What follows belongs to an exercise in optimizing a design on an open flow for small area and a short achievable clock period; a production flow would make more cautious choices.
At most, simulation tests tie the RTL to the original design; equivalence was not proved.
The series may have gaps, and a smaller design here may also do less where the tests do not look.
Function not checked in runs 1 to 3, 7 and 18: the RTL went through the layout flow alone.

### flow/config.mk
export PLATFORM = sky130hd
export DESIGN_NAME = FPU
export DESIGN_NICKNAME = FPU
export VERILOG_FILES = /design/flow/design.v
export SDC_FILE = /design/flow/constraint.sdc
export NUM_CORES = 4
export LEC_CHECK = 0
export ABC_AREA = 1
export CAP_MARGIN = 20
export CORE_MARGIN = 2
export CORE_UTILIZATION = 55
export SLEW_MARGIN = 20
export SYNTH_HIERARCHICAL = 1
export SYNTH_MINIMUM_KEEP_SIZE = 0
### flow/constraint.sdc
create_clock -name core_clock -period 21.0 [get_ports {clk}]
set_input_delay 4.2000 -clock core_clock [delete_from_list [all_inputs] [get_ports {clk}]]
set_output_delay 4.2000 -clock core_clock [all_outputs]
set_load 0.01 [all_outputs]
### flow/design.v
module fa(a, b, c, s, co);
  input a, b, c;
  output s, co;
  assign s = a ^ b ^ c;
  assign co = (a & b) | (a & c) | (b & c);
endmodule
module FPU(clk, A, B, opcode, O, flags);
	input clk;
	input [31:0] A, B;
	input [1:0] opcode;
	output [31:0] O;
	output [6:0] flags;
	wire az = ~|A[30:23];
	wire bz = ~|B[30:23];
	wire [7:0]  ea = {A[30:24], A[23] | az};
	wire [7:0]  eb = {B[30:24], B[23] | bz};
	wire [23:0] ma = {~az, A[22:0]};
	wire [23:0] mb = {~bz, B[22:0]};
	wire sx = A[31];
	wire sy = B[31] ^ opcode[0];
	wire [30:0] cmp_x = B[30:0];
	wire [30:0] cmp_y = ~A[30:0];
	wire [30:0] c_g = cmp_x & cmp_y;
	wire [30:0] c_p = cmp_x ^ cmp_y;
	wire c_G0_m1 = c_g[0] | (c_p[0] & 1'b1);
	wire c_G2_1 = c_g[2] | (c_p[2] & c_g[1]);
	wire c_P2_1 = c_p[2] & c_p[1];
	wire c_G4_3 = c_g[4] | (c_p[4] & c_g[3]);
	wire c_P4_3 = c_p[4] & c_p[3];
	wire c_G6_5 = c_g[6] | (c_p[6] & c_g[5]);
	wire c_P6_5 = c_p[6] & c_p[5];
	wire c_G8_7 = c_g[8] | (c_p[8] & c_g[7]);
	wire c_P8_7 = c_p[8] & c_p[7];
	wire c_G10_9 = c_g[10] | (c_p[10] & c_g[9]);
	wire c_P10_9 = c_p[10] & c_p[9];
	wire c_G12_11 = c_g[12] | (c_p[12] & c_g[11]);
	wire c_P12_11 = c_p[12] & c_p[11];
	wire c_G14_13 = c_g[14] | (c_p[14] & c_g[13]);
	wire c_P14_13 = c_p[14] & c_p[13];
	wire c_G16_15 = c_g[16] | (c_p[16] & c_g[15]);
	wire c_P16_15 = c_p[16] & c_p[15];
	wire c_G18_17 = c_g[18] | (c_p[18] & c_g[17]);
	wire c_P18_17 = c_p[18] & c_p[17];
	wire c_G20_19 = c_g[20] | (c_p[20] & c_g[19]);
	wire c_P20_19 = c_p[20] & c_p[19];
	wire c_G22_21 = c_g[22] | (c_p[22] & c_g[21]);
	wire c_P22_21 = c_p[22] & c_p[21];
	wire c_G24_23 = c_g[24] | (c_p[24] & c_g[23]);
	wire c_P24_23 = c_p[24] & c_p[23];
	wire c_G26_25 = c_g[26] | (c_p[26] & c_g[25]);
	wire c_P26_25 = c_p[26] & c_p[25];
	wire c_G28_27 = c_g[28] | (c_p[28] & c_g[27]);
	wire c_P28_27 = c_p[28] & c_p[27];
	wire c_G30_29 = c_g[30] | (c_p[30] & c_g[29]);
	wire c_P30_29 = c_p[30] & c_p[29];
	wire c_G2_m1 = c_G2_1 | (c_P2_1 & c_G0_m1);
	wire c_G6_3 = c_G6_5 | (c_P6_5 & c_G4_3);
	wire c_P6_3 = c_P6_5 & c_P4_3;
	wire c_G10_7 = c_G10_9 | (c_P10_9 & c_G8_7);
	wire c_P10_7 = c_P10_9 & c_P8_7;
	wire c_G14_11 = c_G14_13 | (c_P14_13 & c_G12_11);
	wire c_P14_11 = c_P14_13 & c_P12_11;
	wire c_G18_15 = c_G18_17 | (c_P18_17 & c_G16_15);
	wire c_P18_15 = c_P18_17 & c_P16_15;
	wire c_G22_19 = c_G22_21 | (c_P22_21 & c_G20_19);
	wire c_P22_19 = c_P22_21 & c_P20_19;
	wire c_G26_23 = c_G26_25 | (c_P26_25 & c_G24_23);
	wire c_P26_23 = c_P26_25 & c_P24_23;
	wire c_G30_27 = c_G30_29 | (c_P30_29 & c_G28_27);
	wire c_P30_27 = c_P30_29 & c_P28_27;
	wire c_G6_m1 = c_G6_3 | (c_P6_3 & c_G2_m1);
	wire c_G14_7 = c_G14_11 | (c_P14_11 & c_G10_7);
	wire c_P14_7 = c_P14_11 & c_P10_7;
	wire c_G22_15 = c_G22_19 | (c_P22_19 & c_G18_15);
	wire c_P22_15 = c_P22_19 & c_P18_15;
	wire c_G30_23 = c_G30_27 | (c_P30_27 & c_G26_23);
	wire c_P30_23 = c_P30_27 & c_P26_23;
	wire c_G14_m1 = c_G14_7 | (c_P14_7 & c_G6_m1);
	wire c_G30_15 = c_G30_23 | (c_P30_23 & c_G22_15);
	wire c_P30_15 = c_P30_23 & c_P22_15;
	wire c_G30_m1 = c_G30_15 | (c_P30_15 & c_G14_m1);
	wire c_G22_m1 = c_G22_15 | (c_P22_15 & c_G14_m1);
	wire c_G10_m1 = c_G10_7 | (c_P10_7 & c_G6_m1);
	wire c_G18_m1 = c_G18_15 | (c_P18_15 & c_G14_m1);
	wire c_G26_m1 = c_G26_23 | (c_P26_23 & c_G22_m1);
	wire c_G4_m1 = c_G4_3 | (c_P4_3 & c_G2_m1);
	wire c_G8_m1 = c_G8_7 | (c_P8_7 & c_G6_m1);
	wire c_G12_m1 = c_G12_11 | (c_P12_11 & c_G10_m1);
	wire c_G16_m1 = c_G16_15 | (c_P16_15 & c_G14_m1);
	wire c_G20_m1 = c_G20_19 | (c_P20_19 & c_G18_m1);
	wire c_G24_m1 = c_G24_23 | (c_P24_23 & c_G22_m1);
	wire c_G28_m1 = c_G28_27 | (c_P28_27 & c_G26_m1);
	wire c_G1_m1 = c_g[1] | (c_p[1] & c_G0_m1);
	wire c_G3_m1 = c_g[3] | (c_p[3] & c_G2_m1);
	wire c_G5_m1 = c_g[5] | (c_p[5] & c_G4_m1);
	wire c_G7_m1 = c_g[7] | (c_p[7] & c_G6_m1);
	wire c_G9_m1 = c_g[9] | (c_p[9] & c_G8_m1);
	wire c_G11_m1 = c_g[11] | (c_p[11] & c_G10_m1);
	wire c_G13_m1 = c_g[13] | (c_p[13] & c_G12_m1);
	wire c_G15_m1 = c_g[15] | (c_p[15] & c_G14_m1);
	wire c_G17_m1 = c_g[17] | (c_p[17] & c_G16_m1);
	wire c_G19_m1 = c_g[19] | (c_p[19] & c_G18_m1);
	wire c_G21_m1 = c_g[21] | (c_p[21] & c_G20_m1);
	wire c_G23_m1 = c_g[23] | (c_p[23] & c_G22_m1);
	wire c_G25_m1 = c_g[25] | (c_p[25] & c_G24_m1);
	wire c_G27_m1 = c_g[27] | (c_p[27] & c_G26_m1);
	wire c_G29_m1 = c_g[29] | (c_p[29] & c_G28_m1);
	wire c_co = c_G30_m1;
	wire swap = c_co;
	wire [7:0]  d_ab = ea - eb;
	wire [7:0]  d_ba = eb - ea;
	wire [7:0]  diff = swap ? d_ba : d_ab;
	wire [23:0] big_m   = swap ? mb : ma;
	wire [23:0] small_m = swap ? ma : mb;
	wire [7:0]  big_e   = swap ? eb : ea;
	wire        big_s   = swap ? sy : sx;
	wire        eff_sub = sx ^ sy;
	wire [23:0] aligned = (|diff[7:5]) ? 24'd0 : (small_m >> diff[4:0]);
	wire [24:0] add_x = {1'b0, big_m};
	wire [24:0] add_y = {1'b0, aligned} ^ {25{eff_sub}};
	wire [24:0] s_g = add_x & add_y;
	wire [24:0] s_p = add_x ^ add_y;
	wire s_G0_m1 = s_g[0] | (s_p[0] & eff_sub);
	wire s_G2_1 = s_g[2] | (s_p[2] & s_g[1]);
	wire s_P2_1 = s_p[2] & s_p[1];
	wire s_G4_3 = s_g[4] | (s_p[4] & s_g[3]);
	wire s_P4_3 = s_p[4] & s_p[3];
	wire s_G6_5 = s_g[6] | (s_p[6] & s_g[5]);
	wire s_P6_5 = s_p[6] & s_p[5];
	wire s_G8_7 = s_g[8] | (s_p[8] & s_g[7]);
	wire s_P8_7 = s_p[8] & s_p[7];
	wire s_G10_9 = s_g[10] | (s_p[10] & s_g[9]);
	wire s_P10_9 = s_p[10] & s_p[9];
	wire s_G12_11 = s_g[12] | (s_p[12] & s_g[11]);
	wire s_P12_11 = s_p[12] & s_p[11];
	wire s_G14_13 = s_g[14] | (s_p[14] & s_g[13]);
	wire s_P14_13 = s_p[14] & s_p[13];
	wire s_G16_15 = s_g[16] | (s_p[16] & s_g[15]);
	wire s_P16_15 = s_p[16] & s_p[15];
	wire s_G18_17 = s_g[18] | (s_p[18] & s_g[17]);
	wire s_P18_17 = s_p[18] & s_p[17];
	wire s_G20_19 = s_g[20] | (s_p[20] & s_g[19]);
	wire s_P20_19 = s_p[20] & s_p[19];
	wire s_G22_21 = s_g[22] | (s_p[22] & s_g[21]);
	wire s_P22_21 = s_p[22] & s_p[21];
	wire s_G24_23 = s_g[24] | (s_p[24] & s_g[23]);
	wire s_P24_23 = s_p[24] & s_p[23];
	wire s_G2_m1 = s_G2_1 | (s_P2_1 & s_G0_m1);
	wire s_G6_3 = s_G6_5 | (s_P6_5 & s_G4_3);
	wire s_P6_3 = s_P6_5 & s_P4_3;
	wire s_G10_7 = s_G10_9 | (s_P10_9 & s_G8_7);
	wire s_P10_7 = s_P10_9 & s_P8_7;
	wire s_G14_11 = s_G14_13 | (s_P14_13 & s_G12_11);
	wire s_P14_11 = s_P14_13 & s_P12_11;
	wire s_G18_15 = s_G18_17 | (s_P18_17 & s_G16_15);
	wire s_P18_15 = s_P18_17 & s_P16_15;
	wire s_G22_19 = s_G22_21 | (s_P22_21 & s_G20_19);
	wire s_P22_19 = s_P22_21 & s_P20_19;
	wire s_G6_m1 = s_G6_3 | (s_P6_3 & s_G2_m1);
	wire s_G14_7 = s_G14_11 | (s_P14_11 & s_G10_7);
	wire s_P14_7 = s_P14_11 & s_P10_7;
	wire s_G22_15 = s_G22_19 | (s_P22_19 & s_G18_15);
	wire s_P22_15 = s_P22_19 & s_P18_15;
	wire s_G14_m1 = s_G14_7 | (s_P14_7 & s_G6_m1);
	wire s_G22_m1 = s_G22_15 | (s_P22_15 & s_G14_m1);
	wire s_G10_m1 = s_G10_7 | (s_P10_7 & s_G6_m1);
	wire s_G18_m1 = s_G18_15 | (s_P18_15 & s_G14_m1);
	wire s_G4_m1 = s_G4_3 | (s_P4_3 & s_G2_m1);
	wire s_G8_m1 = s_G8_7 | (s_P8_7 & s_G6_m1);
	wire s_G12_m1 = s_G12_11 | (s_P12_11 & s_G10_m1);
	wire s_G16_m1 = s_G16_15 | (s_P16_15 & s_G14_m1);
	wire s_G20_m1 = s_G20_19 | (s_P20_19 & s_G18_m1);
	wire s_G24_m1 = s_G24_23 | (s_P24_23 & s_G22_m1);
	wire s_G1_m1 = s_g[1] | (s_p[1] & s_G0_m1);
	wire s_G3_m1 = s_g[3] | (s_p[3] & s_G2_m1);
	wire s_G5_m1 = s_g[5] | (s_p[5] & s_G4_m1);
	wire s_G7_m1 = s_g[7] | (s_p[7] & s_G6_m1);
	wire s_G9_m1 = s_g[9] | (s_p[9] & s_G8_m1);
	wire s_G11_m1 = s_g[11] | (s_p[11] & s_G10_m1);
	wire s_G13_m1 = s_g[13] | (s_p[13] & s_G12_m1);
	wire s_G15_m1 = s_g[15] | (s_p[15] & s_G14_m1);
	wire s_G17_m1 = s_g[17] | (s_p[17] & s_G16_m1);
	wire s_G19_m1 = s_g[19] | (s_p[19] & s_G18_m1);
	wire s_G21_m1 = s_g[21] | (s_p[21] & s_G20_m1);
	wire s_G23_m1 = s_g[23] | (s_p[23] & s_G22_m1);
	wire [24:0] s_s;
	assign s_s[0] = s_p[0] ^ eff_sub;
	assign s_s[1] = s_p[1] ^ s_G0_m1;
	assign s_s[2] = s_p[2] ^ s_G1_m1;
	assign s_s[3] = s_p[3] ^ s_G2_m1;
	assign s_s[4] = s_p[4] ^ s_G3_m1;
	assign s_s[5] = s_p[5] ^ s_G4_m1;
	assign s_s[6] = s_p[6] ^ s_G5_m1;
	assign s_s[7] = s_p[7] ^ s_G6_m1;
	assign s_s[8] = s_p[8] ^ s_G7_m1;
	assign s_s[9] = s_p[9] ^ s_G8_m1;
	assign s_s[10] = s_p[10] ^ s_G9_m1;
	assign s_s[11] = s_p[11] ^ s_G10_m1;
	assign s_s[12] = s_p[12] ^ s_G11_m1;
	assign s_s[13] = s_p[13] ^ s_G12_m1;
	assign s_s[14] = s_p[14] ^ s_G13_m1;
	assign s_s[15] = s_p[15] ^ s_G14_m1;
	assign s_s[16] = s_p[16] ^ s_G15_m1;
	assign s_s[17] = s_p[17] ^ s_G16_m1;
	assign s_s[18] = s_p[18] ^ s_G17_m1;
	assign s_s[19] = s_p[19] ^ s_G18_m1;
	assign s_s[20] = s_p[20] ^ s_G19_m1;
	assign s_s[21] = s_p[21] ^ s_G20_m1;
	assign s_s[22] = s_p[22] ^ s_G21_m1;
	assign s_s[23] = s_p[23] ^ s_G22_m1;
	assign s_s[24] = s_p[24] ^ s_G23_m1;
	wire s_co = s_G24_m1;
	wire force24 = ~eff_sub & (diff == 8'd0);
	wire [24:0] sum = {s_s[24] | force24, s_s[23:0]};
	wire none = ~|sum[23:3];
	wire [23:0] m0 = sum[23:0];
	wire s16 = ~none & ~|m0[23:8];
	wire [23:0] m1 = s16 ? {m0[7:0], 16'd0} : m0;
	wire s8 = ~none & ~|m1[23:16];
	wire [23:0] m2 = s8 ? {m1[15:0], 8'd0} : m1;
	wire s4 = ~none & ~|m2[23:20];
	wire [23:0] m3 = s4 ? {m2[19:0], 4'd0} : m2;
	wire s2 = ~none & ~|m3[23:22];
	wire [23:0] m4 = s2 ? {m3[21:0], 2'd0} : m3;
	wire s1 = ~none & ~m4[23];
	wire [23:0] m5 = s1 ? {m4[22:0], 1'b0} : m4;
	wire [4:0] lshift = {s16, s8, s4, s2, s1};
	wire [7:0]  add_e = sum[24] ? big_e + 8'd1 : big_e - {3'd0, lshift};
	wire [22:0] add_m = sum[24] ? sum[23:1] : m5[22:0];
	wire [31:0] add_out = {big_s, add_e, add_m};
	wire [7:0] e0 = ea + eb + 8'h81;
	wire [47:18] p;
	wire [23:0] m_pn [0:23];
	assign m_pn[0] = ~(ma & {24{mb[0]}});
	assign m_pn[1] = ~(ma & {24{mb[1]}});
	assign m_pn[2] = ~(ma & {24{mb[2]}});
	assign m_pn[3] = ~(ma & {24{mb[3]}});
	assign m_pn[4] = ~(ma & {24{mb[4]}});
	assign m_pn[5] = ~(ma & {24{mb[5]}});
	assign m_pn[6] = ~(ma & {24{mb[6]}});
	assign m_pn[7] = ~(ma & {24{mb[7]}});
	assign m_pn[8] = ~(ma & {24{mb[8]}});
	assign m_pn[9] = ~(ma & {24{mb[9]}});
	assign m_pn[10] = ~(ma & {24{mb[10]}});
	assign m_pn[11] = ~(ma & {24{mb[11]}});
	assign m_pn[12] = ~(ma & {24{mb[12]}});
	assign m_pn[13] = ~(ma & {24{mb[13]}});
	assign m_pn[14] = ~(ma & {24{mb[14]}});
	assign m_pn[15] = ~(ma & {24{mb[15]}});
	assign m_pn[16] = ~(ma & {24{mb[16]}});
	assign m_pn[17] = ~(ma & {24{mb[17]}});
	assign m_pn[18] = ~(ma & {24{mb[18]}});
	assign m_pn[19] = ~(ma & {24{mb[19]}});
	assign m_pn[20] = ~(ma & {24{mb[20]}});
	assign m_pn[21] = ~(ma & {24{mb[21]}});
	assign m_pn[22] = ~(ma & {24{mb[22]}});
	assign m_pn[23] = ~(ma & {24{mb[23]}});
	wire m_s1 = ~(m_pn[0][19] ^ m_pn[10][9]);
	wire m_c2 = m_pn[0][19] | m_pn[10][9];
	wire m_s3, m_c4;
	fa m_um_s3(.a(m_pn[0][20]), .b(m_pn[10][10]), .c(m_pn[11][9]), .s(m_s3), .co(m_c4));
	wire m_s5 = ~(m_pn[12][8] ^ m_pn[13][7]);
	wire m_c6 = m_pn[12][8] | m_pn[13][7];
	wire m_s7, m_c8;
	fa m_um_s7(.a(m_pn[0][21]), .b(m_pn[10][11]), .c(m_pn[11][10]), .s(m_s7), .co(m_c8));
	wire m_s9, m_c10;
	fa m_um_s9(.a(m_pn[12][9]), .b(m_pn[13][8]), .c(m_pn[14][7]), .s(m_s9), .co(m_c10));
	wire m_s11 = ~(m_pn[15][6] ^ m_pn[16][5]);
	wire m_c12 = m_pn[15][6] | m_pn[16][5];
	wire m_s13, m_c14;
	fa m_um_s13(.a(m_pn[0][22]), .b(m_pn[10][12]), .c(m_pn[11][11]), .s(m_s13), .co(m_c14));
	wire m_s15, m_c16;
	fa m_um_s15(.a(m_pn[12][10]), .b(m_pn[13][9]), .c(m_pn[14][8]), .s(m_s15), .co(m_c16));
	wire m_s17, m_c18;
	fa m_um_s17(.a(m_pn[15][7]), .b(m_pn[16][6]), .c(m_pn[17][5]), .s(m_s17), .co(m_c18));
	wire m_s19 = ~(m_pn[18][4] ^ m_pn[19][3]);
	wire m_c20 = m_pn[18][4] | m_pn[19][3];
	wire m_s21, m_c22;
	fa m_um_s21(.a(m_pn[0][23]), .b(m_pn[10][13]), .c(m_pn[11][12]), .s(m_s21), .co(m_c22));
	wire m_s23, m_c24;
	fa m_um_s23(.a(m_pn[12][11]), .b(m_pn[13][10]), .c(m_pn[14][9]), .s(m_s23), .co(m_c24));
	wire m_s25, m_c26;
	fa m_um_s25(.a(m_pn[15][8]), .b(m_pn[16][7]), .c(m_pn[17][6]), .s(m_s25), .co(m_c26));
	wire m_s27, m_c28;
	fa m_um_s27(.a(m_pn[18][5]), .b(m_pn[19][4]), .c(m_pn[1][22]), .s(m_s27), .co(m_c28));
	wire m_s29 = ~(m_pn[20][3] ^ m_pn[21][2]);
	wire m_c30 = m_pn[20][3] | m_pn[21][2];
	wire m_s31, m_c32;
	fa m_um_s31(.a(m_pn[10][14]), .b(m_pn[11][13]), .c(m_pn[12][12]), .s(m_s31), .co(m_c32));
	wire m_s33, m_c34;
	fa m_um_s33(.a(m_pn[13][11]), .b(m_pn[14][10]), .c(m_pn[15][9]), .s(m_s33), .co(m_c34));
	wire m_s35, m_c36;
	fa m_um_s35(.a(m_pn[16][8]), .b(m_pn[17][7]), .c(m_pn[18][6]), .s(m_s35), .co(m_c36));
	wire m_s37, m_c38;
	fa m_um_s37(.a(m_pn[19][5]), .b(m_pn[1][23]), .c(m_pn[20][4]), .s(m_s37), .co(m_c38));
	wire m_s39 = ~(m_pn[21][3] ^ m_pn[22][2]);
	wire m_c40 = m_pn[21][3] | m_pn[22][2];
	wire m_s41, m_c42;
	fa m_um_s41(.a(m_pn[10][15]), .b(m_pn[11][14]), .c(m_pn[12][13]), .s(m_s41), .co(m_c42));
	wire m_s43, m_c44;
	fa m_um_s43(.a(m_pn[13][12]), .b(m_pn[14][11]), .c(m_pn[15][10]), .s(m_s43), .co(m_c44));
	wire m_s45, m_c46;
	fa m_um_s45(.a(m_pn[16][9]), .b(m_pn[17][8]), .c(m_pn[18][7]), .s(m_s45), .co(m_c46));
	wire m_s47, m_c48;
	fa m_um_s47(.a(m_pn[19][6]), .b(m_pn[20][5]), .c(m_pn[21][4]), .s(m_s47), .co(m_c48));
	wire m_s49, m_c50;
	fa m_um_s49(.a(m_pn[10][16]), .b(m_pn[11][15]), .c(m_pn[12][14]), .s(m_s49), .co(m_c50));
	wire m_s51, m_c52;
	fa m_um_s51(.a(m_pn[13][13]), .b(m_pn[14][12]), .c(m_pn[15][11]), .s(m_s51), .co(m_c52));
	wire m_s53, m_c54;
	fa m_um_s53(.a(m_pn[16][10]), .b(m_pn[17][9]), .c(m_pn[18][8]), .s(m_s53), .co(m_c54));
	wire m_s55, m_c56;
	fa m_um_s55(.a(m_pn[10][17]), .b(m_pn[11][16]), .c(m_pn[12][15]), .s(m_s55), .co(m_c56));
	wire m_s57, m_c58;
	fa m_um_s57(.a(m_pn[13][14]), .b(m_pn[14][13]), .c(m_pn[15][12]), .s(m_s57), .co(m_c58));
	wire m_s59, m_c60;
	fa m_um_s59(.a(m_pn[10][18]), .b(m_pn[11][17]), .c(m_pn[12][16]), .s(m_s59), .co(m_c60));
	wire m_s61 = ~(m_pn[0][13] ^ m_pn[10][3]);
	wire m_c62 = m_pn[0][13] | m_pn[10][3];
	wire m_s63, m_c64;
	fa m_um_s63(.a(m_pn[0][14]), .b(m_pn[10][4]), .c(m_pn[11][3]), .s(m_s63), .co(m_c64));
	wire m_s65 = ~(m_pn[12][2] ^ m_pn[13][1]);
	wire m_c66 = m_pn[12][2] | m_pn[13][1];
	wire m_s67, m_c68;
	fa m_um_s67(.a(m_pn[0][15]), .b(m_pn[10][5]), .c(m_pn[11][4]), .s(m_s67), .co(m_c68));
	wire m_s69, m_c70;
	fa m_um_s69(.a(m_pn[12][3]), .b(m_pn[13][2]), .c(m_pn[14][1]), .s(m_s69), .co(m_c70));
	wire m_s71 = ~(m_pn[15][0] ^ m_pn[1][14]);
	wire m_c72 = m_pn[15][0] | m_pn[1][14];
	wire m_s73, m_c74;
	fa m_um_s73(.a(m_pn[0][16]), .b(m_pn[10][6]), .c(m_pn[11][5]), .s(m_s73), .co(m_c74));
	wire m_s75, m_c76;
	fa m_um_s75(.a(m_pn[12][4]), .b(m_pn[13][3]), .c(m_pn[14][2]), .s(m_s75), .co(m_c76));
	wire m_s77, m_c78;
	fa m_um_s77(.a(m_pn[15][1]), .b(m_pn[16][0]), .c(m_pn[1][15]), .s(m_s77), .co(m_c78));
	wire m_s79 = ~(m_pn[2][14] ^ m_pn[3][13]);
	wire m_c80 = m_pn[2][14] | m_pn[3][13];
	wire m_s81, m_c82;
	fa m_um_s81(.a(m_pn[0][17]), .b(m_pn[10][7]), .c(m_pn[11][6]), .s(m_s81), .co(m_c82));
	wire m_s83, m_c84;
	fa m_um_s83(.a(m_pn[12][5]), .b(m_pn[13][4]), .c(m_pn[14][3]), .s(m_s83), .co(m_c84));
	wire m_s85, m_c86;
	fa m_um_s85(.a(m_pn[15][2]), .b(m_pn[16][1]), .c(m_pn[17][0]), .s(m_s85), .co(m_c86));
	wire m_s87, m_c88;
	fa m_um_s87(.a(m_pn[1][16]), .b(m_pn[2][15]), .c(m_pn[3][14]), .s(m_s87), .co(m_c88));
	wire m_s89 = ~(m_pn[4][13] ^ m_pn[5][12]);
	wire m_c90 = m_pn[4][13] | m_pn[5][12];
	wire m_s91, m_c92;
	fa m_um_s91(.a(m_pn[0][18]), .b(m_pn[10][8]), .c(m_pn[11][7]), .s(m_s91), .co(m_c92));
	wire m_s93, m_c94;
	fa m_um_s93(.a(m_pn[12][6]), .b(m_pn[13][5]), .c(m_pn[14][4]), .s(m_s93), .co(m_c94));
	wire m_s95, m_c96;
	fa m_um_s95(.a(m_pn[15][3]), .b(m_pn[16][2]), .c(m_pn[17][1]), .s(m_s95), .co(m_c96));
	wire m_s97, m_c98;
	fa m_um_s97(.a(m_pn[18][0]), .b(m_pn[1][17]), .c(m_pn[2][16]), .s(m_s97), .co(m_c98));
	wire m_s99, m_c100;
	fa m_um_s99(.a(m_pn[3][15]), .b(m_pn[4][14]), .c(m_pn[5][13]), .s(m_s99), .co(m_c100));
	wire m_s101 = ~(m_pn[6][12] ^ m_pn[7][11]);
	wire m_c102 = m_pn[6][12] | m_pn[7][11];
	wire m_s103, m_c104;
	fa m_um_s103(.a(m_pn[11][8]), .b(m_pn[12][7]), .c(m_pn[13][6]), .s(m_s103), .co(m_c104));
	wire m_s105, m_c106;
	fa m_um_s105(.a(m_pn[14][5]), .b(m_pn[15][4]), .c(m_pn[16][3]), .s(m_s105), .co(m_c106));
	wire m_s107, m_c108;
	fa m_um_s107(.a(m_pn[17][2]), .b(m_pn[18][1]), .c(m_pn[19][0]), .s(m_s107), .co(m_c108));
	wire m_s109, m_c110;
	fa m_um_s109(.a(m_pn[1][18]), .b(m_pn[2][17]), .c(m_pn[3][16]), .s(m_s109), .co(m_c110));
	wire m_s111, m_c112;
	fa m_um_s111(.a(m_pn[4][15]), .b(m_pn[5][14]), .c(m_pn[6][13]), .s(m_s111), .co(m_c112));
	wire m_s113, m_c114;
	fa m_um_s113(.a(m_pn[7][12]), .b(m_pn[8][11]), .c(m_pn[9][10]), .s(m_s113), .co(m_c114));
	wire m_s115, m_c116;
	fa m_um_s115(.a(m_pn[14][6]), .b(m_pn[15][5]), .c(m_pn[16][4]), .s(m_s115), .co(m_c116));
	wire m_s117, m_c118;
	fa m_um_s117(.a(m_pn[17][3]), .b(m_pn[18][2]), .c(m_pn[19][1]), .s(m_s117), .co(m_c118));
	wire m_s119, m_c120;
	fa m_um_s119(.a(m_pn[1][19]), .b(m_pn[20][0]), .c(m_pn[2][18]), .s(m_s119), .co(m_c120));
	wire m_s121, m_c122;
	fa m_um_s121(.a(m_pn[3][17]), .b(m_pn[4][16]), .c(m_pn[5][15]), .s(m_s121), .co(m_c122));
	wire m_s123, m_c124;
	fa m_um_s123(.a(m_pn[6][14]), .b(m_pn[7][13]), .c(m_pn[8][12]), .s(m_s123), .co(m_c124));
	wire m_s125, m_c126;
	fa m_um_s125(.a(m_pn[9][11]), .b(m_c2), .c(m_s5), .s(m_s125), .co(m_c126));
	wire m_s127, m_c128;
	fa m_um_s127(.a(m_pn[17][4]), .b(m_pn[18][3]), .c(m_pn[19][2]), .s(m_s127), .co(m_c128));
	wire m_s129, m_c130;
	fa m_um_s129(.a(m_pn[1][20]), .b(m_pn[20][1]), .c(m_pn[21][0]), .s(m_s129), .co(m_c130));
	wire m_s131, m_c132;
	fa m_um_s131(.a(m_pn[2][19]), .b(m_pn[3][18]), .c(m_pn[4][17]), .s(m_s131), .co(m_c132));
	wire m_s133, m_c134;
	fa m_um_s133(.a(m_pn[5][16]), .b(m_pn[6][15]), .c(m_pn[7][14]), .s(m_s133), .co(m_c134));
	wire m_s135, m_c136;
	fa m_um_s135(.a(m_pn[8][13]), .b(m_pn[9][12]), .c(m_c6), .s(m_s135), .co(m_c136));
	wire m_s137, m_c138;
	fa m_um_s137(.a(m_s11), .b(m_c4), .c(m_s7), .s(m_s137), .co(m_c138));
	wire m_s139, m_c140;
	fa m_um_s139(.a(m_pn[1][21]), .b(m_pn[20][2]), .c(m_pn[21][1]), .s(m_s139), .co(m_c140));
	wire m_s141, m_c142;
	fa m_um_s141(.a(m_pn[22][0]), .b(m_pn[2][20]), .c(m_pn[3][19]), .s(m_s141), .co(m_c142));
	wire m_s143, m_c144;
	fa m_um_s143(.a(m_pn[4][18]), .b(m_pn[5][17]), .c(m_pn[6][16]), .s(m_s143), .co(m_c144));
	wire m_s145, m_c146;
	fa m_um_s145(.a(m_pn[7][15]), .b(m_pn[8][14]), .c(m_pn[9][13]), .s(m_s145), .co(m_c146));
	wire m_s147, m_c148;
	fa m_um_s147(.a(m_c12), .b(m_s19), .c(m_c10), .s(m_s147), .co(m_c148));
	wire m_s149, m_c150;
	fa m_um_s149(.a(m_c8), .b(m_s13), .c(m_s15), .s(m_s149), .co(m_c150));
	wire m_s151, m_c152;
	fa m_um_s151(.a(m_pn[22][1]), .b(m_pn[23][0]), .c(m_pn[2][21]), .s(m_s151), .co(m_c152));
	wire m_s153, m_c154;
	fa m_um_s153(.a(m_pn[3][20]), .b(m_pn[4][19]), .c(m_pn[5][18]), .s(m_s153), .co(m_c154));
	wire m_s155, m_c156;
	fa m_um_s155(.a(m_pn[6][17]), .b(m_pn[7][16]), .c(m_pn[8][15]), .s(m_s155), .co(m_c156));
	wire m_s157, m_c158;
	fa m_um_s157(.a(m_pn[9][14]), .b(m_c20), .c(m_s29), .s(m_s157), .co(m_c158));
	wire m_s159, m_c160;
	fa m_um_s159(.a(m_c14), .b(m_c16), .c(m_c18), .s(m_s159), .co(m_c160));
	wire m_s161, m_c162;
	fa m_um_s161(.a(m_s21), .b(m_s23), .c(m_s25), .s(m_s161), .co(m_c162));
	wire m_s163, m_c164;
	fa m_um_s163(.a(m_pn[23][1]), .b(m_pn[2][22]), .c(m_pn[3][21]), .s(m_s163), .co(m_c164));
	wire m_s165, m_c166;
	fa m_um_s165(.a(m_pn[4][20]), .b(m_pn[5][19]), .c(m_pn[6][18]), .s(m_s165), .co(m_c166));
	wire m_s167, m_c168;
	fa m_um_s167(.a(m_pn[7][17]), .b(m_pn[8][16]), .c(m_pn[9][15]), .s(m_s167), .co(m_c168));
	wire m_s169, m_c170;
	fa m_um_s169(.a(m_c30), .b(m_s39), .c(m_c22), .s(m_s169), .co(m_c170));
	wire m_s171, m_c172;
	fa m_um_s171(.a(m_c24), .b(m_c26), .c(m_c28), .s(m_s171), .co(m_c172));
	wire m_s173, m_c174;
	fa m_um_s173(.a(m_s31), .b(m_s33), .c(m_s35), .s(m_s173), .co(m_c174));
	wire m_s175, m_c176;
	fa m_um_s175(.a(m_pn[22][3]), .b(m_pn[23][2]), .c(m_pn[2][23]), .s(m_s175), .co(m_c176));
	wire m_s177, m_c178;
	fa m_um_s177(.a(m_pn[3][22]), .b(m_pn[4][21]), .c(m_pn[5][20]), .s(m_s177), .co(m_c178));
	wire m_s179, m_c180;
	fa m_um_s179(.a(m_pn[6][19]), .b(m_pn[7][18]), .c(m_pn[8][17]), .s(m_s179), .co(m_c180));
	wire m_s181, m_c182;
	fa m_um_s181(.a(m_pn[9][16]), .b(m_c40), .c(m_c32), .s(m_s181), .co(m_c182));
	wire m_s183, m_c184;
	fa m_um_s183(.a(m_c34), .b(m_c36), .c(m_c38), .s(m_s183), .co(m_c184));
	wire m_s185, m_c186;
	fa m_um_s185(.a(m_s41), .b(m_s43), .c(m_s45), .s(m_s185), .co(m_c186));
	wire m_s187, m_c188;
	fa m_um_s187(.a(m_pn[19][7]), .b(m_pn[20][6]), .c(m_pn[21][5]), .s(m_s187), .co(m_c188));
	wire m_s189, m_c190;
	fa m_um_s189(.a(m_pn[22][4]), .b(m_pn[23][3]), .c(m_pn[3][23]), .s(m_s189), .co(m_c190));
	wire m_s191, m_c192;
	fa m_um_s191(.a(m_pn[4][22]), .b(m_pn[5][21]), .c(m_pn[6][20]), .s(m_s191), .co(m_c192));
	wire m_s193, m_c194;
	fa m_um_s193(.a(m_pn[7][19]), .b(m_pn[8][18]), .c(m_pn[9][17]), .s(m_s193), .co(m_c194));
	wire m_s195, m_c196;
	fa m_um_s195(.a(m_c42), .b(m_c44), .c(m_c46), .s(m_s195), .co(m_c196));
	wire m_s197, m_c198;
	fa m_um_s197(.a(m_c48), .b(m_s49), .c(m_s51), .s(m_s197), .co(m_c198));
	wire m_s199, m_c200;
	fa m_um_s199(.a(m_pn[16][11]), .b(m_pn[17][10]), .c(m_pn[18][9]), .s(m_s199), .co(m_c200));
	wire m_s201, m_c202;
	fa m_um_s201(.a(m_pn[19][8]), .b(m_pn[20][7]), .c(m_pn[21][6]), .s(m_s201), .co(m_c202));
	wire m_s203, m_c204;
	fa m_um_s203(.a(m_pn[22][5]), .b(m_pn[23][4]), .c(m_pn[4][23]), .s(m_s203), .co(m_c204));
	wire m_s205, m_c206;
	fa m_um_s205(.a(m_pn[5][22]), .b(m_pn[6][21]), .c(m_pn[7][20]), .s(m_s205), .co(m_c206));
	wire m_s207, m_c208;
	fa m_um_s207(.a(m_pn[8][19]), .b(m_pn[9][18]), .c(m_c50), .s(m_s207), .co(m_c208));
	wire m_s209, m_c210;
	fa m_um_s209(.a(m_c52), .b(m_c54), .c(m_s55), .s(m_s209), .co(m_c210));
	wire m_s211, m_c212;
	fa m_um_s211(.a(m_pn[13][15]), .b(m_pn[14][14]), .c(m_pn[15][13]), .s(m_s211), .co(m_c212));
	wire m_s213, m_c214;
	fa m_um_s213(.a(m_pn[16][12]), .b(m_pn[17][11]), .c(m_pn[18][10]), .s(m_s213), .co(m_c214));
	wire m_s215, m_c216;
	fa m_um_s215(.a(m_pn[19][9]), .b(m_pn[20][8]), .c(m_pn[21][7]), .s(m_s215), .co(m_c216));
	wire m_s217, m_c218;
	fa m_um_s217(.a(m_pn[22][6]), .b(m_pn[23][5]), .c(m_pn[5][23]), .s(m_s217), .co(m_c218));
	wire m_s219, m_c220;
	fa m_um_s219(.a(m_pn[6][22]), .b(m_pn[7][21]), .c(m_pn[8][20]), .s(m_s219), .co(m_c220));
	wire m_s221, m_c222;
	fa m_um_s221(.a(m_pn[9][19]), .b(m_c56), .c(m_c58), .s(m_s221), .co(m_c222));
	wire m_s223, m_c224;
	fa m_um_s223(.a(m_pn[10][19]), .b(m_pn[11][18]), .c(m_pn[12][17]), .s(m_s223), .co(m_c224));
	wire m_s225, m_c226;
	fa m_um_s225(.a(m_pn[13][16]), .b(m_pn[14][15]), .c(m_pn[15][14]), .s(m_s225), .co(m_c226));
	wire m_s227, m_c228;
	fa m_um_s227(.a(m_pn[16][13]), .b(m_pn[17][12]), .c(m_pn[18][11]), .s(m_s227), .co(m_c228));
	wire m_s229, m_c230;
	fa m_um_s229(.a(m_pn[19][10]), .b(m_pn[20][9]), .c(m_pn[21][8]), .s(m_s229), .co(m_c230));
	wire m_s231, m_c232;
	fa m_um_s231(.a(m_pn[22][7]), .b(m_pn[23][6]), .c(m_pn[6][23]), .s(m_s231), .co(m_c232));
	wire m_s233, m_c234;
	fa m_um_s233(.a(m_pn[7][22]), .b(m_pn[8][21]), .c(m_pn[9][20]), .s(m_s233), .co(m_c234));
	wire m_s235, m_c236;
	fa m_um_s235(.a(m_pn[10][20]), .b(m_pn[11][19]), .c(m_pn[12][18]), .s(m_s235), .co(m_c236));
	wire m_s237, m_c238;
	fa m_um_s237(.a(m_pn[13][17]), .b(m_pn[14][16]), .c(m_pn[15][15]), .s(m_s237), .co(m_c238));
	wire m_s239, m_c240;
	fa m_um_s239(.a(m_pn[16][14]), .b(m_pn[17][13]), .c(m_pn[18][12]), .s(m_s239), .co(m_c240));
	wire m_s241, m_c242;
	fa m_um_s241(.a(m_pn[19][11]), .b(m_pn[20][10]), .c(m_pn[21][9]), .s(m_s241), .co(m_c242));
	wire m_s243, m_c244;
	fa m_um_s243(.a(m_pn[22][8]), .b(m_pn[23][7]), .c(m_pn[7][23]), .s(m_s243), .co(m_c244));
	wire m_s245, m_c246;
	fa m_um_s245(.a(m_pn[10][21]), .b(m_pn[11][20]), .c(m_pn[12][19]), .s(m_s245), .co(m_c246));
	wire m_s247, m_c248;
	fa m_um_s247(.a(m_pn[13][18]), .b(m_pn[14][17]), .c(m_pn[15][16]), .s(m_s247), .co(m_c248));
	wire m_s249, m_c250;
	fa m_um_s249(.a(m_pn[16][15]), .b(m_pn[17][14]), .c(m_pn[18][13]), .s(m_s249), .co(m_c250));
	wire m_s251, m_c252;
	fa m_um_s251(.a(m_pn[19][12]), .b(m_pn[20][11]), .c(m_pn[21][10]), .s(m_s251), .co(m_c252));
	wire m_s253, m_c254;
	fa m_um_s253(.a(m_pn[10][22]), .b(m_pn[11][21]), .c(m_pn[12][20]), .s(m_s253), .co(m_c254));
	wire m_s255, m_c256;
	fa m_um_s255(.a(m_pn[13][19]), .b(m_pn[14][18]), .c(m_pn[15][17]), .s(m_s255), .co(m_c256));
	wire m_s257, m_c258;
	fa m_um_s257(.a(m_pn[16][16]), .b(m_pn[17][15]), .c(m_pn[18][14]), .s(m_s257), .co(m_c258));
	wire m_s259, m_c260;
	fa m_um_s259(.a(m_pn[10][23]), .b(m_pn[11][22]), .c(m_pn[12][21]), .s(m_s259), .co(m_c260));
	wire m_s261, m_c262;
	fa m_um_s261(.a(m_pn[13][20]), .b(m_pn[14][19]), .c(m_pn[15][18]), .s(m_s261), .co(m_c262));
	wire m_s263, m_c264;
	fa m_um_s263(.a(m_pn[11][23]), .b(m_pn[12][22]), .c(m_pn[13][21]), .s(m_s263), .co(m_c264));
	wire m_s265 = ~(m_pn[0][9] ^ m_pn[1][8]);
	wire m_c266 = m_pn[0][9] | m_pn[1][8];
	wire m_s267, m_c268;
	fa m_um_s267(.a(m_pn[0][10]), .b(m_pn[10][0]), .c(m_pn[1][9]), .s(m_s267), .co(m_c268));
	wire m_s269 = ~(m_pn[2][8] ^ m_pn[3][7]);
	wire m_c270 = m_pn[2][8] | m_pn[3][7];
	wire m_s271, m_c272;
	fa m_um_s271(.a(m_pn[0][11]), .b(m_pn[10][1]), .c(m_pn[11][0]), .s(m_s271), .co(m_c272));
	wire m_s273, m_c274;
	fa m_um_s273(.a(m_pn[1][10]), .b(m_pn[2][9]), .c(m_pn[3][8]), .s(m_s273), .co(m_c274));
	wire m_s275 = ~(m_pn[4][7] ^ m_pn[5][6]);
	wire m_c276 = m_pn[4][7] | m_pn[5][6];
	wire m_s277, m_c278;
	fa m_um_s277(.a(m_pn[0][12]), .b(m_pn[10][2]), .c(m_pn[11][1]), .s(m_s277), .co(m_c278));
	wire m_s279, m_c280;
	fa m_um_s279(.a(m_pn[12][0]), .b(m_pn[1][11]), .c(m_pn[2][10]), .s(m_s279), .co(m_c280));
	wire m_s281, m_c282;
	fa m_um_s281(.a(m_pn[3][9]), .b(m_pn[4][8]), .c(m_pn[5][7]), .s(m_s281), .co(m_c282));
	wire m_s283 = ~(m_pn[6][6] ^ m_pn[7][5]);
	wire m_c284 = m_pn[6][6] | m_pn[7][5];
	wire m_s285, m_c286;
	fa m_um_s285(.a(m_pn[11][2]), .b(m_pn[12][1]), .c(m_pn[13][0]), .s(m_s285), .co(m_c286));
	wire m_s287, m_c288;
	fa m_um_s287(.a(m_pn[1][12]), .b(m_pn[2][11]), .c(m_pn[3][10]), .s(m_s287), .co(m_c288));
	wire m_s289, m_c290;
	fa m_um_s289(.a(m_pn[4][9]), .b(m_pn[5][8]), .c(m_pn[6][7]), .s(m_s289), .co(m_c290));
	wire m_s291, m_c292;
	fa m_um_s291(.a(m_pn[7][6]), .b(m_pn[8][5]), .c(m_pn[9][4]), .s(m_s291), .co(m_c292));
	wire m_s293, m_c294;
	fa m_um_s293(.a(m_pn[14][0]), .b(m_pn[1][13]), .c(m_pn[2][12]), .s(m_s293), .co(m_c294));
	wire m_s295, m_c296;
	fa m_um_s295(.a(m_pn[3][11]), .b(m_pn[4][10]), .c(m_pn[5][9]), .s(m_s295), .co(m_c296));
	wire m_s297, m_c298;
	fa m_um_s297(.a(m_pn[6][8]), .b(m_pn[7][7]), .c(m_pn[8][6]), .s(m_s297), .co(m_c298));
	wire m_s299, m_c300;
	fa m_um_s299(.a(m_pn[9][5]), .b(m_c62), .c(m_s65), .s(m_s299), .co(m_c300));
	wire m_s301, m_c302;
	fa m_um_s301(.a(m_pn[2][13]), .b(m_pn[3][12]), .c(m_pn[4][11]), .s(m_s301), .co(m_c302));
	wire m_s303, m_c304;
	fa m_um_s303(.a(m_pn[5][10]), .b(m_pn[6][9]), .c(m_pn[7][8]), .s(m_s303), .co(m_c304));
	wire m_s305, m_c306;
	fa m_um_s305(.a(m_pn[8][7]), .b(m_pn[9][6]), .c(m_c66), .s(m_s305), .co(m_c306));
	wire m_s307, m_c308;
	fa m_um_s307(.a(m_s71), .b(m_c64), .c(m_s67), .s(m_s307), .co(m_c308));
	wire m_s309, m_c310;
	fa m_um_s309(.a(m_pn[4][12]), .b(m_pn[5][11]), .c(m_pn[6][10]), .s(m_s309), .co(m_c310));
	wire m_s311, m_c312;
	fa m_um_s311(.a(m_pn[7][9]), .b(m_pn[8][8]), .c(m_pn[9][7]), .s(m_s311), .co(m_c312));
	wire m_s313, m_c314;
	fa m_um_s313(.a(m_c72), .b(m_s79), .c(m_c68), .s(m_s313), .co(m_c314));
	wire m_s315, m_c316;
	fa m_um_s315(.a(m_c70), .b(m_s73), .c(m_s75), .s(m_s315), .co(m_c316));
	wire m_s317, m_c318;
	fa m_um_s317(.a(m_pn[6][11]), .b(m_pn[7][10]), .c(m_pn[8][9]), .s(m_s317), .co(m_c318));
	wire m_s319, m_c320;
	fa m_um_s319(.a(m_pn[9][8]), .b(m_c80), .c(m_s89), .s(m_s319), .co(m_c320));
	wire m_s321, m_c322;
	fa m_um_s321(.a(m_c74), .b(m_c76), .c(m_c78), .s(m_s321), .co(m_c322));
	wire m_s323, m_c324;
	fa m_um_s323(.a(m_s81), .b(m_s83), .c(m_s85), .s(m_s323), .co(m_c324));
	wire m_s325, m_c326;
	fa m_um_s325(.a(m_pn[8][10]), .b(m_pn[9][9]), .c(m_c90), .s(m_s325), .co(m_c326));
	wire m_s327, m_c328;
	fa m_um_s327(.a(m_s101), .b(m_c82), .c(m_c84), .s(m_s327), .co(m_c328));
	wire m_s329, m_c330;
	fa m_um_s329(.a(m_c86), .b(m_c88), .c(m_s91), .s(m_s329), .co(m_c330));
	wire m_s331, m_c332;
	fa m_um_s331(.a(m_s93), .b(m_s95), .c(m_s97), .s(m_s331), .co(m_c332));
	wire m_s333, m_c334;
	fa m_um_s333(.a(m_c102), .b(m_s1), .c(m_c100), .s(m_s333), .co(m_c334));
	wire m_s335, m_c336;
	fa m_um_s335(.a(m_c92), .b(m_c94), .c(m_c96), .s(m_s335), .co(m_c336));
	wire m_s337, m_c338;
	fa m_um_s337(.a(m_c98), .b(m_s103), .c(m_s105), .s(m_s337), .co(m_c338));
	wire m_s339, m_c340;
	fa m_um_s339(.a(m_s107), .b(m_s109), .c(m_s111), .s(m_s339), .co(m_c340));
	wire m_s341, m_c342;
	fa m_um_s341(.a(m_c104), .b(m_c106), .c(m_c108), .s(m_s341), .co(m_c342));
	wire m_s343, m_c344;
	fa m_um_s343(.a(m_c110), .b(m_c112), .c(m_c114), .s(m_s343), .co(m_c344));
	wire m_s345, m_c346;
	fa m_um_s345(.a(m_s115), .b(m_s117), .c(m_s119), .s(m_s345), .co(m_c346));
	wire m_s347, m_c348;
	fa m_um_s347(.a(m_s121), .b(m_s123), .c(m_s3), .s(m_s347), .co(m_c348));
	wire m_s349, m_c350;
	fa m_um_s349(.a(m_c116), .b(m_c118), .c(m_c120), .s(m_s349), .co(m_c350));
	wire m_s351, m_c352;
	fa m_um_s351(.a(m_c122), .b(m_c124), .c(m_s127), .s(m_s351), .co(m_c352));
	wire m_s353, m_c354;
	fa m_um_s353(.a(m_s129), .b(m_s131), .c(m_s133), .s(m_s353), .co(m_c354));
	wire m_s355, m_c356;
	fa m_um_s355(.a(m_s9), .b(m_s135), .c(m_c126), .s(m_s355), .co(m_c356));
	wire m_s357, m_c358;
	fa m_um_s357(.a(m_c128), .b(m_c130), .c(m_c132), .s(m_s357), .co(m_c358));
	wire m_s359, m_c360;
	fa m_um_s359(.a(m_c134), .b(m_s139), .c(m_s141), .s(m_s359), .co(m_c360));
	wire m_s361, m_c362;
	fa m_um_s361(.a(m_s143), .b(m_s145), .c(m_s17), .s(m_s361), .co(m_c362));
	wire m_s363, m_c364;
	fa m_um_s363(.a(m_c136), .b(m_c138), .c(m_s147), .s(m_s363), .co(m_c364));
	wire m_s365, m_c366;
	fa m_um_s365(.a(m_c140), .b(m_c142), .c(m_c144), .s(m_s365), .co(m_c366));
	wire m_s367, m_c368;
	fa m_um_s367(.a(m_c146), .b(m_s151), .c(m_s153), .s(m_s367), .co(m_c368));
	wire m_s369, m_c370;
	fa m_um_s369(.a(m_s155), .b(m_s27), .c(m_c148), .s(m_s369), .co(m_c370));
	wire m_s371, m_c372;
	fa m_um_s371(.a(m_s157), .b(m_c150), .c(m_s159), .s(m_s371), .co(m_c372));
	wire m_s373, m_c374;
	fa m_um_s373(.a(m_c152), .b(m_c154), .c(m_c156), .s(m_s373), .co(m_c374));
	wire m_s375, m_c376;
	fa m_um_s375(.a(m_s163), .b(m_s165), .c(m_s167), .s(m_s375), .co(m_c376));
	wire m_s377, m_c378;
	fa m_um_s377(.a(m_s37), .b(m_c158), .c(m_c160), .s(m_s377), .co(m_c378));
	wire m_s379, m_c380;
	fa m_um_s379(.a(m_c162), .b(m_s169), .c(m_s171), .s(m_s379), .co(m_c380));
	wire m_s381, m_c382;
	fa m_um_s381(.a(m_c164), .b(m_c166), .c(m_c168), .s(m_s381), .co(m_c382));
	wire m_s383, m_c384;
	fa m_um_s383(.a(m_s175), .b(m_s177), .c(m_s179), .s(m_s383), .co(m_c384));
	wire m_s385, m_c386;
	fa m_um_s385(.a(m_s47), .b(m_c170), .c(m_c172), .s(m_s385), .co(m_c386));
	wire m_s387, m_c388;
	fa m_um_s387(.a(m_c174), .b(m_s181), .c(m_s183), .s(m_s387), .co(m_c388));
	wire m_s389, m_c390;
	fa m_um_s389(.a(m_c176), .b(m_c178), .c(m_c180), .s(m_s389), .co(m_c390));
	wire m_s391, m_c392;
	fa m_um_s391(.a(m_s187), .b(m_s189), .c(m_s191), .s(m_s391), .co(m_c392));
	wire m_s393, m_c394;
	fa m_um_s393(.a(m_s193), .b(m_s53), .c(m_c182), .s(m_s393), .co(m_c394));
	wire m_s395, m_c396;
	fa m_um_s395(.a(m_c184), .b(m_c186), .c(m_s195), .s(m_s395), .co(m_c396));
	wire m_s397, m_c398;
	fa m_um_s397(.a(m_c188), .b(m_c190), .c(m_c192), .s(m_s397), .co(m_c398));
	wire m_s399, m_c400;
	fa m_um_s399(.a(m_c194), .b(m_s199), .c(m_s201), .s(m_s399), .co(m_c400));
	wire m_s401, m_c402;
	fa m_um_s401(.a(m_s203), .b(m_s205), .c(m_s57), .s(m_s401), .co(m_c402));
	wire m_s403, m_c404;
	fa m_um_s403(.a(m_c196), .b(m_c198), .c(m_s207), .s(m_s403), .co(m_c404));
	wire m_s405, m_c406;
	fa m_um_s405(.a(m_c200), .b(m_c202), .c(m_c204), .s(m_s405), .co(m_c406));
	wire m_s407, m_c408;
	fa m_um_s407(.a(m_c206), .b(m_s211), .c(m_s213), .s(m_s407), .co(m_c408));
	wire m_s409, m_c410;
	fa m_um_s409(.a(m_s215), .b(m_s217), .c(m_s219), .s(m_s409), .co(m_c410));
	wire m_s411, m_c412;
	fa m_um_s411(.a(m_s59), .b(m_c208), .c(m_c210), .s(m_s411), .co(m_c412));
	wire m_s413, m_c414;
	fa m_um_s413(.a(m_c212), .b(m_c214), .c(m_c216), .s(m_s413), .co(m_c414));
	wire m_s415, m_c416;
	fa m_um_s415(.a(m_c218), .b(m_c220), .c(m_c60), .s(m_s415), .co(m_c416));
	wire m_s417, m_c418;
	fa m_um_s417(.a(m_s223), .b(m_s225), .c(m_s227), .s(m_s417), .co(m_c418));
	wire m_s419, m_c420;
	fa m_um_s419(.a(m_s229), .b(m_s231), .c(m_s233), .s(m_s419), .co(m_c420));
	wire m_s421, m_c422;
	fa m_um_s421(.a(m_pn[8][22]), .b(m_pn[9][21]), .c(m_c224), .s(m_s421), .co(m_c422));
	wire m_s423, m_c424;
	fa m_um_s423(.a(m_c226), .b(m_c228), .c(m_c230), .s(m_s423), .co(m_c424));
	wire m_s425, m_c426;
	fa m_um_s425(.a(m_c232), .b(m_c234), .c(m_s235), .s(m_s425), .co(m_c426));
	wire m_s427, m_c428;
	fa m_um_s427(.a(m_s237), .b(m_s239), .c(m_s241), .s(m_s427), .co(m_c428));
	wire m_s429, m_c430;
	fa m_um_s429(.a(m_pn[22][9]), .b(m_pn[23][8]), .c(m_pn[8][23]), .s(m_s429), .co(m_c430));
	wire m_s431, m_c432;
	fa m_um_s431(.a(m_pn[9][22]), .b(m_c236), .c(m_c238), .s(m_s431), .co(m_c432));
	wire m_s433, m_c434;
	fa m_um_s433(.a(m_c240), .b(m_c242), .c(m_c244), .s(m_s433), .co(m_c434));
	wire m_s435, m_c436;
	fa m_um_s435(.a(m_s245), .b(m_s247), .c(m_s249), .s(m_s435), .co(m_c436));
	wire m_s437, m_c438;
	fa m_um_s437(.a(m_pn[19][13]), .b(m_pn[20][12]), .c(m_pn[21][11]), .s(m_s437), .co(m_c438));
	wire m_s439, m_c440;
	fa m_um_s439(.a(m_pn[22][10]), .b(m_pn[23][9]), .c(m_pn[9][23]), .s(m_s439), .co(m_c440));
	wire m_s441, m_c442;
	fa m_um_s441(.a(m_c246), .b(m_c248), .c(m_c250), .s(m_s441), .co(m_c442));
	wire m_s443, m_c444;
	fa m_um_s443(.a(m_c252), .b(m_s253), .c(m_s255), .s(m_s443), .co(m_c444));
	wire m_s445, m_c446;
	fa m_um_s445(.a(m_pn[16][17]), .b(m_pn[17][16]), .c(m_pn[18][15]), .s(m_s445), .co(m_c446));
	wire m_s447, m_c448;
	fa m_um_s447(.a(m_pn[19][14]), .b(m_pn[20][13]), .c(m_pn[21][12]), .s(m_s447), .co(m_c448));
	wire m_s449, m_c450;
	fa m_um_s449(.a(m_pn[22][11]), .b(m_pn[23][10]), .c(m_c254), .s(m_s449), .co(m_c450));
	wire m_s451, m_c452;
	fa m_um_s451(.a(m_c256), .b(m_c258), .c(m_s259), .s(m_s451), .co(m_c452));
	wire m_s453, m_c454;
	fa m_um_s453(.a(m_pn[14][20]), .b(m_pn[15][19]), .c(m_pn[16][18]), .s(m_s453), .co(m_c454));
	wire m_s455, m_c456;
	fa m_um_s455(.a(m_pn[17][17]), .b(m_pn[18][16]), .c(m_pn[19][15]), .s(m_s455), .co(m_c456));
	wire m_s457, m_c458;
	fa m_um_s457(.a(m_pn[20][14]), .b(m_pn[21][13]), .c(m_pn[22][12]), .s(m_s457), .co(m_c458));
	wire m_s459, m_c460;
	fa m_um_s459(.a(m_pn[23][11]), .b(m_c260), .c(m_c262), .s(m_s459), .co(m_c460));
	wire m_s461, m_c462;
	fa m_um_s461(.a(m_pn[12][23]), .b(m_pn[13][22]), .c(m_pn[14][21]), .s(m_s461), .co(m_c462));
	wire m_s463, m_c464;
	fa m_um_s463(.a(m_pn[15][20]), .b(m_pn[16][19]), .c(m_pn[17][18]), .s(m_s463), .co(m_c464));
	wire m_s465, m_c466;
	fa m_um_s465(.a(m_pn[18][17]), .b(m_pn[19][16]), .c(m_pn[20][15]), .s(m_s465), .co(m_c466));
	wire m_s467, m_c468;
	fa m_um_s467(.a(m_pn[21][14]), .b(m_pn[22][13]), .c(m_pn[23][12]), .s(m_s467), .co(m_c468));
	wire m_s469, m_c470;
	fa m_um_s469(.a(m_pn[13][23]), .b(m_pn[14][22]), .c(m_pn[15][21]), .s(m_s469), .co(m_c470));
	wire m_s471, m_c472;
	fa m_um_s471(.a(m_pn[16][20]), .b(m_pn[17][19]), .c(m_pn[18][18]), .s(m_s471), .co(m_c472));
	wire m_s473, m_c474;
	fa m_um_s473(.a(m_pn[19][17]), .b(m_pn[20][16]), .c(m_pn[21][15]), .s(m_s473), .co(m_c474));
	wire m_s475, m_c476;
	fa m_um_s475(.a(m_pn[14][23]), .b(m_pn[15][22]), .c(m_pn[16][21]), .s(m_s475), .co(m_c476));
	wire m_s477, m_c478;
	fa m_um_s477(.a(m_pn[17][20]), .b(m_pn[18][19]), .c(m_pn[19][18]), .s(m_s477), .co(m_c478));
	wire m_s479, m_c480;
	fa m_um_s479(.a(m_pn[15][23]), .b(m_pn[16][22]), .c(m_pn[17][21]), .s(m_s479), .co(m_c480));
	wire m_s481 = ~(m_pn[0][6] ^ m_pn[1][5]);
	wire m_c482 = m_pn[0][6] | m_pn[1][5];
	wire m_s483, m_c484;
	fa m_um_s483(.a(m_pn[0][7]), .b(m_pn[1][6]), .c(m_pn[2][5]), .s(m_s483), .co(m_c484));
	wire m_s485 = ~(m_pn[3][4] ^ m_pn[4][3]);
	wire m_c486 = m_pn[3][4] | m_pn[4][3];
	wire m_s487, m_c488;
	fa m_um_s487(.a(m_pn[0][8]), .b(m_pn[1][7]), .c(m_pn[2][6]), .s(m_s487), .co(m_c488));
	wire m_s489, m_c490;
	fa m_um_s489(.a(m_pn[3][5]), .b(m_pn[4][4]), .c(m_pn[5][3]), .s(m_s489), .co(m_c490));
	wire m_s491 = ~(m_pn[6][2] ^ m_pn[7][1]);
	wire m_c492 = m_pn[6][2] | m_pn[7][1];
	wire m_s493, m_c494;
	fa m_um_s493(.a(m_pn[2][7]), .b(m_pn[3][6]), .c(m_pn[4][5]), .s(m_s493), .co(m_c494));
	wire m_s495, m_c496;
	fa m_um_s495(.a(m_pn[5][4]), .b(m_pn[6][3]), .c(m_pn[7][2]), .s(m_s495), .co(m_c496));
	wire m_s497, m_c498;
	fa m_um_s497(.a(m_pn[8][1]), .b(m_pn[9][0]), .c(m_s265), .s(m_s497), .co(m_c498));
	wire m_s499, m_c500;
	fa m_um_s499(.a(m_pn[4][6]), .b(m_pn[5][5]), .c(m_pn[6][4]), .s(m_s499), .co(m_c500));
	wire m_s501, m_c502;
	fa m_um_s501(.a(m_pn[7][3]), .b(m_pn[8][2]), .c(m_pn[9][1]), .s(m_s501), .co(m_c502));
	wire m_s503, m_c504;
	fa m_um_s503(.a(m_c266), .b(m_s269), .c(m_s267), .s(m_s503), .co(m_c504));
	wire m_s505, m_c506;
	fa m_um_s505(.a(m_pn[6][5]), .b(m_pn[7][4]), .c(m_pn[8][3]), .s(m_s505), .co(m_c506));
	wire m_s507, m_c508;
	fa m_um_s507(.a(m_pn[9][2]), .b(m_c270), .c(m_s275), .s(m_s507), .co(m_c508));
	wire m_s509, m_c510;
	fa m_um_s509(.a(m_c268), .b(m_s271), .c(m_s273), .s(m_s509), .co(m_c510));
	wire m_s511, m_c512;
	fa m_um_s511(.a(m_pn[8][4]), .b(m_pn[9][3]), .c(m_c276), .s(m_s511), .co(m_c512));
	wire m_s513, m_c514;
	fa m_um_s513(.a(m_s283), .b(m_c272), .c(m_c274), .s(m_s513), .co(m_c514));
	wire m_s515, m_c516;
	fa m_um_s515(.a(m_s277), .b(m_s279), .c(m_s281), .s(m_s515), .co(m_c516));
	wire m_s517, m_c518;
	fa m_um_s517(.a(m_c284), .b(m_s61), .c(m_c278), .s(m_s517), .co(m_c518));
	wire m_s519, m_c520;
	fa m_um_s519(.a(m_c280), .b(m_c282), .c(m_s285), .s(m_s519), .co(m_c520));
	wire m_s521, m_c522;
	fa m_um_s521(.a(m_s287), .b(m_s289), .c(m_s291), .s(m_s521), .co(m_c522));
	wire m_s523, m_c524;
	fa m_um_s523(.a(m_c286), .b(m_c288), .c(m_c290), .s(m_s523), .co(m_c524));
	wire m_s525, m_c526;
	fa m_um_s525(.a(m_c292), .b(m_s293), .c(m_s295), .s(m_s525), .co(m_c526));
	wire m_s527, m_c528;
	fa m_um_s527(.a(m_s297), .b(m_s63), .c(m_s299), .s(m_s527), .co(m_c528));
	wire m_s529, m_c530;
	fa m_um_s529(.a(m_c294), .b(m_c296), .c(m_c298), .s(m_s529), .co(m_c530));
	wire m_s531, m_c532;
	fa m_um_s531(.a(m_s301), .b(m_s303), .c(m_s69), .s(m_s531), .co(m_c532));
	wire m_s533, m_c534;
	fa m_um_s533(.a(m_s305), .b(m_c300), .c(m_s307), .s(m_s533), .co(m_c534));
	wire m_s535, m_c536;
	fa m_um_s535(.a(m_c302), .b(m_c304), .c(m_s309), .s(m_s535), .co(m_c536));
	wire m_s537, m_c538;
	fa m_um_s537(.a(m_s311), .b(m_s77), .c(m_c306), .s(m_s537), .co(m_c538));
	wire m_s539, m_c540;
	fa m_um_s539(.a(m_c308), .b(m_s313), .c(m_s315), .s(m_s539), .co(m_c540));
	wire m_s541, m_c542;
	fa m_um_s541(.a(m_c310), .b(m_c312), .c(m_s317), .s(m_s541), .co(m_c542));
	wire m_s543, m_c544;
	fa m_um_s543(.a(m_s87), .b(m_c314), .c(m_s319), .s(m_s543), .co(m_c544));
	wire m_s545, m_c546;
	fa m_um_s545(.a(m_c316), .b(m_s321), .c(m_s323), .s(m_s545), .co(m_c546));
	wire m_s547, m_c548;
	fa m_um_s547(.a(m_c318), .b(m_s99), .c(m_s325), .s(m_s547), .co(m_c548));
	wire m_s549, m_c550;
	fa m_um_s549(.a(m_c320), .b(m_c322), .c(m_c324), .s(m_s549), .co(m_c550));
	wire m_s551, m_c552;
	fa m_um_s551(.a(m_s327), .b(m_s329), .c(m_s331), .s(m_s551), .co(m_c552));
	wire m_s553, m_c554;
	fa m_um_s553(.a(m_s113), .b(m_c326), .c(m_c328), .s(m_s553), .co(m_c554));
	wire m_s555, m_c556;
	fa m_um_s555(.a(m_c330), .b(m_c332), .c(m_s333), .s(m_s555), .co(m_c556));
	wire m_s557, m_c558;
	fa m_um_s557(.a(m_s335), .b(m_s337), .c(m_s339), .s(m_s557), .co(m_c558));
	wire m_s559, m_c560;
	fa m_um_s559(.a(m_c334), .b(m_c336), .c(m_s125), .s(m_s559), .co(m_c560));
	wire m_s561, m_c562;
	fa m_um_s561(.a(m_c338), .b(m_c340), .c(m_s341), .s(m_s561), .co(m_c562));
	wire m_s563, m_c564;
	fa m_um_s563(.a(m_s343), .b(m_s345), .c(m_s347), .s(m_s563), .co(m_c564));
	wire m_s565, m_c566;
	fa m_um_s565(.a(m_c342), .b(m_c344), .c(m_c346), .s(m_s565), .co(m_c566));
	wire m_s567, m_c568;
	fa m_um_s567(.a(m_c348), .b(m_s349), .c(m_s137), .s(m_s567), .co(m_c568));
	wire m_s569, m_c570;
	fa m_um_s569(.a(m_s351), .b(m_s353), .c(m_s355), .s(m_s569), .co(m_c570));
	wire m_s571, m_c572;
	fa m_um_s571(.a(m_c350), .b(m_c352), .c(m_c354), .s(m_s571), .co(m_c572));
	wire m_s573, m_c574;
	fa m_um_s573(.a(m_s357), .b(m_s149), .c(m_s359), .s(m_s573), .co(m_c574));
	wire m_s575, m_c576;
	fa m_um_s575(.a(m_s361), .b(m_c356), .c(m_s363), .s(m_s575), .co(m_c576));
	wire m_s577, m_c578;
	fa m_um_s577(.a(m_c358), .b(m_c360), .c(m_c362), .s(m_s577), .co(m_c578));
	wire m_s579, m_c580;
	fa m_um_s579(.a(m_s365), .b(m_s161), .c(m_s367), .s(m_s579), .co(m_c580));
	wire m_s581, m_c582;
	fa m_um_s581(.a(m_c364), .b(m_s369), .c(m_s371), .s(m_s581), .co(m_c582));
	wire m_s583, m_c584;
	fa m_um_s583(.a(m_c366), .b(m_c368), .c(m_s373), .s(m_s583), .co(m_c584));
	wire m_s585, m_c586;
	fa m_um_s585(.a(m_s173), .b(m_s375), .c(m_c370), .s(m_s585), .co(m_c586));
	wire m_s587, m_c588;
	fa m_um_s587(.a(m_c372), .b(m_s377), .c(m_s379), .s(m_s587), .co(m_c588));
	wire m_s589, m_c590;
	fa m_um_s589(.a(m_c374), .b(m_c376), .c(m_s381), .s(m_s589), .co(m_c590));
	wire m_s591, m_c592;
	fa m_um_s591(.a(m_s185), .b(m_s383), .c(m_c378), .s(m_s591), .co(m_c592));
	wire m_s593, m_c594;
	fa m_um_s593(.a(m_c380), .b(m_s385), .c(m_s387), .s(m_s593), .co(m_c594));
	wire m_s595, m_c596;
	fa m_um_s595(.a(m_c382), .b(m_c384), .c(m_s389), .s(m_s595), .co(m_c596));
	wire m_s597, m_c598;
	fa m_um_s597(.a(m_s197), .b(m_s391), .c(m_c386), .s(m_s597), .co(m_c598));
	wire m_s599, m_c600;
	fa m_um_s599(.a(m_c388), .b(m_s393), .c(m_s395), .s(m_s599), .co(m_c600));
	wire m_s601, m_c602;
	fa m_um_s601(.a(m_c390), .b(m_c392), .c(m_s397), .s(m_s601), .co(m_c602));
	wire m_s603, m_c604;
	fa m_um_s603(.a(m_s209), .b(m_s399), .c(m_s401), .s(m_s603), .co(m_c604));
	wire m_s605, m_c606;
	fa m_um_s605(.a(m_c394), .b(m_c396), .c(m_s403), .s(m_s605), .co(m_c606));
	wire m_s607, m_c608;
	fa m_um_s607(.a(m_c398), .b(m_c400), .c(m_c402), .s(m_s607), .co(m_c608));
	wire m_s609, m_c610;
	fa m_um_s609(.a(m_s221), .b(m_s405), .c(m_s407), .s(m_s609), .co(m_c610));
	wire m_s611, m_c612;
	fa m_um_s611(.a(m_s409), .b(m_c404), .c(m_s411), .s(m_s611), .co(m_c612));
	wire m_s613, m_c614;
	fa m_um_s613(.a(m_c222), .b(m_c406), .c(m_c408), .s(m_s613), .co(m_c614));
	wire m_s615, m_c616;
	fa m_um_s615(.a(m_c410), .b(m_s413), .c(m_s415), .s(m_s615), .co(m_c616));
	wire m_s617, m_c618;
	fa m_um_s617(.a(m_s417), .b(m_s419), .c(m_c412), .s(m_s617), .co(m_c618));
	wire m_s619, m_c620;
	fa m_um_s619(.a(m_s243), .b(m_c414), .c(m_c416), .s(m_s619), .co(m_c620));
	wire m_s621, m_c622;
	fa m_um_s621(.a(m_c418), .b(m_c420), .c(m_s421), .s(m_s621), .co(m_c622));
	wire m_s623, m_c624;
	fa m_um_s623(.a(m_s423), .b(m_s425), .c(m_s427), .s(m_s623), .co(m_c624));
	wire m_s625, m_c626;
	fa m_um_s625(.a(m_s251), .b(m_s429), .c(m_c422), .s(m_s625), .co(m_c626));
	wire m_s627, m_c628;
	fa m_um_s627(.a(m_c424), .b(m_c426), .c(m_c428), .s(m_s627), .co(m_c628));
	wire m_s629, m_c630;
	fa m_um_s629(.a(m_s431), .b(m_s433), .c(m_s435), .s(m_s629), .co(m_c630));
	wire m_s631, m_c632;
	fa m_um_s631(.a(m_c430), .b(m_s257), .c(m_s437), .s(m_s631), .co(m_c632));
	wire m_s633, m_c634;
	fa m_um_s633(.a(m_s439), .b(m_c432), .c(m_c434), .s(m_s633), .co(m_c634));
	wire m_s635, m_c636;
	fa m_um_s635(.a(m_c436), .b(m_s441), .c(m_s443), .s(m_s635), .co(m_c636));
	wire m_s637, m_c638;
	fa m_um_s637(.a(m_c438), .b(m_c440), .c(m_s261), .s(m_s637), .co(m_c638));
	wire m_s639, m_c640;
	fa m_um_s639(.a(m_s445), .b(m_s447), .c(m_c442), .s(m_s639), .co(m_c640));
	wire m_s641, m_c642;
	fa m_um_s641(.a(m_c444), .b(m_s449), .c(m_s451), .s(m_s641), .co(m_c642));
	wire m_s643, m_c644;
	fa m_um_s643(.a(m_c446), .b(m_c448), .c(m_s263), .s(m_s643), .co(m_c644));
	wire m_s645, m_c646;
	fa m_um_s645(.a(m_s453), .b(m_s455), .c(m_s457), .s(m_s645), .co(m_c646));
	wire m_s647, m_c648;
	fa m_um_s647(.a(m_c450), .b(m_c452), .c(m_s459), .s(m_s647), .co(m_c648));
	wire m_s649, m_c650;
	fa m_um_s649(.a(m_c264), .b(m_c454), .c(m_c456), .s(m_s649), .co(m_c650));
	wire m_s651, m_c652;
	fa m_um_s651(.a(m_c458), .b(m_s461), .c(m_s463), .s(m_s651), .co(m_c652));
	wire m_s653, m_c654;
	fa m_um_s653(.a(m_s465), .b(m_s467), .c(m_c460), .s(m_s653), .co(m_c654));
	wire m_s655, m_c656;
	fa m_um_s655(.a(m_pn[22][14]), .b(m_pn[23][13]), .c(m_c462), .s(m_s655), .co(m_c656));
	wire m_s657, m_c658;
	fa m_um_s657(.a(m_c464), .b(m_c466), .c(m_c468), .s(m_s657), .co(m_c658));
	wire m_s659, m_c660;
	fa m_um_s659(.a(m_s469), .b(m_s471), .c(m_s473), .s(m_s659), .co(m_c660));
	wire m_s661, m_c662;
	fa m_um_s661(.a(m_pn[20][17]), .b(m_pn[21][16]), .c(m_pn[22][15]), .s(m_s661), .co(m_c662));
	wire m_s663, m_c664;
	fa m_um_s663(.a(m_pn[23][14]), .b(m_c470), .c(m_c472), .s(m_s663), .co(m_c664));
	wire m_s665, m_c666;
	fa m_um_s665(.a(m_c474), .b(m_s475), .c(m_s477), .s(m_s665), .co(m_c666));
	wire m_s667, m_c668;
	fa m_um_s667(.a(m_pn[18][20]), .b(m_pn[19][19]), .c(m_pn[20][18]), .s(m_s667), .co(m_c668));
	wire m_s669, m_c670;
	fa m_um_s669(.a(m_pn[21][17]), .b(m_pn[22][16]), .c(m_pn[23][15]), .s(m_s669), .co(m_c670));
	wire m_s671, m_c672;
	fa m_um_s671(.a(m_c476), .b(m_c478), .c(m_s479), .s(m_s671), .co(m_c672));
	wire m_s673, m_c674;
	fa m_um_s673(.a(m_pn[16][23]), .b(m_pn[17][22]), .c(m_pn[18][21]), .s(m_s673), .co(m_c674));
	wire m_s675, m_c676;
	fa m_um_s675(.a(m_pn[19][20]), .b(m_pn[20][19]), .c(m_pn[21][18]), .s(m_s675), .co(m_c676));
	wire m_s677, m_c678;
	fa m_um_s677(.a(m_pn[22][17]), .b(m_pn[23][16]), .c(m_c480), .s(m_s677), .co(m_c678));
	wire m_s679, m_c680;
	fa m_um_s679(.a(m_pn[17][23]), .b(m_pn[18][22]), .c(m_pn[19][21]), .s(m_s679), .co(m_c680));
	wire m_s681, m_c682;
	fa m_um_s681(.a(m_pn[20][20]), .b(m_pn[21][19]), .c(m_pn[22][18]), .s(m_s681), .co(m_c682));
	wire m_s683, m_c684;
	fa m_um_s683(.a(m_pn[18][23]), .b(m_pn[19][22]), .c(m_pn[20][21]), .s(m_s683), .co(m_c684));
	wire m_s685 = ~(m_pn[0][4] ^ m_pn[1][3]);
	wire m_c686 = m_pn[0][4] | m_pn[1][3];
	wire m_s687, m_c688;
	fa m_um_s687(.a(m_pn[0][5]), .b(m_pn[1][4]), .c(m_pn[2][3]), .s(m_s687), .co(m_c688));
	wire m_s689 = ~(m_pn[3][2] ^ m_pn[4][1]);
	wire m_c690 = m_pn[3][2] | m_pn[4][1];
	wire m_s691, m_c692;
	fa m_um_s691(.a(m_pn[2][4]), .b(m_pn[3][3]), .c(m_pn[4][2]), .s(m_s691), .co(m_c692));
	wire m_s693, m_c694;
	fa m_um_s693(.a(m_pn[5][1]), .b(m_pn[6][0]), .c(m_s481), .s(m_s693), .co(m_c694));
	wire m_s695, m_c696;
	fa m_um_s695(.a(m_pn[5][2]), .b(m_pn[6][1]), .c(m_pn[7][0]), .s(m_s695), .co(m_c696));
	wire m_s697, m_c698;
	fa m_um_s697(.a(m_c482), .b(m_s485), .c(m_s483), .s(m_s697), .co(m_c698));
	wire m_s699, m_c700;
	fa m_um_s699(.a(m_pn[8][0]), .b(m_c486), .c(m_s491), .s(m_s699), .co(m_c700));
	wire m_s701, m_c702;
	fa m_um_s701(.a(m_c484), .b(m_s487), .c(m_s489), .s(m_s701), .co(m_c702));
	wire m_s703, m_c704;
	fa m_um_s703(.a(m_c492), .b(m_c488), .c(m_c490), .s(m_s703), .co(m_c704));
	wire m_s705, m_c706;
	fa m_um_s705(.a(m_s493), .b(m_s495), .c(m_s497), .s(m_s705), .co(m_c706));
	wire m_s707, m_c708;
	fa m_um_s707(.a(m_c494), .b(m_c496), .c(m_s499), .s(m_s707), .co(m_c708));
	wire m_s709, m_c710;
	fa m_um_s709(.a(m_s501), .b(m_c498), .c(m_s503), .s(m_s709), .co(m_c710));
	wire m_s711, m_c712;
	fa m_um_s711(.a(m_c500), .b(m_c502), .c(m_s505), .s(m_s711), .co(m_c712));
	wire m_s713, m_c714;
	fa m_um_s713(.a(m_s507), .b(m_c504), .c(m_s509), .s(m_s713), .co(m_c714));
	wire m_s715, m_c716;
	fa m_um_s715(.a(m_c506), .b(m_s511), .c(m_c508), .s(m_s715), .co(m_c716));
	wire m_s717, m_c718;
	fa m_um_s717(.a(m_c510), .b(m_s513), .c(m_s515), .s(m_s717), .co(m_c718));
	wire m_s719, m_c720;
	fa m_um_s719(.a(m_c512), .b(m_c514), .c(m_c516), .s(m_s719), .co(m_c720));
	wire m_s721, m_c722;
	fa m_um_s721(.a(m_s517), .b(m_s519), .c(m_s521), .s(m_s721), .co(m_c722));
	wire m_s723, m_c724;
	fa m_um_s723(.a(m_c518), .b(m_c520), .c(m_c522), .s(m_s723), .co(m_c724));
	wire m_s725, m_c726;
	fa m_um_s725(.a(m_s523), .b(m_s525), .c(m_s527), .s(m_s725), .co(m_c726));
	wire m_s727, m_c728;
	fa m_um_s727(.a(m_c524), .b(m_c526), .c(m_s529), .s(m_s727), .co(m_c728));
	wire m_s729, m_c730;
	fa m_um_s729(.a(m_s531), .b(m_c528), .c(m_s533), .s(m_s729), .co(m_c730));
	wire m_s731, m_c732;
	fa m_um_s731(.a(m_c530), .b(m_c532), .c(m_s535), .s(m_s731), .co(m_c732));
	wire m_s733, m_c734;
	fa m_um_s733(.a(m_s537), .b(m_c534), .c(m_s539), .s(m_s733), .co(m_c734));
	wire m_s735, m_c736;
	fa m_um_s735(.a(m_c536), .b(m_c538), .c(m_s541), .s(m_s735), .co(m_c736));
	wire m_s737, m_c738;
	fa m_um_s737(.a(m_s543), .b(m_c540), .c(m_s545), .s(m_s737), .co(m_c738));
	wire m_s739, m_c740;
	fa m_um_s739(.a(m_c542), .b(m_s547), .c(m_c544), .s(m_s739), .co(m_c740));
	wire m_s741, m_c742;
	fa m_um_s741(.a(m_c546), .b(m_s549), .c(m_s551), .s(m_s741), .co(m_c742));
	wire m_s743, m_c744;
	fa m_um_s743(.a(m_c548), .b(m_c550), .c(m_s553), .s(m_s743), .co(m_c744));
	wire m_s745, m_c746;
	fa m_um_s745(.a(m_c552), .b(m_s555), .c(m_s557), .s(m_s745), .co(m_c746));
	wire m_s747, m_c748;
	fa m_um_s747(.a(m_c554), .b(m_c556), .c(m_s559), .s(m_s747), .co(m_c748));
	wire m_s749, m_c750;
	fa m_um_s749(.a(m_c558), .b(m_s561), .c(m_s563), .s(m_s749), .co(m_c750));
	wire m_s751, m_c752;
	fa m_um_s751(.a(m_c560), .b(m_c562), .c(m_c564), .s(m_s751), .co(m_c752));
	wire m_s753, m_c754;
	fa m_um_s753(.a(m_s565), .b(m_s567), .c(m_s569), .s(m_s753), .co(m_c754));
	wire m_s755, m_c756;
	fa m_um_s755(.a(m_c566), .b(m_c568), .c(m_s571), .s(m_s755), .co(m_c756));
	wire m_s757, m_c758;
	fa m_um_s757(.a(m_s573), .b(m_c570), .c(m_s575), .s(m_s757), .co(m_c758));
	wire m_s759, m_c760;
	fa m_um_s759(.a(m_c572), .b(m_c574), .c(m_s577), .s(m_s759), .co(m_c760));
	wire m_s761, m_c762;
	fa m_um_s761(.a(m_s579), .b(m_c576), .c(m_s581), .s(m_s761), .co(m_c762));
	wire m_s763, m_c764;
	fa m_um_s763(.a(m_c578), .b(m_c580), .c(m_s583), .s(m_s763), .co(m_c764));
	wire m_s765, m_c766;
	fa m_um_s765(.a(m_s585), .b(m_c582), .c(m_s587), .s(m_s765), .co(m_c766));
	wire m_s767, m_c768;
	fa m_um_s767(.a(m_c584), .b(m_s589), .c(m_c586), .s(m_s767), .co(m_c768));
	wire m_s769, m_c770;
	fa m_um_s769(.a(m_s591), .b(m_c588), .c(m_s593), .s(m_s769), .co(m_c770));
	wire m_s771, m_c772;
	fa m_um_s771(.a(m_c590), .b(m_s595), .c(m_c592), .s(m_s771), .co(m_c772));
	wire m_s773, m_c774;
	fa m_um_s773(.a(m_s597), .b(m_c594), .c(m_s599), .s(m_s773), .co(m_c774));
	wire m_s775, m_c776;
	fa m_um_s775(.a(m_c596), .b(m_s601), .c(m_s603), .s(m_s775), .co(m_c776));
	wire m_s777, m_c778;
	fa m_um_s777(.a(m_c598), .b(m_c600), .c(m_s605), .s(m_s777), .co(m_c778));
	wire m_s779, m_c780;
	fa m_um_s779(.a(m_c602), .b(m_c604), .c(m_s607), .s(m_s779), .co(m_c780));
	wire m_s781, m_c782;
	fa m_um_s781(.a(m_s609), .b(m_c606), .c(m_s611), .s(m_s781), .co(m_c782));
	wire m_s783, m_c784;
	fa m_um_s783(.a(m_c608), .b(m_c610), .c(m_s613), .s(m_s783), .co(m_c784));
	wire m_s785, m_c786;
	fa m_um_s785(.a(m_s615), .b(m_c612), .c(m_s617), .s(m_s785), .co(m_c786));
	wire m_s787, m_c788;
	fa m_um_s787(.a(m_c614), .b(m_c616), .c(m_s619), .s(m_s787), .co(m_c788));
	wire m_s789, m_c790;
	fa m_um_s789(.a(m_s621), .b(m_s623), .c(m_c618), .s(m_s789), .co(m_c790));
	wire m_s791, m_c792;
	fa m_um_s791(.a(m_c620), .b(m_c622), .c(m_s625), .s(m_s791), .co(m_c792));
	wire m_s793, m_c794;
	fa m_um_s793(.a(m_c624), .b(m_s627), .c(m_s629), .s(m_s793), .co(m_c794));
	wire m_s795, m_c796;
	fa m_um_s795(.a(m_s631), .b(m_c626), .c(m_c628), .s(m_s795), .co(m_c796));
	wire m_s797, m_c798;
	fa m_um_s797(.a(m_s633), .b(m_c630), .c(m_s635), .s(m_s797), .co(m_c798));
	wire m_s799, m_c800;
	fa m_um_s799(.a(m_c632), .b(m_s637), .c(m_c634), .s(m_s799), .co(m_c800));
	wire m_s801, m_c802;
	fa m_um_s801(.a(m_s639), .b(m_c636), .c(m_s641), .s(m_s801), .co(m_c802));
	wire m_s803, m_c804;
	fa m_um_s803(.a(m_c638), .b(m_s643), .c(m_s645), .s(m_s803), .co(m_c804));
	wire m_s805, m_c806;
	fa m_um_s805(.a(m_c640), .b(m_c642), .c(m_s647), .s(m_s805), .co(m_c806));
	wire m_s807, m_c808;
	fa m_um_s807(.a(m_c644), .b(m_c646), .c(m_s649), .s(m_s807), .co(m_c808));
	wire m_s809, m_c810;
	fa m_um_s809(.a(m_s651), .b(m_c648), .c(m_s653), .s(m_s809), .co(m_c810));
	wire m_s811, m_c812;
	fa m_um_s811(.a(m_c650), .b(m_c652), .c(m_s655), .s(m_s811), .co(m_c812));
	wire m_s813, m_c814;
	fa m_um_s813(.a(m_s657), .b(m_s659), .c(m_c654), .s(m_s813), .co(m_c814));
	wire m_s815, m_c816;
	fa m_um_s815(.a(m_s661), .b(m_c656), .c(m_c658), .s(m_s815), .co(m_c816));
	wire m_s817, m_c818;
	fa m_um_s817(.a(m_c660), .b(m_s663), .c(m_s665), .s(m_s817), .co(m_c818));
	wire m_s819, m_c820;
	fa m_um_s819(.a(m_c662), .b(m_s667), .c(m_s669), .s(m_s819), .co(m_c820));
	wire m_s821, m_c822;
	fa m_um_s821(.a(m_c664), .b(m_c666), .c(m_s671), .s(m_s821), .co(m_c822));
	wire m_s823, m_c824;
	fa m_um_s823(.a(m_c668), .b(m_c670), .c(m_s673), .s(m_s823), .co(m_c824));
	wire m_s825, m_c826;
	fa m_um_s825(.a(m_s675), .b(m_c672), .c(m_s677), .s(m_s825), .co(m_c826));
	wire m_s827, m_c828;
	fa m_um_s827(.a(m_pn[23][17]), .b(m_c674), .c(m_c676), .s(m_s827), .co(m_c828));
	wire m_s829, m_c830;
	fa m_um_s829(.a(m_s679), .b(m_s681), .c(m_c678), .s(m_s829), .co(m_c830));
	wire m_s831, m_c832;
	fa m_um_s831(.a(m_pn[21][20]), .b(m_pn[22][19]), .c(m_pn[23][18]), .s(m_s831), .co(m_c832));
	wire m_s833, m_c834;
	fa m_um_s833(.a(m_c680), .b(m_c682), .c(m_s683), .s(m_s833), .co(m_c834));
	wire m_s835, m_c836;
	fa m_um_s835(.a(m_pn[19][23]), .b(m_pn[20][22]), .c(m_pn[21][21]), .s(m_s835), .co(m_c836));
	wire m_s837, m_c838;
	fa m_um_s837(.a(m_pn[22][20]), .b(m_pn[23][19]), .c(m_c684), .s(m_s837), .co(m_c838));
	wire m_s839, m_c840;
	fa m_um_s839(.a(m_pn[20][23]), .b(m_pn[21][22]), .c(m_pn[22][21]), .s(m_s839), .co(m_c840));
	wire m_s841 = ~(m_pn[0][3] ^ m_pn[1][2]);
	wire m_c842 = m_pn[0][3] | m_pn[1][2];
	wire m_s843, m_c844;
	fa m_um_s843(.a(m_pn[2][2]), .b(m_pn[3][1]), .c(m_pn[4][0]), .s(m_s843), .co(m_c844));
	wire m_s845, m_c846;
	fa m_um_s845(.a(m_pn[5][0]), .b(m_c686), .c(m_s689), .s(m_s845), .co(m_c846));
	wire m_s847, m_c848;
	fa m_um_s847(.a(m_c690), .b(m_c688), .c(m_s691), .s(m_s847), .co(m_c848));
	wire m_s849, m_c850;
	fa m_um_s849(.a(m_c692), .b(m_s695), .c(m_c694), .s(m_s849), .co(m_c850));
	wire m_s851, m_c852;
	fa m_um_s851(.a(m_c696), .b(m_s699), .c(m_c698), .s(m_s851), .co(m_c852));
	wire m_s853, m_c854;
	fa m_um_s853(.a(m_c700), .b(m_c702), .c(m_s703), .s(m_s853), .co(m_c854));
	wire m_s855, m_c856;
	fa m_um_s855(.a(m_c704), .b(m_s707), .c(m_c706), .s(m_s855), .co(m_c856));
	wire m_s857, m_c858;
	fa m_um_s857(.a(m_c708), .b(m_s711), .c(m_c710), .s(m_s857), .co(m_c858));
	wire m_s859, m_c860;
	fa m_um_s859(.a(m_c712), .b(m_s715), .c(m_c714), .s(m_s859), .co(m_c860));
	wire m_s861, m_c862;
	fa m_um_s861(.a(m_c716), .b(m_c718), .c(m_s719), .s(m_s861), .co(m_c862));
	wire m_s863, m_c864;
	fa m_um_s863(.a(m_c720), .b(m_c722), .c(m_s723), .s(m_s863), .co(m_c864));
	wire m_s865, m_c866;
	fa m_um_s865(.a(m_c724), .b(m_s727), .c(m_c726), .s(m_s865), .co(m_c866));
	wire m_s867, m_c868;
	fa m_um_s867(.a(m_c728), .b(m_s731), .c(m_c730), .s(m_s867), .co(m_c868));
	wire m_s869, m_c870;
	fa m_um_s869(.a(m_c732), .b(m_s735), .c(m_c734), .s(m_s869), .co(m_c870));
	wire m_s871, m_c872;
	fa m_um_s871(.a(m_c736), .b(m_s739), .c(m_c738), .s(m_s871), .co(m_c872));
	wire m_s873, m_c874;
	fa m_um_s873(.a(m_c740), .b(m_s743), .c(m_c742), .s(m_s873), .co(m_c874));
	wire m_s875, m_c876;
	fa m_um_s875(.a(m_c744), .b(m_s747), .c(m_c746), .s(m_s875), .co(m_c876));
	wire m_s877, m_c878;
	fa m_um_s877(.a(m_c748), .b(m_c750), .c(m_s751), .s(m_s877), .co(m_c878));
	wire m_s879, m_c880;
	fa m_um_s879(.a(m_c752), .b(m_s755), .c(m_c754), .s(m_s879), .co(m_c880));
	wire m_s881, m_c882;
	fa m_um_s881(.a(m_c756), .b(m_s759), .c(m_c758), .s(m_s881), .co(m_c882));
	wire m_s883, m_c884;
	fa m_um_s883(.a(m_c760), .b(m_s763), .c(m_c762), .s(m_s883), .co(m_c884));
	wire m_s885, m_c886;
	fa m_um_s885(.a(m_c764), .b(m_s767), .c(m_c766), .s(m_s885), .co(m_c886));
	wire m_s887, m_c888;
	fa m_um_s887(.a(m_c768), .b(m_s771), .c(m_c770), .s(m_s887), .co(m_c888));
	wire m_s889, m_c890;
	fa m_um_s889(.a(m_c772), .b(m_s775), .c(m_c774), .s(m_s889), .co(m_c890));
	wire m_s891, m_c892;
	fa m_um_s891(.a(m_c776), .b(m_s779), .c(m_c778), .s(m_s891), .co(m_c892));
	wire m_s893, m_c894;
	fa m_um_s893(.a(m_c780), .b(m_s783), .c(m_c782), .s(m_s893), .co(m_c894));
	wire m_s895, m_c896;
	fa m_um_s895(.a(m_c784), .b(m_s787), .c(m_c786), .s(m_s895), .co(m_c896));
	wire m_s897, m_c898;
	fa m_um_s897(.a(m_c788), .b(m_s791), .c(m_s793), .s(m_s897), .co(m_c898));
	wire m_s899, m_c900;
	fa m_um_s899(.a(m_c792), .b(m_s795), .c(m_c794), .s(m_s899), .co(m_c900));
	wire m_s901, m_c902;
	fa m_um_s901(.a(m_c796), .b(m_s799), .c(m_c798), .s(m_s901), .co(m_c902));
	wire m_s903, m_c904;
	fa m_um_s903(.a(m_s803), .b(m_c800), .c(m_c802), .s(m_s903), .co(m_c904));
	wire m_s905, m_c906;
	fa m_um_s905(.a(m_c804), .b(m_s807), .c(m_c806), .s(m_s905), .co(m_c906));
	wire m_s907, m_c908;
	fa m_um_s907(.a(m_c808), .b(m_s811), .c(m_c810), .s(m_s907), .co(m_c908));
	wire m_s909, m_c910;
	fa m_um_s909(.a(m_c812), .b(m_s815), .c(m_s817), .s(m_s909), .co(m_c910));
	wire m_s911, m_c912;
	fa m_um_s911(.a(m_s819), .b(m_c816), .c(m_c818), .s(m_s911), .co(m_c912));
	wire m_s913, m_c914;
	fa m_um_s913(.a(m_c820), .b(m_s823), .c(m_c822), .s(m_s913), .co(m_c914));
	wire m_s915, m_c916;
	fa m_um_s915(.a(m_c824), .b(m_s827), .c(m_c826), .s(m_s915), .co(m_c916));
	wire m_s917, m_c918;
	fa m_um_s917(.a(m_s831), .b(m_c828), .c(m_s833), .s(m_s917), .co(m_c918));
	wire m_s919, m_c920;
	fa m_um_s919(.a(m_c832), .b(m_s835), .c(m_c834), .s(m_s919), .co(m_c920));
	wire m_s921, m_c922;
	fa m_um_s921(.a(m_pn[23][20]), .b(m_c836), .c(m_s839), .s(m_s921), .co(m_c922));
	wire m_s923, m_c924;
	fa m_um_s923(.a(m_pn[21][23]), .b(m_pn[22][22]), .c(m_pn[23][21]), .s(m_s923), .co(m_c924));
	wire m_s925 = ~(m_pn[0][2] ^ m_pn[1][1]);
	wire m_c926 = m_pn[0][2] | m_pn[1][1];
	wire m_s927, m_c928;
	fa m_um_s927(.a(m_pn[2][1]), .b(m_pn[3][0]), .c(m_s841), .s(m_s927), .co(m_c928));
	wire m_s929, m_c930;
	fa m_um_s929(.a(m_c842), .b(m_s685), .c(m_s843), .s(m_s929), .co(m_c930));
	wire m_s931, m_c932;
	fa m_um_s931(.a(m_c844), .b(m_s687), .c(m_s845), .s(m_s931), .co(m_c932));
	wire m_s933, m_c934;
	fa m_um_s933(.a(m_c846), .b(m_s693), .c(m_s847), .s(m_s933), .co(m_c934));
	wire m_s935, m_c936;
	fa m_um_s935(.a(m_c848), .b(m_s697), .c(m_s849), .s(m_s935), .co(m_c936));
	wire m_s937, m_c938;
	fa m_um_s937(.a(m_s701), .b(m_c850), .c(m_s851), .s(m_s937), .co(m_c938));
	wire m_s939, m_c940;
	fa m_um_s939(.a(m_c852), .b(m_s705), .c(m_s853), .s(m_s939), .co(m_c940));
	wire m_s941, m_c942;
	fa m_um_s941(.a(m_c854), .b(m_s709), .c(m_s855), .s(m_s941), .co(m_c942));
	wire m_s943, m_c944;
	fa m_um_s943(.a(m_s713), .b(m_c856), .c(m_s857), .s(m_s943), .co(m_c944));
	wire m_s945, m_c946;
	fa m_um_s945(.a(m_s717), .b(m_c858), .c(m_s859), .s(m_s945), .co(m_c946));
	wire m_s947, m_c948;
	fa m_um_s947(.a(m_s721), .b(m_c860), .c(m_s861), .s(m_s947), .co(m_c948));
	wire m_s949, m_c950;
	fa m_um_s949(.a(m_c862), .b(m_s725), .c(m_s863), .s(m_s949), .co(m_c950));
	wire m_s951, m_c952;
	fa m_um_s951(.a(m_c864), .b(m_s729), .c(m_s865), .s(m_s951), .co(m_c952));
	wire m_s953, m_c954;
	fa m_um_s953(.a(m_s733), .b(m_c866), .c(m_s867), .s(m_s953), .co(m_c954));
	wire m_s955, m_c956;
	fa m_um_s955(.a(m_s737), .b(m_c868), .c(m_s869), .s(m_s955), .co(m_c956));
	wire m_s957, m_c958;
	fa m_um_s957(.a(m_s741), .b(m_c870), .c(m_s871), .s(m_s957), .co(m_c958));
	wire m_s959, m_c960;
	fa m_um_s959(.a(m_s745), .b(m_c872), .c(m_s873), .s(m_s959), .co(m_c960));
	wire m_s961, m_c962;
	fa m_um_s961(.a(m_s749), .b(m_c874), .c(m_s875), .s(m_s961), .co(m_c962));
	wire m_s963, m_c964;
	fa m_um_s963(.a(m_s753), .b(m_c876), .c(m_s877), .s(m_s963), .co(m_c964));
	wire m_s965, m_c966;
	fa m_um_s965(.a(m_c878), .b(m_s757), .c(m_s879), .s(m_s965), .co(m_c966));
	wire m_s967, m_c968;
	fa m_um_s967(.a(m_s761), .b(m_c880), .c(m_s881), .s(m_s967), .co(m_c968));
	wire m_s969, m_c970;
	fa m_um_s969(.a(m_s765), .b(m_c882), .c(m_s883), .s(m_s969), .co(m_c970));
	wire m_s971, m_c972;
	fa m_um_s971(.a(m_s769), .b(m_c884), .c(m_s885), .s(m_s971), .co(m_c972));
	wire m_s973, m_c974;
	fa m_um_s973(.a(m_s773), .b(m_c886), .c(m_s887), .s(m_s973), .co(m_c974));
	wire m_s975, m_c976;
	fa m_um_s975(.a(m_s777), .b(m_c888), .c(m_s889), .s(m_s975), .co(m_c976));
	wire m_s977, m_c978;
	fa m_um_s977(.a(m_s781), .b(m_c890), .c(m_s891), .s(m_s977), .co(m_c978));
	wire m_s979, m_c980;
	fa m_um_s979(.a(m_s785), .b(m_c892), .c(m_s893), .s(m_s979), .co(m_c980));
	wire m_s981, m_c982;
	fa m_um_s981(.a(m_s789), .b(m_c894), .c(m_s895), .s(m_s981), .co(m_c982));
	wire m_s983, m_c984;
	fa m_um_s983(.a(m_c790), .b(m_s897), .c(m_c896), .s(m_s983), .co(m_c984));
	wire m_s985, m_c986;
	fa m_um_s985(.a(m_s797), .b(m_c898), .c(m_s899), .s(m_s985), .co(m_c986));
	wire m_s987, m_c988;
	fa m_um_s987(.a(m_s801), .b(m_c900), .c(m_s901), .s(m_s987), .co(m_c988));
	wire m_s989, m_c990;
	fa m_um_s989(.a(m_s805), .b(m_c902), .c(m_s903), .s(m_s989), .co(m_c990));
	wire m_s991, m_c992;
	fa m_um_s991(.a(m_s809), .b(m_c904), .c(m_s905), .s(m_s991), .co(m_c992));
	wire m_s993, m_c994;
	fa m_um_s993(.a(m_s813), .b(m_c906), .c(m_s907), .s(m_s993), .co(m_c994));
	wire m_s995, m_c996;
	fa m_um_s995(.a(m_c814), .b(m_s909), .c(m_c908), .s(m_s995), .co(m_c996));
	wire m_s997, m_c998;
	fa m_um_s997(.a(m_s821), .b(m_c910), .c(m_s911), .s(m_s997), .co(m_c998));
	wire m_s999, m_c1000;
	fa m_um_s999(.a(m_s825), .b(m_c912), .c(m_s913), .s(m_s999), .co(m_c1000));
	wire m_s1001, m_c1002;
	fa m_um_s1001(.a(m_s829), .b(m_c914), .c(m_s915), .s(m_s1001), .co(m_c1002));
	wire m_s1003, m_c1004;
	fa m_um_s1003(.a(m_c830), .b(m_s917), .c(m_c916), .s(m_s1003), .co(m_c1004));
	wire m_s1005, m_c1006;
	fa m_um_s1005(.a(m_s837), .b(m_c918), .c(m_s919), .s(m_s1005), .co(m_c1006));
	wire m_s1007, m_c1008;
	fa m_um_s1007(.a(m_c838), .b(m_s921), .c(m_c920), .s(m_s1007), .co(m_c1008));
	wire m_s1009, m_c1010;
	fa m_um_s1009(.a(m_c840), .b(m_s923), .c(m_c922), .s(m_s1009), .co(m_c1010));
	wire m_s1011, m_c1012;
	fa m_um_s1011(.a(m_pn[22][23]), .b(m_pn[23][22]), .c(m_c924), .s(m_s1011), .co(m_c1012));
	wire [47:0] m_rx = {1'b0, ~m_c1012, ~m_c1010, ~m_c1008, ~m_c1006, ~m_c1004, ~m_c1002, ~m_c1000, ~m_c998, ~m_c996, ~m_c994, ~m_c992, ~m_c990, ~m_c988, ~m_c986, ~m_c984, ~m_c982, ~m_c980, ~m_c978, ~m_c976, ~m_c974, ~m_c972, ~m_c970, ~m_c968, ~m_c966, ~m_c964, ~m_c962, ~m_c960, ~m_c958, ~m_c956, ~m_c954, ~m_c952, ~m_c950, ~m_c948, ~m_c946, ~m_c944, ~m_c942, ~m_c940, ~m_c938, ~m_c936, ~m_c934, ~m_c932, ~m_c930, ~m_c928, ~m_c926, ~m_s925, ~m_pn[0][1], ~m_pn[0][0]};
	wire [47:0] m_ry = {1'b0, ~m_pn[23][23], ~m_s1011, ~m_s1009, ~m_s1007, ~m_s1005, ~m_s1003, ~m_s1001, ~m_s999, ~m_s997, ~m_s995, ~m_s993, ~m_s991, ~m_s989, ~m_s987, ~m_s985, ~m_s983, ~m_s981, ~m_s979, ~m_s977, ~m_s975, ~m_s973, ~m_s971, ~m_s969, ~m_s967, ~m_s965, ~m_s963, ~m_s961, ~m_s959, ~m_s957, ~m_s955, ~m_s953, ~m_s951, ~m_s949, ~m_s947, ~m_s945, ~m_s943, ~m_s941, ~m_s939, ~m_s937, ~m_s935, ~m_s933, ~m_s931, ~m_s929, ~m_s927, ~m_pn[2][0], ~m_pn[1][0], 1'b0};
	wire [47:0] m_fg = m_rx & m_ry;
	wire [47:0] m_fp = m_rx ^ m_ry;
	wire m_fG1_0 = m_fg[1] | (m_fp[1] & m_fg[0]);
	wire m_fP1_0 = m_fp[1] & m_fp[0];
	wire m_fG3_2 = m_fg[3] | (m_fp[3] & m_fg[2]);
	wire m_fP3_2 = m_fp[3] & m_fp[2];
	wire m_fG5_4 = m_fg[5] | (m_fp[5] & m_fg[4]);
	wire m_fP5_4 = m_fp[5] & m_fp[4];
	wire m_fG7_6 = m_fg[7] | (m_fp[7] & m_fg[6]);
	wire m_fP7_6 = m_fp[7] & m_fp[6];
	wire m_fG9_8 = m_fg[9] | (m_fp[9] & m_fg[8]);
	wire m_fP9_8 = m_fp[9] & m_fp[8];
	wire m_fG11_10 = m_fg[11] | (m_fp[11] & m_fg[10]);
	wire m_fP11_10 = m_fp[11] & m_fp[10];
	wire m_fG13_12 = m_fg[13] | (m_fp[13] & m_fg[12]);
	wire m_fP13_12 = m_fp[13] & m_fp[12];
	wire m_fG15_14 = m_fg[15] | (m_fp[15] & m_fg[14]);
	wire m_fP15_14 = m_fp[15] & m_fp[14];
	wire m_fG17_16 = m_fg[17] | (m_fp[17] & m_fg[16]);
	wire m_fP17_16 = m_fp[17] & m_fp[16];
	wire m_fG19_18 = m_fg[19] | (m_fp[19] & m_fg[18]);
	wire m_fP19_18 = m_fp[19] & m_fp[18];
	wire m_fG21_20 = m_fg[21] | (m_fp[21] & m_fg[20]);
	wire m_fP21_20 = m_fp[21] & m_fp[20];
	wire m_fG23_22 = m_fg[23] | (m_fp[23] & m_fg[22]);
	wire m_fP23_22 = m_fp[23] & m_fp[22];
	wire m_fG25_24 = m_fg[25] | (m_fp[25] & m_fg[24]);
	wire m_fP25_24 = m_fp[25] & m_fp[24];
	wire m_fG27_26 = m_fg[27] | (m_fp[27] & m_fg[26]);
	wire m_fP27_26 = m_fp[27] & m_fp[26];
	wire m_fG29_28 = m_fg[29] | (m_fp[29] & m_fg[28]);
	wire m_fP29_28 = m_fp[29] & m_fp[28];
	wire m_fG31_30 = m_fg[31] | (m_fp[31] & m_fg[30]);
	wire m_fP31_30 = m_fp[31] & m_fp[30];
	wire m_fG33_32 = m_fg[33] | (m_fp[33] & m_fg[32]);
	wire m_fP33_32 = m_fp[33] & m_fp[32];
	wire m_fG35_34 = m_fg[35] | (m_fp[35] & m_fg[34]);
	wire m_fP35_34 = m_fp[35] & m_fp[34];
	wire m_fG37_36 = m_fg[37] | (m_fp[37] & m_fg[36]);
	wire m_fP37_36 = m_fp[37] & m_fp[36];
	wire m_fG39_38 = m_fg[39] | (m_fp[39] & m_fg[38]);
	wire m_fP39_38 = m_fp[39] & m_fp[38];
	wire m_fG41_40 = m_fg[41] | (m_fp[41] & m_fg[40]);
	wire m_fP41_40 = m_fp[41] & m_fp[40];
	wire m_fG43_42 = m_fg[43] | (m_fp[43] & m_fg[42]);
	wire m_fP43_42 = m_fp[43] & m_fp[42];
	wire m_fG45_44 = m_fg[45] | (m_fp[45] & m_fg[44]);
	wire m_fP45_44 = m_fp[45] & m_fp[44];
	wire m_fG47_46 = m_fg[47] | (m_fp[47] & m_fg[46]);
	wire m_fP47_46 = m_fp[47] & m_fp[46];
	wire m_fG3_0 = m_fG3_2 | (m_fP3_2 & m_fG1_0);
	wire m_fP3_0 = m_fP3_2 & m_fP1_0;
	wire m_fG7_4 = m_fG7_6 | (m_fP7_6 & m_fG5_4);
	wire m_fP7_4 = m_fP7_6 & m_fP5_4;
	wire m_fG11_8 = m_fG11_10 | (m_fP11_10 & m_fG9_8);
	wire m_fP11_8 = m_fP11_10 & m_fP9_8;
	wire m_fG15_12 = m_fG15_14 | (m_fP15_14 & m_fG13_12);
	wire m_fP15_12 = m_fP15_14 & m_fP13_12;
	wire m_fG19_16 = m_fG19_18 | (m_fP19_18 & m_fG17_16);
	wire m_fP19_16 = m_fP19_18 & m_fP17_16;
	wire m_fG23_20 = m_fG23_22 | (m_fP23_22 & m_fG21_20);
	wire m_fP23_20 = m_fP23_22 & m_fP21_20;
	wire m_fG27_24 = m_fG27_26 | (m_fP27_26 & m_fG25_24);
	wire m_fP27_24 = m_fP27_26 & m_fP25_24;
	wire m_fG31_28 = m_fG31_30 | (m_fP31_30 & m_fG29_28);
	wire m_fP31_28 = m_fP31_30 & m_fP29_28;
	wire m_fG35_32 = m_fG35_34 | (m_fP35_34 & m_fG33_32);
	wire m_fP35_32 = m_fP35_34 & m_fP33_32;
	wire m_fG39_36 = m_fG39_38 | (m_fP39_38 & m_fG37_36);
	wire m_fP39_36 = m_fP39_38 & m_fP37_36;
	wire m_fG43_40 = m_fG43_42 | (m_fP43_42 & m_fG41_40);
	wire m_fP43_40 = m_fP43_42 & m_fP41_40;
	wire m_fG47_44 = m_fG47_46 | (m_fP47_46 & m_fG45_44);
	wire m_fP47_44 = m_fP47_46 & m_fP45_44;
	wire m_fG7_0 = m_fG7_4 | (m_fP7_4 & m_fG3_0);
	wire m_fP7_0 = m_fP7_4 & m_fP3_0;
	wire m_fG15_8 = m_fG15_12 | (m_fP15_12 & m_fG11_8);
	wire m_fP15_8 = m_fP15_12 & m_fP11_8;
	wire m_fG23_16 = m_fG23_20 | (m_fP23_20 & m_fG19_16);
	wire m_fP23_16 = m_fP23_20 & m_fP19_16;
	wire m_fG31_24 = m_fG31_28 | (m_fP31_28 & m_fG27_24);
	wire m_fP31_24 = m_fP31_28 & m_fP27_24;
	wire m_fG39_32 = m_fG39_36 | (m_fP39_36 & m_fG35_32);
	wire m_fP39_32 = m_fP39_36 & m_fP35_32;
	wire m_fG47_40 = m_fG47_44 | (m_fP47_44 & m_fG43_40);
	wire m_fP47_40 = m_fP47_44 & m_fP43_40;
	wire m_fG15_0 = m_fG15_8 | (m_fP15_8 & m_fG7_0);
	wire m_fP15_0 = m_fP15_8 & m_fP7_0;
	wire m_fG31_16 = m_fG31_24 | (m_fP31_24 & m_fG23_16);
	wire m_fP31_16 = m_fP31_24 & m_fP23_16;
	wire m_fG47_32 = m_fG47_40 | (m_fP47_40 & m_fG39_32);
	wire m_fP47_32 = m_fP47_40 & m_fP39_32;
	wire m_fG31_0 = m_fG31_16 | (m_fP31_16 & m_fG15_0);
	wire m_fP31_0 = m_fP31_16 & m_fP15_0;
	wire m_fG47_0 = m_fG47_32 | (m_fP47_32 & m_fG31_0);
	wire m_fP47_0 = m_fP47_32 & m_fP31_0;
	wire m_fG23_0 = m_fG23_16 | (m_fP23_16 & m_fG15_0);
	wire m_fP23_0 = m_fP23_16 & m_fP15_0;
	wire m_fG39_0 = m_fG39_32 | (m_fP39_32 & m_fG31_0);
	wire m_fP39_0 = m_fP39_32 & m_fP31_0;
	wire m_fG11_0 = m_fG11_8 | (m_fP11_8 & m_fG7_0);
	wire m_fP11_0 = m_fP11_8 & m_fP7_0;
	wire m_fG19_0 = m_fG19_16 | (m_fP19_16 & m_fG15_0);
	wire m_fP19_0 = m_fP19_16 & m_fP15_0;
	wire m_fG27_0 = m_fG27_24 | (m_fP27_24 & m_fG23_0);
	wire m_fP27_0 = m_fP27_24 & m_fP23_0;
	wire m_fG35_0 = m_fG35_32 | (m_fP35_32 & m_fG31_0);
	wire m_fP35_0 = m_fP35_32 & m_fP31_0;
	wire m_fG43_0 = m_fG43_40 | (m_fP43_40 & m_fG39_0);
	wire m_fP43_0 = m_fP43_40 & m_fP39_0;
	wire m_fG5_0 = m_fG5_4 | (m_fP5_4 & m_fG3_0);
	wire m_fP5_0 = m_fP5_4 & m_fP3_0;
	wire m_fG9_0 = m_fG9_8 | (m_fP9_8 & m_fG7_0);
	wire m_fP9_0 = m_fP9_8 & m_fP7_0;
	wire m_fG13_0 = m_fG13_12 | (m_fP13_12 & m_fG11_0);
	wire m_fP13_0 = m_fP13_12 & m_fP11_0;
	wire m_fG17_0 = m_fG17_16 | (m_fP17_16 & m_fG15_0);
	wire m_fP17_0 = m_fP17_16 & m_fP15_0;
	wire m_fG21_0 = m_fG21_20 | (m_fP21_20 & m_fG19_0);
	wire m_fP21_0 = m_fP21_20 & m_fP19_0;
	wire m_fG25_0 = m_fG25_24 | (m_fP25_24 & m_fG23_0);
	wire m_fP25_0 = m_fP25_24 & m_fP23_0;
	wire m_fG29_0 = m_fG29_28 | (m_fP29_28 & m_fG27_0);
	wire m_fP29_0 = m_fP29_28 & m_fP27_0;
	wire m_fG33_0 = m_fG33_32 | (m_fP33_32 & m_fG31_0);
	wire m_fP33_0 = m_fP33_32 & m_fP31_0;
	wire m_fG37_0 = m_fG37_36 | (m_fP37_36 & m_fG35_0);
	wire m_fP37_0 = m_fP37_36 & m_fP35_0;
	wire m_fG41_0 = m_fG41_40 | (m_fP41_40 & m_fG39_0);
	wire m_fP41_0 = m_fP41_40 & m_fP39_0;
	wire m_fG45_0 = m_fG45_44 | (m_fP45_44 & m_fG43_0);
	wire m_fP45_0 = m_fP45_44 & m_fP43_0;
	wire m_fG2_0 = m_fg[2] | (m_fp[2] & m_fG1_0);
	wire m_fP2_0 = m_fp[2] & m_fP1_0;
	wire m_fG4_0 = m_fg[4] | (m_fp[4] & m_fG3_0);
	wire m_fP4_0 = m_fp[4] & m_fP3_0;
	wire m_fG6_0 = m_fg[6] | (m_fp[6] & m_fG5_0);
	wire m_fP6_0 = m_fp[6] & m_fP5_0;
	wire m_fG8_0 = m_fg[8] | (m_fp[8] & m_fG7_0);
	wire m_fP8_0 = m_fp[8] & m_fP7_0;
	wire m_fG10_0 = m_fg[10] | (m_fp[10] & m_fG9_0);
	wire m_fP10_0 = m_fp[10] & m_fP9_0;
	wire m_fG12_0 = m_fg[12] | (m_fp[12] & m_fG11_0);
	wire m_fP12_0 = m_fp[12] & m_fP11_0;
	wire m_fG14_0 = m_fg[14] | (m_fp[14] & m_fG13_0);
	wire m_fP14_0 = m_fp[14] & m_fP13_0;
	wire m_fG16_0 = m_fg[16] | (m_fp[16] & m_fG15_0);
	wire m_fP16_0 = m_fp[16] & m_fP15_0;
	wire m_fG18_0 = m_fg[18] | (m_fp[18] & m_fG17_0);
	wire m_fP18_0 = m_fp[18] & m_fP17_0;
	wire m_fG20_0 = m_fg[20] | (m_fp[20] & m_fG19_0);
	wire m_fP20_0 = m_fp[20] & m_fP19_0;
	wire m_fG22_0 = m_fg[22] | (m_fp[22] & m_fG21_0);
	wire m_fP22_0 = m_fp[22] & m_fP21_0;
	wire m_fG24_0 = m_fg[24] | (m_fp[24] & m_fG23_0);
	wire m_fP24_0 = m_fp[24] & m_fP23_0;
	wire m_fG26_0 = m_fg[26] | (m_fp[26] & m_fG25_0);
	wire m_fP26_0 = m_fp[26] & m_fP25_0;
	wire m_fG28_0 = m_fg[28] | (m_fp[28] & m_fG27_0);
	wire m_fP28_0 = m_fp[28] & m_fP27_0;
	wire m_fG30_0 = m_fg[30] | (m_fp[30] & m_fG29_0);
	wire m_fP30_0 = m_fp[30] & m_fP29_0;
	wire m_fG32_0 = m_fg[32] | (m_fp[32] & m_fG31_0);
	wire m_fP32_0 = m_fp[32] & m_fP31_0;
	wire m_fG34_0 = m_fg[34] | (m_fp[34] & m_fG33_0);
	wire m_fP34_0 = m_fp[34] & m_fP33_0;
	wire m_fG36_0 = m_fg[36] | (m_fp[36] & m_fG35_0);
	wire m_fP36_0 = m_fp[36] & m_fP35_0;
	wire m_fG38_0 = m_fg[38] | (m_fp[38] & m_fG37_0);
	wire m_fP38_0 = m_fp[38] & m_fP37_0;
	wire m_fG40_0 = m_fg[40] | (m_fp[40] & m_fG39_0);
	wire m_fP40_0 = m_fp[40] & m_fP39_0;
	wire m_fG42_0 = m_fg[42] | (m_fp[42] & m_fG41_0);
	wire m_fP42_0 = m_fp[42] & m_fP41_0;
	wire m_fG44_0 = m_fg[44] | (m_fp[44] & m_fG43_0);
	wire m_fP44_0 = m_fp[44] & m_fP43_0;
	wire m_fG46_0 = m_fg[46] | (m_fp[46] & m_fG45_0);
	wire m_fP46_0 = m_fp[46] & m_fP45_0;
	assign p[18] = m_fp[18] ^ m_fG17_0;
	assign p[19] = m_fp[19] ^ m_fG18_0;
	assign p[20] = m_fp[20] ^ m_fG19_0;
	assign p[21] = m_fp[21] ^ m_fG20_0;
	assign p[22] = m_fp[22] ^ m_fG21_0;
	assign p[23] = m_fp[23] ^ m_fG22_0;
	assign p[24] = m_fp[24] ^ m_fG23_0;
	assign p[25] = m_fp[25] ^ m_fG24_0;
	assign p[26] = m_fp[26] ^ m_fG25_0;
	assign p[27] = m_fp[27] ^ m_fG26_0;
	assign p[28] = m_fp[28] ^ m_fG27_0;
	assign p[29] = m_fp[29] ^ m_fG28_0;
	assign p[30] = m_fp[30] ^ m_fG29_0;
	assign p[31] = m_fp[31] ^ m_fG30_0;
	assign p[32] = m_fp[32] ^ m_fG31_0;
	assign p[33] = m_fp[33] ^ m_fG32_0;
	assign p[34] = m_fp[34] ^ m_fG33_0;
	assign p[35] = m_fp[35] ^ m_fG34_0;
	assign p[36] = m_fp[36] ^ m_fG35_0;
	assign p[37] = m_fp[37] ^ m_fG36_0;
	assign p[38] = m_fp[38] ^ m_fG37_0;
	assign p[39] = m_fp[39] ^ m_fG38_0;
	assign p[40] = m_fp[40] ^ m_fG39_0;
	assign p[41] = m_fp[41] ^ m_fG40_0;
	assign p[42] = m_fp[42] ^ m_fG41_0;
	assign p[43] = m_fp[43] ^ m_fG42_0;
	assign p[44] = m_fp[44] ^ m_fG43_0;
	assign p[45] = m_fp[45] ^ m_fG44_0;
	assign p[46] = m_fp[46] ^ m_fG45_0;
	assign p[47] = m_fp[47] ^ m_fG46_0;
	wire mok = ~p[46] & (e0 != 8'd0);
	reg [2:0]  mk;
	reg [22:0] mm;
	always @(*) begin
		mk = 3'd0;
		mm = p[45:23];
		if (mok) begin
			if (p[45])      begin mk = 3'd1; mm = p[44:22]; end
			else if (p[44]) begin mk = 3'd2; mm = p[43:21]; end
			else if (p[43]) begin mk = 3'd3; mm = p[42:20]; end
			else if (p[42]) begin mk = 3'd4; mm = p[41:19]; end
			else if (p[41]) begin mk = 3'd5; mm = p[40:18]; end
		end
	end
	wire [7:0]  mul_e = p[47] ? e0 + 8'd1 : e0 - {5'd0, mk};
	wire [22:0] mul_m = p[47] ? p[46:24] : mm;
	wire [31:0] mul_out = {A[31] ^ B[31], mul_e, mul_m};
	wire a_max = &A[30:23];
	wire b_max = &B[30:23];
	wire a_frac_zero = ~|A[22:0];
	wire b_frac_zero = ~|B[22:0];
	wire nop = opcode[1] & opcode[0];
	wire zero_out = nop | (~opcode[1] & opcode[0] & (A == B));
	wire [31:0] arith = opcode[1] ? mul_out : add_out;
	wire [31:0] special = a_max ? A : B;
	wire [31:0] res = (a_max | b_max) ? special : arith;
	assign O = zero_out ? 32'd0 : res;
	reg Z, S, NaN_A, NaN_B, inf_A, inf_B;
	always @(posedge clk)
	begin
		NaN_A <= a_max & ~a_frac_zero;
		NaN_B <= b_max & ~b_frac_zero;
		inf_A <= a_max & a_frac_zero;
		inf_B <= b_max & b_frac_zero;
		S <= O[31];
		Z <= ~|O[30:0];
	end
	assign flags[0] = inf_B;
	assign flags[1] = inf_A;
	assign flags[2] = NaN_B;
	assign flags[3] = NaN_A;
	assign flags[4] = S;
	assign flags[5] = Z;
	assign flags[6] = nop;
endmodule
### flow/run.sh
#!/bin/bash
# synth_recipe.tcl (not shown) runs the flow's synth.tcl, then flattens the netlist and writes it again
# the make line also repeats each setting of config.mk as NAME=value (left out here)
make -C /OpenROAD-flow-scripts/flow DESIGN_CONFIG=/design/flow/config.mk WORK_HOME=/design/flow/orfs CLKGATE_MAP_FILE= SYNTH_SCRIPT=/design/flow/synth_recipe.tcl finish
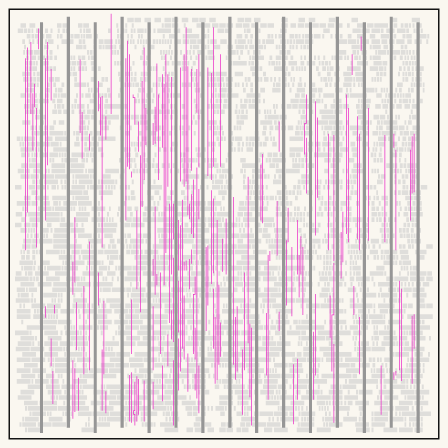
run_1/m4.png
Supply wires on this layer in grey.
longest straight run = 116 µm
wire length on this layer = 6390 µm
vias: 24500
DRT Wirelength: 93.5 mm

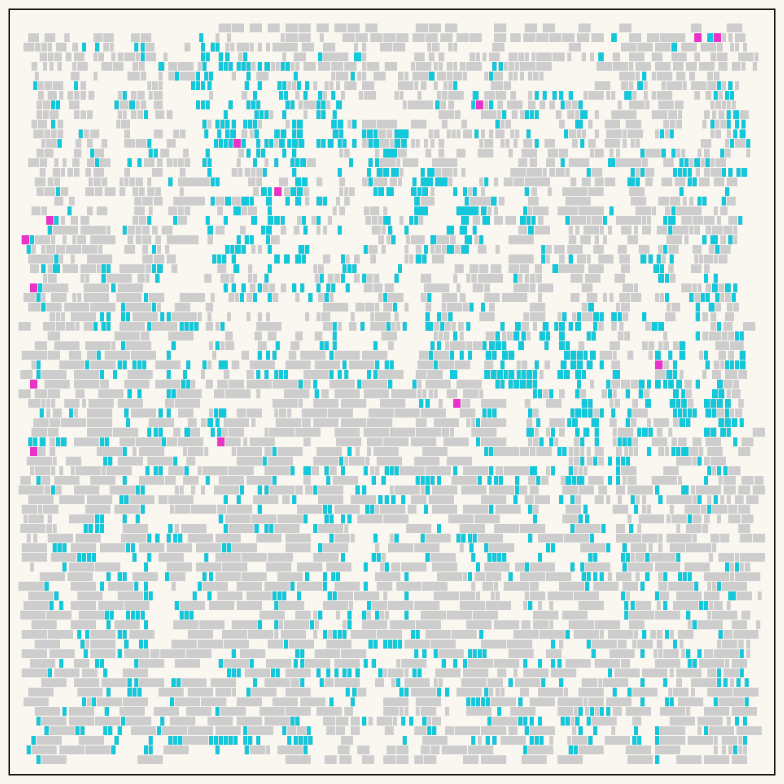
run_1/gates.png
nand cells -> cyan  # cells 1237, where all over the die
and/or cells -> magenta  # cells 13
Layout Cells excl Fill: 3941
commonest non-fill, non-tap cell in the layout: nand2_1
multi-input combinational area share: 0.829

==> impl_metrics.py, run 1 <==
metrics = {
    "status": {
        "status": "complete, no violations",
    },
    "worst_setup_path": {
        "crit_path_end_kind": "primary output",
        "cp.depth": 52,
        "crit_path_start_kind": "input pin",
        "critPathMaxFanout": 17,
        "cp-startpoint": "B[1]",
        "crit_top_cell": "nand2_1",
        "crit_type": "input pin to primary output",
        "critPathCapture": "O[30]",
    },
    "logic_synthesis": {
        "synth-compound-area-share": 0.116,
        "synth.distinct_cells": 61,
        "syn_area_um2": 24700,
        "ys.flop_type": "dfxtp_1",
        "synth-simple-area-share": 0.239,
        "ys_warn_count": 7,
        "synthMuxAreaShare": 0.000811,
        "synthTopCellsByArea": "fa_1 (42%), nand2_1 (16%), ha_1 (9.1%), inv_1 (6.6%), o21ai_0 (3.1%)",
        "synth_adder_area_share": 0.509,
        "ys_ff_latch": 6,
    },
    "final_layout": {
        "clkCellAreaFrac": 0.00284,
        "fin_area_um2": 26400,
        "final_nets": 4113,
        "num-clock-buffers": 3,
        "seq_share": 0.00454,
        "multi_input_area_um2": 21900,
        "seq_area_um2": 120,
        "multi_input_gates": 2672,
    },
    "hold_path": {
        "hold_depth": 3,
    },
    "run": {
        "drv_cap": 0,
    },
    "die": {
        "die_y_um": 216,
        "initial_core_util": 0.558,
        "num_tap_cells": 592,
    },
    "global_routing": {
        "grt.overflow.total": 0,
        "grt_pass1_vias": 25400,
        "grt_max_degree": 39,
        "antenna_found_initial": 1,
    },
    "placed_design": {
        "place_congestion": 1.06,
        "placed_cells": 3938,
        "dpl.hpwl_mm": 73.1,
    },
    "clock_tree": {
        "hold_buffers": 0,
        "clock_tree.buffer_depth": 2,
        "cts_setup_buffers": 0,
    },
    "detailed_routing": {
        "highest_layer": "met5",
        "drt_iter0_drc": 2695,
    },
    "timing": {
        "drv_slew": 0,
        "grt_setup_unrepaired": "no",
    },
}
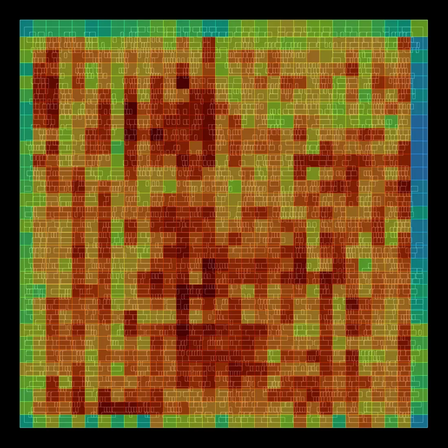
run_1/congestion_map.png
met3 Usage GRT: 0.0779
GR Layer Usage met2: 0.635
all-layer global routing usage: 0.410
GR Util met1: 0.544
final core utilization: 0.598

run 1: Yosys stat by module, one instance, submodules excluded:
module  area, µm²  flops+latches  copies in the design
FPU         15000              6                     1
fa           20.0              0                   483
run 1: cells in the mapped netlist, types with 12 or more instances:
library cell     n
xor2_1          43
clkbuf_1       182
nor3_1          16
o21ai_0        152
nand2_1       1047
nor4_1          17
xnor2_1         19
fa_1           515
buf_2           17
a21oi_1        115
nand3_1        150
o211ai_1        41
inv_1          436
a21o_1          13
nand4_1         27
a31oi_1         12
nor2_1         145
o21ai_1         13
o221ai_1        26
o22ai_1         49
buf_1           22
ha_1           180
run 1: state kept, by name (all words and copies together), names as in the netlist:
name / cells
NaN_A: 1
NaN_B: 1
S: 1
Z: 1
inf_A: 1
inf_B: 1
## Run 2: what changed since run 1
--- a/flow/config.mk
+++ b/flow/config.mk
@@ -11,2 +11,3 @@
 export CORE_UTILIZATION = 55
+export SETUP_SLACK_MARGIN = 3
 export SLEW_MARGIN = 20
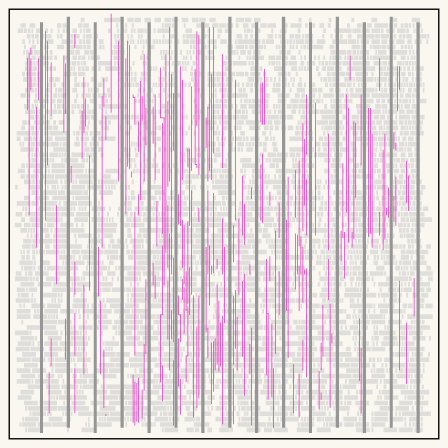
run_2/m4.png
Supply wires on this layer in grey.
main direction = vertical
wire length on this layer = 7050 µm
share of all routed wire = 7.0%
nets with wire on the layer = 165
longest straight run = 101 µm

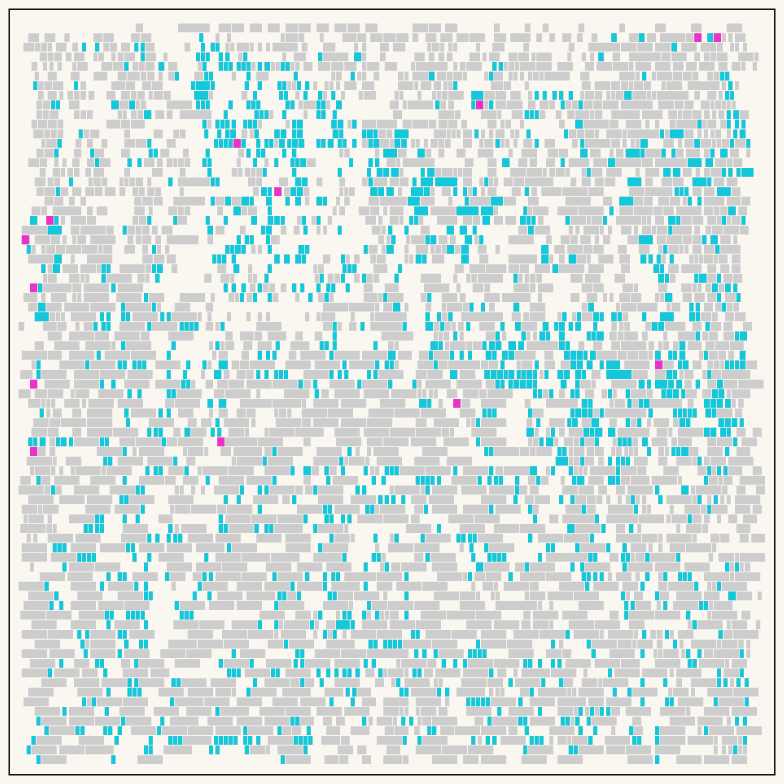
run_2/gates.png
multi-input combinational area share: 0.780
Layout Cells excl Fill: 4118

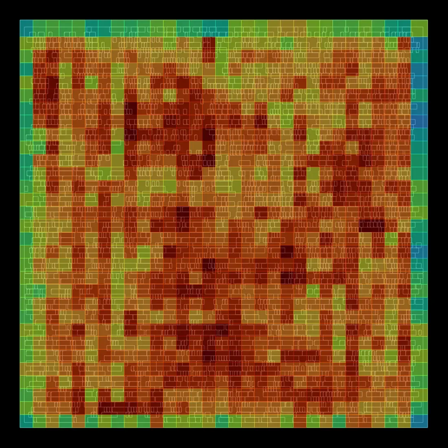
run_2/congestion_map.png
Most Crowded Layer GR: met2
GR Util met1: 0.555
final core utilization: 0.666
GR Layer Usage met2: 0.649
all-layer global routing usage: 0.422

==> impl_metrics.py, run 2 <==
metrics = {
    "worst_setup_path": {
        "crit_top_cell": "fa_1",
        "crit_path_start_kind": "input pin",
        "crit_path_end_kind": "primary output",
        "path_buf_inv": 11,
        "crit_type": "input pin to primary output",
        "critPathMaxFanout": 17,
        "critical_path_required_ps": 16800,
        "cp_top_family": "adder cells",
        "crit_slowest_cell": "fa_1",
        "critPathArrivalTime_ps": 13550,
        "cpPeakStageDelay_ps": 580,
    },
    "final_layout": {
        "syn_to_final_growth_pct": 19.2,
        "num-clock-buffers": 3,
        "final_cell_mix": "nand2_1 (1001), fa_1 (484), inv_1 (395)",
        "area_dominant_class": "multi-input gates",
        "multi_input_gates": 2674,
        "antenna_cells": 0,
        "seq_area_um2": 120,
        "fill_cells": 3849,
        "multi_input_area_um2": 23000,
        "fin_area_um2": 29400,
        "inverters": 451,
        "seq_share": 0.00408,
        "buffers": 392,
        "clkCellAreaFrac": 0.00255,
        "final-nonclk-buf-share": 0.128,
        "final_common_cell": "nand2_1",
        "drive_gt1_frac": 0.181,
        "final_nets": 4290,
    },
    "logic_synthesis": {
        "ys_ff_latch": 6,
        "ys_warn_count": 7,
        "syn_area_um2": 24700,
        "avgSynthCellArea_um2": 7.34,
        "synth_nets": 4126,
        "ys_top_cells_by_count": "nand2_1 (1047), fa_1 (515), inv_1 (436)",
        "syn-instance-count": 3364,
        "async_flop_share": 0,
        "yosysTopAreaCell": "fa_1",
        "synth.distinct_cells": 61,
        "yosys.area.top_type_share": 0.418,
        "synthTopCellsByArea": "fa_1 (42%), nand2_1 (16%), ha_1 (9.1%), inv_1 (6.6%), o21ai_0 (3.1%)",
        "yosysMostFrequentCell": "nand2_1",
        "synth_seq_area_share": 0.00487,
        "ys.flop_type": "dfxtp_1",
        "synth-edff-count": 0,
    },
    "die": {
        "die_y_um": 216,
        "num_tap_cells": 592,
        "rows": 77,
        "die_area_um2": 46600,
        "coreArea_um2": 44200,
        "ios": 106,
        "die_w_um": 216,
        "initial_core_util": 0.558,
    },
    "timing": {
        "finalCritPeriodShare": 0.845,
        "hold_violations": 0,
        "slew-limit-headroom": 0.323,
        "setup_violations": 0,
        "grt_setup_unrepaired": "no",
        "fmax_mhz": 56.3,
        "fin_hold_ws_ps": 4550,
        "final.setup.tns_ps": 0,
        "setup_ws_ps": 3250,
        "worst_pin_slew_ps": 1010,
        "drv_slew": 0,
    },
    "detailed_routing": {
        "dr.pass1.iters": 6,
        "ant_nets": 0,
        "routedWlPerCell_um": 24.4,
        "drt_iter0_drc": 3007,
        "drc": 0,
        "wl_mm": 100,
        "vias": 25700,
        "routed_via_density": 6.24,
    },
    "hold_path": {
        "hold_class": "input pin to flop",
    },
    "status": {
        "status": "complete, no violations",
    },
    "global_routing": {
        "grt.overflow.total": 0,
        "grt_pass1_vias": 26000,
        "grt_pass1_wl_mm": 150,
        "grt_max_degree": 39,
        "antenna_found_initial": 1,
    },
    "clock_tree": {
        "cts_buffers": 3,
        "cts-htree-levels": 1,
        "clock_tree.buffer_depth": 2,
        "hold_buffers": 0,
        "root_buffer": "clkbuf_16",
        "clock_sinks": 6,
        "cts.clk_slew.worst_paths_ps": 50,
    },
    "placed_design": {
        "pre_cts_ws_ps": 1140,
        "place_area_um2": 26400,
        "place_congestion": 1.06,
        "placed_cells": 3938,
        "portBuffers": 105,
        "dpl.hpwl_mm": 73.1,
    },
    "run": {
        "drv_cap": 0,
    },
}
[run 2: metal layers]
layer	vias up	wire length [µm]	GRT usage
met1	12500	37100	0.555
met4	5	7050	0.245
met3	455	11600	0.0871
met5	-	69	0
li1	10900	-	-
met2	1791	44500	0.649
[run 2: repair_timing]
item / in CTS / in global routing
resized for setup: 256 / 496
buffers inserted: 43 / 120
gates cloned: 9 / 5
pin swaps: 26 / 145
endpoints found under the setup margin: 31 / 31
[run 2: final timing paths]
kind              slack (ps)    end  cells past startpoint   from
setup / recovery        3250  O[30]                     48  B[18]
hold / removal          4550  NaN_B                      5  B[23]
[run 2: kinds of logic after synthesis]
kind of cell / count (synthesis) / synth area share
flip-flops: 6 / 0.00487
XOR/XNOR: 63 / 0.0227
AND/OR/NAND/NOR: 1439 / 0.239
adder cells (fa/ha/maj): 695 / 0.509
AO/OA/AOI/OAI: 473 / 0.116
buffers and inverters: 686 / 0.108
multiplexers: 2 / 0.000811
[run 2: per-module statistics from Yosys, one instance, submodules excluded]
module | times used | cells | cell area, µm² | flops+latches
FPU | 1 | 2881 | 15000 | 6
fa | 483 | 1 | 20.0 | 0
## Run 3: large edit since run 2, in outline
flow/design.v: 1524 -> 1386 lines; modules unchanged: 1
  FPU: edited, 1518 -> 1380 lines
--- a/flow/config.mk
+++ b/flow/config.mk
@@ -10,5 +10,4 @@
 export CORE_MARGIN = 2
 export CORE_UTILIZATION = 55
-export SETUP_SLACK_MARGIN = 3
 export SLEW_MARGIN = 20
 export SYNTH_HIERARCHICAL = 1
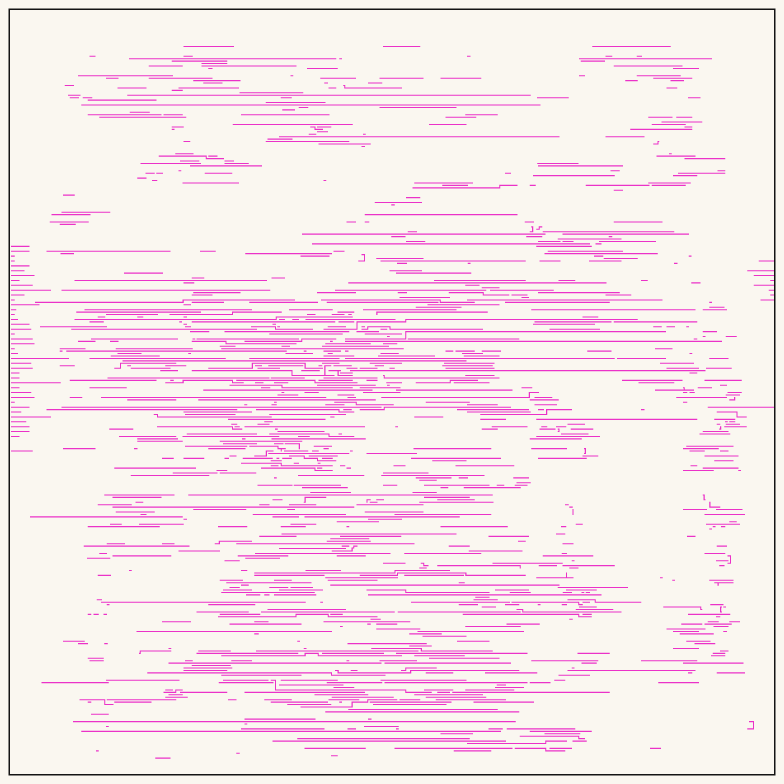
run_3/m3.png
longest straight run = 128 µm
main direction = horizontal

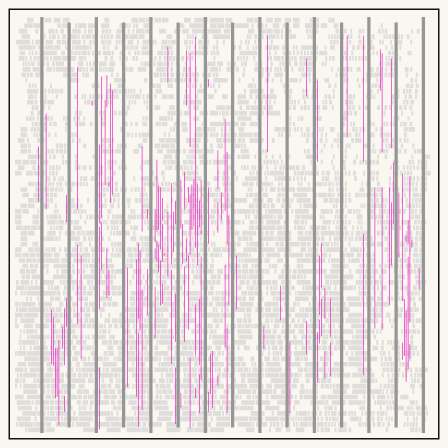
run_3/m4.png
Supply wires on this layer in grey.
wire length on this layer = 3990 µm
share of all routed wire = 4.2%
main direction = vertical

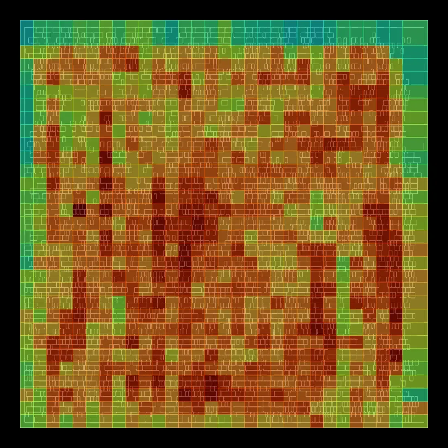
run_3/congestion_map.png
GR Util met1: 0.574
Wirelength per Cell: 22.6 µm
final core utilization: 0.594
GR Layer Usage met2: 0.629
met3 Usage GRT: 0.106

==> impl_metrics.py, run 3 <==
metrics = {
    "placed_design": {
        "dpl.hpwl_mm": 76.9,
        "pre_cts_ws_ps": 1210,
        "placed_cells": 4185,
        "place_congestion": 0.997,
        "place_area_um2": 25500,
        "portBuffers": 105,
    },
    "timing": {
        "setup_ws_ps": 1330,
        "setup_violations": 0,
        "drv_slew": 0,
        "fin_hold_ws_ps": 4750,
        "fmax_mhz": 50.8,
        "layout_min_cycle_time_ps": 19670,
        "slew-limit-headroom": 0.255,
        "worst_pin_slew_ps": 1120,
        "grt_setup_unrepaired": "no",
        "final.setup.tns_ps": 0,
        "hold_violations": 0,
        "finalCritPeriodShare": 0.937,
    },
    "final_layout": {
        "fill_cells": 4221,
        "syn_to_final_growth_pct": 6.56,
        "drive_gt1_frac": 0.0494,
        "seq_area_um2": 120,
        "multi_input_area_um2": 20500,
        "final_nets": 4119,
        "final_cells": 4190,
        "fin_area_um2": 25600,
        "final_common_cell": "nand2_1",
        "final_cell_mix": "nand2_1 (670), inv_1 (666), o22ai_1 (331)",
    },
    "global_routing": {
        "grt_use_total": 0.414,
        "grt_pass1_vias": 24700,
        "antenna_found_initial": 2,
        "grt_max_degree": 76,
        "grt_pass1_wl_mm": 144,
        "grt.overflow.total": 0,
    },
    "logic_synthesis": {
        "synth.distinct_cells": 65,
        "synth_nets": 4141,
        "avgSynthCellArea_um2": 6.63,
        "synthMuxAreaShare": 0.000832,
        "yosysTopAreaCell": "fa_1",
        "syn_area_um2": 24100,
        "synth-compound-area-share": 0.195,
        "synth_seq_area_share": 0.00499,
        "synth_adder_area_share": 0.321,
        "synthXorXnorAreaFrac": 0.132,
        "synthTopCellsByArea": "fa_1 (24%), xor2_1 (12%), nand2_1 (10%), inv_1 (10%), o22ai_1 (8.6%)",
        "syn-instance-count": 3627,
        "ys_warn_count": 7,
        "ys.flop_type": "dfxtp_1",
        "async_flop_share": 0,
        "synth_top_family_by_area": "adder cells",
        "yosys.area.top_type_share": 0.237,
        "synth-simple-area-share": 0.200,
        "ys_ff_latch": 6,
        "synth-edff-count": 0,
        "yosysMostFrequentCell": "nand2_1",
        "ys_top_cells_by_count": "nand2_1 (671), inv_1 (666), o22ai_1 (331)",
    },
    "worst_setup_path": {
        "path_buf_inv": 11,
        "crit_slowest_cell": "nor2_2",
        "crit_top_cell": "nand2_1",
        "cp_top_family": "adder cells",
        "critPathMaxFanout": 20,
        "crit_path_start_kind": "input pin",
        "crit_type": "input pin to primary output",
        "cpPeakStageDelay_ps": 830,
        "crit_path_end_kind": "primary output",
        "critical_path_required_ps": 16800,
        "critPathArrivalTime_ps": 15470,
    },
    "die": {
        "ios": 106,
        "die_y_um": 213,
        "die_w_um": 213,
        "die_area_um2": 45400,
        "rows": 76,
        "initial_core_util": 0.557,
        "coreArea_um2": 43200,
    },
    "clock_tree": {
        "cts.clk_slew.worst_paths_ps": 40,
        "cts_setup_buffers": 0,
        "clock_tree.buffer_depth": 2,
        "root_buffer": "clkbuf_16",
        "clock_sinks": 6,
        "hold_buffers": 0,
        "cts-htree-levels": 1,
        "post_cts_resized": 0,
        "cts_tree": "built",
        "cts_buffers": 3,
    },
    "run": {
        "drv_cap": 0,
    },
    "detailed_routing": {
        "drc": 0,
        "routed_via_density": 6.16,
        "vias": 25800,
        "drt_iter0_drc": 3586,
        "wl_mm": 94.5,
        "ant_nets": 0,
        "dr.pass1.iters": 6,
    },
    "hold_path": {
        "hold_class": "input pin to flop",
    },
    "status": {
        "status": "complete, no violations",
    },
}
run 3: kinds of logic after synthesis:
group / count (synthesis)
and+or+nand+nor: 1127
buffers and inverters: 906
adders and majority gates: 447
AOI/OAI and AO/OA: 780
DFF: 6
muxes: 2
xor gates and xnor gates: 359
run 3: path summary, 6_finish.rpt:
check | start | to | cells after the start
setup / recovery | B[4] | O[28] | 50
hold / removal | B[31] | S | 3
run 3: layer usage:
layer  vias up  global-route usage  wire length [µm]
met5         -                   0                 0
met1     12200               0.574             39200
met2      1674               0.629             39600
li1      11700                   -                 -
met4         0               0.140              3990
met3       285               0.106             11700
run 3: layout make-up:
class | instances | share of cell area
Tap cell | 585 | 0.0285
Multi-Input combinational cell | 2715 | 0.801
Sequential cell | 6 | 0.00468
Clock buffer | 3 | 0.00293
Timing Repair Buffer | 165 | 0.0585
Antenna cell | 2 | 0.000195
Inverter | 714 | 0.105
==> run 4: too many edits to list; what changed since run 3 <==
flow/design.v: 1386 -> 1316 lines; modules unchanged: 1
  FPU: edited, 1380 -> 1310 lines
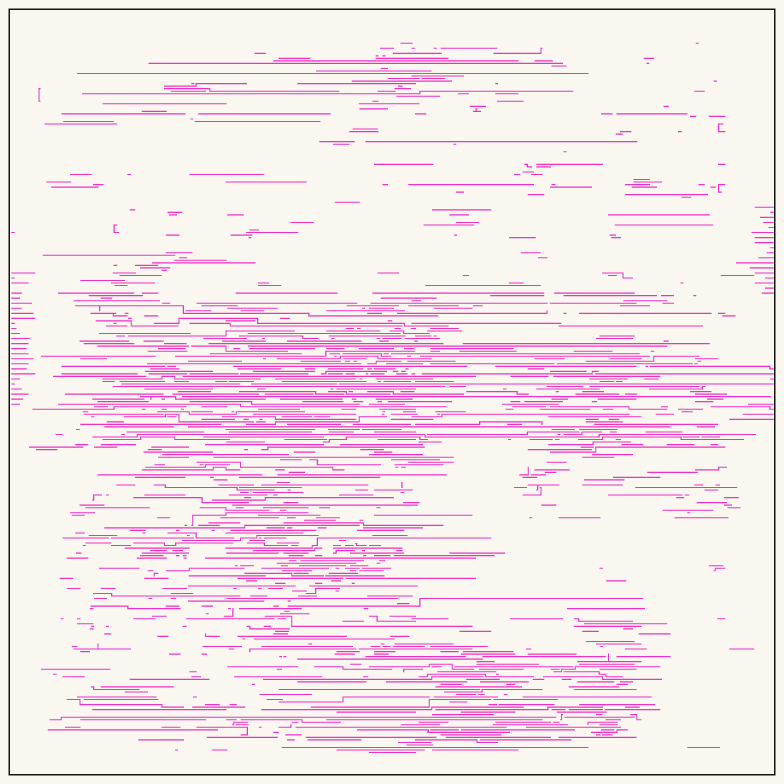
run_4/m3.png
main direction = horizontal
nets with wire on the layer = 527
longest straight run = 159 µm
wire length on this layer = 13300 µm

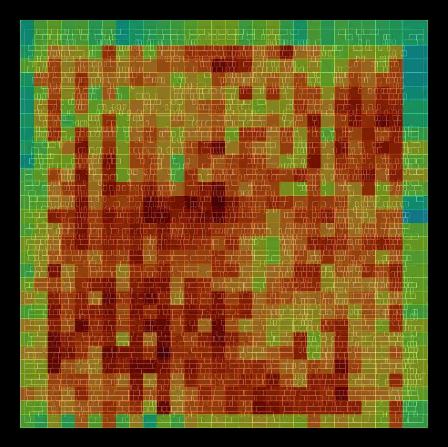
run_4/congestion_map.png
met3 Usage GRT: 0.163
GR Util met1: 0.570

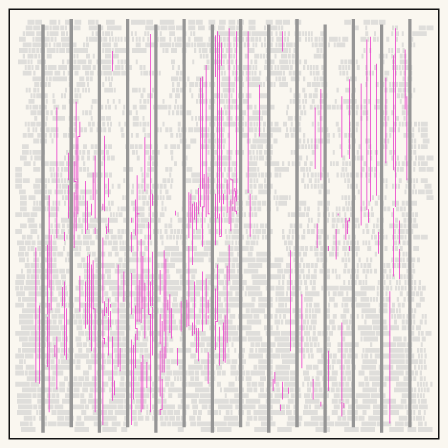
run_4/m4.png
Supply wires on this layer in grey.
DRT Wirelength: 92.3 mm
vias: 24200

==> impl_metrics.py, run 4 <==
metrics = {
    "status": {
        "status": "complete, no violations",
    },
    "die": {
        "die_w_um": 206,
        "rows": 73,
        "coreArea_um2": 40000,
        "die_y_um": 206,
        "ios": 106,
        "die_area_um2": 42400,
    },
    "global_routing": {
        "grt_max_degree": 54,
        "grt_pass1_vias": 23300,
        "grt_pass1_wl_mm": 138,
        "grt_use_total": 0.430,
    },
    "placed_design": {
        "place_area_um2": 23700,
        "place_congestion": 1.04,
        "portBuffers": 105,
        "pre_cts_ws_ps": 1460,
        "dpl.hpwl_mm": 73.5,
    },
    "final_layout": {
        "postLayoutCoreUtil": 0.596,
        "drive_gt1_frac": 0.0527,
        "final_common_cell": "nand2_1",
        "fin_area_um2": 23800,
        "syn_to_final_growth_pct": 6.36,
    },
    "clock_tree": {
        "clock_tree.buffer_depth": 2,
        "post_cts_resized": 0,
    },
    "worst_setup_path": {
        "crit_top_cell": "nand2_1",
        "critPathArrivalTime_ps": 15690,
        "crit_slowest_cell": "o21ai_2",
        "crit_type": "input pin to primary output",
        "critical_path_required_ps": 16800,
        "cp-startpoint": "A[15]",
    },
    "timing": {
        "drv_slew": 0,
        "layout_min_cycle_time_ps": 19890,
        "finalCritPeriodShare": 0.947,
        "slew-limit-headroom": 0.218,
        "grt_setup_unrepaired": "no",
    },
    "detailed_routing": {
        "routed_via_density": 6.61,
        "routedWlPerCell_um": 25.2,
    },
    "logic_synthesis": {
        "synth.distinct_cells": 63,
        "syn_area_um2": 22400,
        "synthTopCellsByArea": "fa_1 (26%), xor2_1 (12%), o22ai_1 (9.7%), nand2_1 (9.1%), ha_1 (9.0%)",
        "ys_top_cells_by_count": "nand2_1 (545), o22ai_1 (346), xor2_1 (309)",
        "yosys.area.top_type_share": 0.258,
        "syn-instance-count": 3156,
    },
    "hold_path": {
        "hold_class": "input pin to flop",
        "worstHoldStart": "B[31]",
    },
    "run": {
        "drv_cap": 0,
    },
}
-- run 4: routing by layer --
metal | share of wire | vias to the layer above | track usage
met5 | 0.0023 | - | 0
met4 | 0.050 | 10 | 0.166
met3 | 0.14 | 384 | 0.163
met2 | 0.41 | 1728 | 0.631
met1 | 0.39 | 11400 | 0.570
li1 | - | 10700 | -
-- run 4: worst paths after layout --
kind	endpoint	slack, ps	cells past startpoint
worst max-delay path	O[30]	1110	57
worst min-delay path	S	4760	3
-- run 4: cells by family after synthesis --
logic type                 share of synthesized area
AOI/OAI and AO/OA                              0.213
xor gates and xnor gates                       0.140
adders and majority gates                      0.348
buffers and inverters                         0.0943
DFF                                          0.00536
muxes                                        0.00223
and+or+nand+nor                                0.197
-- run 4: final cells by class --
type                       count  area (µm²)
fill                        3833       16200
sequential                     6         120
multi-input combinational   2625       20200
tap                          525         657
antenna                        3        7.51
clock buffer                   3        75.1
timing repair buffer         158        1450
inverter                     338        1270
## Run 5: what changed since run 4
--- a/flow/config.mk
+++ b/flow/config.mk
@@ -11,2 +11,3 @@
 export CORE_UTILIZATION = 55
+export SETUP_SLACK_MARGIN = 4
 export SLEW_MARGIN = 20
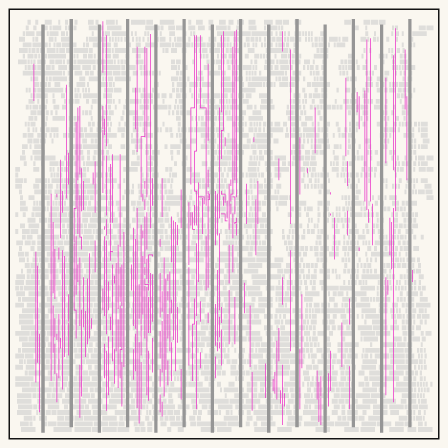
run_5/m4.png
Supply wires on this layer in grey.
DRT Wirelength: 101 mm
vias: 25600

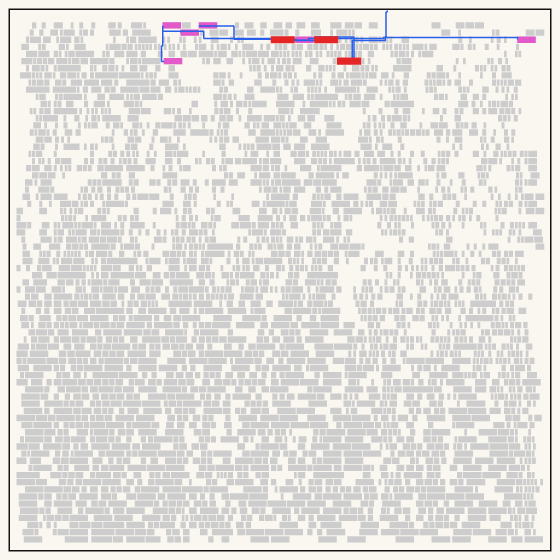
run_5/clock_wires.png
clock-net drivers -> red  # count 3
flip-flops -> magenta  # count 6
clock wires -> blue  # length 275 µm
routed clock nets = 4

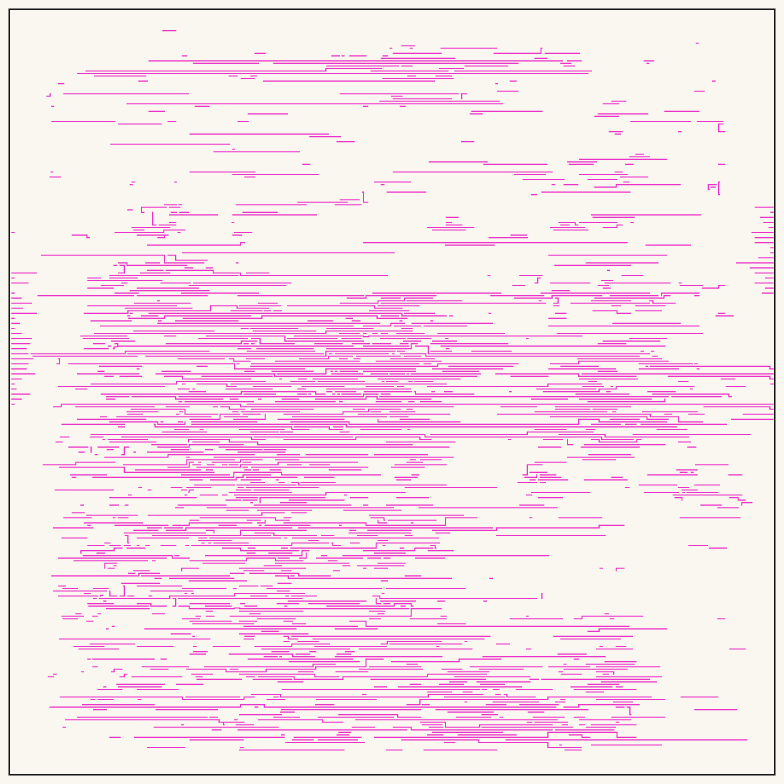
run_5/m3.png
longest straight run = 142 µm
wire length on this layer = 15400 µm
main direction = horizontal
met3 Usage GRT: 0.183

==> impl_metrics.py, run 5 <==
metrics = {
    "detailed_routing": {
        "routed_via_density": 6.72,
        "drt_iter0_drc": 4009,
        "routedWlPerCell_um": 26.4,
        "dr.pass1.iters": 14,
    },
    "final_layout": {
        "fin_area_um2": 26600,
        "clkCellAreaFrac": 0.00282,
        "seq_cells": 6,
        "drive_gt1_frac": 0.170,
        "area_dominant_class": "multi-input gates",
        "final-nonclk-buf-share": 0.102,
        "multi_input_area_share": 0.808,
        "seq_area_um2": 120,
        "final_cells": 3813,
        "inverters": 348,
        "syn_to_final_growth_pct": 18.8,
        "num-clock-buffers": 3,
        "multi_input_area_um2": 21500,
        "fill_cells": 3493,
        "antenna_cells": 1,
        "final_common_cell": "nand2_1",
        "seq_share": 0.00451,
        "buffers": 295,
        "postLayoutCoreUtil": 0.665,
        "multi_input_gates": 2635,
    },
    "worst_setup_path": {
        "cp-startpoint": "A[30]",
        "critPathArrivalTime_ps": 12620,
        "crit_path_start_kind": "input pin",
        "path_buf_inv": 11,
        "cp_top_family": "simple AND/OR/NAND/NOR gates",
        "crit_type": "input pin to primary output",
        "cpPeakStageDelay_ps": 480,
        "critical_path_required_ps": 16800,
        "crit_path_end_kind": "primary output",
        "crit_slowest_cell": "clkdlybuf4s50_1",
        "crit_top_cell": "nand2_1",
    },
    "logic_synthesis": {
        "yosys.area.top_type_share": 0.258,
        "yosysTopAreaCell": "fa_1",
        "synth_nets": 3673,
        "syn-instance-count": 3156,
        "syn_area_um2": 22400,
        "synth.distinct_cells": 63,
        "avgSynthCellArea_um2": 7.10,
        "ys_top_cells_by_count": "nand2_1 (545), o22ai_1 (346), xor2_1 (309)",
        "async_flop_share": 0,
        "synth_seq_area_share": 0.00536,
        "synthTopCellsByArea": "fa_1 (26%), xor2_1 (12%), o22ai_1 (9.7%), nand2_1 (9.1%), ha_1 (9.0%)",
    },
    "placed_design": {
        "dpl.hpwl_mm": 73.5,
        "placed_cells": 3651,
        "place_area_um2": 23700,
        "portBuffers": 105,
        "pre_cts_ws_ps": 1460,
        "place_congestion": 1.04,
    },
    "timing": {
        "finalCritPeriodShare": 0.801,
        "layout_min_cycle_time_ps": 16820,
        "setup_violations": 0,
        "drv_slew": 0,
        "grt_setup_unrepaired": "yes",
        "slew-limit-headroom": 0.192,
    },
    "die": {
        "ios": 106,
        "num_tap_cells": 525,
        "rows": 73,
        "initial_core_util": 0.560,
        "die_w_um": 206,
        "die_area_um2": 42400,
        "die_y_um": 206,
        "coreArea_um2": 40000,
    },
    "clock_tree": {
        "clock_sinks": 6,
        "post_cts_resized": 361,
        "hold_buffers": 0,
        "clock_tree.buffer_depth": 2,
        "cts_setup_buffers": 90,
        "cts.clk_slew.worst_paths_ps": 40,
        "root_buffer": "clkbuf_16",
        "cts_tree": "built",
    },
    "status": {
        "status": "complete, no violations",
    },
    "global_routing": {
        "grt_max_degree": 39,
        "grt_pass1_vias": 24700,
        "grt_use_total": 0.460,
        "grt_pass1_wl_mm": 147,
    },
    "hold_path": {
        "hold_class": "input pin to flop",
        "worstHoldStart": "A[1]",
        "hold_depth": 4,
        "holdPathEnd": "inf_A",
    },
    "run": {
        "drv_cap": 0,
    },
}
[run 5: metal layers]
| metal | share of wire | global-route usage |
|---|---|---|
| met1 | 0.38 | 0.596 |
| met2 | 0.40 | 0.669 |
| met3 | 0.15 | 0.183 |
| met4 | 0.064 | 0.218 |
| met5 | 0.0021 | 0 |
[run 5: logic make-up after synthesis]
| family | after synthesis | synth area share |
|---|---|---|
| mux | 5 | 0.00223 |
| buf+inv | 525 | 0.0943 |
| fa+ha+maj | 450 | 0.348 |
| simple gates | 1011 | 0.197 |
| compound gates | 801 | 0.213 |
| flops | 6 | 0.00536 |
| xor+xnor | 358 | 0.140 |
[run 5: worst max path at each step]
| stage | slack [ps] | to | depth (start not counted) |
|---|---|---|---|
| 2_1_floorplan | 4510 | O[30] | 64 |
| 3_3_place_gp | 1600 | O[30] | 58 |
| 3_5_place_dp | 1460 | O[28] | 56 |
| 4_1_cts | 3980 | O[27] | 46 |
| 5_1_grt | 3730 | O[30] | 56 |
| 6_report | 4180 | O[30] | 56 |
[run 5: worst min-delay path, stage by stage]
cell,delay (ps)
clkbuf_2,200
nor4_1,90
nand4_1,180
nor2_1,70
## Run 6: what changed since run 5
--- a/flow/config.mk
+++ b/flow/config.mk
@@ -11,3 +11,3 @@
 export CORE_UTILIZATION = 55
-export SETUP_SLACK_MARGIN = 4
+export SETUP_SLACK_MARGIN = 2
 export SLEW_MARGIN = 20
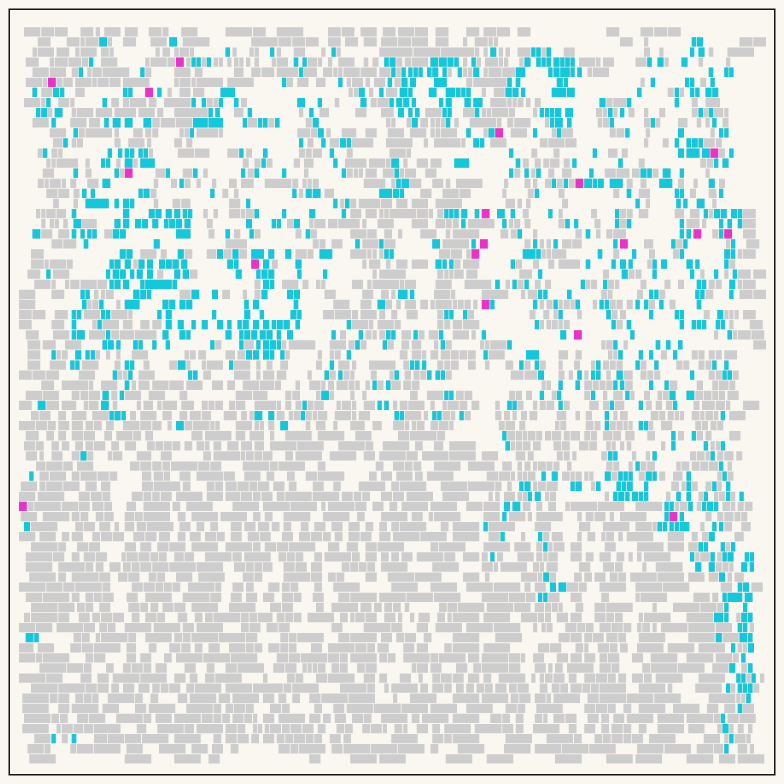
run_6/gates.png
multi-input combinational area share: 0.838
Layout Cells excl Fill: 3693

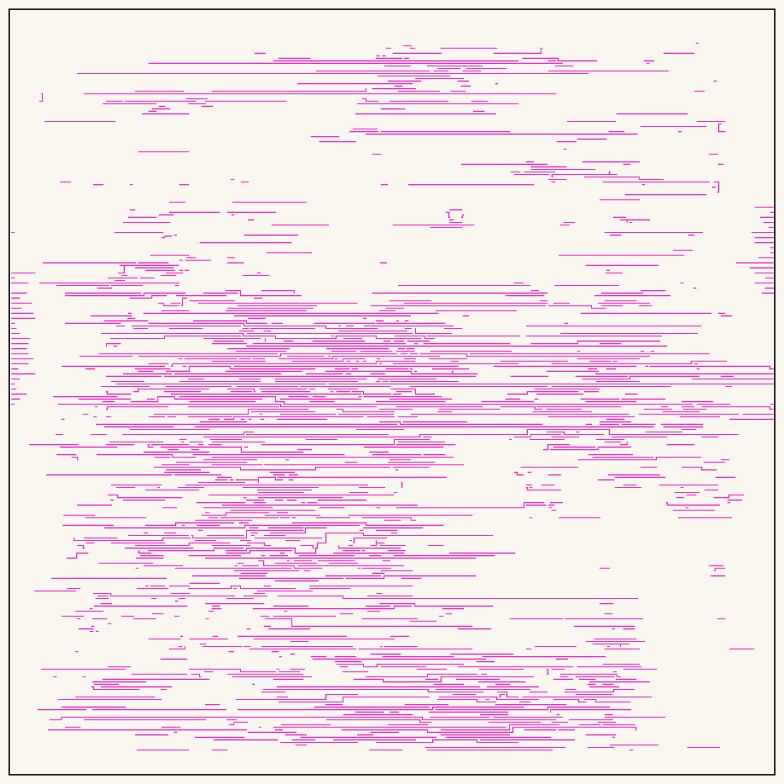
run_6/m3.png
main direction = horizontal
share of all routed wire = 15%
vias: 24600
met3 Usage GRT: 0.165
DRT Wirelength: 94.0 mm

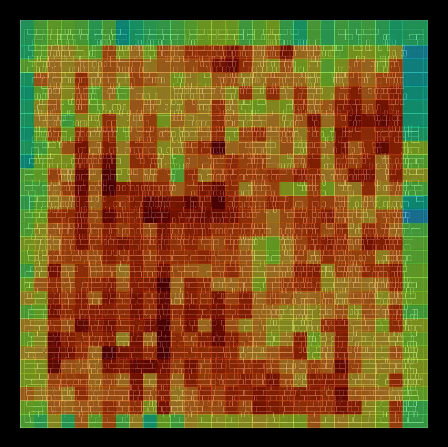
run_6/congestion_map.png
all-layer global routing usage: 0.433
Wirelength per Cell: 25.5 µm
GR Layer Usage met2: 0.634
final core utilization: 0.610

==> impl_metrics.py, run 6 <==
metrics = {
    "detailed_routing": {
        "highest_layer": "met5",
        "wl_met1_mm": 36.8,
        "routed_via_density": 6.65,
        "drt_iter0_drc": 3771,
        "route.met2.wl_mm": 38.7,
        "routed-wl-met3_mm": 13.8,
        "dr.pass1.iters": 10,
    },
    "final_layout": {
        "final_cell_mix": "nand2_1 (543), o22ai_1 (346), xor2_1 (308)",
        "drive_gt1_frac": 0.0721,
        "syn_to_final_growth_pct": 9.00,
        "final_common_cell": "nand2_1",
    },
    "die": {
        "die_y_um": 206,
        "coreArea_um2": 40000,
        "initial_core_util": 0.560,
        "ios": 106,
        "die_area_um2": 42400,
        "rows": 73,
        "die_w_um": 206,
    },
    "clock_tree": {
        "clock_sinks": 6,
        "cts_tree": "built",
        "root_buffer": "clkbuf_16",
        "hold_buffers": 0,
        "cts_setup_buffers": 2,
        "cts.clk_slew.worst_paths_ps": 40,
        "post_cts_resized": 12,
        "clock_tree.buffer_depth": 2,
    },
    "timing": {
        "finalCritPeriodShare": 0.889,
        "setup_violations": 0,
        "drv_slew": 0,
        "grt_setup_unrepaired": "yes",
        "layout_min_cycle_time_ps": 18660,
        "slew-limit-headroom": 0.188,
    },
    "global_routing": {
        "grt_max_degree": 54,
        "grt.overflow.total": 0,
        "grt-busiest-layer": "met2",
        "use_met1": 0.573,
        "grt_pass1_vias": 23500,
        "grt_pass1_wl_mm": 139,
    },
    "worst_setup_path": {
        "crit_slowest_cell": "clkdlybuf4s50_1",
        "critPathCapture": "O[27]",
        "crit_top_cell": "nand2_1",
        "crit_path_end_kind": "primary output",
        "cp-startpoint": "B[15]",
        "crit_path_start_kind": "input pin",
        "critPathArrivalTime_ps": 14460,
        "critical_path_required_ps": 16800,
    },
    "logic_synthesis": {
        "async_flop_share": 0,
        "synth_seq_area_share": 0.00536,
        "ys_top_cells_by_count": "nand2_1 (545), o22ai_1 (346), xor2_1 (309)",
        "yosysTopAreaCell": "fa_1",
        "avgSynthCellArea_um2": 7.10,
        "synthTopCellsByArea": "fa_1 (26%), xor2_1 (12%), o22ai_1 (9.7%), nand2_1 (9.1%), ha_1 (9.0%)",
        "syn-instance-count": 3156,
        "yosys.area.top_type_share": 0.258,
        "synth_nets": 3673,
        "synth.distinct_cells": 63,
        "syn_area_um2": 22400,
    },
    "placed_design": {
        "pre_cts_ws_ps": 1460,
        "place_congestion": 1.04,
        "dpl.hpwl_mm": 73.5,
        "portBuffers": 105,
        "placed_cells": 3651,
        "place_area_um2": 23700,
    },
    "run": {
        "drv_cap": 0,
    },
    "status": {
        "status": "complete, no violations",
    },
    "hold_path": {
        "worstHoldStart": "A[21]",
        "hold_class": "input pin to flop",
        "hold_depth": 4,
    },
}
[run 6: cell counts after synthesis]
No cell type changed its count.
[run 6: cells by family (layout without fill, tap and decap cells)]
logic type,Yosys count,count (layout),synth area share
AO/OA/AOI/OAI,801,803,0.213
XOR/XNOR,358,358,0.140
adder cells (fa/ha/maj),450,450,0.348
buffers and inverters,525,528,0.0943
flip-flops,6,6,0.00536
multiplexers,5,5,0.00223
other,0,4,0
AND/OR/NAND/NOR,1011,1014,0.197
[run 6: cell type report]
| class | instances | area, µm² |
|---|---|---|
| well taps | 525 | 657 |
| fillers | 3762 | 15600 |
| repair inverters | 5 | 27.5 |
| inverters | 338 | 1340 |
| repair buffers | 182 | 1720 |
| multi-input cells | 2630 | 20500 |
| clock buffers | 3 | 75.1 |
| diodes | 4 | 10.0 |
| flip-flops and latches | 6 | 120 |
[run 6: critical path, delay by kind of cell]
kind / cells / cell delay [ps]
AO/OA/AOI/OAI: 8 / 1210
XOR/XNOR: 1 / 210
adder cells (fa/ha/maj): 9 / 3480
buffers and inverters: 9 / 2800
AND/OR/NAND/NOR: 19 / 2530
## Run 7: what changed since run 6
--- a/flow/design.v
+++ b/flow/design.v
@@ -173,3 +173,3 @@
 	wire [7:0]  d_ba = dba_s;
-	wire [7:0]  diff = swap ? d_ba : d_ab;
+	wire [7:0]  diff = dab_co ? d_ab : d_ba;
 	wire [23:0] big_m   = swap ? mb : ma;
@@ -355,5 +355,65 @@
 	wire [23:0] m5 = sum[23:0] << lshift;
-	wire [6:0] ae_lo = {2'b00, big_e[4:0]} + (sum[24] ? 7'd1 : -{2'b00, lshift});
-	wire [2:0] ae_hi = ae_lo[6] ? big_e[7:5] - 3'd1 : (ae_lo[5] ? big_e[7:5] + 3'd1 : big_e[7:5]);
-	wire [7:0]  add_e = {ae_hi, ae_lo[4:0]};
+	wire [7:0] ae_y = ~{3'b000, lshift};
+	wire [7:0] aes_g = big_e & ae_y;
+	wire [7:0] aes_p = big_e ^ ae_y;
+	wire aes_G0_m1 = aes_g[0] | (aes_p[0] & 1'b1);
+	wire aes_G2_1 = aes_g[2] | (aes_p[2] & aes_g[1]);
+	wire aes_P2_1 = aes_p[2] & aes_p[1];
+	wire aes_G4_3 = aes_g[4] | (aes_p[4] & aes_g[3]);
+	wire aes_P4_3 = aes_p[4] & aes_p[3];
+	wire aes_G6_5 = aes_g[6] | (aes_p[6] & aes_g[5]);
+	wire aes_P6_5 = aes_p[6] & aes_p[5];
+	wire aes_G1_m1 = aes_g[1] | (aes_p[1] & aes_G0_m1);
+	wire aes_G2_m1 = aes_G2_1 | (aes_P2_1 & aes_G0_m1);
+	wire aes_G5_3 = aes_g[5] | (aes_p[5] & aes_G4_3);
+	wire aes_P5_3 = aes_p[5] & aes_P4_3;
+	wire aes_G6_3 = aes_G6_5 | (aes_P6_5 & aes_G4_3);
+	wire aes_P6_3 = aes_P6_5 & aes_P4_3;
+	wire aes_G3_m1 = aes_g[3] | (aes_p[3] & aes_G2_m1);
+	wire aes_G4_m1 = aes_G4_3 | (aes_P4_3 & aes_G2_m1);
+	wire aes_G5_m1 = aes_G5_3 | (aes_P5_3 & aes_G2_m1);
+	wire aes_G6_m1 = aes_G6_3 | (aes_P6_3 & aes_G2_m1);
+	wire aes_G7_m1 = aes_g[7] | (aes_p[7] & aes_G6_m1);
+	wire [7:0] aes_s;
+	assign aes_s[0] = aes_p[0] ^ 1'b1;
+	assign aes_s[1] = aes_p[1] ^ aes_G0_m1;
+	assign aes_s[2] = aes_p[2] ^ aes_G1_m1;
+	assign aes_s[3] = aes_p[3] ^ aes_G2_m1;
+	assign aes_s[4] = aes_p[4] ^ aes_G3_m1;
+	assign aes_s[5] = aes_p[5] ^ aes_G4_m1;
+	assign aes_s[6] = aes_p[6] ^ aes_G5_m1;
+	assign aes_s[7] = aes_p[7] ^ aes_G6_m1;
+	wire aes_co = aes_G7_m1;
+	wire [7:0] ae_z = 8'd0;
+	wire [7:0] aei_g = big_e & ae_z;
+	wire [7:0] aei_p = big_e ^ ae_z;
+	wire aei_G0_m1 = aei_g[0] | (aei_p[0] & 1'b1);
+	wire aei_G2_1 = aei_g[2] | (aei_p[2] & aei_g[1]);
+	wire aei_P2_1 = aei_p[2] & aei_p[1];
+	wire aei_G4_3 = aei_g[4] | (aei_p[4] & aei_g[3]);
+	wire aei_P4_3 = aei_p[4] & aei_p[3];
+	wire aei_G6_5 = aei_g[6] | (aei_p[6] & aei_g[5]);
+	wire aei_P6_5 = aei_p[6] & aei_p[5];
+	wire aei_G1_m1 = aei_g[1] | (aei_p[1] & aei_G0_m1);
+	wire aei_G2_m1 = aei_G2_1 | (aei_P2_1 & aei_G0_m1);
+	wire aei_G5_3 = aei_g[5] | (aei_p[5] & aei_G4_3);
+	wire aei_P5_3 = aei_p[5] & aei_P4_3;
+	wire aei_G6_3 = aei_G6_5 | (aei_P6_5 & aei_G4_3);
+	wire aei_P6_3 = aei_P6_5 & aei_P4_3;
+	wire aei_G3_m1 = aei_g[3] | (aei_p[3] & aei_G2_m1);
+	wire aei_G4_m1 = aei_G4_3 | (aei_P4_3 & aei_G2_m1);
+	wire aei_G5_m1 = aei_G5_3 | (aei_P5_3 & aei_G2_m1);
+	wire aei_G6_m1 = aei_G6_3 | (aei_P6_3 & aei_G2_m1);
+	wire aei_G7_m1 = aei_g[7] | (aei_p[7] & aei_G6_m1);
+	wire [7:0] aei_s;
+	assign aei_s[0] = aei_p[0] ^ 1'b1;
+	assign aei_s[1] = aei_p[1] ^ aei_G0_m1;
+	assign aei_s[2] = aei_p[2] ^ aei_G1_m1;
+	assign aei_s[3] = aei_p[3] ^ aei_G2_m1;
+	assign aei_s[4] = aei_p[4] ^ aei_G3_m1;
+	assign aei_s[5] = aei_p[5] ^ aei_G4_m1;
+	assign aei_s[6] = aei_p[6] ^ aei_G5_m1;
+	assign aei_s[7] = aei_p[7] ^ aei_G6_m1;
+	wire aei_co = aei_G7_m1;
+	wire [7:0]  add_e = sum[24] ? aei_s : aes_s;
 	wire [22:0] add_m = sum[24] ? sum[23:1] : m5[22:0];
@@ -1267,20 +1327,28 @@
 	assign p[47] = m_fhp[29] ^ m_fhG28_m1;
-	wire mok = ~p[46] & (e0 != 8'd0);
-	reg [2:0]  mk;
-	reg [22:0] mm;
-	always @(*) begin
-		mk = 3'd0;
-		mm = p[45:23];
-		if (mok) begin
-			if (p[45])      begin mk = 3'd1; mm = p[44:22]; end
-			else if (p[44]) begin mk = 3'd2; mm = p[43:21]; end
-			else if (p[43]) begin mk = 3'd3; mm = p[42:20]; end
-			else if (p[42]) begin mk = 3'd4; mm = p[41:19]; end
-			else if (p[41]) begin mk = 3'd5; mm = p[40:18]; end
-		end
-	end
-	wire [4:0] me_lo = {2'b00, e0[2:0]} + (p[47] ? 5'd1 : -{2'b00, mk});
-	wire [4:0] me_hi = me_lo[4] ? e0[7:3] - 5'd1 : (me_lo[3] ? e0[7:3] + 5'd1 : e0[7:3]);
-	wire [7:0] mul_e = {me_hi, me_lo[2:0]};
-	wire [22:0] mul_m = p[47] ? p[46:24] : mm;
+	wire mok = ~p[47] & ~p[46] & (e0 != 8'd0);
+	wire hr = p[47];
+	wire h1 = mok & p[45];
+	wire h2 = mok & ~p[45] & p[44];
+	wire h3 = mok & ~p[45] & ~p[44] & p[43];
+	wire h4 = mok & ~p[45] & ~p[44] & ~p[43] & p[42];
+	wire h5 = mok & ~p[45] & ~p[44] & ~p[43] & ~p[42] & p[41];
+	wire h0 = ~(hr | h1 | h2 | h3 | h4 | h5);
+	wire [22:0] mul_m = ({23{hr}} & p[46:24]) | ({23{h0}} & p[45:23]) |
+	                    ({23{h1}} & p[44:22]) | ({23{h2}} & p[43:21]) |
+	                    ({23{h3}} & p[42:20]) | ({23{h4}} & p[41:19]) |
+	                    ({23{h5}} & p[40:18]);
+	wire [3:0] el_r = {1'b0, e0[2:0]} + 4'd1;
+	wire [3:0] el_0 = {1'b0, e0[2:0]};
+	wire [3:0] el_1 = {1'b0, e0[2:0]} - 4'd1;
+	wire [3:0] el_2 = {1'b0, e0[2:0]} - 4'd2;
+	wire [3:0] el_3 = {1'b0, e0[2:0]} - 4'd3;
+	wire [3:0] el_4 = {1'b0, e0[2:0]} - 4'd4;
+	wire [3:0] el_5 = {1'b0, e0[2:0]} - 4'd5;
+	wire [4:0] eh_m = e0[7:3] - 5'd1;
+	wire [4:0] eh_p = e0[7:3] + 5'd1;
+	wire [3:0] el = ({4{hr}} & el_r) | ({4{h0}} & el_0) | ({4{h1}} & el_1) |
+	                ({4{h2}} & el_2) | ({4{h3}} & el_3) | ({4{h4}} & el_4) |
+	                ({4{h5}} & el_5);
+	wire [4:0] mul_eh = el[3] ? (hr ? eh_p : eh_m) : e0[7:3];
+	wire [7:0] mul_e = {mul_eh, el[2:0]};
 	wire [31:0] mul_out = {A[31] ^ B[31], mul_e, mul_m};
==> flow/flow/run.sh (new file) <==
#!/bin/bash
# Layout flow: the standard flow (standard.sh: ORFS synthesis to the
# final layout), with the input and output port buffers taken from
# sky130_fd_sc_hd__buf_4 instead of the cell buffer_ports picks by itself.
# ORFS writes each step's log under orfs/logs; make's own output goes to
# standard.log here.
set -euo pipefail
bash standard.sh BUFFER_PORTS_ARGS="-buffer_cell sky130_fd_sc_hd__buf_4" finish > standard.log 2>&1
==> flow/standard.sh (new file) <==
#!/bin/bash
# synth_recipe.tcl (not shown) runs the flow's synth.tcl, then flattens the netlist and writes it again
# the make line also repeats each setting of config.mk as NAME=value (left out here)
make -C /OpenROAD-flow-scripts/flow DESIGN_CONFIG=/design/flow/config.mk WORK_HOME=/design/flow/orfs CLKGATE_MAP_FILE= SYNTH_SCRIPT=/design/flow/synth_recipe.tcl "${@:-finish}"
--- a/flow/config.mk
+++ b/flow/config.mk
@@ -10,4 +10,4 @@
 export CORE_MARGIN = 2
-export CORE_UTILIZATION = 55
-export SETUP_SLACK_MARGIN = 2
+export CORE_UTILIZATION = 50
+export SETUP_SLACK_MARGIN = 3
 export SLEW_MARGIN = 20
removed: flow/run.sh
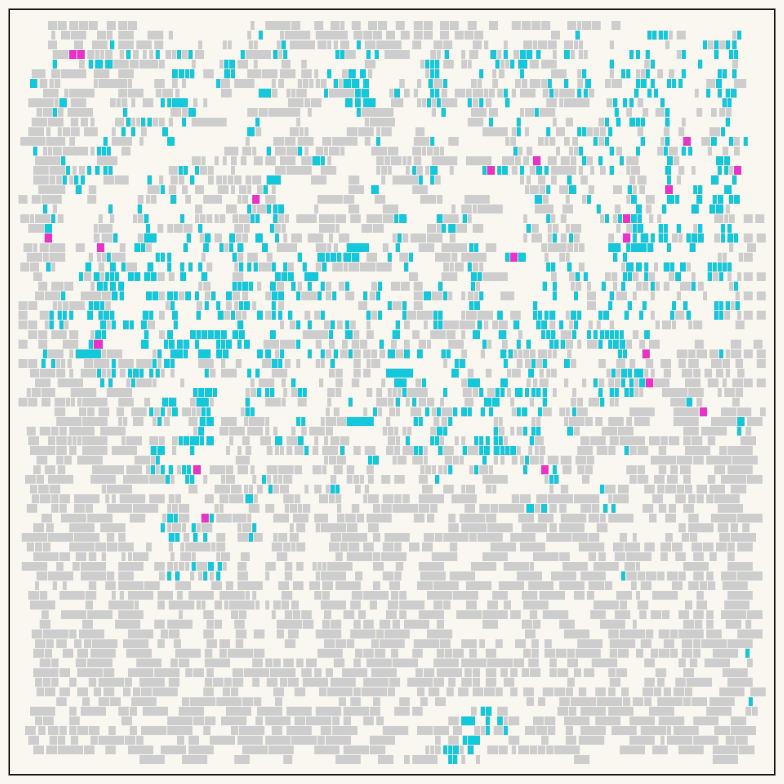
run_7/gates.png
and/or cells -> magenta  # cells 20
nand cells -> cyan  # cells 830

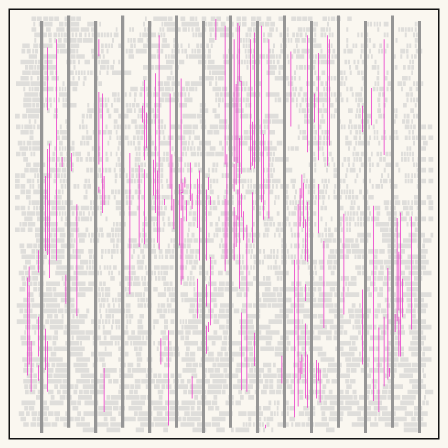
run_7/m4.png
Supply wires on this layer in grey.
wire length on this layer = 4350 µm
share of all routed wire = 4.6%
main direction = vertical
nets with wire on the layer = 91

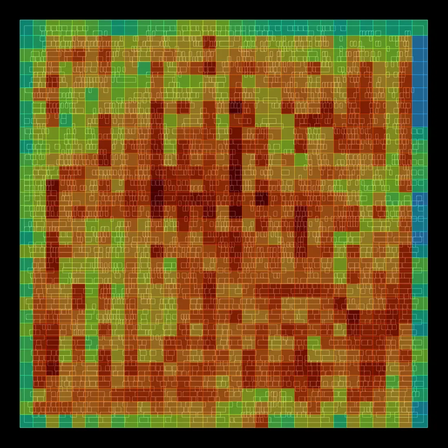
run_7/congestion_map.png
final core utilization: 0.543
met3 Usage GRT: 0.101
GR Layer Usage met2: 0.589
all-layer global routing usage: 0.395
GR Util met1: 0.551

==> impl_metrics.py, run 7 <==
metrics = {
    "final_layout": {
        "inverters": 344,
        "buffers": 179,
        "drive_gt1_frac": 0.108,
        "seq_share": 0.00501,
        "clkCellAreaFrac": 0.00313,
        "multi_input_area_share": 0.847,
        "final_cells": 3741,
        "seq_area_um2": 120,
        "num-clock-buffers": 3,
    },
    "worst_setup_path": {
        "path_buf_inv": 5,
        "crit_top_cell": "nand2_1",
        "crit_slowest_cell": "nor2_2",
        "critical_path_required_ps": 16800,
        "cp_top_family": "simple AND/OR/NAND/NOR gates",
    },
    "logic_synthesis": {
        "synthMuxAreaShare": 0.00180,
        "synth-simple-area-share": 0.212,
        "synth_adder_area_share": 0.352,
        "syn-instance-count": 3149,
        "avgSynthCellArea_um2": 7.08,
        "yosys.area.top_type_share": 0.261,
        "synthTopCellsByArea": "fa_1 (26%), xor2_1 (13%), nand2_1 (10%), ha_1 (9.1%), o22ai_1 (8.7%)",
        "synth_seq_area_share": 0.00539,
    },
    "die": {
        "initial_core_util": 0.505,
        "rows": 77,
    },
    "clock_tree": {
        "cts_tree": "built",
        "cts.clk_slew.worst_paths_ps": 40,
        "post_cts_resized": 7,
        "root_buffer": "clkbuf_16",
    },
    "timing": {
        "layout_min_cycle_time_ps": 17620,
        "grt_setup_unrepaired": "no",
        "finalCritPeriodShare": 0.839,
    },
    "status": {
        "status": "complete, no violations",
    },
    "global_routing": {
        "grt_pass1_wl_mm": 140,
        "grt_pass1_vias": 22600,
    },
    "detailed_routing": {
        "dr.pass1.iters": 8,
        "routedWlPerCell_um": 25.3,
    },
    "placed_design": {
        "placed_cells": 3716,
    },
    "hold_path": {
        "worstHoldStart": "A[31]",
    },
}
[run 7: cell count changes in the layout (fill, tap and decap cells not counted), moves of 23 or more]
| cell | delta |
|---|---|
| a21oi_1 | -54 |
| buf_4 | +103 |
| clkdlybuf4s50_1 | -89 |
| nand2_1 | +54 |
| nand3_1 | -23 |
| o22ai_1 | -36 |
[run 7: worst paths after layout]
check / to / slack [ps] / cells past startpoint
worst max-delay path: O[18] / 3380 / 39
worst min-delay path: S / 4270 / 3
[run 7: tightest hold or removal path: stages]
cell and delay (ps):
buf_4 100, nand2_1 50, o2111ai_1 110
[run 7: layer usage]
layer  track usage  vias up  routed length (µm)
met5             0        -                  23
met2         0.589     1631               39400
met4         0.143        4                4350
met1         0.551    11400               38400
met3         0.101      265               12500
li1              -    10600                   -
[run 7: modules after synthesis (local to each module, per instance)]
module	area, µm²	flops+latches
FPU	17000	6
fa	20.0	0
## Run 8: what changed since run 7
--- a/flow/design.v
+++ b/flow/design.v
@@ -173,3 +173,3 @@
 	wire [7:0]  d_ba = dba_s;
-	wire [7:0]  diff = dab_co ? d_ab : d_ba;
+	wire [7:0]  diff = swap ? d_ba : d_ab;
 	wire [23:0] big_m   = swap ? mb : ma;
--- a/flow/config.mk
+++ b/flow/config.mk
@@ -11,3 +11,3 @@
 export CORE_UTILIZATION = 50
-export SETUP_SLACK_MARGIN = 3
+export SETUP_SLACK_MARGIN = 5
 export SLEW_MARGIN = 20
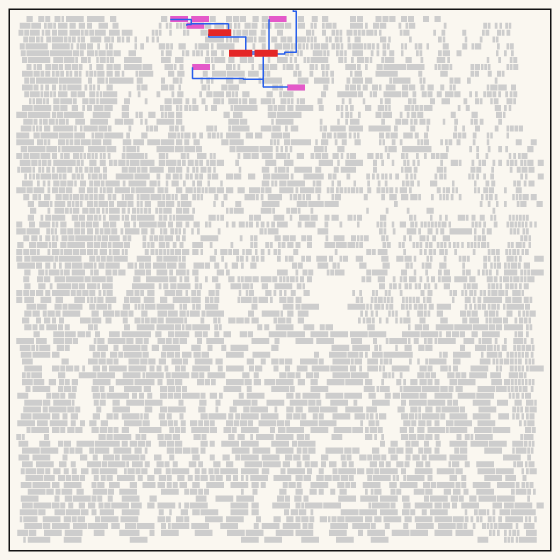
run_8/clock_wires.png

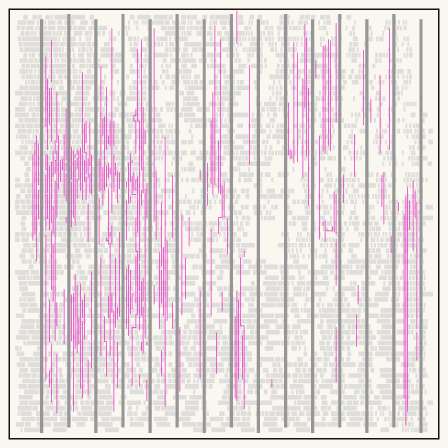
run_8/m4.png
Supply wires on this layer in grey.
longest straight run = 135 µm
nets with wire on the layer = 174
wire length on this layer = 6120 µm
share of all routed wire = 5.9%
DRT Wirelength: 104 mm
vias: 25900

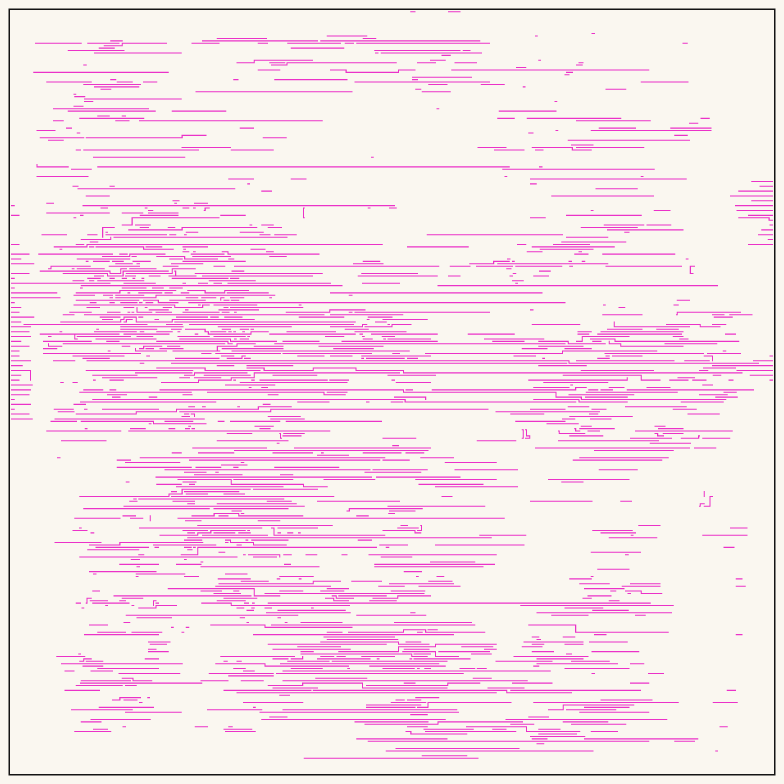
run_8/m3.png
met3 Usage GRT: 0.130

==> impl_metrics.py, run 8 <==
metrics = {
    "global_routing": {
        "use_met1": 0.577,
        "grt_max_degree": 53,
        "grt_pass1_vias": 24100,
        "grt.overflow.total": 0,
        "grt_pass1_wl_mm": 149,
        "grt-busiest-layer": "met2",
        "grt_use_total": 0.421,
        "antenna_found_initial": 2,
        "grt_util_met2": 0.616,
    },
    "timing": {
        "drv_slew": 0,
        "layout_min_cycle_time_ps": 16040,
        "finalCritPeriodShare": 0.764,
        "worst_pin_slew_ps": 995,
        "setup_violations": 0,
        "grt_setup_unrepaired": "yes",
        "hold_violations": 0,
    },
    "die": {
        "coreArea_um2": 43900,
        "die_w_um": 214,
        "ios": 106,
        "rows": 77,
        "die_y_um": 214,
        "initial_core_util": 0.504,
        "die_area_um2": 45900,
    },
    "clock_tree": {
        "cts_setup_buffers": 102,
        "clock_sinks": 6,
        "cts.clk_slew.worst_paths_ps": 40,
        "cts_buffers": 3,
        "root_buffer": "clkbuf_16",
        "cts_tree": "built",
        "hold_buffers": 0,
        "post_cts_resized": 218,
        "cts-htree-levels": 1,
        "clock_tree.buffer_depth": 2,
    },
    "placed_design": {
        "place_congestion": 0.991,
        "dpl.hpwl_mm": 74.1,
    },
    "logic_synthesis": {
        "ys_ff_latch": 6,
        "ys_top_cells_by_count": "nand2_1 (584), o22ai_1 (322), xor2_1 (316)",
        "avgSynthCellArea_um2": 7.04,
        "async_flop_share": 0,
        "syn-instance-count": 3141,
        "synth_seq_area_share": 0.00543,
        "yosys.area.top_type_share": 0.262,
        "synthTopCellsByArea": "fa_1 (26%), xor2_1 (13%), nand2_1 (9.9%), ha_1 (9.2%), o22ai_1 (9.1%)",
        "ys_warn_count": 7,
        "yosysMostFrequentCell": "nand2_1",
        "ys.flop_type": "dfxtp_1",
    },
    "final_layout": {
        "drive_gt1_frac": 0.231,
        "multi_input_area_share": 0.783,
        "num-clock-buffers": 3,
        "seq_area_um2": 120,
        "buffers": 379,
        "seq_share": 0.00434,
        "fill_cells": 3969,
        "antenna_cells": 2,
        "area_dominant_class": "multi-input gates",
        "multi_input_gates": 2637,
        "final_common_cell": "nand2_1",
        "clkCellAreaFrac": 0.00271,
        "syn_to_final_growth_pct": 25.1,
        "final-nonclk-buf-share": 0.124,
        "final_cell_mix": "nand2_1 (549), o22ai_1 (313), buf_4 (310)",
        "seq_cells": 6,
        "final_nets": 3887,
        "inverters": 341,
    },
    "detailed_routing": {
        "highest_layer": "met5",
        "route.met2.wl_mm": 42.6,
        "dr.pass1.iters": 8,
        "drt_iter0_drc": 3286,
        "wl_met1_mm": 40.2,
        "routed_via_density": 6.53,
        "routed-wl-met3_mm": 14.6,
        "drc": 0,
        "ant_nets": 0,
        "routedWlPerCell_um": 26.2,
    },
    "worst_setup_path": {
        "cp_top_family": "buffers and inverters",
        "critPathMaxFanout": 18,
        "critical_path_required_ps": 16800,
        "path_buf_inv": 44,
        "crit_type": "input pin to primary output",
        "critPathArrivalTime_ps": 11840,
        "crit_top_cell": "buf_4",
        "crit_slowest_cell": "a22oi_2",
        "crit_path_start_kind": "input pin",
    },
    "run": {
        "drv_cap": 0,
    },
    "hold_path": {
        "hold_class": "input pin to flop",
    },
    "status": {
        "status": "complete, no violations",
    },
}
==> run 8: cell count changes in the layout (fill, tap and decap cells not counted), moves of 20 or more <==
cell and change:
o21ai_0 -44, clkinvlp_4 +27, ha_1 -20, buf_4 +140, nand2_4 +23, buf_6 +27, nand2_1 -48, inv_1 -49
o21ai_2 +20, buf_12 +21, a21oi_2 +22
==> run 8: through the flow <==
stage                util  std cells  setup WS [ps]  instance area, µm²  hold slack (ps)
global route        0.630       3958           4740               27700             4270
global placement    0.530       3706           2250               23300             4480
CTS                 0.575       3832           4990               25300             4250
detailed placement  0.530       3706           2030               23300             4490
floorplan               -       3141           5000               22200             4390
finish              0.630       3960           4960               27700             4260
==> run 8: kinds of logic (layout without fill, tap and decap cells) <==
family	after synthesis	after routing	share of synthesized area
muxes	1	1	0.000452
buffers and inverters	510	723	0.0923
xor gates and xnor gates	350	350	0.139
other	0	2	0
adders and majority gates	452	452	0.354
and+or+nand+nor	1098	1107	0.215
AOI/OAI and AO/OA	724	727	0.194
DFF	6	6	0.00543
==> run 8: final timing paths <==
check	start	endpoint	slack, ps	cells past startpoint
max	A[22]	O[16]	4960	56
min	B[31]	S	4260	3
## Run 9: what changed since run 8
--- a/flow/config.mk
+++ b/flow/config.mk
@@ -11,3 +11,3 @@
 export CORE_UTILIZATION = 50
-export SETUP_SLACK_MARGIN = 5
+export SETUP_SLACK_MARGIN = 3
 export SLEW_MARGIN = 20
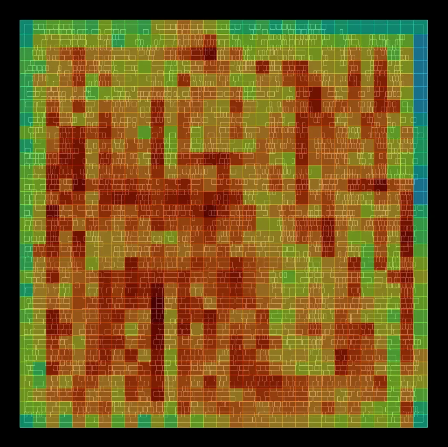
run_9/congestion_map.png
met3 Usage GRT: 0.108
final core utilization: 0.539

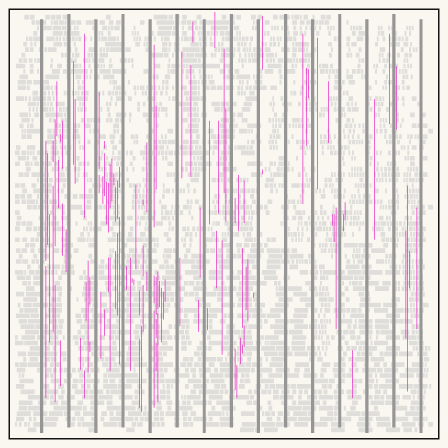
run_9/m4.png
Supply wires on this layer in grey.
vias: 23900
DRT Wirelength: 93.8 mm

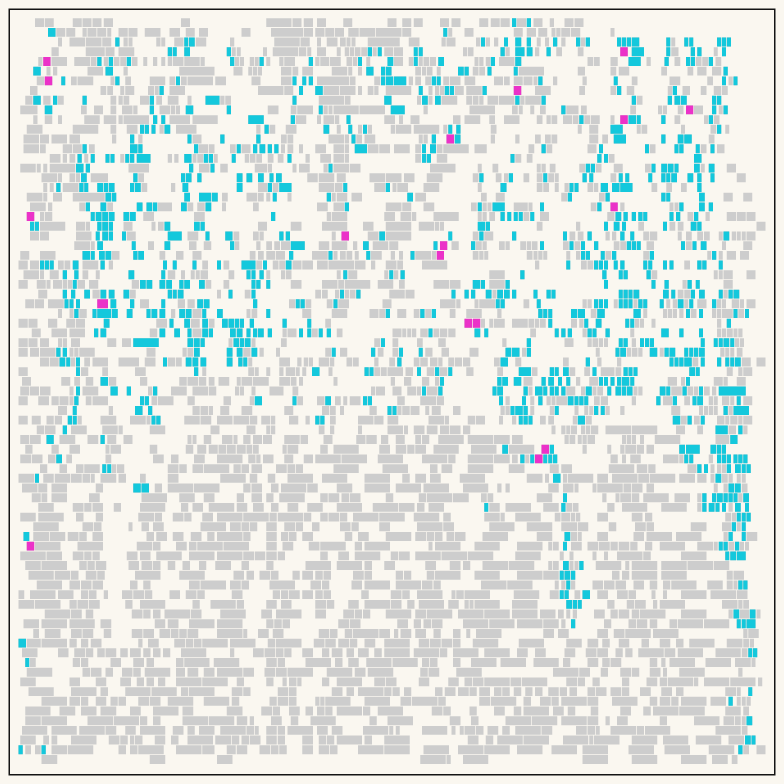
run_9/gates.png
nand cells -> cyan  # cells 828
and/or cells -> magenta  # cells 18

==> impl_metrics.py, run 9 <==
metrics = {
    "logic_synthesis": {
        "synth_top_family_by_area": "adder cells",
        "yosys.area.top_type_share": 0.262,
        "ys.flop_type": "dfxtp_1",
        "synth_seq_area_share": 0.00543,
        "avgSynthCellArea_um2": 7.04,
        "yosysMostFrequentCell": "nand2_1",
        "ys_warn_count": 7,
        "synth-compound-area-share": 0.194,
        "ys_ff_latch": 6,
        "ys_top_cells_by_count": "nand2_1 (584), o22ai_1 (322), xor2_1 (316)",
        "synthXorXnorAreaFrac": 0.139,
        "synth-simple-area-share": 0.215,
        "synth_adder_area_share": 0.354,
        "syn-instance-count": 3141,
        "async_flop_share": 0,
        "synthTopCellsByArea": "fa_1 (26%), xor2_1 (13%), nand2_1 (9.9%), ha_1 (9.2%), o22ai_1 (9.1%)",
    },
    "worst_setup_path": {
        "crit_path_start_kind": "input pin",
        "crit_type": "input pin to primary output",
        "critPathArrivalTime_ps": 13230,
        "crit_slowest_cell": "inv_2",
        "critPathMaxFanout": 26,
        "critical_path_required_ps": 16800,
    },
    "die": {
        "initial_core_util": 0.504,
        "coreArea_um2": 43900,
        "die_y_um": 214,
        "rows": 77,
    },
    "detailed_routing": {
        "routed_via_density": 6.41,
        "highest_layer": "met5",
        "ant_nets": 0,
        "route.met2.wl_mm": 39.8,
        "wl_met1_mm": 39.0,
        "routedWlPerCell_um": 25.2,
        "drc": 0,
        "dr.pass1.iters": 6,
        "routed-wl-met3_mm": 11.3,
    },
    "clock_tree": {
        "cts_buffers": 3,
        "cts_tree": "built",
        "cts.clk_slew.worst_paths_ps": 40,
        "clock_sinks": 6,
        "root_buffer": "clkbuf_16",
        "cts-htree-levels": 1,
        "clock_tree.buffer_depth": 2,
    },
    "global_routing": {
        "grt_max_degree": 53,
        "antenna_found_initial": 2,
        "grt_pass1_wl_mm": 141,
        "grt_util_met2": 0.601,
        "grt_pass1_vias": 23400,
        "grt_use_total": 0.396,
    },
    "final_layout": {
        "syn_to_final_growth_pct": 6.93,
        "final_nets": 3656,
        "final_common_cell": "nand2_1",
        "final_cell_mix": "nand2_1 (583), o22ai_1 (322), xor2_1 (316)",
        "drive_gt1_frac": 0.0954,
        "final_cells": 3730,
    },
    "timing": {
        "worst_pin_slew_ps": 1120,
        "setup_violations": 0,
        "layout_min_cycle_time_ps": 17440,
        "hold_violations": 0,
        "drv_slew": 0,
        "fin_hold_ws_ps": 4310,
        "setup_ws_ps": 3570,
    },
    "placed_design": {
        "place_area_um2": 23300,
        "place_congestion": 1.00,
        "dpl.hpwl_mm": 73.2,
        "placed_cells": 3705,
    },
    "run": {
        "drv_cap": 0,
    },
    "hold_path": {
        "hold_class": "input pin to flop",
    },
    "status": {
        "status": "complete, no violations",
    },
}
-- run 9: cell counts after synthesis --
Identical to the previous run, type by type.
-- run 9: path summary, 6_finish.rpt --
path	depth (start not counted)	endpoint	from	slack, ps
setup / recovery	55	O[30]	A[15]	3570
hold / removal	3	S	B[31]	4310
-- run 9: worst max-delay path: cells and delay by family --
kind | cells | cell delay (ps)
adder cells (fa/ha/maj) | 4 | 1460
AND/OR/NAND/NOR | 28 | 3410
XOR/XNOR | 1 | 230
AO/OA/AOI/OAI | 13 | 2270
buffers and inverters | 9 | 1620
-- run 9: cell type report --
| class | instances | area (µm²) |
|---|---|---|
| repair inverters | 3 | 17.5 |
| inverters | 329 | 1290 |
| repair buffers | 164 | 1240 |
| clock buffers | 3 | 75.1 |
| diodes | 3 | 7.51 |
| flip-flops and latches | 6 | 120 |
| well taps | 592 | 741 |
| multi-input cells | 2630 | 20200 |
| fillers | 4429 | 20300 |
-- run 9: timing repair --
action	in CTS	in global routing
endpoints found under the hold margin	0	0
gates cloned	3	5
gates resized for setup	13	37
pin swaps	3	3
buffers inserted	1	10
endpoints found under the setup margin	26	29
hold buffers	0	0
## Run 10: what changed since run 9
--- a/flow/config.mk
+++ b/flow/config.mk
@@ -10,3 +10,3 @@
 export CORE_MARGIN = 2
-export CORE_UTILIZATION = 50
+export CORE_UTILIZATION = 65
 export SETUP_SLACK_MARGIN = 3
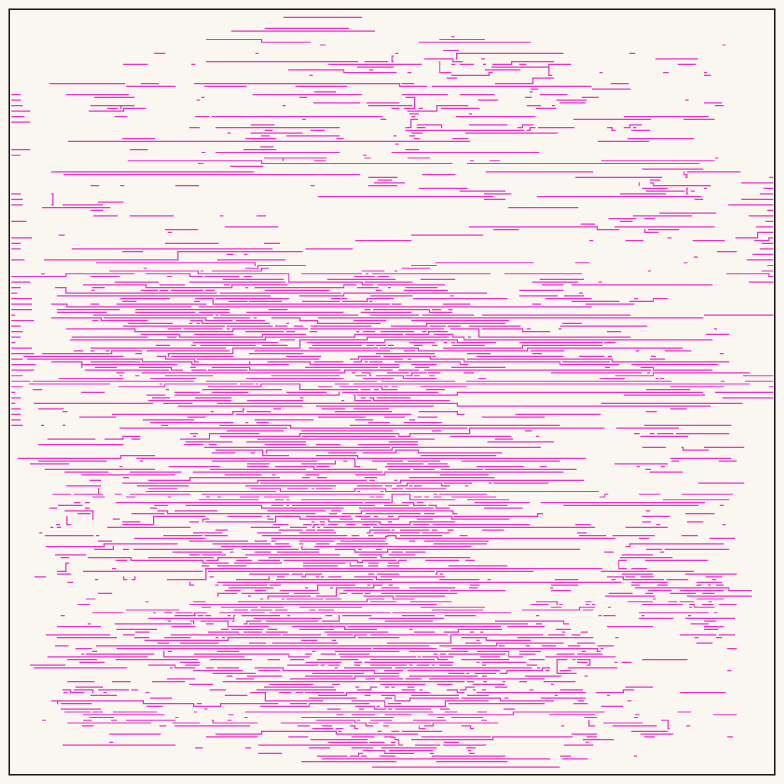
run_10/m3.png
main direction = horizontal
nets with wire on the layer = 749

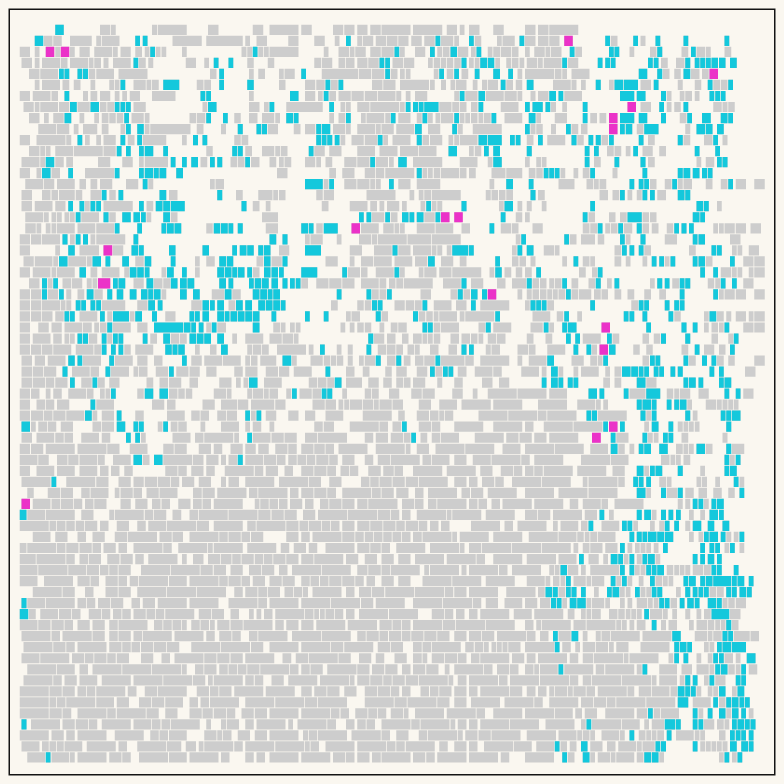
run_10/gates.png
and/or cells -> magenta  # cells 18
nand cells -> cyan  # cells 827, where all over the die
Layout Cells excl Fill: 3586
multi-input combinational area share: 0.857

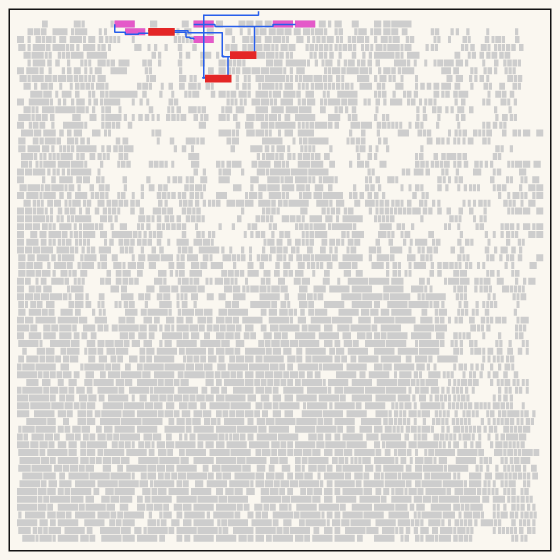
run_10/clock_wires.png
flip-flops -> magenta  # count 6
clock-net drivers -> red  # count 3
clock wires -> blue  # length 167 µm
routed clock nets = 4

==> impl_metrics.py, run 10 <==
metrics = {
    "logic_synthesis": {
        "async_flop_share": 0,
        "ys_top_cells_by_count": "nand2_1 (584), o22ai_1 (322), xor2_1 (316)",
        "ys_ff_latch": 6,
        "syn-instance-count": 3141,
        "avgSynthCellArea_um2": 7.04,
        "yosys.area.top_type_share": 0.262,
        "synthTopCellsByArea": "fa_1 (26%), xor2_1 (13%), nand2_1 (9.9%), ha_1 (9.2%), o22ai_1 (9.1%)",
    },
    "detailed_routing": {
        "wl_met1_mm": 32.2,
        "drc": 0,
        "routedWlPerCell_um": 26.1,
        "highest_layer": "met5",
        "wl_mm": 93.7,
        "routed_via_density": 7.11,
        "dr.pass1.iters": 14,
        "ant_nets": 0,
    },
    "global_routing": {
        "grt_max_degree": 53,
        "antenna_found_initial": 1,
        "grt_util_met2": 0.737,
        "grt_pass1_wl_mm": 141,
    },
    "final_layout": {
        "final_cell_mix": "nand2_1 (582), o22ai_1 (322), xor2_1 (316)",
        "syn_to_final_growth_pct": 6.24,
        "final_common_cell": "nand2_1",
        "inverters": 330,
        "num-clock-buffers": 3,
        "multi_input_area_um2": 20200,
        "area_dominant_class": "multi-input gates",
        "seq_cells": 6,
        "clkCellAreaFrac": 0.00319,
        "final-nonclk-buf-share": 0.0553,
        "final_nets": 3658,
        "seq_share": 0.00511,
        "antenna_cells": 1,
        "fill_cells": 2755,
        "drive_gt1_frac": 0.0975,
        "multi_input_gates": 2628,
    },
    "worst_setup_path": {
        "path_buf_inv": 4,
        "cp_top_family": "adder cells",
        "crit_slowest_cell": "fa_1",
        "crit_path_start_kind": "input pin",
        "critical_path_required_ps": 16800,
        "critPathMaxFanout": 30,
        "crit_type": "input pin to primary output",
        "cp-startpoint": "B[1]",
    },
    "clock_tree": {
        "cts.clk_slew.worst_paths_ps": 40,
        "cts-htree-levels": 1,
        "cts_setup_buffers": 0,
        "clock_sinks": 6,
        "cts_tree": "built",
        "post_cts_resized": 15,
        "hold_buffers": 0,
        "cts_buffers": 3,
    },
    "die": {
        "rows": 67,
        "coreArea_um2": 33500,
        "initial_core_util": 0.660,
        "die_y_um": 188,
    },
    "status": {
        "status": "complete, no violations",
    },
    "timing": {
        "worst_pin_slew_ps": 1140,
        "setup_ws_ps": 3300,
        "fin_hold_ws_ps": 4260,
        "hold_violations": 0,
    },
    "placed_design": {
        "place_area_um2": 23000,
        "place_congestion": 1.08,
        "dpl.hpwl_mm": 71.8,
    },
    "hold_path": {
        "worstHoldStart": "B[31]",
        "hold_class": "input pin to flop",
    },
}
## run 10: cell types whose count changed in the layout (fill, tap and decap cells not counted), sizes merged
cell | previous run | this run
clkinvlp | 8 | 4
inv | 308 | 310
diode | 3 | 1
o21ai | 186 | 185
buf | 163 | 170
clkbuf | 4 | 3
nand2 | 601 | 600
## run 10: kinds of logic after synthesis
logic type,Yosys count,share of synthesized area
DFF,6,0.00543
AOI/OAI and AO/OA,724,0.194
and+or+nand+nor,1098,0.215
xor gates and xnor gates,350,0.139
adders and majority gates,452,0.354
muxes,1,0.000452
buffers and inverters,510,0.0923
## run 10: metrics by stage
stage	utilization
after detailed placement	0.687
final	0.701
after floorplan	-
after CTS	0.691
after global routing	0.701
after global placement	0.687
## run 10: worst paths after layout
check / endpoint / slack [ps] / cells after the start
setup / recovery: O[21] / 3300 / 36
hold / removal: S / 4260 / 3
## run 10: Yosys stat by module, one instance, submodules excluded
module,cell area [µm²],copies in the design
FPU,16800,1
fa,20.0,264
## Run 11: what changed since run 10
--- a/flow/config.mk
+++ b/flow/config.mk
@@ -8,7 +8,7 @@
 export ABC_AREA = 1
-export CAP_MARGIN = 20
+export CAP_MARGIN = 5
 export CORE_MARGIN = 2
-export CORE_UTILIZATION = 65
+export CORE_UTILIZATION = 50
 export SETUP_SLACK_MARGIN = 3
-export SLEW_MARGIN = 20
+export SLEW_MARGIN = 5
 export SYNTH_HIERARCHICAL = 1
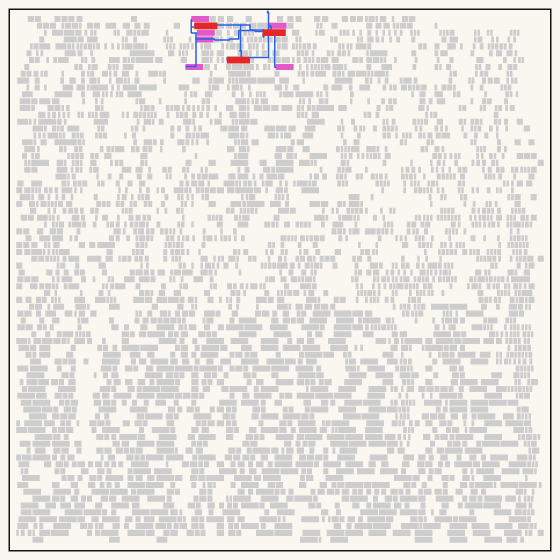
run_11/clock_wires.png
flip-flops -> magenta  # count 6
clock-net drivers -> red  # count 3
clock wires -> blue  # length 175 µm
routed clock nets = 4

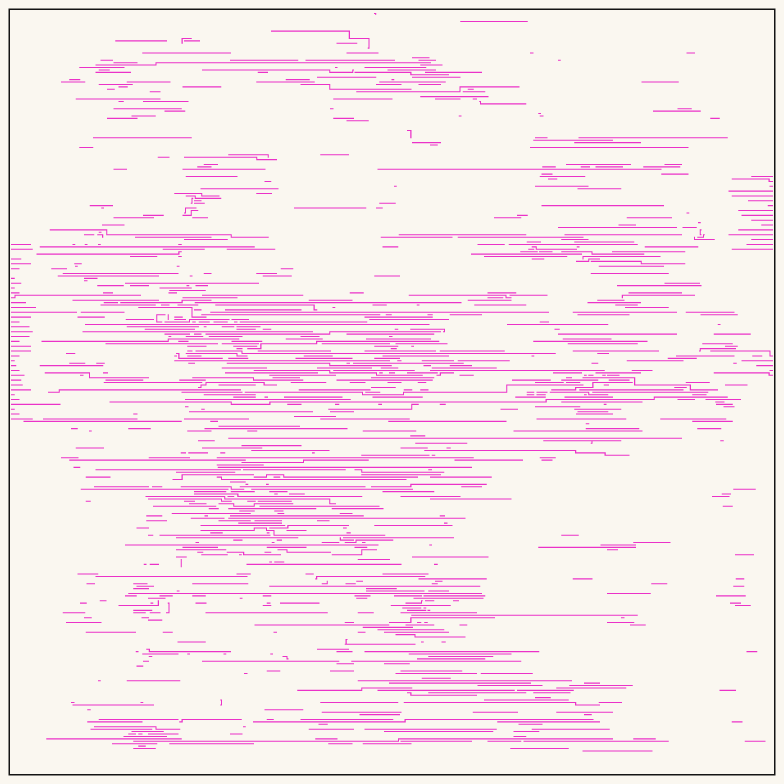
run_11/m3.png

==> impl_metrics.py, run 11 <==
metrics = {
    "die": {
        "die_y_um": 214,
        "initial_core_util": 0.504,
        "coreArea_um2": 43900,
        "die_area_um2": 45900,
        "ios": 106,
        "rows": 77,
    },
    "clock_tree": {
        "hold_buffers": 0,
        "clock_sinks": 6,
        "cts_tree": "built",
        "cts.clk_slew.worst_paths_ps": 40,
        "root_buffer": "clkbuf_16",
        "post_cts_resized": 13,
        "cts_setup_buffers": 1,
        "cts_buffers": 3,
        "clock_tree.buffer_depth": 2,
        "cts-htree-levels": 1,
    },
    "global_routing": {
        "grt_use_total": 0.396,
        "grt_pass1_wl_mm": 141,
        "antenna_found_initial": 2,
        "grt_pass1_vias": 23400,
        "grt_max_degree": 53,
        "grt.overflow.total": 0,
    },
    "worst_setup_path": {
        "crit_path_end_kind": "primary output",
        "crit_slowest_cell": "inv_2",
        "critPathCapture": "O[30]",
        "cp_top_family": "simple AND/OR/NAND/NOR gates",
        "cpPeakStageDelay_ps": 480,
        "cp-startpoint": "A[15]",
        "crit_top_cell": "nand2_1",
        "path_buf_inv": 9,
        "cp.depth": 55,
        "crit_type": "input pin to primary output",
        "crit_path_start_kind": "input pin",
        "critPathArrivalTime_ps": 13230,
        "critical_path_required_ps": 16800,
        "critPathMaxFanout": 26,
    },
    "logic_synthesis": {
        "async_flop_share": 0,
        "synth_nets": 3660,
        "yosysTopAreaCell": "fa_1",
        "syn_area_um2": 22100,
        "syn-instance-count": 3141,
        "ys_top_cells_by_count": "nand2_1 (584), o22ai_1 (322), xor2_1 (316)",
        "synth-edff-count": 0,
        "yosysMostFrequentCell": "nand2_1",
        "ys_warn_count": 7,
        "yosys.area.top_type_share": 0.262,
        "synthTopCellsByArea": "fa_1 (26%), xor2_1 (13%), nand2_1 (9.9%), ha_1 (9.2%), o22ai_1 (9.1%)",
        "avgSynthCellArea_um2": 7.04,
        "ys_ff_latch": 6,
        "synth_seq_area_share": 0.00543,
    },
    "timing": {
        "grt_setup_unrepaired": "yes",
        "finalCritPeriodShare": 0.830,
        "layout_min_cycle_time_ps": 17440,
        "fmax_mhz": 57.4,
        "drv_slew": 0,
        "worst_pin_slew_ps": 1120,
        "setup_ws_ps": 3570,
        "hold_violations": 0,
        "fin_hold_ws_ps": 4310,
        "final.setup.tns_ps": 0,
    },
    "detailed_routing": {
        "routedWlPerCell_um": 25.2,
        "drc": 0,
        "routed_via_density": 6.41,
        "wl_met1_mm": 39.0,
        "ant_nets": 0,
        "drt_iter0_drc": 3071,
        "route.met2.wl_mm": 39.8,
        "wl_mm": 93.8,
        "highest_layer": "met5",
        "dr.pass1.iters": 6,
        "vias": 23900,
    },
    "hold_path": {
        "hold_depth": 3,
        "worstHoldStart": "B[31]",
        "holdPathEnd": "S",
        "hold_class": "input pin to flop",
    },
    "final_layout": {
        "drive_gt1_frac": 0.0954,
        "fin_area_um2": 23700,
        "final_cell_mix": "nand2_1 (583), o22ai_1 (322), xor2_1 (316)",
        "fill_cells": 4429,
        "final_cells": 3730,
        "syn_to_final_growth_pct": 6.93,
        "final_common_cell": "nand2_1",
        "postLayoutCoreUtil": 0.539,
        "final_nets": 3656,
    },
    "placed_design": {
        "place_area_um2": 23300,
        "pre_cts_ws_ps": 2120,
        "place_congestion": 1.00,
        "dpl.hpwl_mm": 73.2,
        "placed_cells": 3705,
        "portBuffers": 105,
    },
    "status": {
        "status": "complete, no violations",
    },
}
==> run 11: cell counts after synthesis <==
No cell type changed its count.
==> run 11: kinds of logic (layout without fill, tap and decap cells) <==
| kind of cell | Yosys count | in the layout | synth area share |
|---|---|---|---|
| simple gates | 1098 | 1101 | 0.215 |
| fa+ha+maj | 452 | 452 | 0.354 |
| other cells | 0 | 3 | 0 |
| flops | 6 | 6 | 0.00543 |
| buf+inv | 510 | 499 | 0.0923 |
| compound gates | 724 | 726 | 0.194 |
| xor+xnor | 350 | 350 | 0.139 |
| mux | 1 | 1 | 0.000452 |
==> run 11: final cells by class <==
| class | instances | area, µm² | area share |
|---|---|---|---|
| tap | 592 | 741 | 0.0313 |
| clock buffer | 3 | 75.1 | 0.00317 |
| inverter | 329 | 1290 | 0.0547 |
| antenna | 3 | 7.51 | 0.000317 |
| timing repair inverter | 3 | 17.5 | 0.000740 |
| timing repair buffer | 164 | 1240 | 0.0525 |
| sequential | 6 | 120 | 0.00508 |
| multi-input combinational | 2630 | 20200 | 0.852 |
==> run 11: metal layers <==
metal  GRT usage  up-vias
li1            -    10600
met1       0.544    11500
met2       0.601     1550
met3       0.108      249
met4       0.129        4
met5      0.0281        -
## Run 12: what changed since run 11
==> flow/run.sh (new file) <==
#!/bin/bash
# synth_recipe.tcl (not shown) runs the flow's synth.tcl, then flattens the netlist and writes it again
# the make line also repeats each setting of config.mk as NAME=value (left out here)
make -C /OpenROAD-flow-scripts/flow DESIGN_CONFIG=/design/flow/config.mk WORK_HOME=/design/flow/orfs CLKGATE_MAP_FILE= SYNTH_SCRIPT=/design/flow/synth_recipe.tcl finish
--- a/flow/config.mk
+++ b/flow/config.mk
@@ -8,3 +8,3 @@
 export ABC_AREA = 1
-export CAP_MARGIN = 5
+export CAP_MARGIN = 20
 export CORE_MARGIN = 2
@@ -12,3 +12,3 @@
 export SETUP_SLACK_MARGIN = 3
-export SLEW_MARGIN = 5
+export SLEW_MARGIN = 20
 export SYNTH_HIERARCHICAL = 1
removed: flow/flow/run.sh
removed: flow/standard.sh
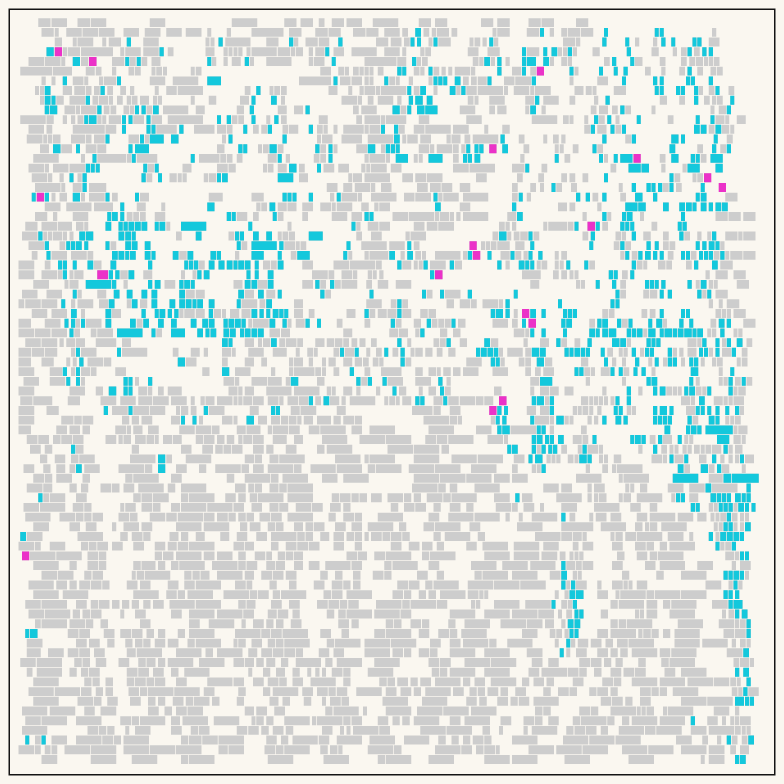
run_12/gates.png
multi-input combinational area share: 0.822
Layout Cells excl Fill: 3792

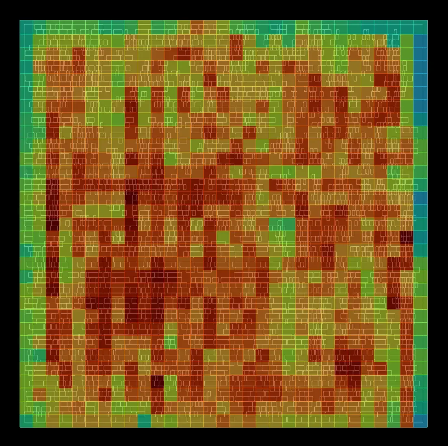
run_12/congestion_map.png
GR Util met1: 0.539
final core utilization: 0.565
GR Layer Usage met2: 0.594
all-layer global routing usage: 0.396
Wirelength per Cell: 25.1 µm

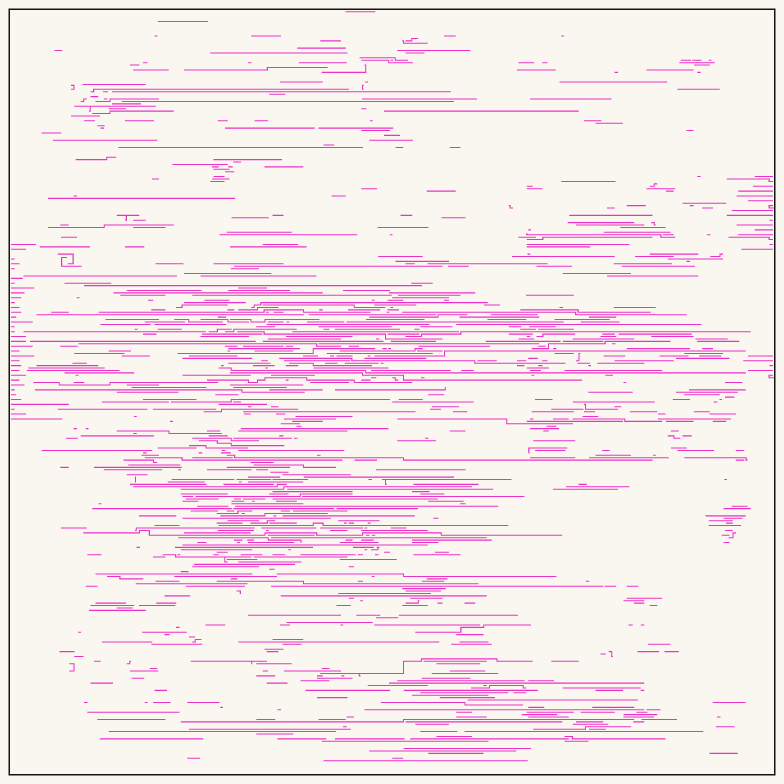
run_12/m3.png
longest straight run = 107 µm
wire length on this layer = 12100 µm
nets with wire on the layer = 501
share of all routed wire = 13%
DRT Wirelength: 95.3 mm
met3 Usage GRT: 0.126
vias: 24200

==> impl_metrics.py, run 12 <==
metrics = {
    "final_layout": {
        "antenna_cells": 0,
        "final_nets": 3721,
        "drive_gt1_frac": 0.0916,
        "syn_to_final_growth_pct": 12.1,
    },
    "worst_setup_path": {
        "crit_path_start_kind": "input pin",
        "crit_slowest_cell": "clkdlybuf4s50_1",
        "path_buf_inv": 6,
        "crit_type": "input pin to primary output",
        "critPathCapture": "O[20]",
        "crit_top_cell": "nand2_1",
        "critPathMaxFanout": 20,
        "cp_top_family": "adder cells",
        "critical_path_required_ps": 16800,
        "critPathArrivalTime_ps": 13390,
        "crit_path_end_kind": "primary output",
    },
    "global_routing": {
        "grt_max_degree": 53,
        "grt-busiest-layer": "met2",
        "grt_pass1_wl_mm": 140,
        "grt.overflow.total": 0,
    },
    "detailed_routing": {
        "dr.pass1.iters": 9,
        "highest_layer": "met5",
        "routed_via_density": 6.39,
        "ant_nets": 0,
    },
    "timing": {
        "worst_pin_slew_ps": 1130,
        "hold_violations": 0,
        "layout_min_cycle_time_ps": 17590,
        "finalCritPeriodShare": 0.838,
        "grt_setup_unrepaired": "no",
    },
    "clock_tree": {
        "cts_tree": "built",
        "root_buffer": "clkbuf_16",
        "clock_tree.buffer_depth": 2,
        "cts-htree-levels": 1,
    },
    "logic_synthesis": {
        "synth-edff-count": 0,
        "synth_nets": 3660,
        "synthTopCellsByArea": "fa_1 (26%), xor2_1 (13%), nand2_1 (9.9%), ha_1 (9.2%), o22ai_1 (9.1%)",
        "synth_adder_area_share": 0.354,
        "async_flop_share": 0,
        "ys_ff_latch": 6,
        "synth-simple-area-share": 0.215,
        "synthXorXnorAreaFrac": 0.139,
        "ys_top_cells_by_count": "nand2_1 (584), o22ai_1 (322), xor2_1 (316)",
        "yosysTopAreaCell": "fa_1",
        "synth-compound-area-share": 0.194,
    },
    "hold_path": {
        "hold_class": "input pin to flop",
        "worstHoldStart": "A[28]",
        "hold_depth": 6,
        "holdPathEnd": "NaN_A",
    },
    "placed_design": {
        "place_area_um2": 23500,
        "portBuffers": 105,
    },
    "die": {
        "initial_core_util": 0.504,
        "ios": 106,
    },
    "status": {
        "status": "complete, no violations",
    },
}
==> run 12: cell count changes in the layout (fill, tap and decap cells not counted), moves of 5 or more <==
cell | previous run | this run
clkdlybuf4s50_1 | 0 | 65
buf_4 | 162 | 108
dlymetal6s2s_1 | 0 | 31
inv_1 | 282 | 270
clkbuf_2 | 0 | 9
o21ai_0 | 155 | 146
nor2_4 | 4 | 12
buf_12 | 0 | 7
clkinvlp_4 | 6 | 12
o21ai_1 | 18 | 24
nor2_2 | 17 | 12
==> run 12: final cells by class <==
| cell class | instances | area, µm² | share of cell area |
|---|---|---|---|
| clock buffers | 3 | 75.1 | 0.00303 |
| repair buffers | 226 | 2130 | 0.0859 |
| repair inverters | 5 | 30.0 | 0.00121 |
| multi-input cells | 2631 | 20400 | 0.822 |
| well taps | 592 | 741 | 0.0299 |
| inverters | 329 | 1330 | 0.0536 |
| flip-flops and latches | 6 | 120 | 0.00484 |
==> run 12: through the flow <==
stage | hold slack (ps)
global placement | 4940
detailed placement | 4940
global route | 4650
floorplan | 4390
CTS | 4720
finish | 4660
## Run 13: what changed since run 12
==> flow/flow/run.sh (new file) <==
#!/bin/bash
# Layout flow: the standard flow (standard.sh: ORFS synthesis to the
# final layout), with the input and output port buffers taken from
# sky130_fd_sc_hd__buf_2 instead of the cell buffer_ports picks by itself.
# ORFS writes each step's log under orfs/logs; make's own output goes to
# standard.log here.
set -euo pipefail
bash standard.sh BUFFER_PORTS_ARGS="-buffer_cell sky130_fd_sc_hd__buf_2" finish > standard.log 2>&1
==> flow/standard.sh (new file) <==
#!/bin/bash
# synth_recipe.tcl (not shown) runs the flow's synth.tcl, then flattens the netlist and writes it again
# the make line also repeats each setting of config.mk as NAME=value (left out here)
make -C /OpenROAD-flow-scripts/flow DESIGN_CONFIG=/design/flow/config.mk WORK_HOME=/design/flow/orfs CLKGATE_MAP_FILE= SYNTH_SCRIPT=/design/flow/synth_recipe.tcl "${@:-finish}"
--- a/flow/config.mk
+++ b/flow/config.mk
@@ -11,3 +11,3 @@
 export CORE_UTILIZATION = 50
-export SETUP_SLACK_MARGIN = 3
+export SETUP_SLACK_MARGIN = 2
 export SLEW_MARGIN = 20
removed: flow/run.sh
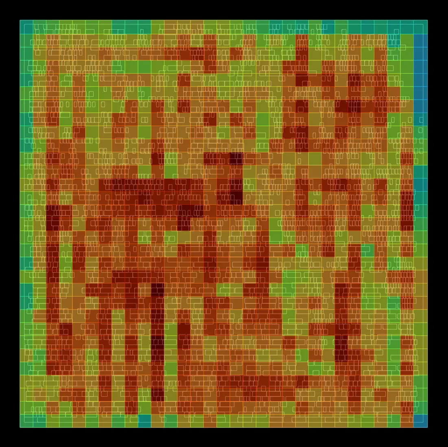
run_13/congestion_map.png
met3 Usage GRT: 0.116
GR Layer Usage met2: 0.597
GR Util met1: 0.550
all-layer global routing usage: 0.397

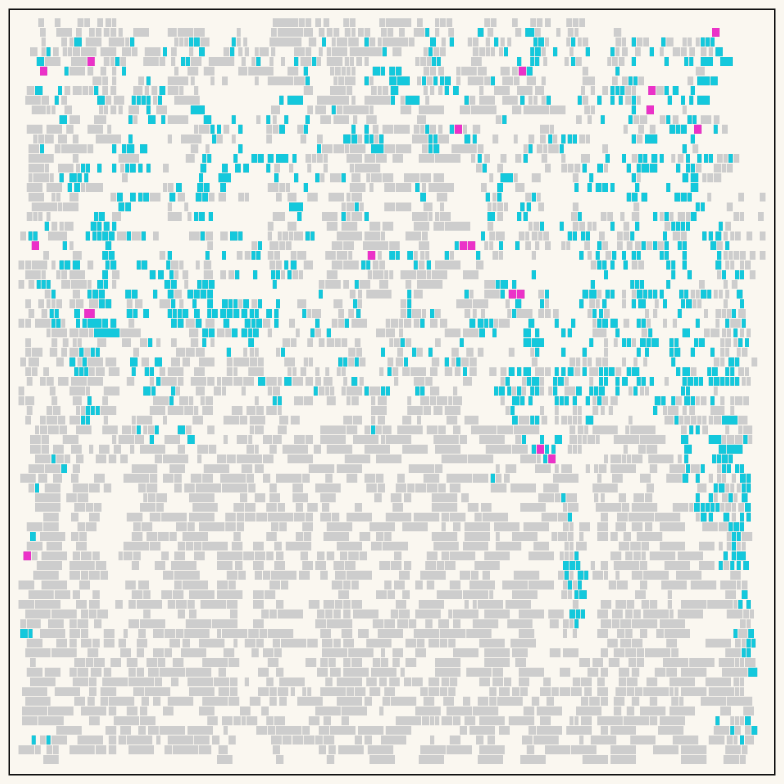
run_13/gates.png
multi-input combinational area share: 0.864
Layout Cells excl Fill: 3720

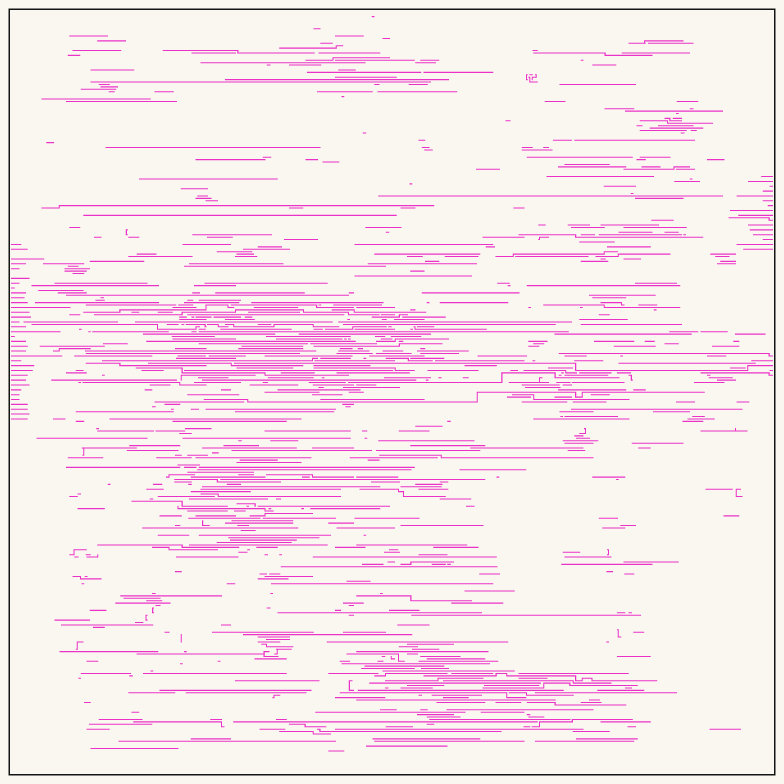
run_13/m3.png
wire length on this layer = 11600 µm
longest straight run = 105 µm
nets with wire on the layer = 448

==> impl_metrics.py, run 13 <==
metrics = {
    "logic_synthesis": {
        "synth.distinct_cells": 63,
        "ys_top_cells_by_count": "nand2_1 (584), o22ai_1 (322), xor2_1 (316)",
        "async_flop_share": 0,
        "yosysTopAreaCell": "fa_1",
        "synth_adder_area_share": 0.354,
        "synth-compound-area-share": 0.194,
        "ys_warn_count": 7,
        "syn_area_um2": 22100,
        "synthMuxAreaShare": 0.000452,
        "synth_seq_area_share": 0.00543,
        "synth_nets": 3660,
        "yosysMostFrequentCell": "nand2_1",
        "synth-edff-count": 0,
        "yosys.area.top_type_share": 0.262,
        "syn-instance-count": 3141,
        "ys.flop_type": "dfxtp_1",
        "synth-simple-area-share": 0.215,
        "avgSynthCellArea_um2": 7.04,
        "synthTopCellsByArea": "fa_1 (26%), xor2_1 (13%), nand2_1 (9.9%), ha_1 (9.2%), o22ai_1 (9.1%)",
        "synthXorXnorAreaFrac": 0.139,
        "ys_ff_latch": 6,
        "synth_top_family_by_area": "adder cells",
    },
    "clock_tree": {
        "cts.clk_slew.worst_paths_ps": 40,
        "cts_tree": "built",
        "post_cts_resized": 2,
        "clock_tree.buffer_depth": 2,
        "cts_setup_buffers": 0,
        "cts-htree-levels": 1,
        "root_buffer": "clkbuf_16",
        "hold_buffers": 0,
        "cts_buffers": 3,
        "clock_sinks": 6,
    },
    "detailed_routing": {
        "dr.pass1.iters": 8,
        "drt_iter0_drc": 2857,
        "ant_nets": 0,
        "routed_via_density": 6.39,
        "drc": 0,
        "vias": 23800,
        "routedWlPerCell_um": 25.1,
        "wl_mm": 93.2,
    },
    "global_routing": {
        "grt.overflow.total": 0,
        "grt_pass1_vias": 23300,
        "grt_max_degree": 105,
        "grt_pass1_wl_mm": 141,
    },
    "placed_design": {
        "placed_cells": 3706,
        "portBuffers": 105,
        "place_area_um2": 23000,
        "dpl.hpwl_mm": 73.0,
        "place_congestion": 1.00,
    },
    "die": {
        "coreArea_um2": 43900,
        "die_area_um2": 45900,
        "die_w_um": 214,
        "ios": 106,
        "initial_core_util": 0.504,
        "rows": 77,
        "die_y_um": 214,
    },
    "final_layout": {
        "seq_area_um2": 120,
        "antenna_cells": 0,
        "multi_input_area_um2": 20100,
        "final_common_cell": "nand2_1",
        "postLayoutCoreUtil": 0.529,
        "drive_gt1_frac": 0.0911,
        "final_nets": 3649,
        "syn_to_final_growth_pct": 5.06,
        "fin_area_um2": 23200,
        "final_cell_mix": "nand2_1 (584), o22ai_1 (322), xor2_1 (316)",
        "fill_cells": 4497,
    },
    "worst_setup_path": {
        "crit_path_end_kind": "primary output",
        "crit_slowest_cell": "clkinv_1",
        "crit_top_cell": "nand2_1",
        "critPathMaxFanout": 26,
        "crit_type": "input pin to primary output",
        "cpPeakStageDelay_ps": 770,
        "critical_path_required_ps": 16800,
        "crit_path_start_kind": "input pin",
        "critPathArrivalTime_ps": 14050,
    },
    "status": {
        "status": "complete, no violations",
    },
    "timing": {
        "slew-limit-headroom": 0.185,
        "fmax_mhz": 54.8,
        "fin_hold_ws_ps": 4330,
        "layout_min_cycle_time_ps": 18250,
        "grt_setup_unrepaired": "no",
        "hold_violations": 0,
        "drv_slew": 0,
        "finalCritPeriodShare": 0.869,
        "worst_pin_slew_ps": 1210,
        "setup_violations": 0,
        "setup_ws_ps": 2750,
    },
    "run": {
        "drv_cap": 0,
    },
    "hold_path": {
        "hold_class": "input pin to flop",
    },
}
[run 13: metal layers]
| metal | vias up | track usage | wire length [µm] |
|---|---|---|---|
| li1 | 10600 | - | - |
| met1 | 11500 | 0.550 | 38800 |
| met2 | 1437 | 0.597 | 39400 |
| met3 | 263 | 0.116 | 11600 |
| met4 | 6 | 0.118 | 3440 |
| met5 | - | 0 | 30 |
[run 13: layout make-up]
cell class | instances | area share
multi-input cells | 2627 | 0.864
flip-flops and latches | 6 | 0.00517
well taps | 592 | 0.0319
clock buffers | 3 | 0.00323
repair buffers | 161 | 0.0409
repair inverters | 2 | 0.000538
inverters | 329 | 0.0547
[run 13: path summary, 6_finish.rpt]
path / from / endpoint / slack, ps / cells after the start
setup / recovery: B[0] / O[17] / 2750 / 41
hold / removal: B[31] / S / 4330 / 3
[run 13: cells by family (layout without fill, tap and decap cells)]
group,Yosys count,in the layout
and+or+nand+nor,1098,1099
adders and majority gates,452,452
buffers and inverters,510,495
muxes,1,1
DFF,6,6
AOI/OAI and AO/OA,724,725
xor gates and xnor gates,350,350
[run 13: critical path: cells and delay by family]
family          cells  cell delay (ps)
simple gates       21             3070
fa+ha+maj           6             2820
compound gates      7             2030
buf+inv             7             1870
## Run 14: what changed since run 13
--- a/flow/config.mk
+++ b/flow/config.mk
@@ -11,3 +11,3 @@
 export CORE_UTILIZATION = 50
-export SETUP_SLACK_MARGIN = 2
+export SETUP_SLACK_MARGIN = 4.5
 export SLEW_MARGIN = 20
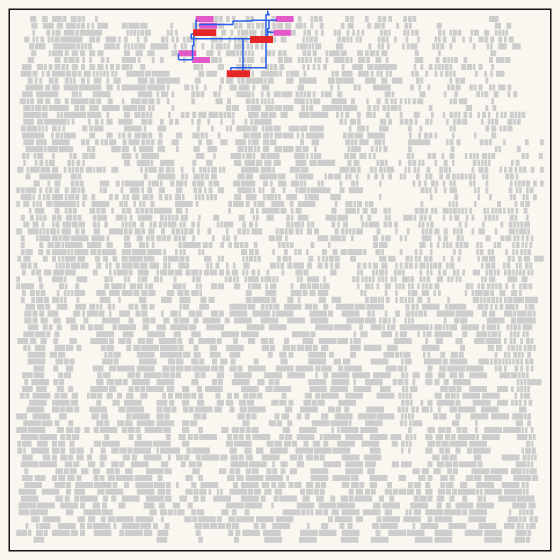
run_14/clock_wires.png
clock wires -> blue  # length 163 µm
flip-flops -> magenta  # count 6
clock-net drivers -> red  # count 3
routed clock nets = 4

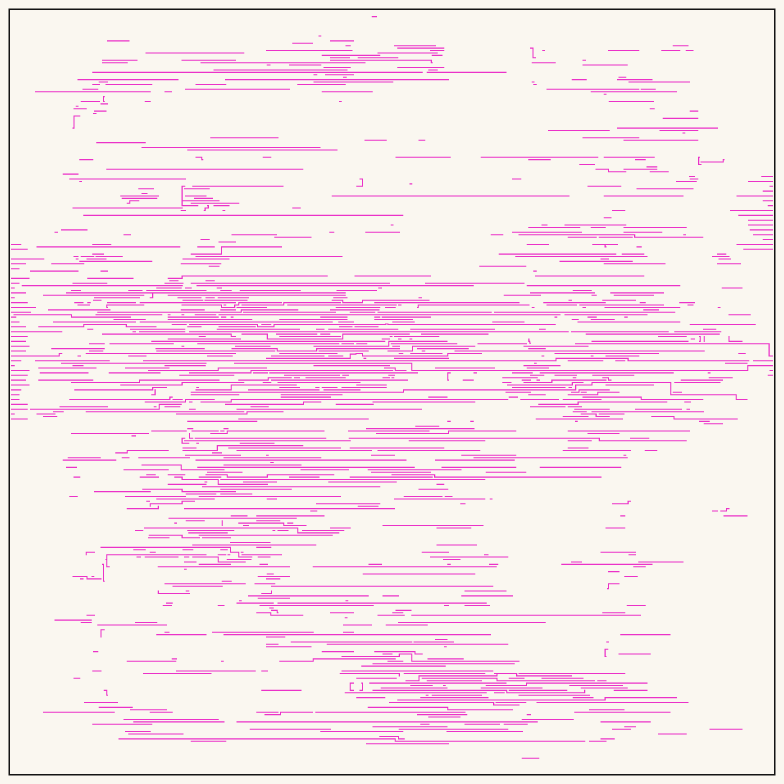
run_14/m3.png
vias: 24600
DRT Wirelength: 98.2 mm
met3 Usage GRT: 0.118

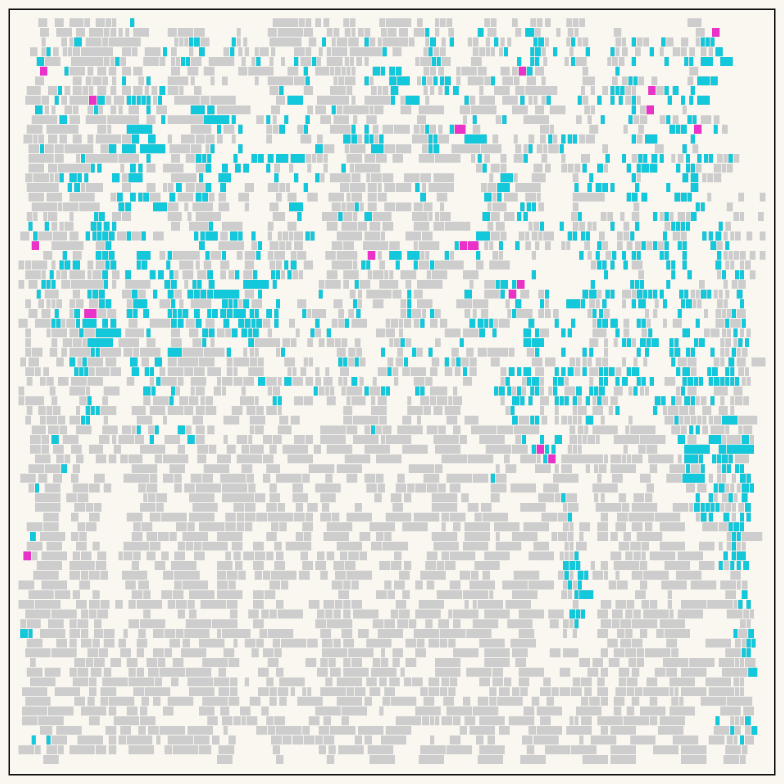
run_14/gates.png
and/or cells -> magenta  # cells 18
nand cells -> cyan  # cells 833

==> impl_metrics.py, run 14 <==
metrics = {
    "clock_tree": {
        "clock_tree.buffer_depth": 2,
        "cts-htree-levels": 1,
        "cts.clk_slew.worst_paths_ps": 40,
        "cts_buffers": 3,
        "hold_buffers": 0,
    },
    "die": {
        "rows": 77,
        "die_y_um": 214,
        "initial_core_util": 0.504,
    },
    "worst_setup_path": {
        "cpPeakStageDelay_ps": 530,
        "crit_path_start_kind": "input pin",
        "cp.depth": 40,
        "crit_type": "input pin to primary output",
        "critical_path_required_ps": 16800,
        "crit_path_end_kind": "primary output",
        "crit_top_cell": "nand2_1",
        "critPathArrivalTime_ps": 12050,
        "critPathMaxFanout": 26,
        "path_buf_inv": 8,
    },
    "logic_synthesis": {
        "synth_seq_area_share": 0.00543,
        "synth.distinct_cells": 63,
        "async_flop_share": 0,
        "syn-instance-count": 3141,
        "synth_top_family_by_area": "adder cells",
        "ys_top_cells_by_count": "nand2_1 (584), o22ai_1 (322), xor2_1 (316)",
        "ys.flop_type": "dfxtp_1",
        "syn_area_um2": 22100,
        "synth-simple-area-share": 0.215,
        "ys_ff_latch": 6,
        "synth_nets": 3660,
        "yosysTopAreaCell": "fa_1",
    },
    "placed_design": {
        "portBuffers": 105,
        "place_area_um2": 23000,
    },
    "run": {
        "drv_cap": 0,
    },
    "global_routing": {
        "grt_use_total": 0.407,
        "grt_max_degree": 53,
        "grt_util_met2": 0.617,
        "grt-busiest-layer": "met2",
        "grt_pass1_vias": 23700,
        "grt.overflow.total": 0,
        "use_met1": 0.562,
    },
    "hold_path": {
        "hold_class": "input pin to flop",
    },
    "final_layout": {
        "fill_cells": 4323,
        "final_common_cell": "nand2_1",
        "syn_to_final_growth_pct": 15.4,
        "seq_area_um2": 120,
    },
    "timing": {
        "fmax_mhz": 61.5,
        "grt_setup_unrepaired": "no",
        "finalCritPeriodShare": 0.774,
        "hold_violations": 0,
        "fin_hold_ws_ps": 4330,
        "slew-limit-headroom": 0.151,
    },
    "detailed_routing": {
        "wl_met1_mm": 39.4,
        "dr.pass1.iters": 7,
    },
    "status": {
        "status": "complete, no violations",
    },
}
[run 14: cell counts after synthesis]
Identical to the previous run, type by type.
[run 14: layout make-up]
| type | count | area share |
|---|---|---|
| antenna | 1 | 0.0000980 |
| tap | 592 | 0.0290 |
| sequential | 6 | 0.00470 |
| timing repair buffer | 275 | 0.0828 |
| timing repair inverter | 4 | 0.000882 |
| multi-input combinational | 2637 | 0.821 |
| clock buffer | 3 | 0.00294 |
| inverter | 329 | 0.0584 |
[run 14: kinds of logic after synthesis]
family,after synthesis
AND/OR/NAND/NOR,1098
AO/OA/AOI/OAI,724
buffers and inverters,510
adder cells (fa/ha/maj),452
XOR/XNOR,350
flip-flops,6
multiplexers,1
[run 14: final timing paths]
kind / from / to / slack, ps
max: B[11] / O[7] / 4750
min: B[31] / S / 4330
[run 14: modules after synthesis (local to each module, per instance)]
module | flip-flops and latches | cells
FPU | 6 | 2877
fa | 0 | 1
## Run 15: what changed since run 14
--- a/flow/config.mk
+++ b/flow/config.mk
@@ -11,3 +11,3 @@
 export CORE_UTILIZATION = 50
-export SETUP_SLACK_MARGIN = 4.5
+export SETUP_SLACK_MARGIN = 3
 export SLEW_MARGIN = 20
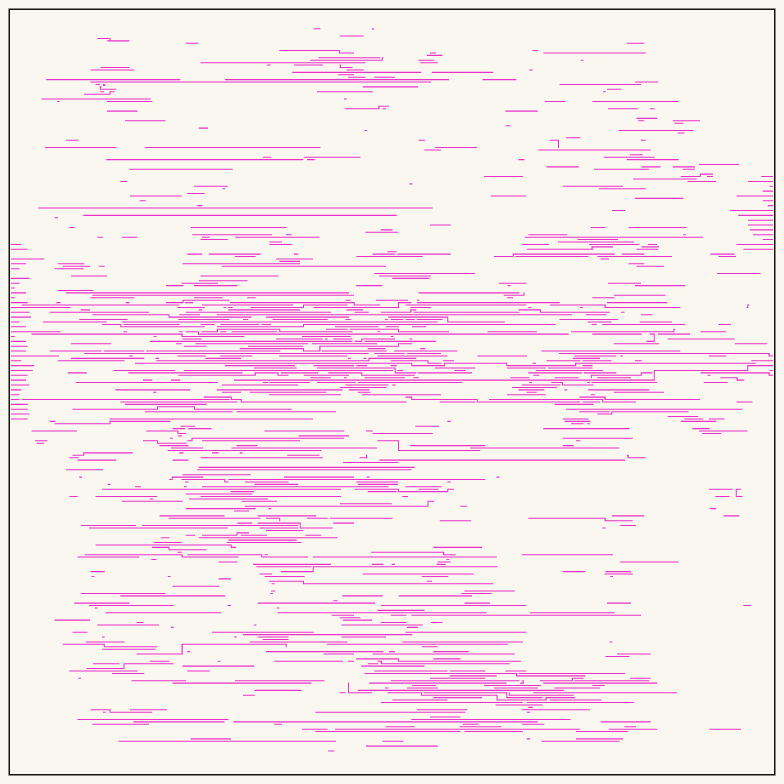
run_15/m3.png
wire length on this layer = 11800 µm
main direction = horizontal

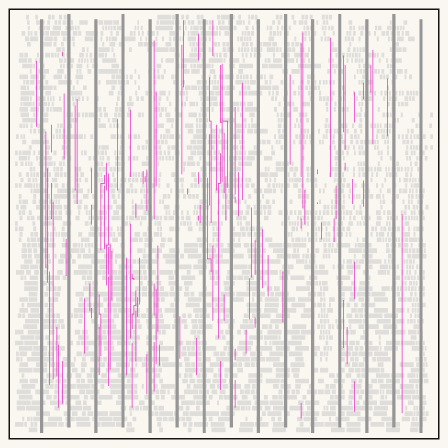
run_15/m4.png
Supply wires on this layer in grey.
DRT Wirelength: 93.9 mm
vias: 23700

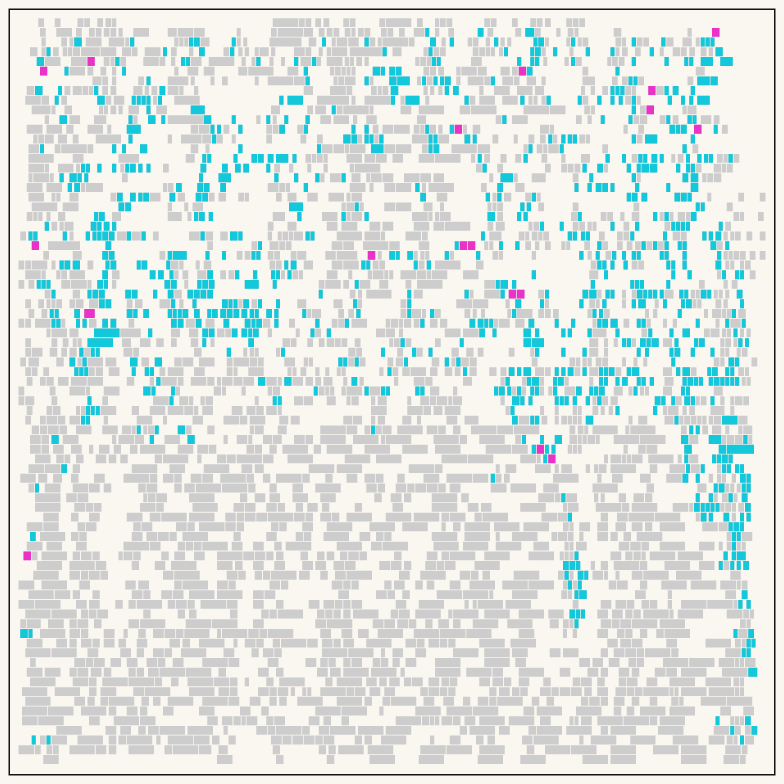
run_15/gates.png
nand cells -> cyan  # cells 828
and/or cells -> magenta  # cells 18
Layout Cells excl Fill: 3735
multi-input combinational area share: 0.860

==> impl_metrics.py, run 15 <==
metrics = {
    "final_layout": {
        "fill_cells": 4504,
        "final-nonclk-buf-share": 0.0446,
        "seq_share": 0.00511,
        "inverters": 331,
        "drive_gt1_frac": 0.0999,
        "seq_cells": 6,
        "clkCellAreaFrac": 0.00320,
        "syn_to_final_growth_pct": 6.16,
        "area_dominant_class": "multi-input gates",
        "multi_input_gates": 2630,
        "num-clock-buffers": 3,
        "seq_area_um2": 120,
    },
    "logic_synthesis": {
        "syn-instance-count": 3141,
        "synth_seq_area_share": 0.00543,
        "yosysTopAreaCell": "fa_1",
        "syn_area_um2": 22100,
        "yosys.area.top_type_share": 0.262,
        "ys_top_cells_by_count": "nand2_1 (584), o22ai_1 (322), xor2_1 (316)",
        "async_flop_share": 0,
        "synth_nets": 3660,
        "synth.distinct_cells": 63,
    },
    "global_routing": {
        "grt.overflow.total": 0,
        "grt_pass1_vias": 23400,
        "use_met3": 0.117,
        "grt_max_degree": 53,
        "use_met1": 0.551,
        "grt-busiest-layer": "met2",
        "grt_util_met2": 0.603,
        "grt_use_total": 0.399,
    },
    "detailed_routing": {
        "dr.pass1.iters": 7,
    },
    "run": {
        "drv_cap": 0,
    },
    "timing": {
        "slew-limit-headroom": 0.205,
        "worst_pin_slew_ps": 1180,
        "grt_setup_unrepaired": "yes",
        "fin_hold_ws_ps": 4340,
        "fmax_mhz": 57.1,
        "hold_violations": 0,
    },
    "placed_design": {
        "portBuffers": 105,
        "place_area_um2": 23000,
    },
    "worst_setup_path": {
        "crit_type": "input pin to primary output",
        "crit_top_cell": "nand2_1",
        "critPathArrivalTime_ps": 13330,
        "cpPeakStageDelay_ps": 540,
        "critical_path_required_ps": 16800,
        "crit_path_start_kind": "input pin",
    },
    "clock_tree": {
        "cts.clk_slew.worst_paths_ps": 40,
        "root_buffer": "clkbuf_16",
        "cts_buffers": 3,
        "cts-htree-levels": 1,
        "clock_tree.buffer_depth": 2,
    },
    "die": {
        "rows": 77,
        "num_tap_cells": 592,
        "initial_core_util": 0.504,
    },
    "hold_path": {
        "hold_class": "input pin to flop",
    },
    "status": {
        "status": "complete, no violations",
    },
}
## run 15: cell counts after synthesis
Identical to the previous run, type by type.
## run 15: path summary, 6_finish.rpt
kind	cells past startpoint	startpoint	end
min	3	B[31]	S
max	42	B[1]	O[21]
## run 15: per-layer routing
metal	part of all wire	up-vias
li1	-	10600
met1	0.41	11400
met2	0.42	1451
met3	0.13	248
met4	0.036	6
met5	0.00033	-
## run 15: worst max-delay path: cells and delay by family
kind,cells,cell delay (ps)
AND/OR/NAND/NOR,19,2420
adder cells (fa/ha/maj),7,3050
buffers and inverters,7,1630
XOR/XNOR,1,150
AO/OA/AOI/OAI,8,1840
## run 15: kinds of logic (layout without fill, tap and decap cells)
| logic type | Yosys count | in the layout | share of synthesized area |
|---|---|---|---|
| simple gates | 1098 | 1101 | 0.215 |
| buf+inv | 510 | 507 | 0.0923 |
| xor+xnor | 350 | 350 | 0.139 |
| mux | 1 | 1 | 0.000452 |
| flops | 6 | 6 | 0.00543 |
| fa+ha+maj | 452 | 452 | 0.354 |
| compound gates | 724 | 726 | 0.194 |
## run 15: Yosys stat by module, one instance, submodules excluded
module	times used	area, µm²	cells inside
fa	264	20.0	1
FPU	1	16800	2877
## Run 16: what changed since run 15
--- a/flow/config.mk
+++ b/flow/config.mk
@@ -11,3 +11,3 @@
 export CORE_UTILIZATION = 50
-export SETUP_SLACK_MARGIN = 3
+export SETUP_SLACK_MARGIN = 4
 export SLEW_MARGIN = 20
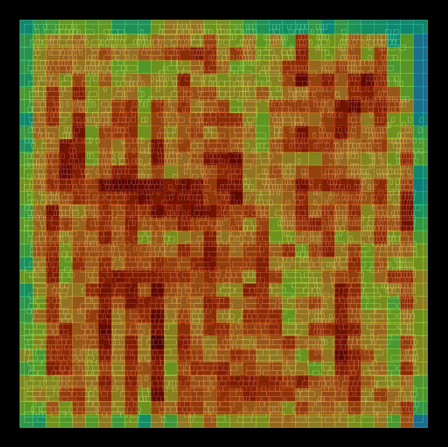
run_16/congestion_map.png
GR Layer Usage met2: 0.610
final core utilization: 0.552
Wirelength per Cell: 25.3 µm

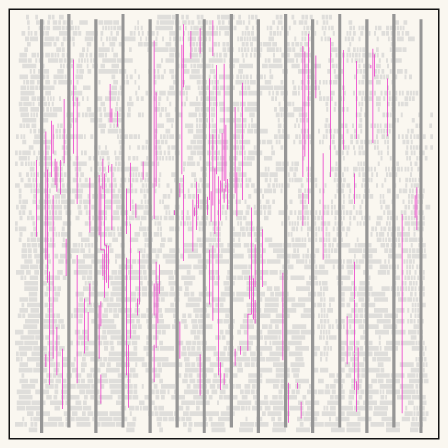
run_16/m4.png
Supply wires on this layer in grey.
longest straight run = 99.3 µm
nets with wire on the layer = 93
vias: 24100
DRT Wirelength: 95.3 mm

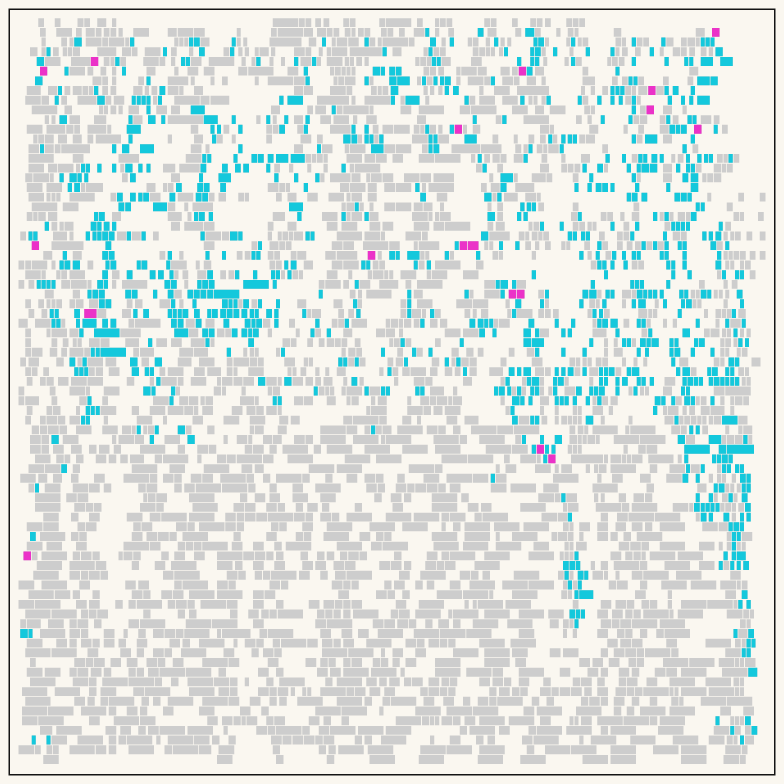
run_16/gates.png
nand cells -> cyan  # cells 830
and/or cells -> magenta  # cells 18

==> impl_metrics.py, run 16 <==
metrics = {
    "logic_synthesis": {
        "synth-compound-area-share": 0.194,
        "yosysTopAreaCell": "fa_1",
        "synthXorXnorAreaFrac": 0.139,
        "async_flop_share": 0,
        "synth_seq_area_share": 0.00543,
        "syn-instance-count": 3141,
        "synth.distinct_cells": 63,
        "ys_top_cells_by_count": "nand2_1 (584), o22ai_1 (322), xor2_1 (316)",
        "synth-edff-count": 0,
        "synth-simple-area-share": 0.215,
        "yosys.area.top_type_share": 0.262,
        "syn_area_um2": 22100,
        "synth_top_family_by_area": "adder cells",
        "ys_ff_latch": 6,
        "synthMuxAreaShare": 0.000452,
        "synth_adder_area_share": 0.354,
        "synth_nets": 3660,
    },
    "worst_setup_path": {
        "crit_path_end_kind": "primary output",
        "cp.depth": 35,
        "crit_type": "input pin to primary output",
        "critical_path_required_ps": 16800,
        "critPathArrivalTime_ps": 12380,
        "cpPeakStageDelay_ps": 570,
        "crit_path_start_kind": "input pin",
        "cp_top_family": "adder cells",
        "path_buf_inv": 6,
        "crit_top_cell": "nand2_1",
    },
    "status": {
        "status": "complete, no violations",
    },
    "timing": {
        "fin_hold_ws_ps": 4340,
        "setup_ws_ps": 4420,
        "slew-limit-headroom": 0.184,
        "worst_pin_slew_ps": 1210,
        "grt_setup_unrepaired": "no",
        "layout_min_cycle_time_ps": 16580,
        "drv_slew": 0,
        "hold_violations": 0,
        "fmax_mhz": 60.3,
    },
    "clock_tree": {
        "clock_sinks": 6,
        "post_cts_resized": 53,
        "cts.clk_slew.worst_paths_ps": 40,
        "root_buffer": "clkbuf_16",
        "hold_buffers": 0,
        "clock_tree.buffer_depth": 2,
        "cts_setup_buffers": 11,
        "cts_buffers": 3,
        "cts-htree-levels": 1,
    },
    "detailed_routing": {
        "routed_via_density": 6.39,
        "dr.pass1.iters": 8,
        "drt_iter0_drc": 3077,
    },
    "final_layout": {
        "syn_to_final_growth_pct": 9.65,
        "final_nets": 3700,
        "final_common_cell": "nand2_1",
        "final_cell_mix": "nand2_1 (576), o22ai_1 (321), xor2_1 (313)",
        "final_cells": 3771,
        "drive_gt1_frac": 0.127,
    },
    "global_routing": {
        "grt_use_total": 0.402,
        "grt_pass1_wl_mm": 142,
        "grt.overflow.total": 0,
        "grt_max_degree": 53,
        "antenna_found_initial": 3,
        "grt_pass1_vias": 23500,
    },
    "placed_design": {
        "place_area_um2": 23000,
        "placed_cells": 3706,
        "portBuffers": 105,
    },
    "run": {
        "drv_cap": 0,
    },
    "hold_path": {
        "hold_depth": 3,
        "holdPathEnd": "S",
        "hold_class": "input pin to flop",
        "worstHoldStart": "B[31]",
    },
    "die": {
        "die_area_um2": 45900,
        "initial_core_util": 0.504,
        "rows": 77,
        "die_y_um": 214,
    },
}
## run 16: Yosys stat by module (local to each module, per instance)
module	cell area (µm²)	cells inside	flip-flops and latches	copies in the design
FPU	16800	2877	6	1
fa	20.0	1	0	264
## run 16: how the worst max path moves through the flow
stage	startpoint	to	slack, ps
after CTS	B[26]	O[30]	3990
after global routing	B[26]	O[30]	3940
after floorplan	A[16]	O[30]	4710
after global placement	A[18]	O[30]	2190
final	B[7]	O[27]	4420
after detailed placement	A[18]	O[30]	1920
## run 16: cell type report
class	instances	area [µm²]
well taps	592	741
inverters	329	1380
repair inverters	2	12.5
flip-flops and latches	6	120
clock buffers	3	75.1
repair buffers	206	1420
fillers	4438	19700
multi-input cells	2633	20500
## run 16: layer usage
metal,GRT usage,wire [µm],vias up
met5,0,105,-
met4,0.116,3560,6
met3,0.119,12100,266
met2,0.610,40300,1514
met1,0.555,39100,11600
li1,-,-,10700
## Run 17: what changed since run 16
==> flow/flow/run.sh (replaced) <==
#!/bin/bash
# Layout flow: the standard flow (standard.sh: ORFS synthesis to the
# final layout) with two changes: synthesis maps with an area-oriented ABC
# script (flow/synth.tcl), and the input and output port buffers are
# sky130_fd_sc_hd__buf_4 instead of the cell buffer_ports picks by itself.
# ORFS writes each step's log under orfs/logs; make's own output goes to
# standard.log here.
set -euo pipefail
here=$(pwd)
bash standard.sh SYNTH_SCRIPT="$here/flow/synth.tcl" BUFFER_PORTS_ARGS="-buffer_cell sky130_fd_sc_hd__buf_4" finish > standard.log 2>&1
==> flow/flow/abc_area_nodelay.script (new file) <==
strash
dch
map -a
topo
stime -c
buffer -c
upsize -c
dnsize -c
==> flow/flow/synth.tcl (new file) <==
# synth_recipe.tcl (the standard synthesis: ORFS synth.tcl without the
# fsm and share passes, then flatten and rename), with ORFS's ABC area
# script replaced by flow/abc_area_nodelay.script (area-oriented mapping
# without ORFS's delay bound).
set my_dir [file dirname [file normalize [info script]]]
set f [open $::env(SCRIPTS_DIR)/synth.tcl]; set synth_txt [read $f]; close $f
set pre "source \$::env(SCRIPTS_DIR)/synth_preamble.tcl"
set synth_txt [string map [list $pre "$pre\nset abc_args \[lreplace \$abc_args 1 1 [file join $my_dir abc_area_nodelay.script]\]"] $synth_txt]
set f [open [file join $my_dir .. synth_recipe.tcl]]; set my_txt [read $f]; close $f
set my_txt [string map [list "source \$::env(SCRIPTS_DIR)/synth.tcl" "eval \$synth_txt"] $my_txt]
eval $my_txt
--- a/flow/config.mk
+++ b/flow/config.mk
@@ -11,3 +11,3 @@
 export CORE_UTILIZATION = 50
-export SETUP_SLACK_MARGIN = 4
+export SETUP_SLACK_MARGIN = 3
 export SLEW_MARGIN = 20
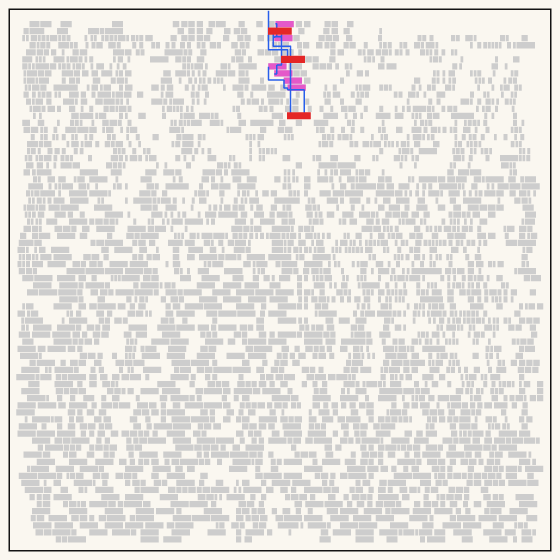
run_17/clock_wires.png
clock wires -> blue  # length 142 µm
flip-flops -> magenta  # count 6
clock-net drivers -> red  # count 3
flops lie = top middle

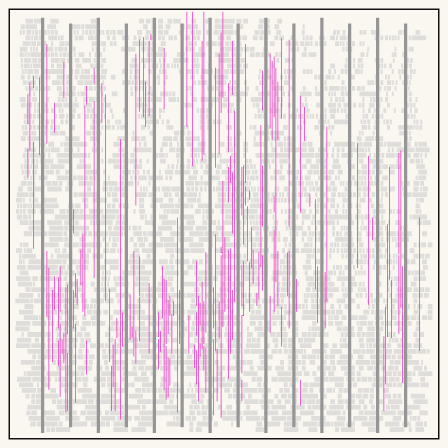
run_17/m4.png
Supply wires on this layer in grey.
share of all routed wire = 6.2%
longest straight run = 136 µm
main direction = vertical

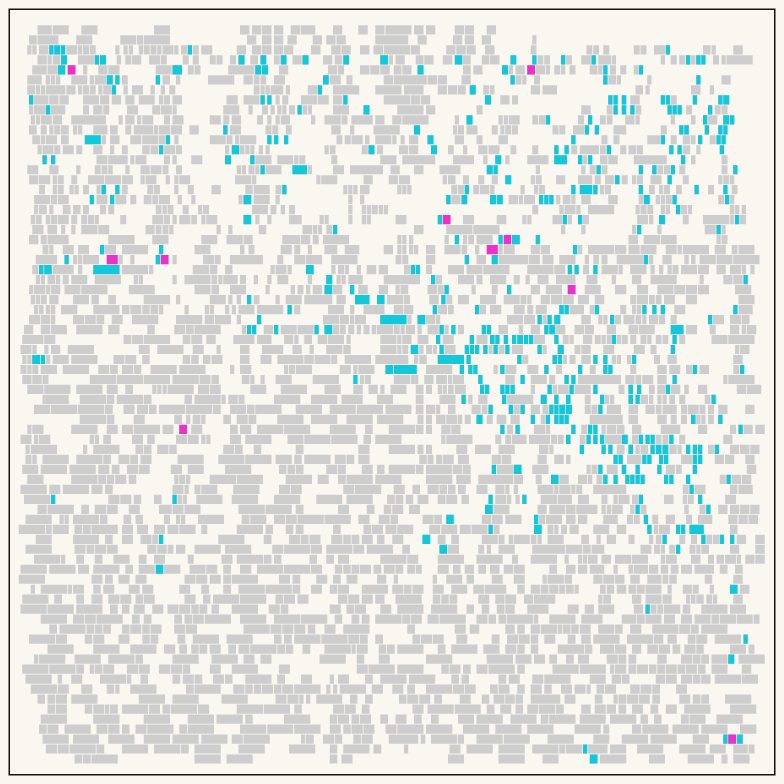
run_17/gates.png
commonest non-fill, non-tap cell in the layout: xor2_1
multi-input combinational area share: 0.821
Layout Cells excl Fill: 3422

==> impl_metrics.py, run 17 <==
metrics = {
    "status": {
        "status": "complete, no violations",
    },
    "final_layout": {
        "final_nets": 3408,
        "final_cell_mix": "xor2_1 (314), o22ai_1 (308), nand2_1 (303)",
        "multi_input_area_um2": 19700,
        "postLayoutCoreUtil": 0.586,
        "fill_cells": 3919,
        "seq_area_um2": 120,
        "syn_to_final_growth_pct": 15.1,
    },
    "global_routing": {
        "antenna_found_initial": 4,
        "grt_use_total": 0.399,
        "grt_pass1_wl_mm": 134,
        "grt_pass1_vias": 22200,
        "grt_max_degree": 50,
        "grt.overflow.total": 0,
        "grt-busiest-layer": "met2",
        "use_met3": 0.0839,
        "use_met1": 0.521,
    },
    "timing": {
        "worst_pin_slew_ps": 1010,
        "setup_ws_ps": 3420,
        "layout_min_cycle_time_ps": 17580,
        "slew-limit-headroom": 0.318,
        "grt_setup_unrepaired": "yes",
        "fmax_mhz": 56.9,
        "hold_violations": 0,
        "drv_slew": 0,
    },
    "detailed_routing": {
        "routedWlPerCell_um": 26.0,
        "routed-wl-met3_mm": 9.81,
        "drt_iter0_drc": 2621,
        "wl_met1_mm": 34.1,
        "vias": 22600,
        "dr.pass1.iters": 6,
        "route.met2.wl_mm": 39.6,
        "wl_mm": 89.0,
        "routed_via_density": 6.61,
    },
    "logic_synthesis": {
        "ys_ff_latch": 6,
        "syn-instance-count": 2790,
        "yosys.area.top_type_share": 0.279,
        "syn_area_um2": 20800,
        "synth-edff-count": 0,
        "synth.distinct_cells": 63,
        "synth_seq_area_share": 0.00577,
        "ys_top_cells_by_count": "xor2_1 (321), o22ai_1 (309), nand2_1 (308)",
        "yosysTopAreaCell": "fa_1",
        "synth_nets": 3309,
    },
    "hold_path": {
        "holdPathEnd": "S",
        "hold_class": "input pin to flop",
        "hold_depth": 3,
        "worstHoldStart": "B[31]",
    },
    "die": {
        "die_y_um": 208,
        "die_area_um2": 43300,
    },
    "worst_setup_path": {
        "crit_top_cell": "nor2_2",
        "critical_path_required_ps": 16800,
        "cp-startpoint": "B[1]",
        "cpPeakStageDelay_ps": 560,
        "crit_type": "input pin to primary output",
        "crit_path_end_kind": "primary output",
        "critPathCapture": "O[17]",
    },
    "clock_tree": {
        "clock_tree.buffer_depth": 2,
        "root_buffer": "clkbuf_16",
        "hold_buffers": 0,
        "cts-htree-levels": 1,
        "cts.clk_slew.worst_paths_ps": 30,
    },
    "run": {
        "drv_cap": 0,
    },
    "placed_design": {
        "portBuffers": 105,
        "placed_cells": 3309,
        "place_area_um2": 22100,
    },
}
## run 17: cell type report
type | instances | area share
clock buffers | 3 | 0.00313
inverters | 273 | 0.0475
flip-flops and latches | 6 | 0.00501
diodes | 3 | 0.000313
repair buffers | 265 | 0.0945
multi-input cells | 2336 | 0.821
repair inverters | 4 | 0.000835
well taps | 532 | 0.0278
## run 17: cells by family after synthesis
group | share of synthesized area
xor gates and xnor gates | 0.146
DFF | 0.00577
AOI/OAI and AO/OA | 0.251
muxes | 0.00192
and+or+nand+nor | 0.135
buffers and inverters | 0.0840
adders and majority gates | 0.376
## run 17: critical path, delay by kind of cell
kind / cells / cell delay, ps
buffers and inverters: 8 / 980
and+or+nand+nor: 18 / 2130
adders and majority gates: 6 / 2460
AOI/OAI and AO/OA: 16 / 3040
xor gates and xnor gates: 2 / 530
## run 17: timing repair
| item | in CTS | in global routing |
|---|---|---|
| gates resized for setup | 75 | 159 |
| hold endpoints to repair | 0 | 0 |
| pin swaps | 20 | 45 |
| setup endpoints to repair | 31 | 31 |
| gates cloned | 6 | 8 |
| buffers inserted | 36 | 57 |
## run 17: modules after synthesis (local to each module, per instance)
module  cell area [µm²]  cells inside  flip-flops and latches
fa                 20.0             1                       0
FPU               15500          2526                       6
--- run 18: outline of the changes from run 17 ---
flow/design.v: 1384 -> 1455 lines; modules unchanged: 1
  FPU: edited, 1378 -> 1449 lines
==> flow/flow/run.sh (replaced) <==
#!/bin/bash
# Layout flow: the standard flow (standard.sh: ORFS synthesis to the
# final layout), with the input and output port buffers taken from
# sky130_fd_sc_hd__buf_4 instead of the cell buffer_ports picks by itself.
# ORFS writes each step's log under orfs/logs; make's own output goes to
# standard.log here.
set -euo pipefail
bash standard.sh BUFFER_PORTS_ARGS="-buffer_cell sky130_fd_sc_hd__buf_4" finish > standard.log 2>&1
removed: flow/flow/abc_area_nodelay.script
removed: flow/flow/synth.tcl
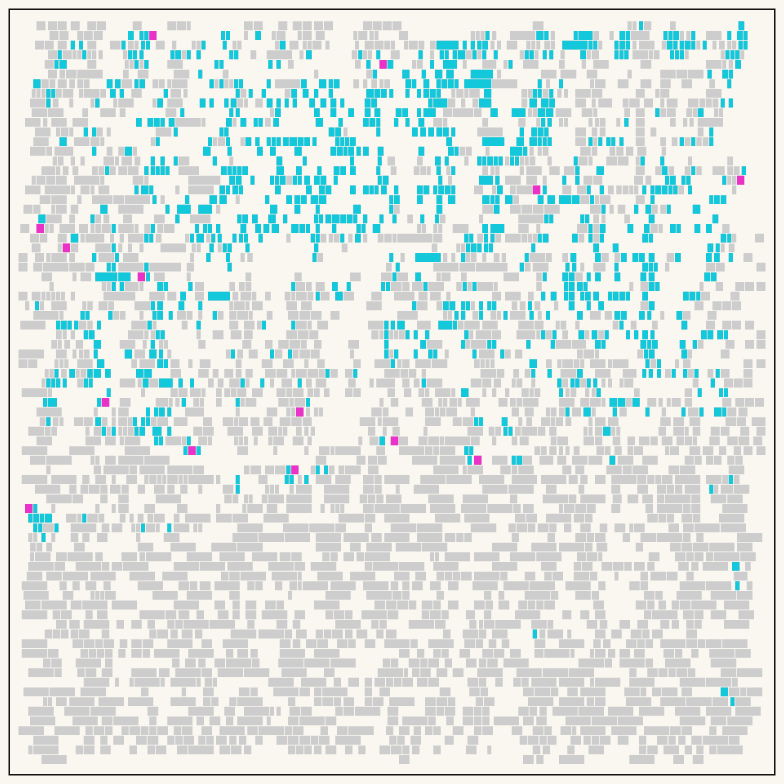
run_18/gates.png
Layout Cells excl Fill: 3724
commonest non-fill, non-tap cell in the layout: nand2_1
multi-input combinational area share: 0.848

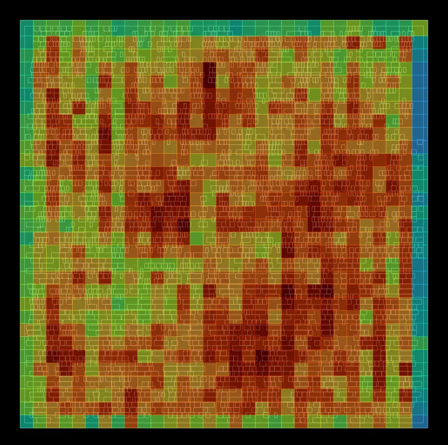
run_18/congestion_map.png
GR Layer Usage met2: 0.594
Wirelength per Cell: 25.0 µm

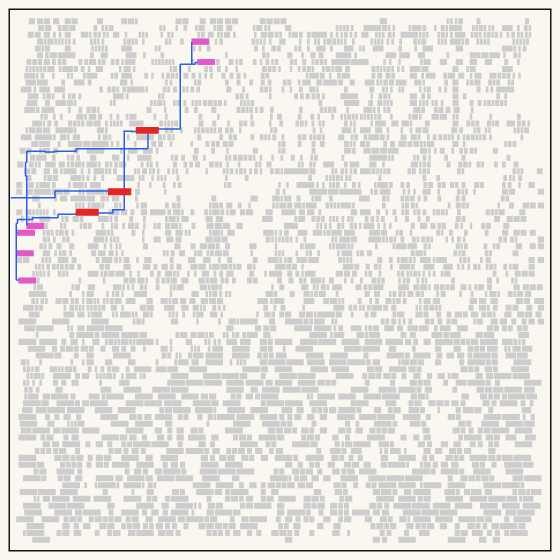
run_18/clock_wires.png
flip-flops -> magenta  # count 6
clock-net drivers -> red  # count 3
clock wires -> blue  # length 304 µm
routed clock nets = 4

==> impl_metrics.py, run 18 <==
metrics = {
    "global_routing": {
        "grt_max_degree": 86,
        "grt.overflow.total": 0,
        "grt_use_total": 0.392,
        "grt_pass1_wl_mm": 141,
        "grt_pass1_vias": 23700,
        "antenna_found_initial": 3,
    },
    "logic_synthesis": {
        "synth_top_family_by_area": "adder cells",
        "synth_adder_area_share": 0.343,
        "synthMuxAreaShare": 0.000449,
        "ys_top_cells_by_count": "nand2_1 (535), xor2_1 (320), o22ai_1 (312)",
        "synth-compound-area-share": 0.200,
        "syn_area_um2": 22300,
        "synth.distinct_cells": 61,
        "ys.flop_type": "dfxtp_1",
        "synthXorXnorAreaFrac": 0.138,
        "syn-instance-count": 3130,
        "yosys.area.top_type_share": 0.252,
        "synth_nets": 3640,
        "ys_ff_latch": 6,
        "yosysTopAreaCell": "fa_1",
    },
    "clock_tree": {
        "cts_setup_buffers": 1,
        "clock_tree.buffer_depth": 2,
        "post_cts_resized": 23,
        "cts.clk_slew.worst_paths_ps": 50,
        "root_buffer": "clkbuf_16",
        "hold_buffers": 0,
    },
    "timing": {
        "hold_violations": 0,
        "worst_pin_slew_ps": 1100,
        "grt_setup_unrepaired": "yes",
        "setup_ws_ps": 3550,
        "fmax_mhz": 57.3,
        "slew-limit-headroom": 0.264,
        "drv_slew": 0,
    },
    "detailed_routing": {
        "wl_mm": 93.1,
        "vias": 24200,
        "drt_iter0_drc": 2816,
        "routed_via_density": 6.49,
    },
    "status": {
        "status": "complete, no violations",
    },
    "die": {
        "die_area_um2": 46300,
        "die_y_um": 215,
    },
    "final_layout": {
        "postLayoutCoreUtil": 0.544,
        "final_cell_mix": "nand2_1 (533), xor2_1 (320), o22ai_1 (312)",
        "fill_cells": 4472,
        "final_nets": 3642,
        "seq_area_um2": 120,
        "fin_area_um2": 24000,
        "multi_input_area_um2": 20300,
        "syn_to_final_growth_pct": 7.59,
    },
    "worst_setup_path": {
        "path_buf_inv": 5,
        "cp_top_family": "simple AND/OR/NAND/NOR gates",
        "crit_path_end_kind": "primary output",
        "crit_top_cell": "nand2_1",
        "cpPeakStageDelay_ps": 650,
        "cp-startpoint": "B[11]",
        "crit_type": "input pin to primary output",
        "critical_path_required_ps": 16800,
    },
    "hold_path": {
        "worstHoldStart": "A[31]",
        "hold_class": "input pin to flop",
    },
    "placed_design": {
        "portBuffers": 105,
        "dpl.hpwl_mm": 72.4,
        "place_area_um2": 23400,
        "placed_cells": 3682,
    },
    "run": {
        "drv_cap": 0,
    },
}
run 18: cell count changes after synthesis, moves of 15 or more:
cell	before	now
o221ai_1	26	43
nor2_1	222	177
nand4_1	21	46
inv_1	215	278
o21ai_0	175	126
nand2_1	308	535
nand3_1	52	238
nand2_2	2	22
o21ai_1	70	14
a22oi_1	31	2
clkbuf_1	135	120
run 18: final cells by class:
type / count / area share
inverters: 327 / 0.0533
repair buffers: 178 / 0.0593
multi-input cells: 2613 / 0.848
diodes: 2 / 0.000208
clock buffers: 3 / 0.00313
flip-flops and latches: 6 / 0.00500
repair inverters: 3 / 0.000625
well taps: 592 / 0.0309
run 18: metal layers:
layer / wire [µm] / part of all wire / up-vias / global-route usage
met5: 0 / 0 / - / 0
met4: 5340 / 0.057 / 0 / 0.178
met3: 11500 / 0.12 / 330 / 0.0897
met2: 39400 / 0.42 / 1649 / 0.594
met1: 36900 / 0.40 / 11500 / 0.530
li1: - / - / 10700 / -
run 18: final timing paths:
path,endpoint,cells after the start
worst min-delay path,S,3
worst max-delay path,O[22],45
run 18: Yosys stat by module, one instance, submodules excluded:
module | times used | flops+latches
FPU | 1 | 6
fa | 264 | 0

==> port drivers added, routing unchanged <==
The results above use ideal ports. As a check the final layouts listed here were re-extracted and re-timed, cells and wires unchanged. Step 1, drivers: a clkbuf_16 drives clk and a buf_2 each remaining input, both assumed. Step 2 moves the port delays by t, midway between the first and last clock arrival at a register: inputs arrive t later, outputs are due t later. That takes back most of the time a late clock gives input paths. Slacks: ideal ports / drivers / drivers and shift; pairs: ideal ports / drivers.
run	t, ns	setup slack, ns	hold slack, ns
run 1	0.279	0.951 / 0.915 / 0.915	4.875 / 4.870 / 4.966
run 2	0.278	3.246 / 3.221 / 3.221	4.551 / 4.554 / 4.832
run 3	0.253	1.327 / 1.288 / 1.288	4.754 / 4.759 / 4.951
run 4	0.266	1.112 / 1.083 / 1.083	4.759 / 4.805 / 4.960
run 5	0.271	4.180 / 4.150 / 4.150	4.548 / 4.566 / 4.837
run 6	0.270	2.340 / 2.313 / 2.313	4.713 / 4.710 / 4.964
run 7	0.259	3.381 / 3.345 / 3.345	4.273 / 4.281 / 4.539
run 8	0.260	4.964 / 4.911 / 4.911	4.263 / 4.272 / 4.532
run 9	0.263	3.565 / 3.534 / 3.534	4.308 / 4.332 / 4.594
run 10	0.259	3.299 / 3.276 / 3.276	4.265 / 4.266 / 4.525
run 11	0.263	3.565 / 3.534 / 3.534	4.308 / 4.332 / 4.594
run 12	0.262	3.409 / 3.389 / 3.389	4.664 / 4.654 / 4.916
run 13	0.261	2.752 / 2.732 / 2.732	4.330 / 4.338 / 4.599
run 14	0.263	4.749 / 4.722 / 4.722	4.326 / 4.333 / 4.596
run 15	0.262	3.474 / 3.456 / 3.456	4.336 / 4.345 / 4.606
run 16	0.261	4.419 / 4.396 / 4.396	4.339 / 4.349 / 4.610
run 17	0.258	3.418 / 3.384 / 3.384	4.334 / 4.369 / 4.604
run 18	0.275	3.549 / 3.509 / 3.509	4.418 / 4.413 / 4.607
After both steps every run listed still meets setup and hold. For run 8, which loses most, drivers alone change the setup slack by -0.053 ns; drivers and shift together by -0.053 ns.
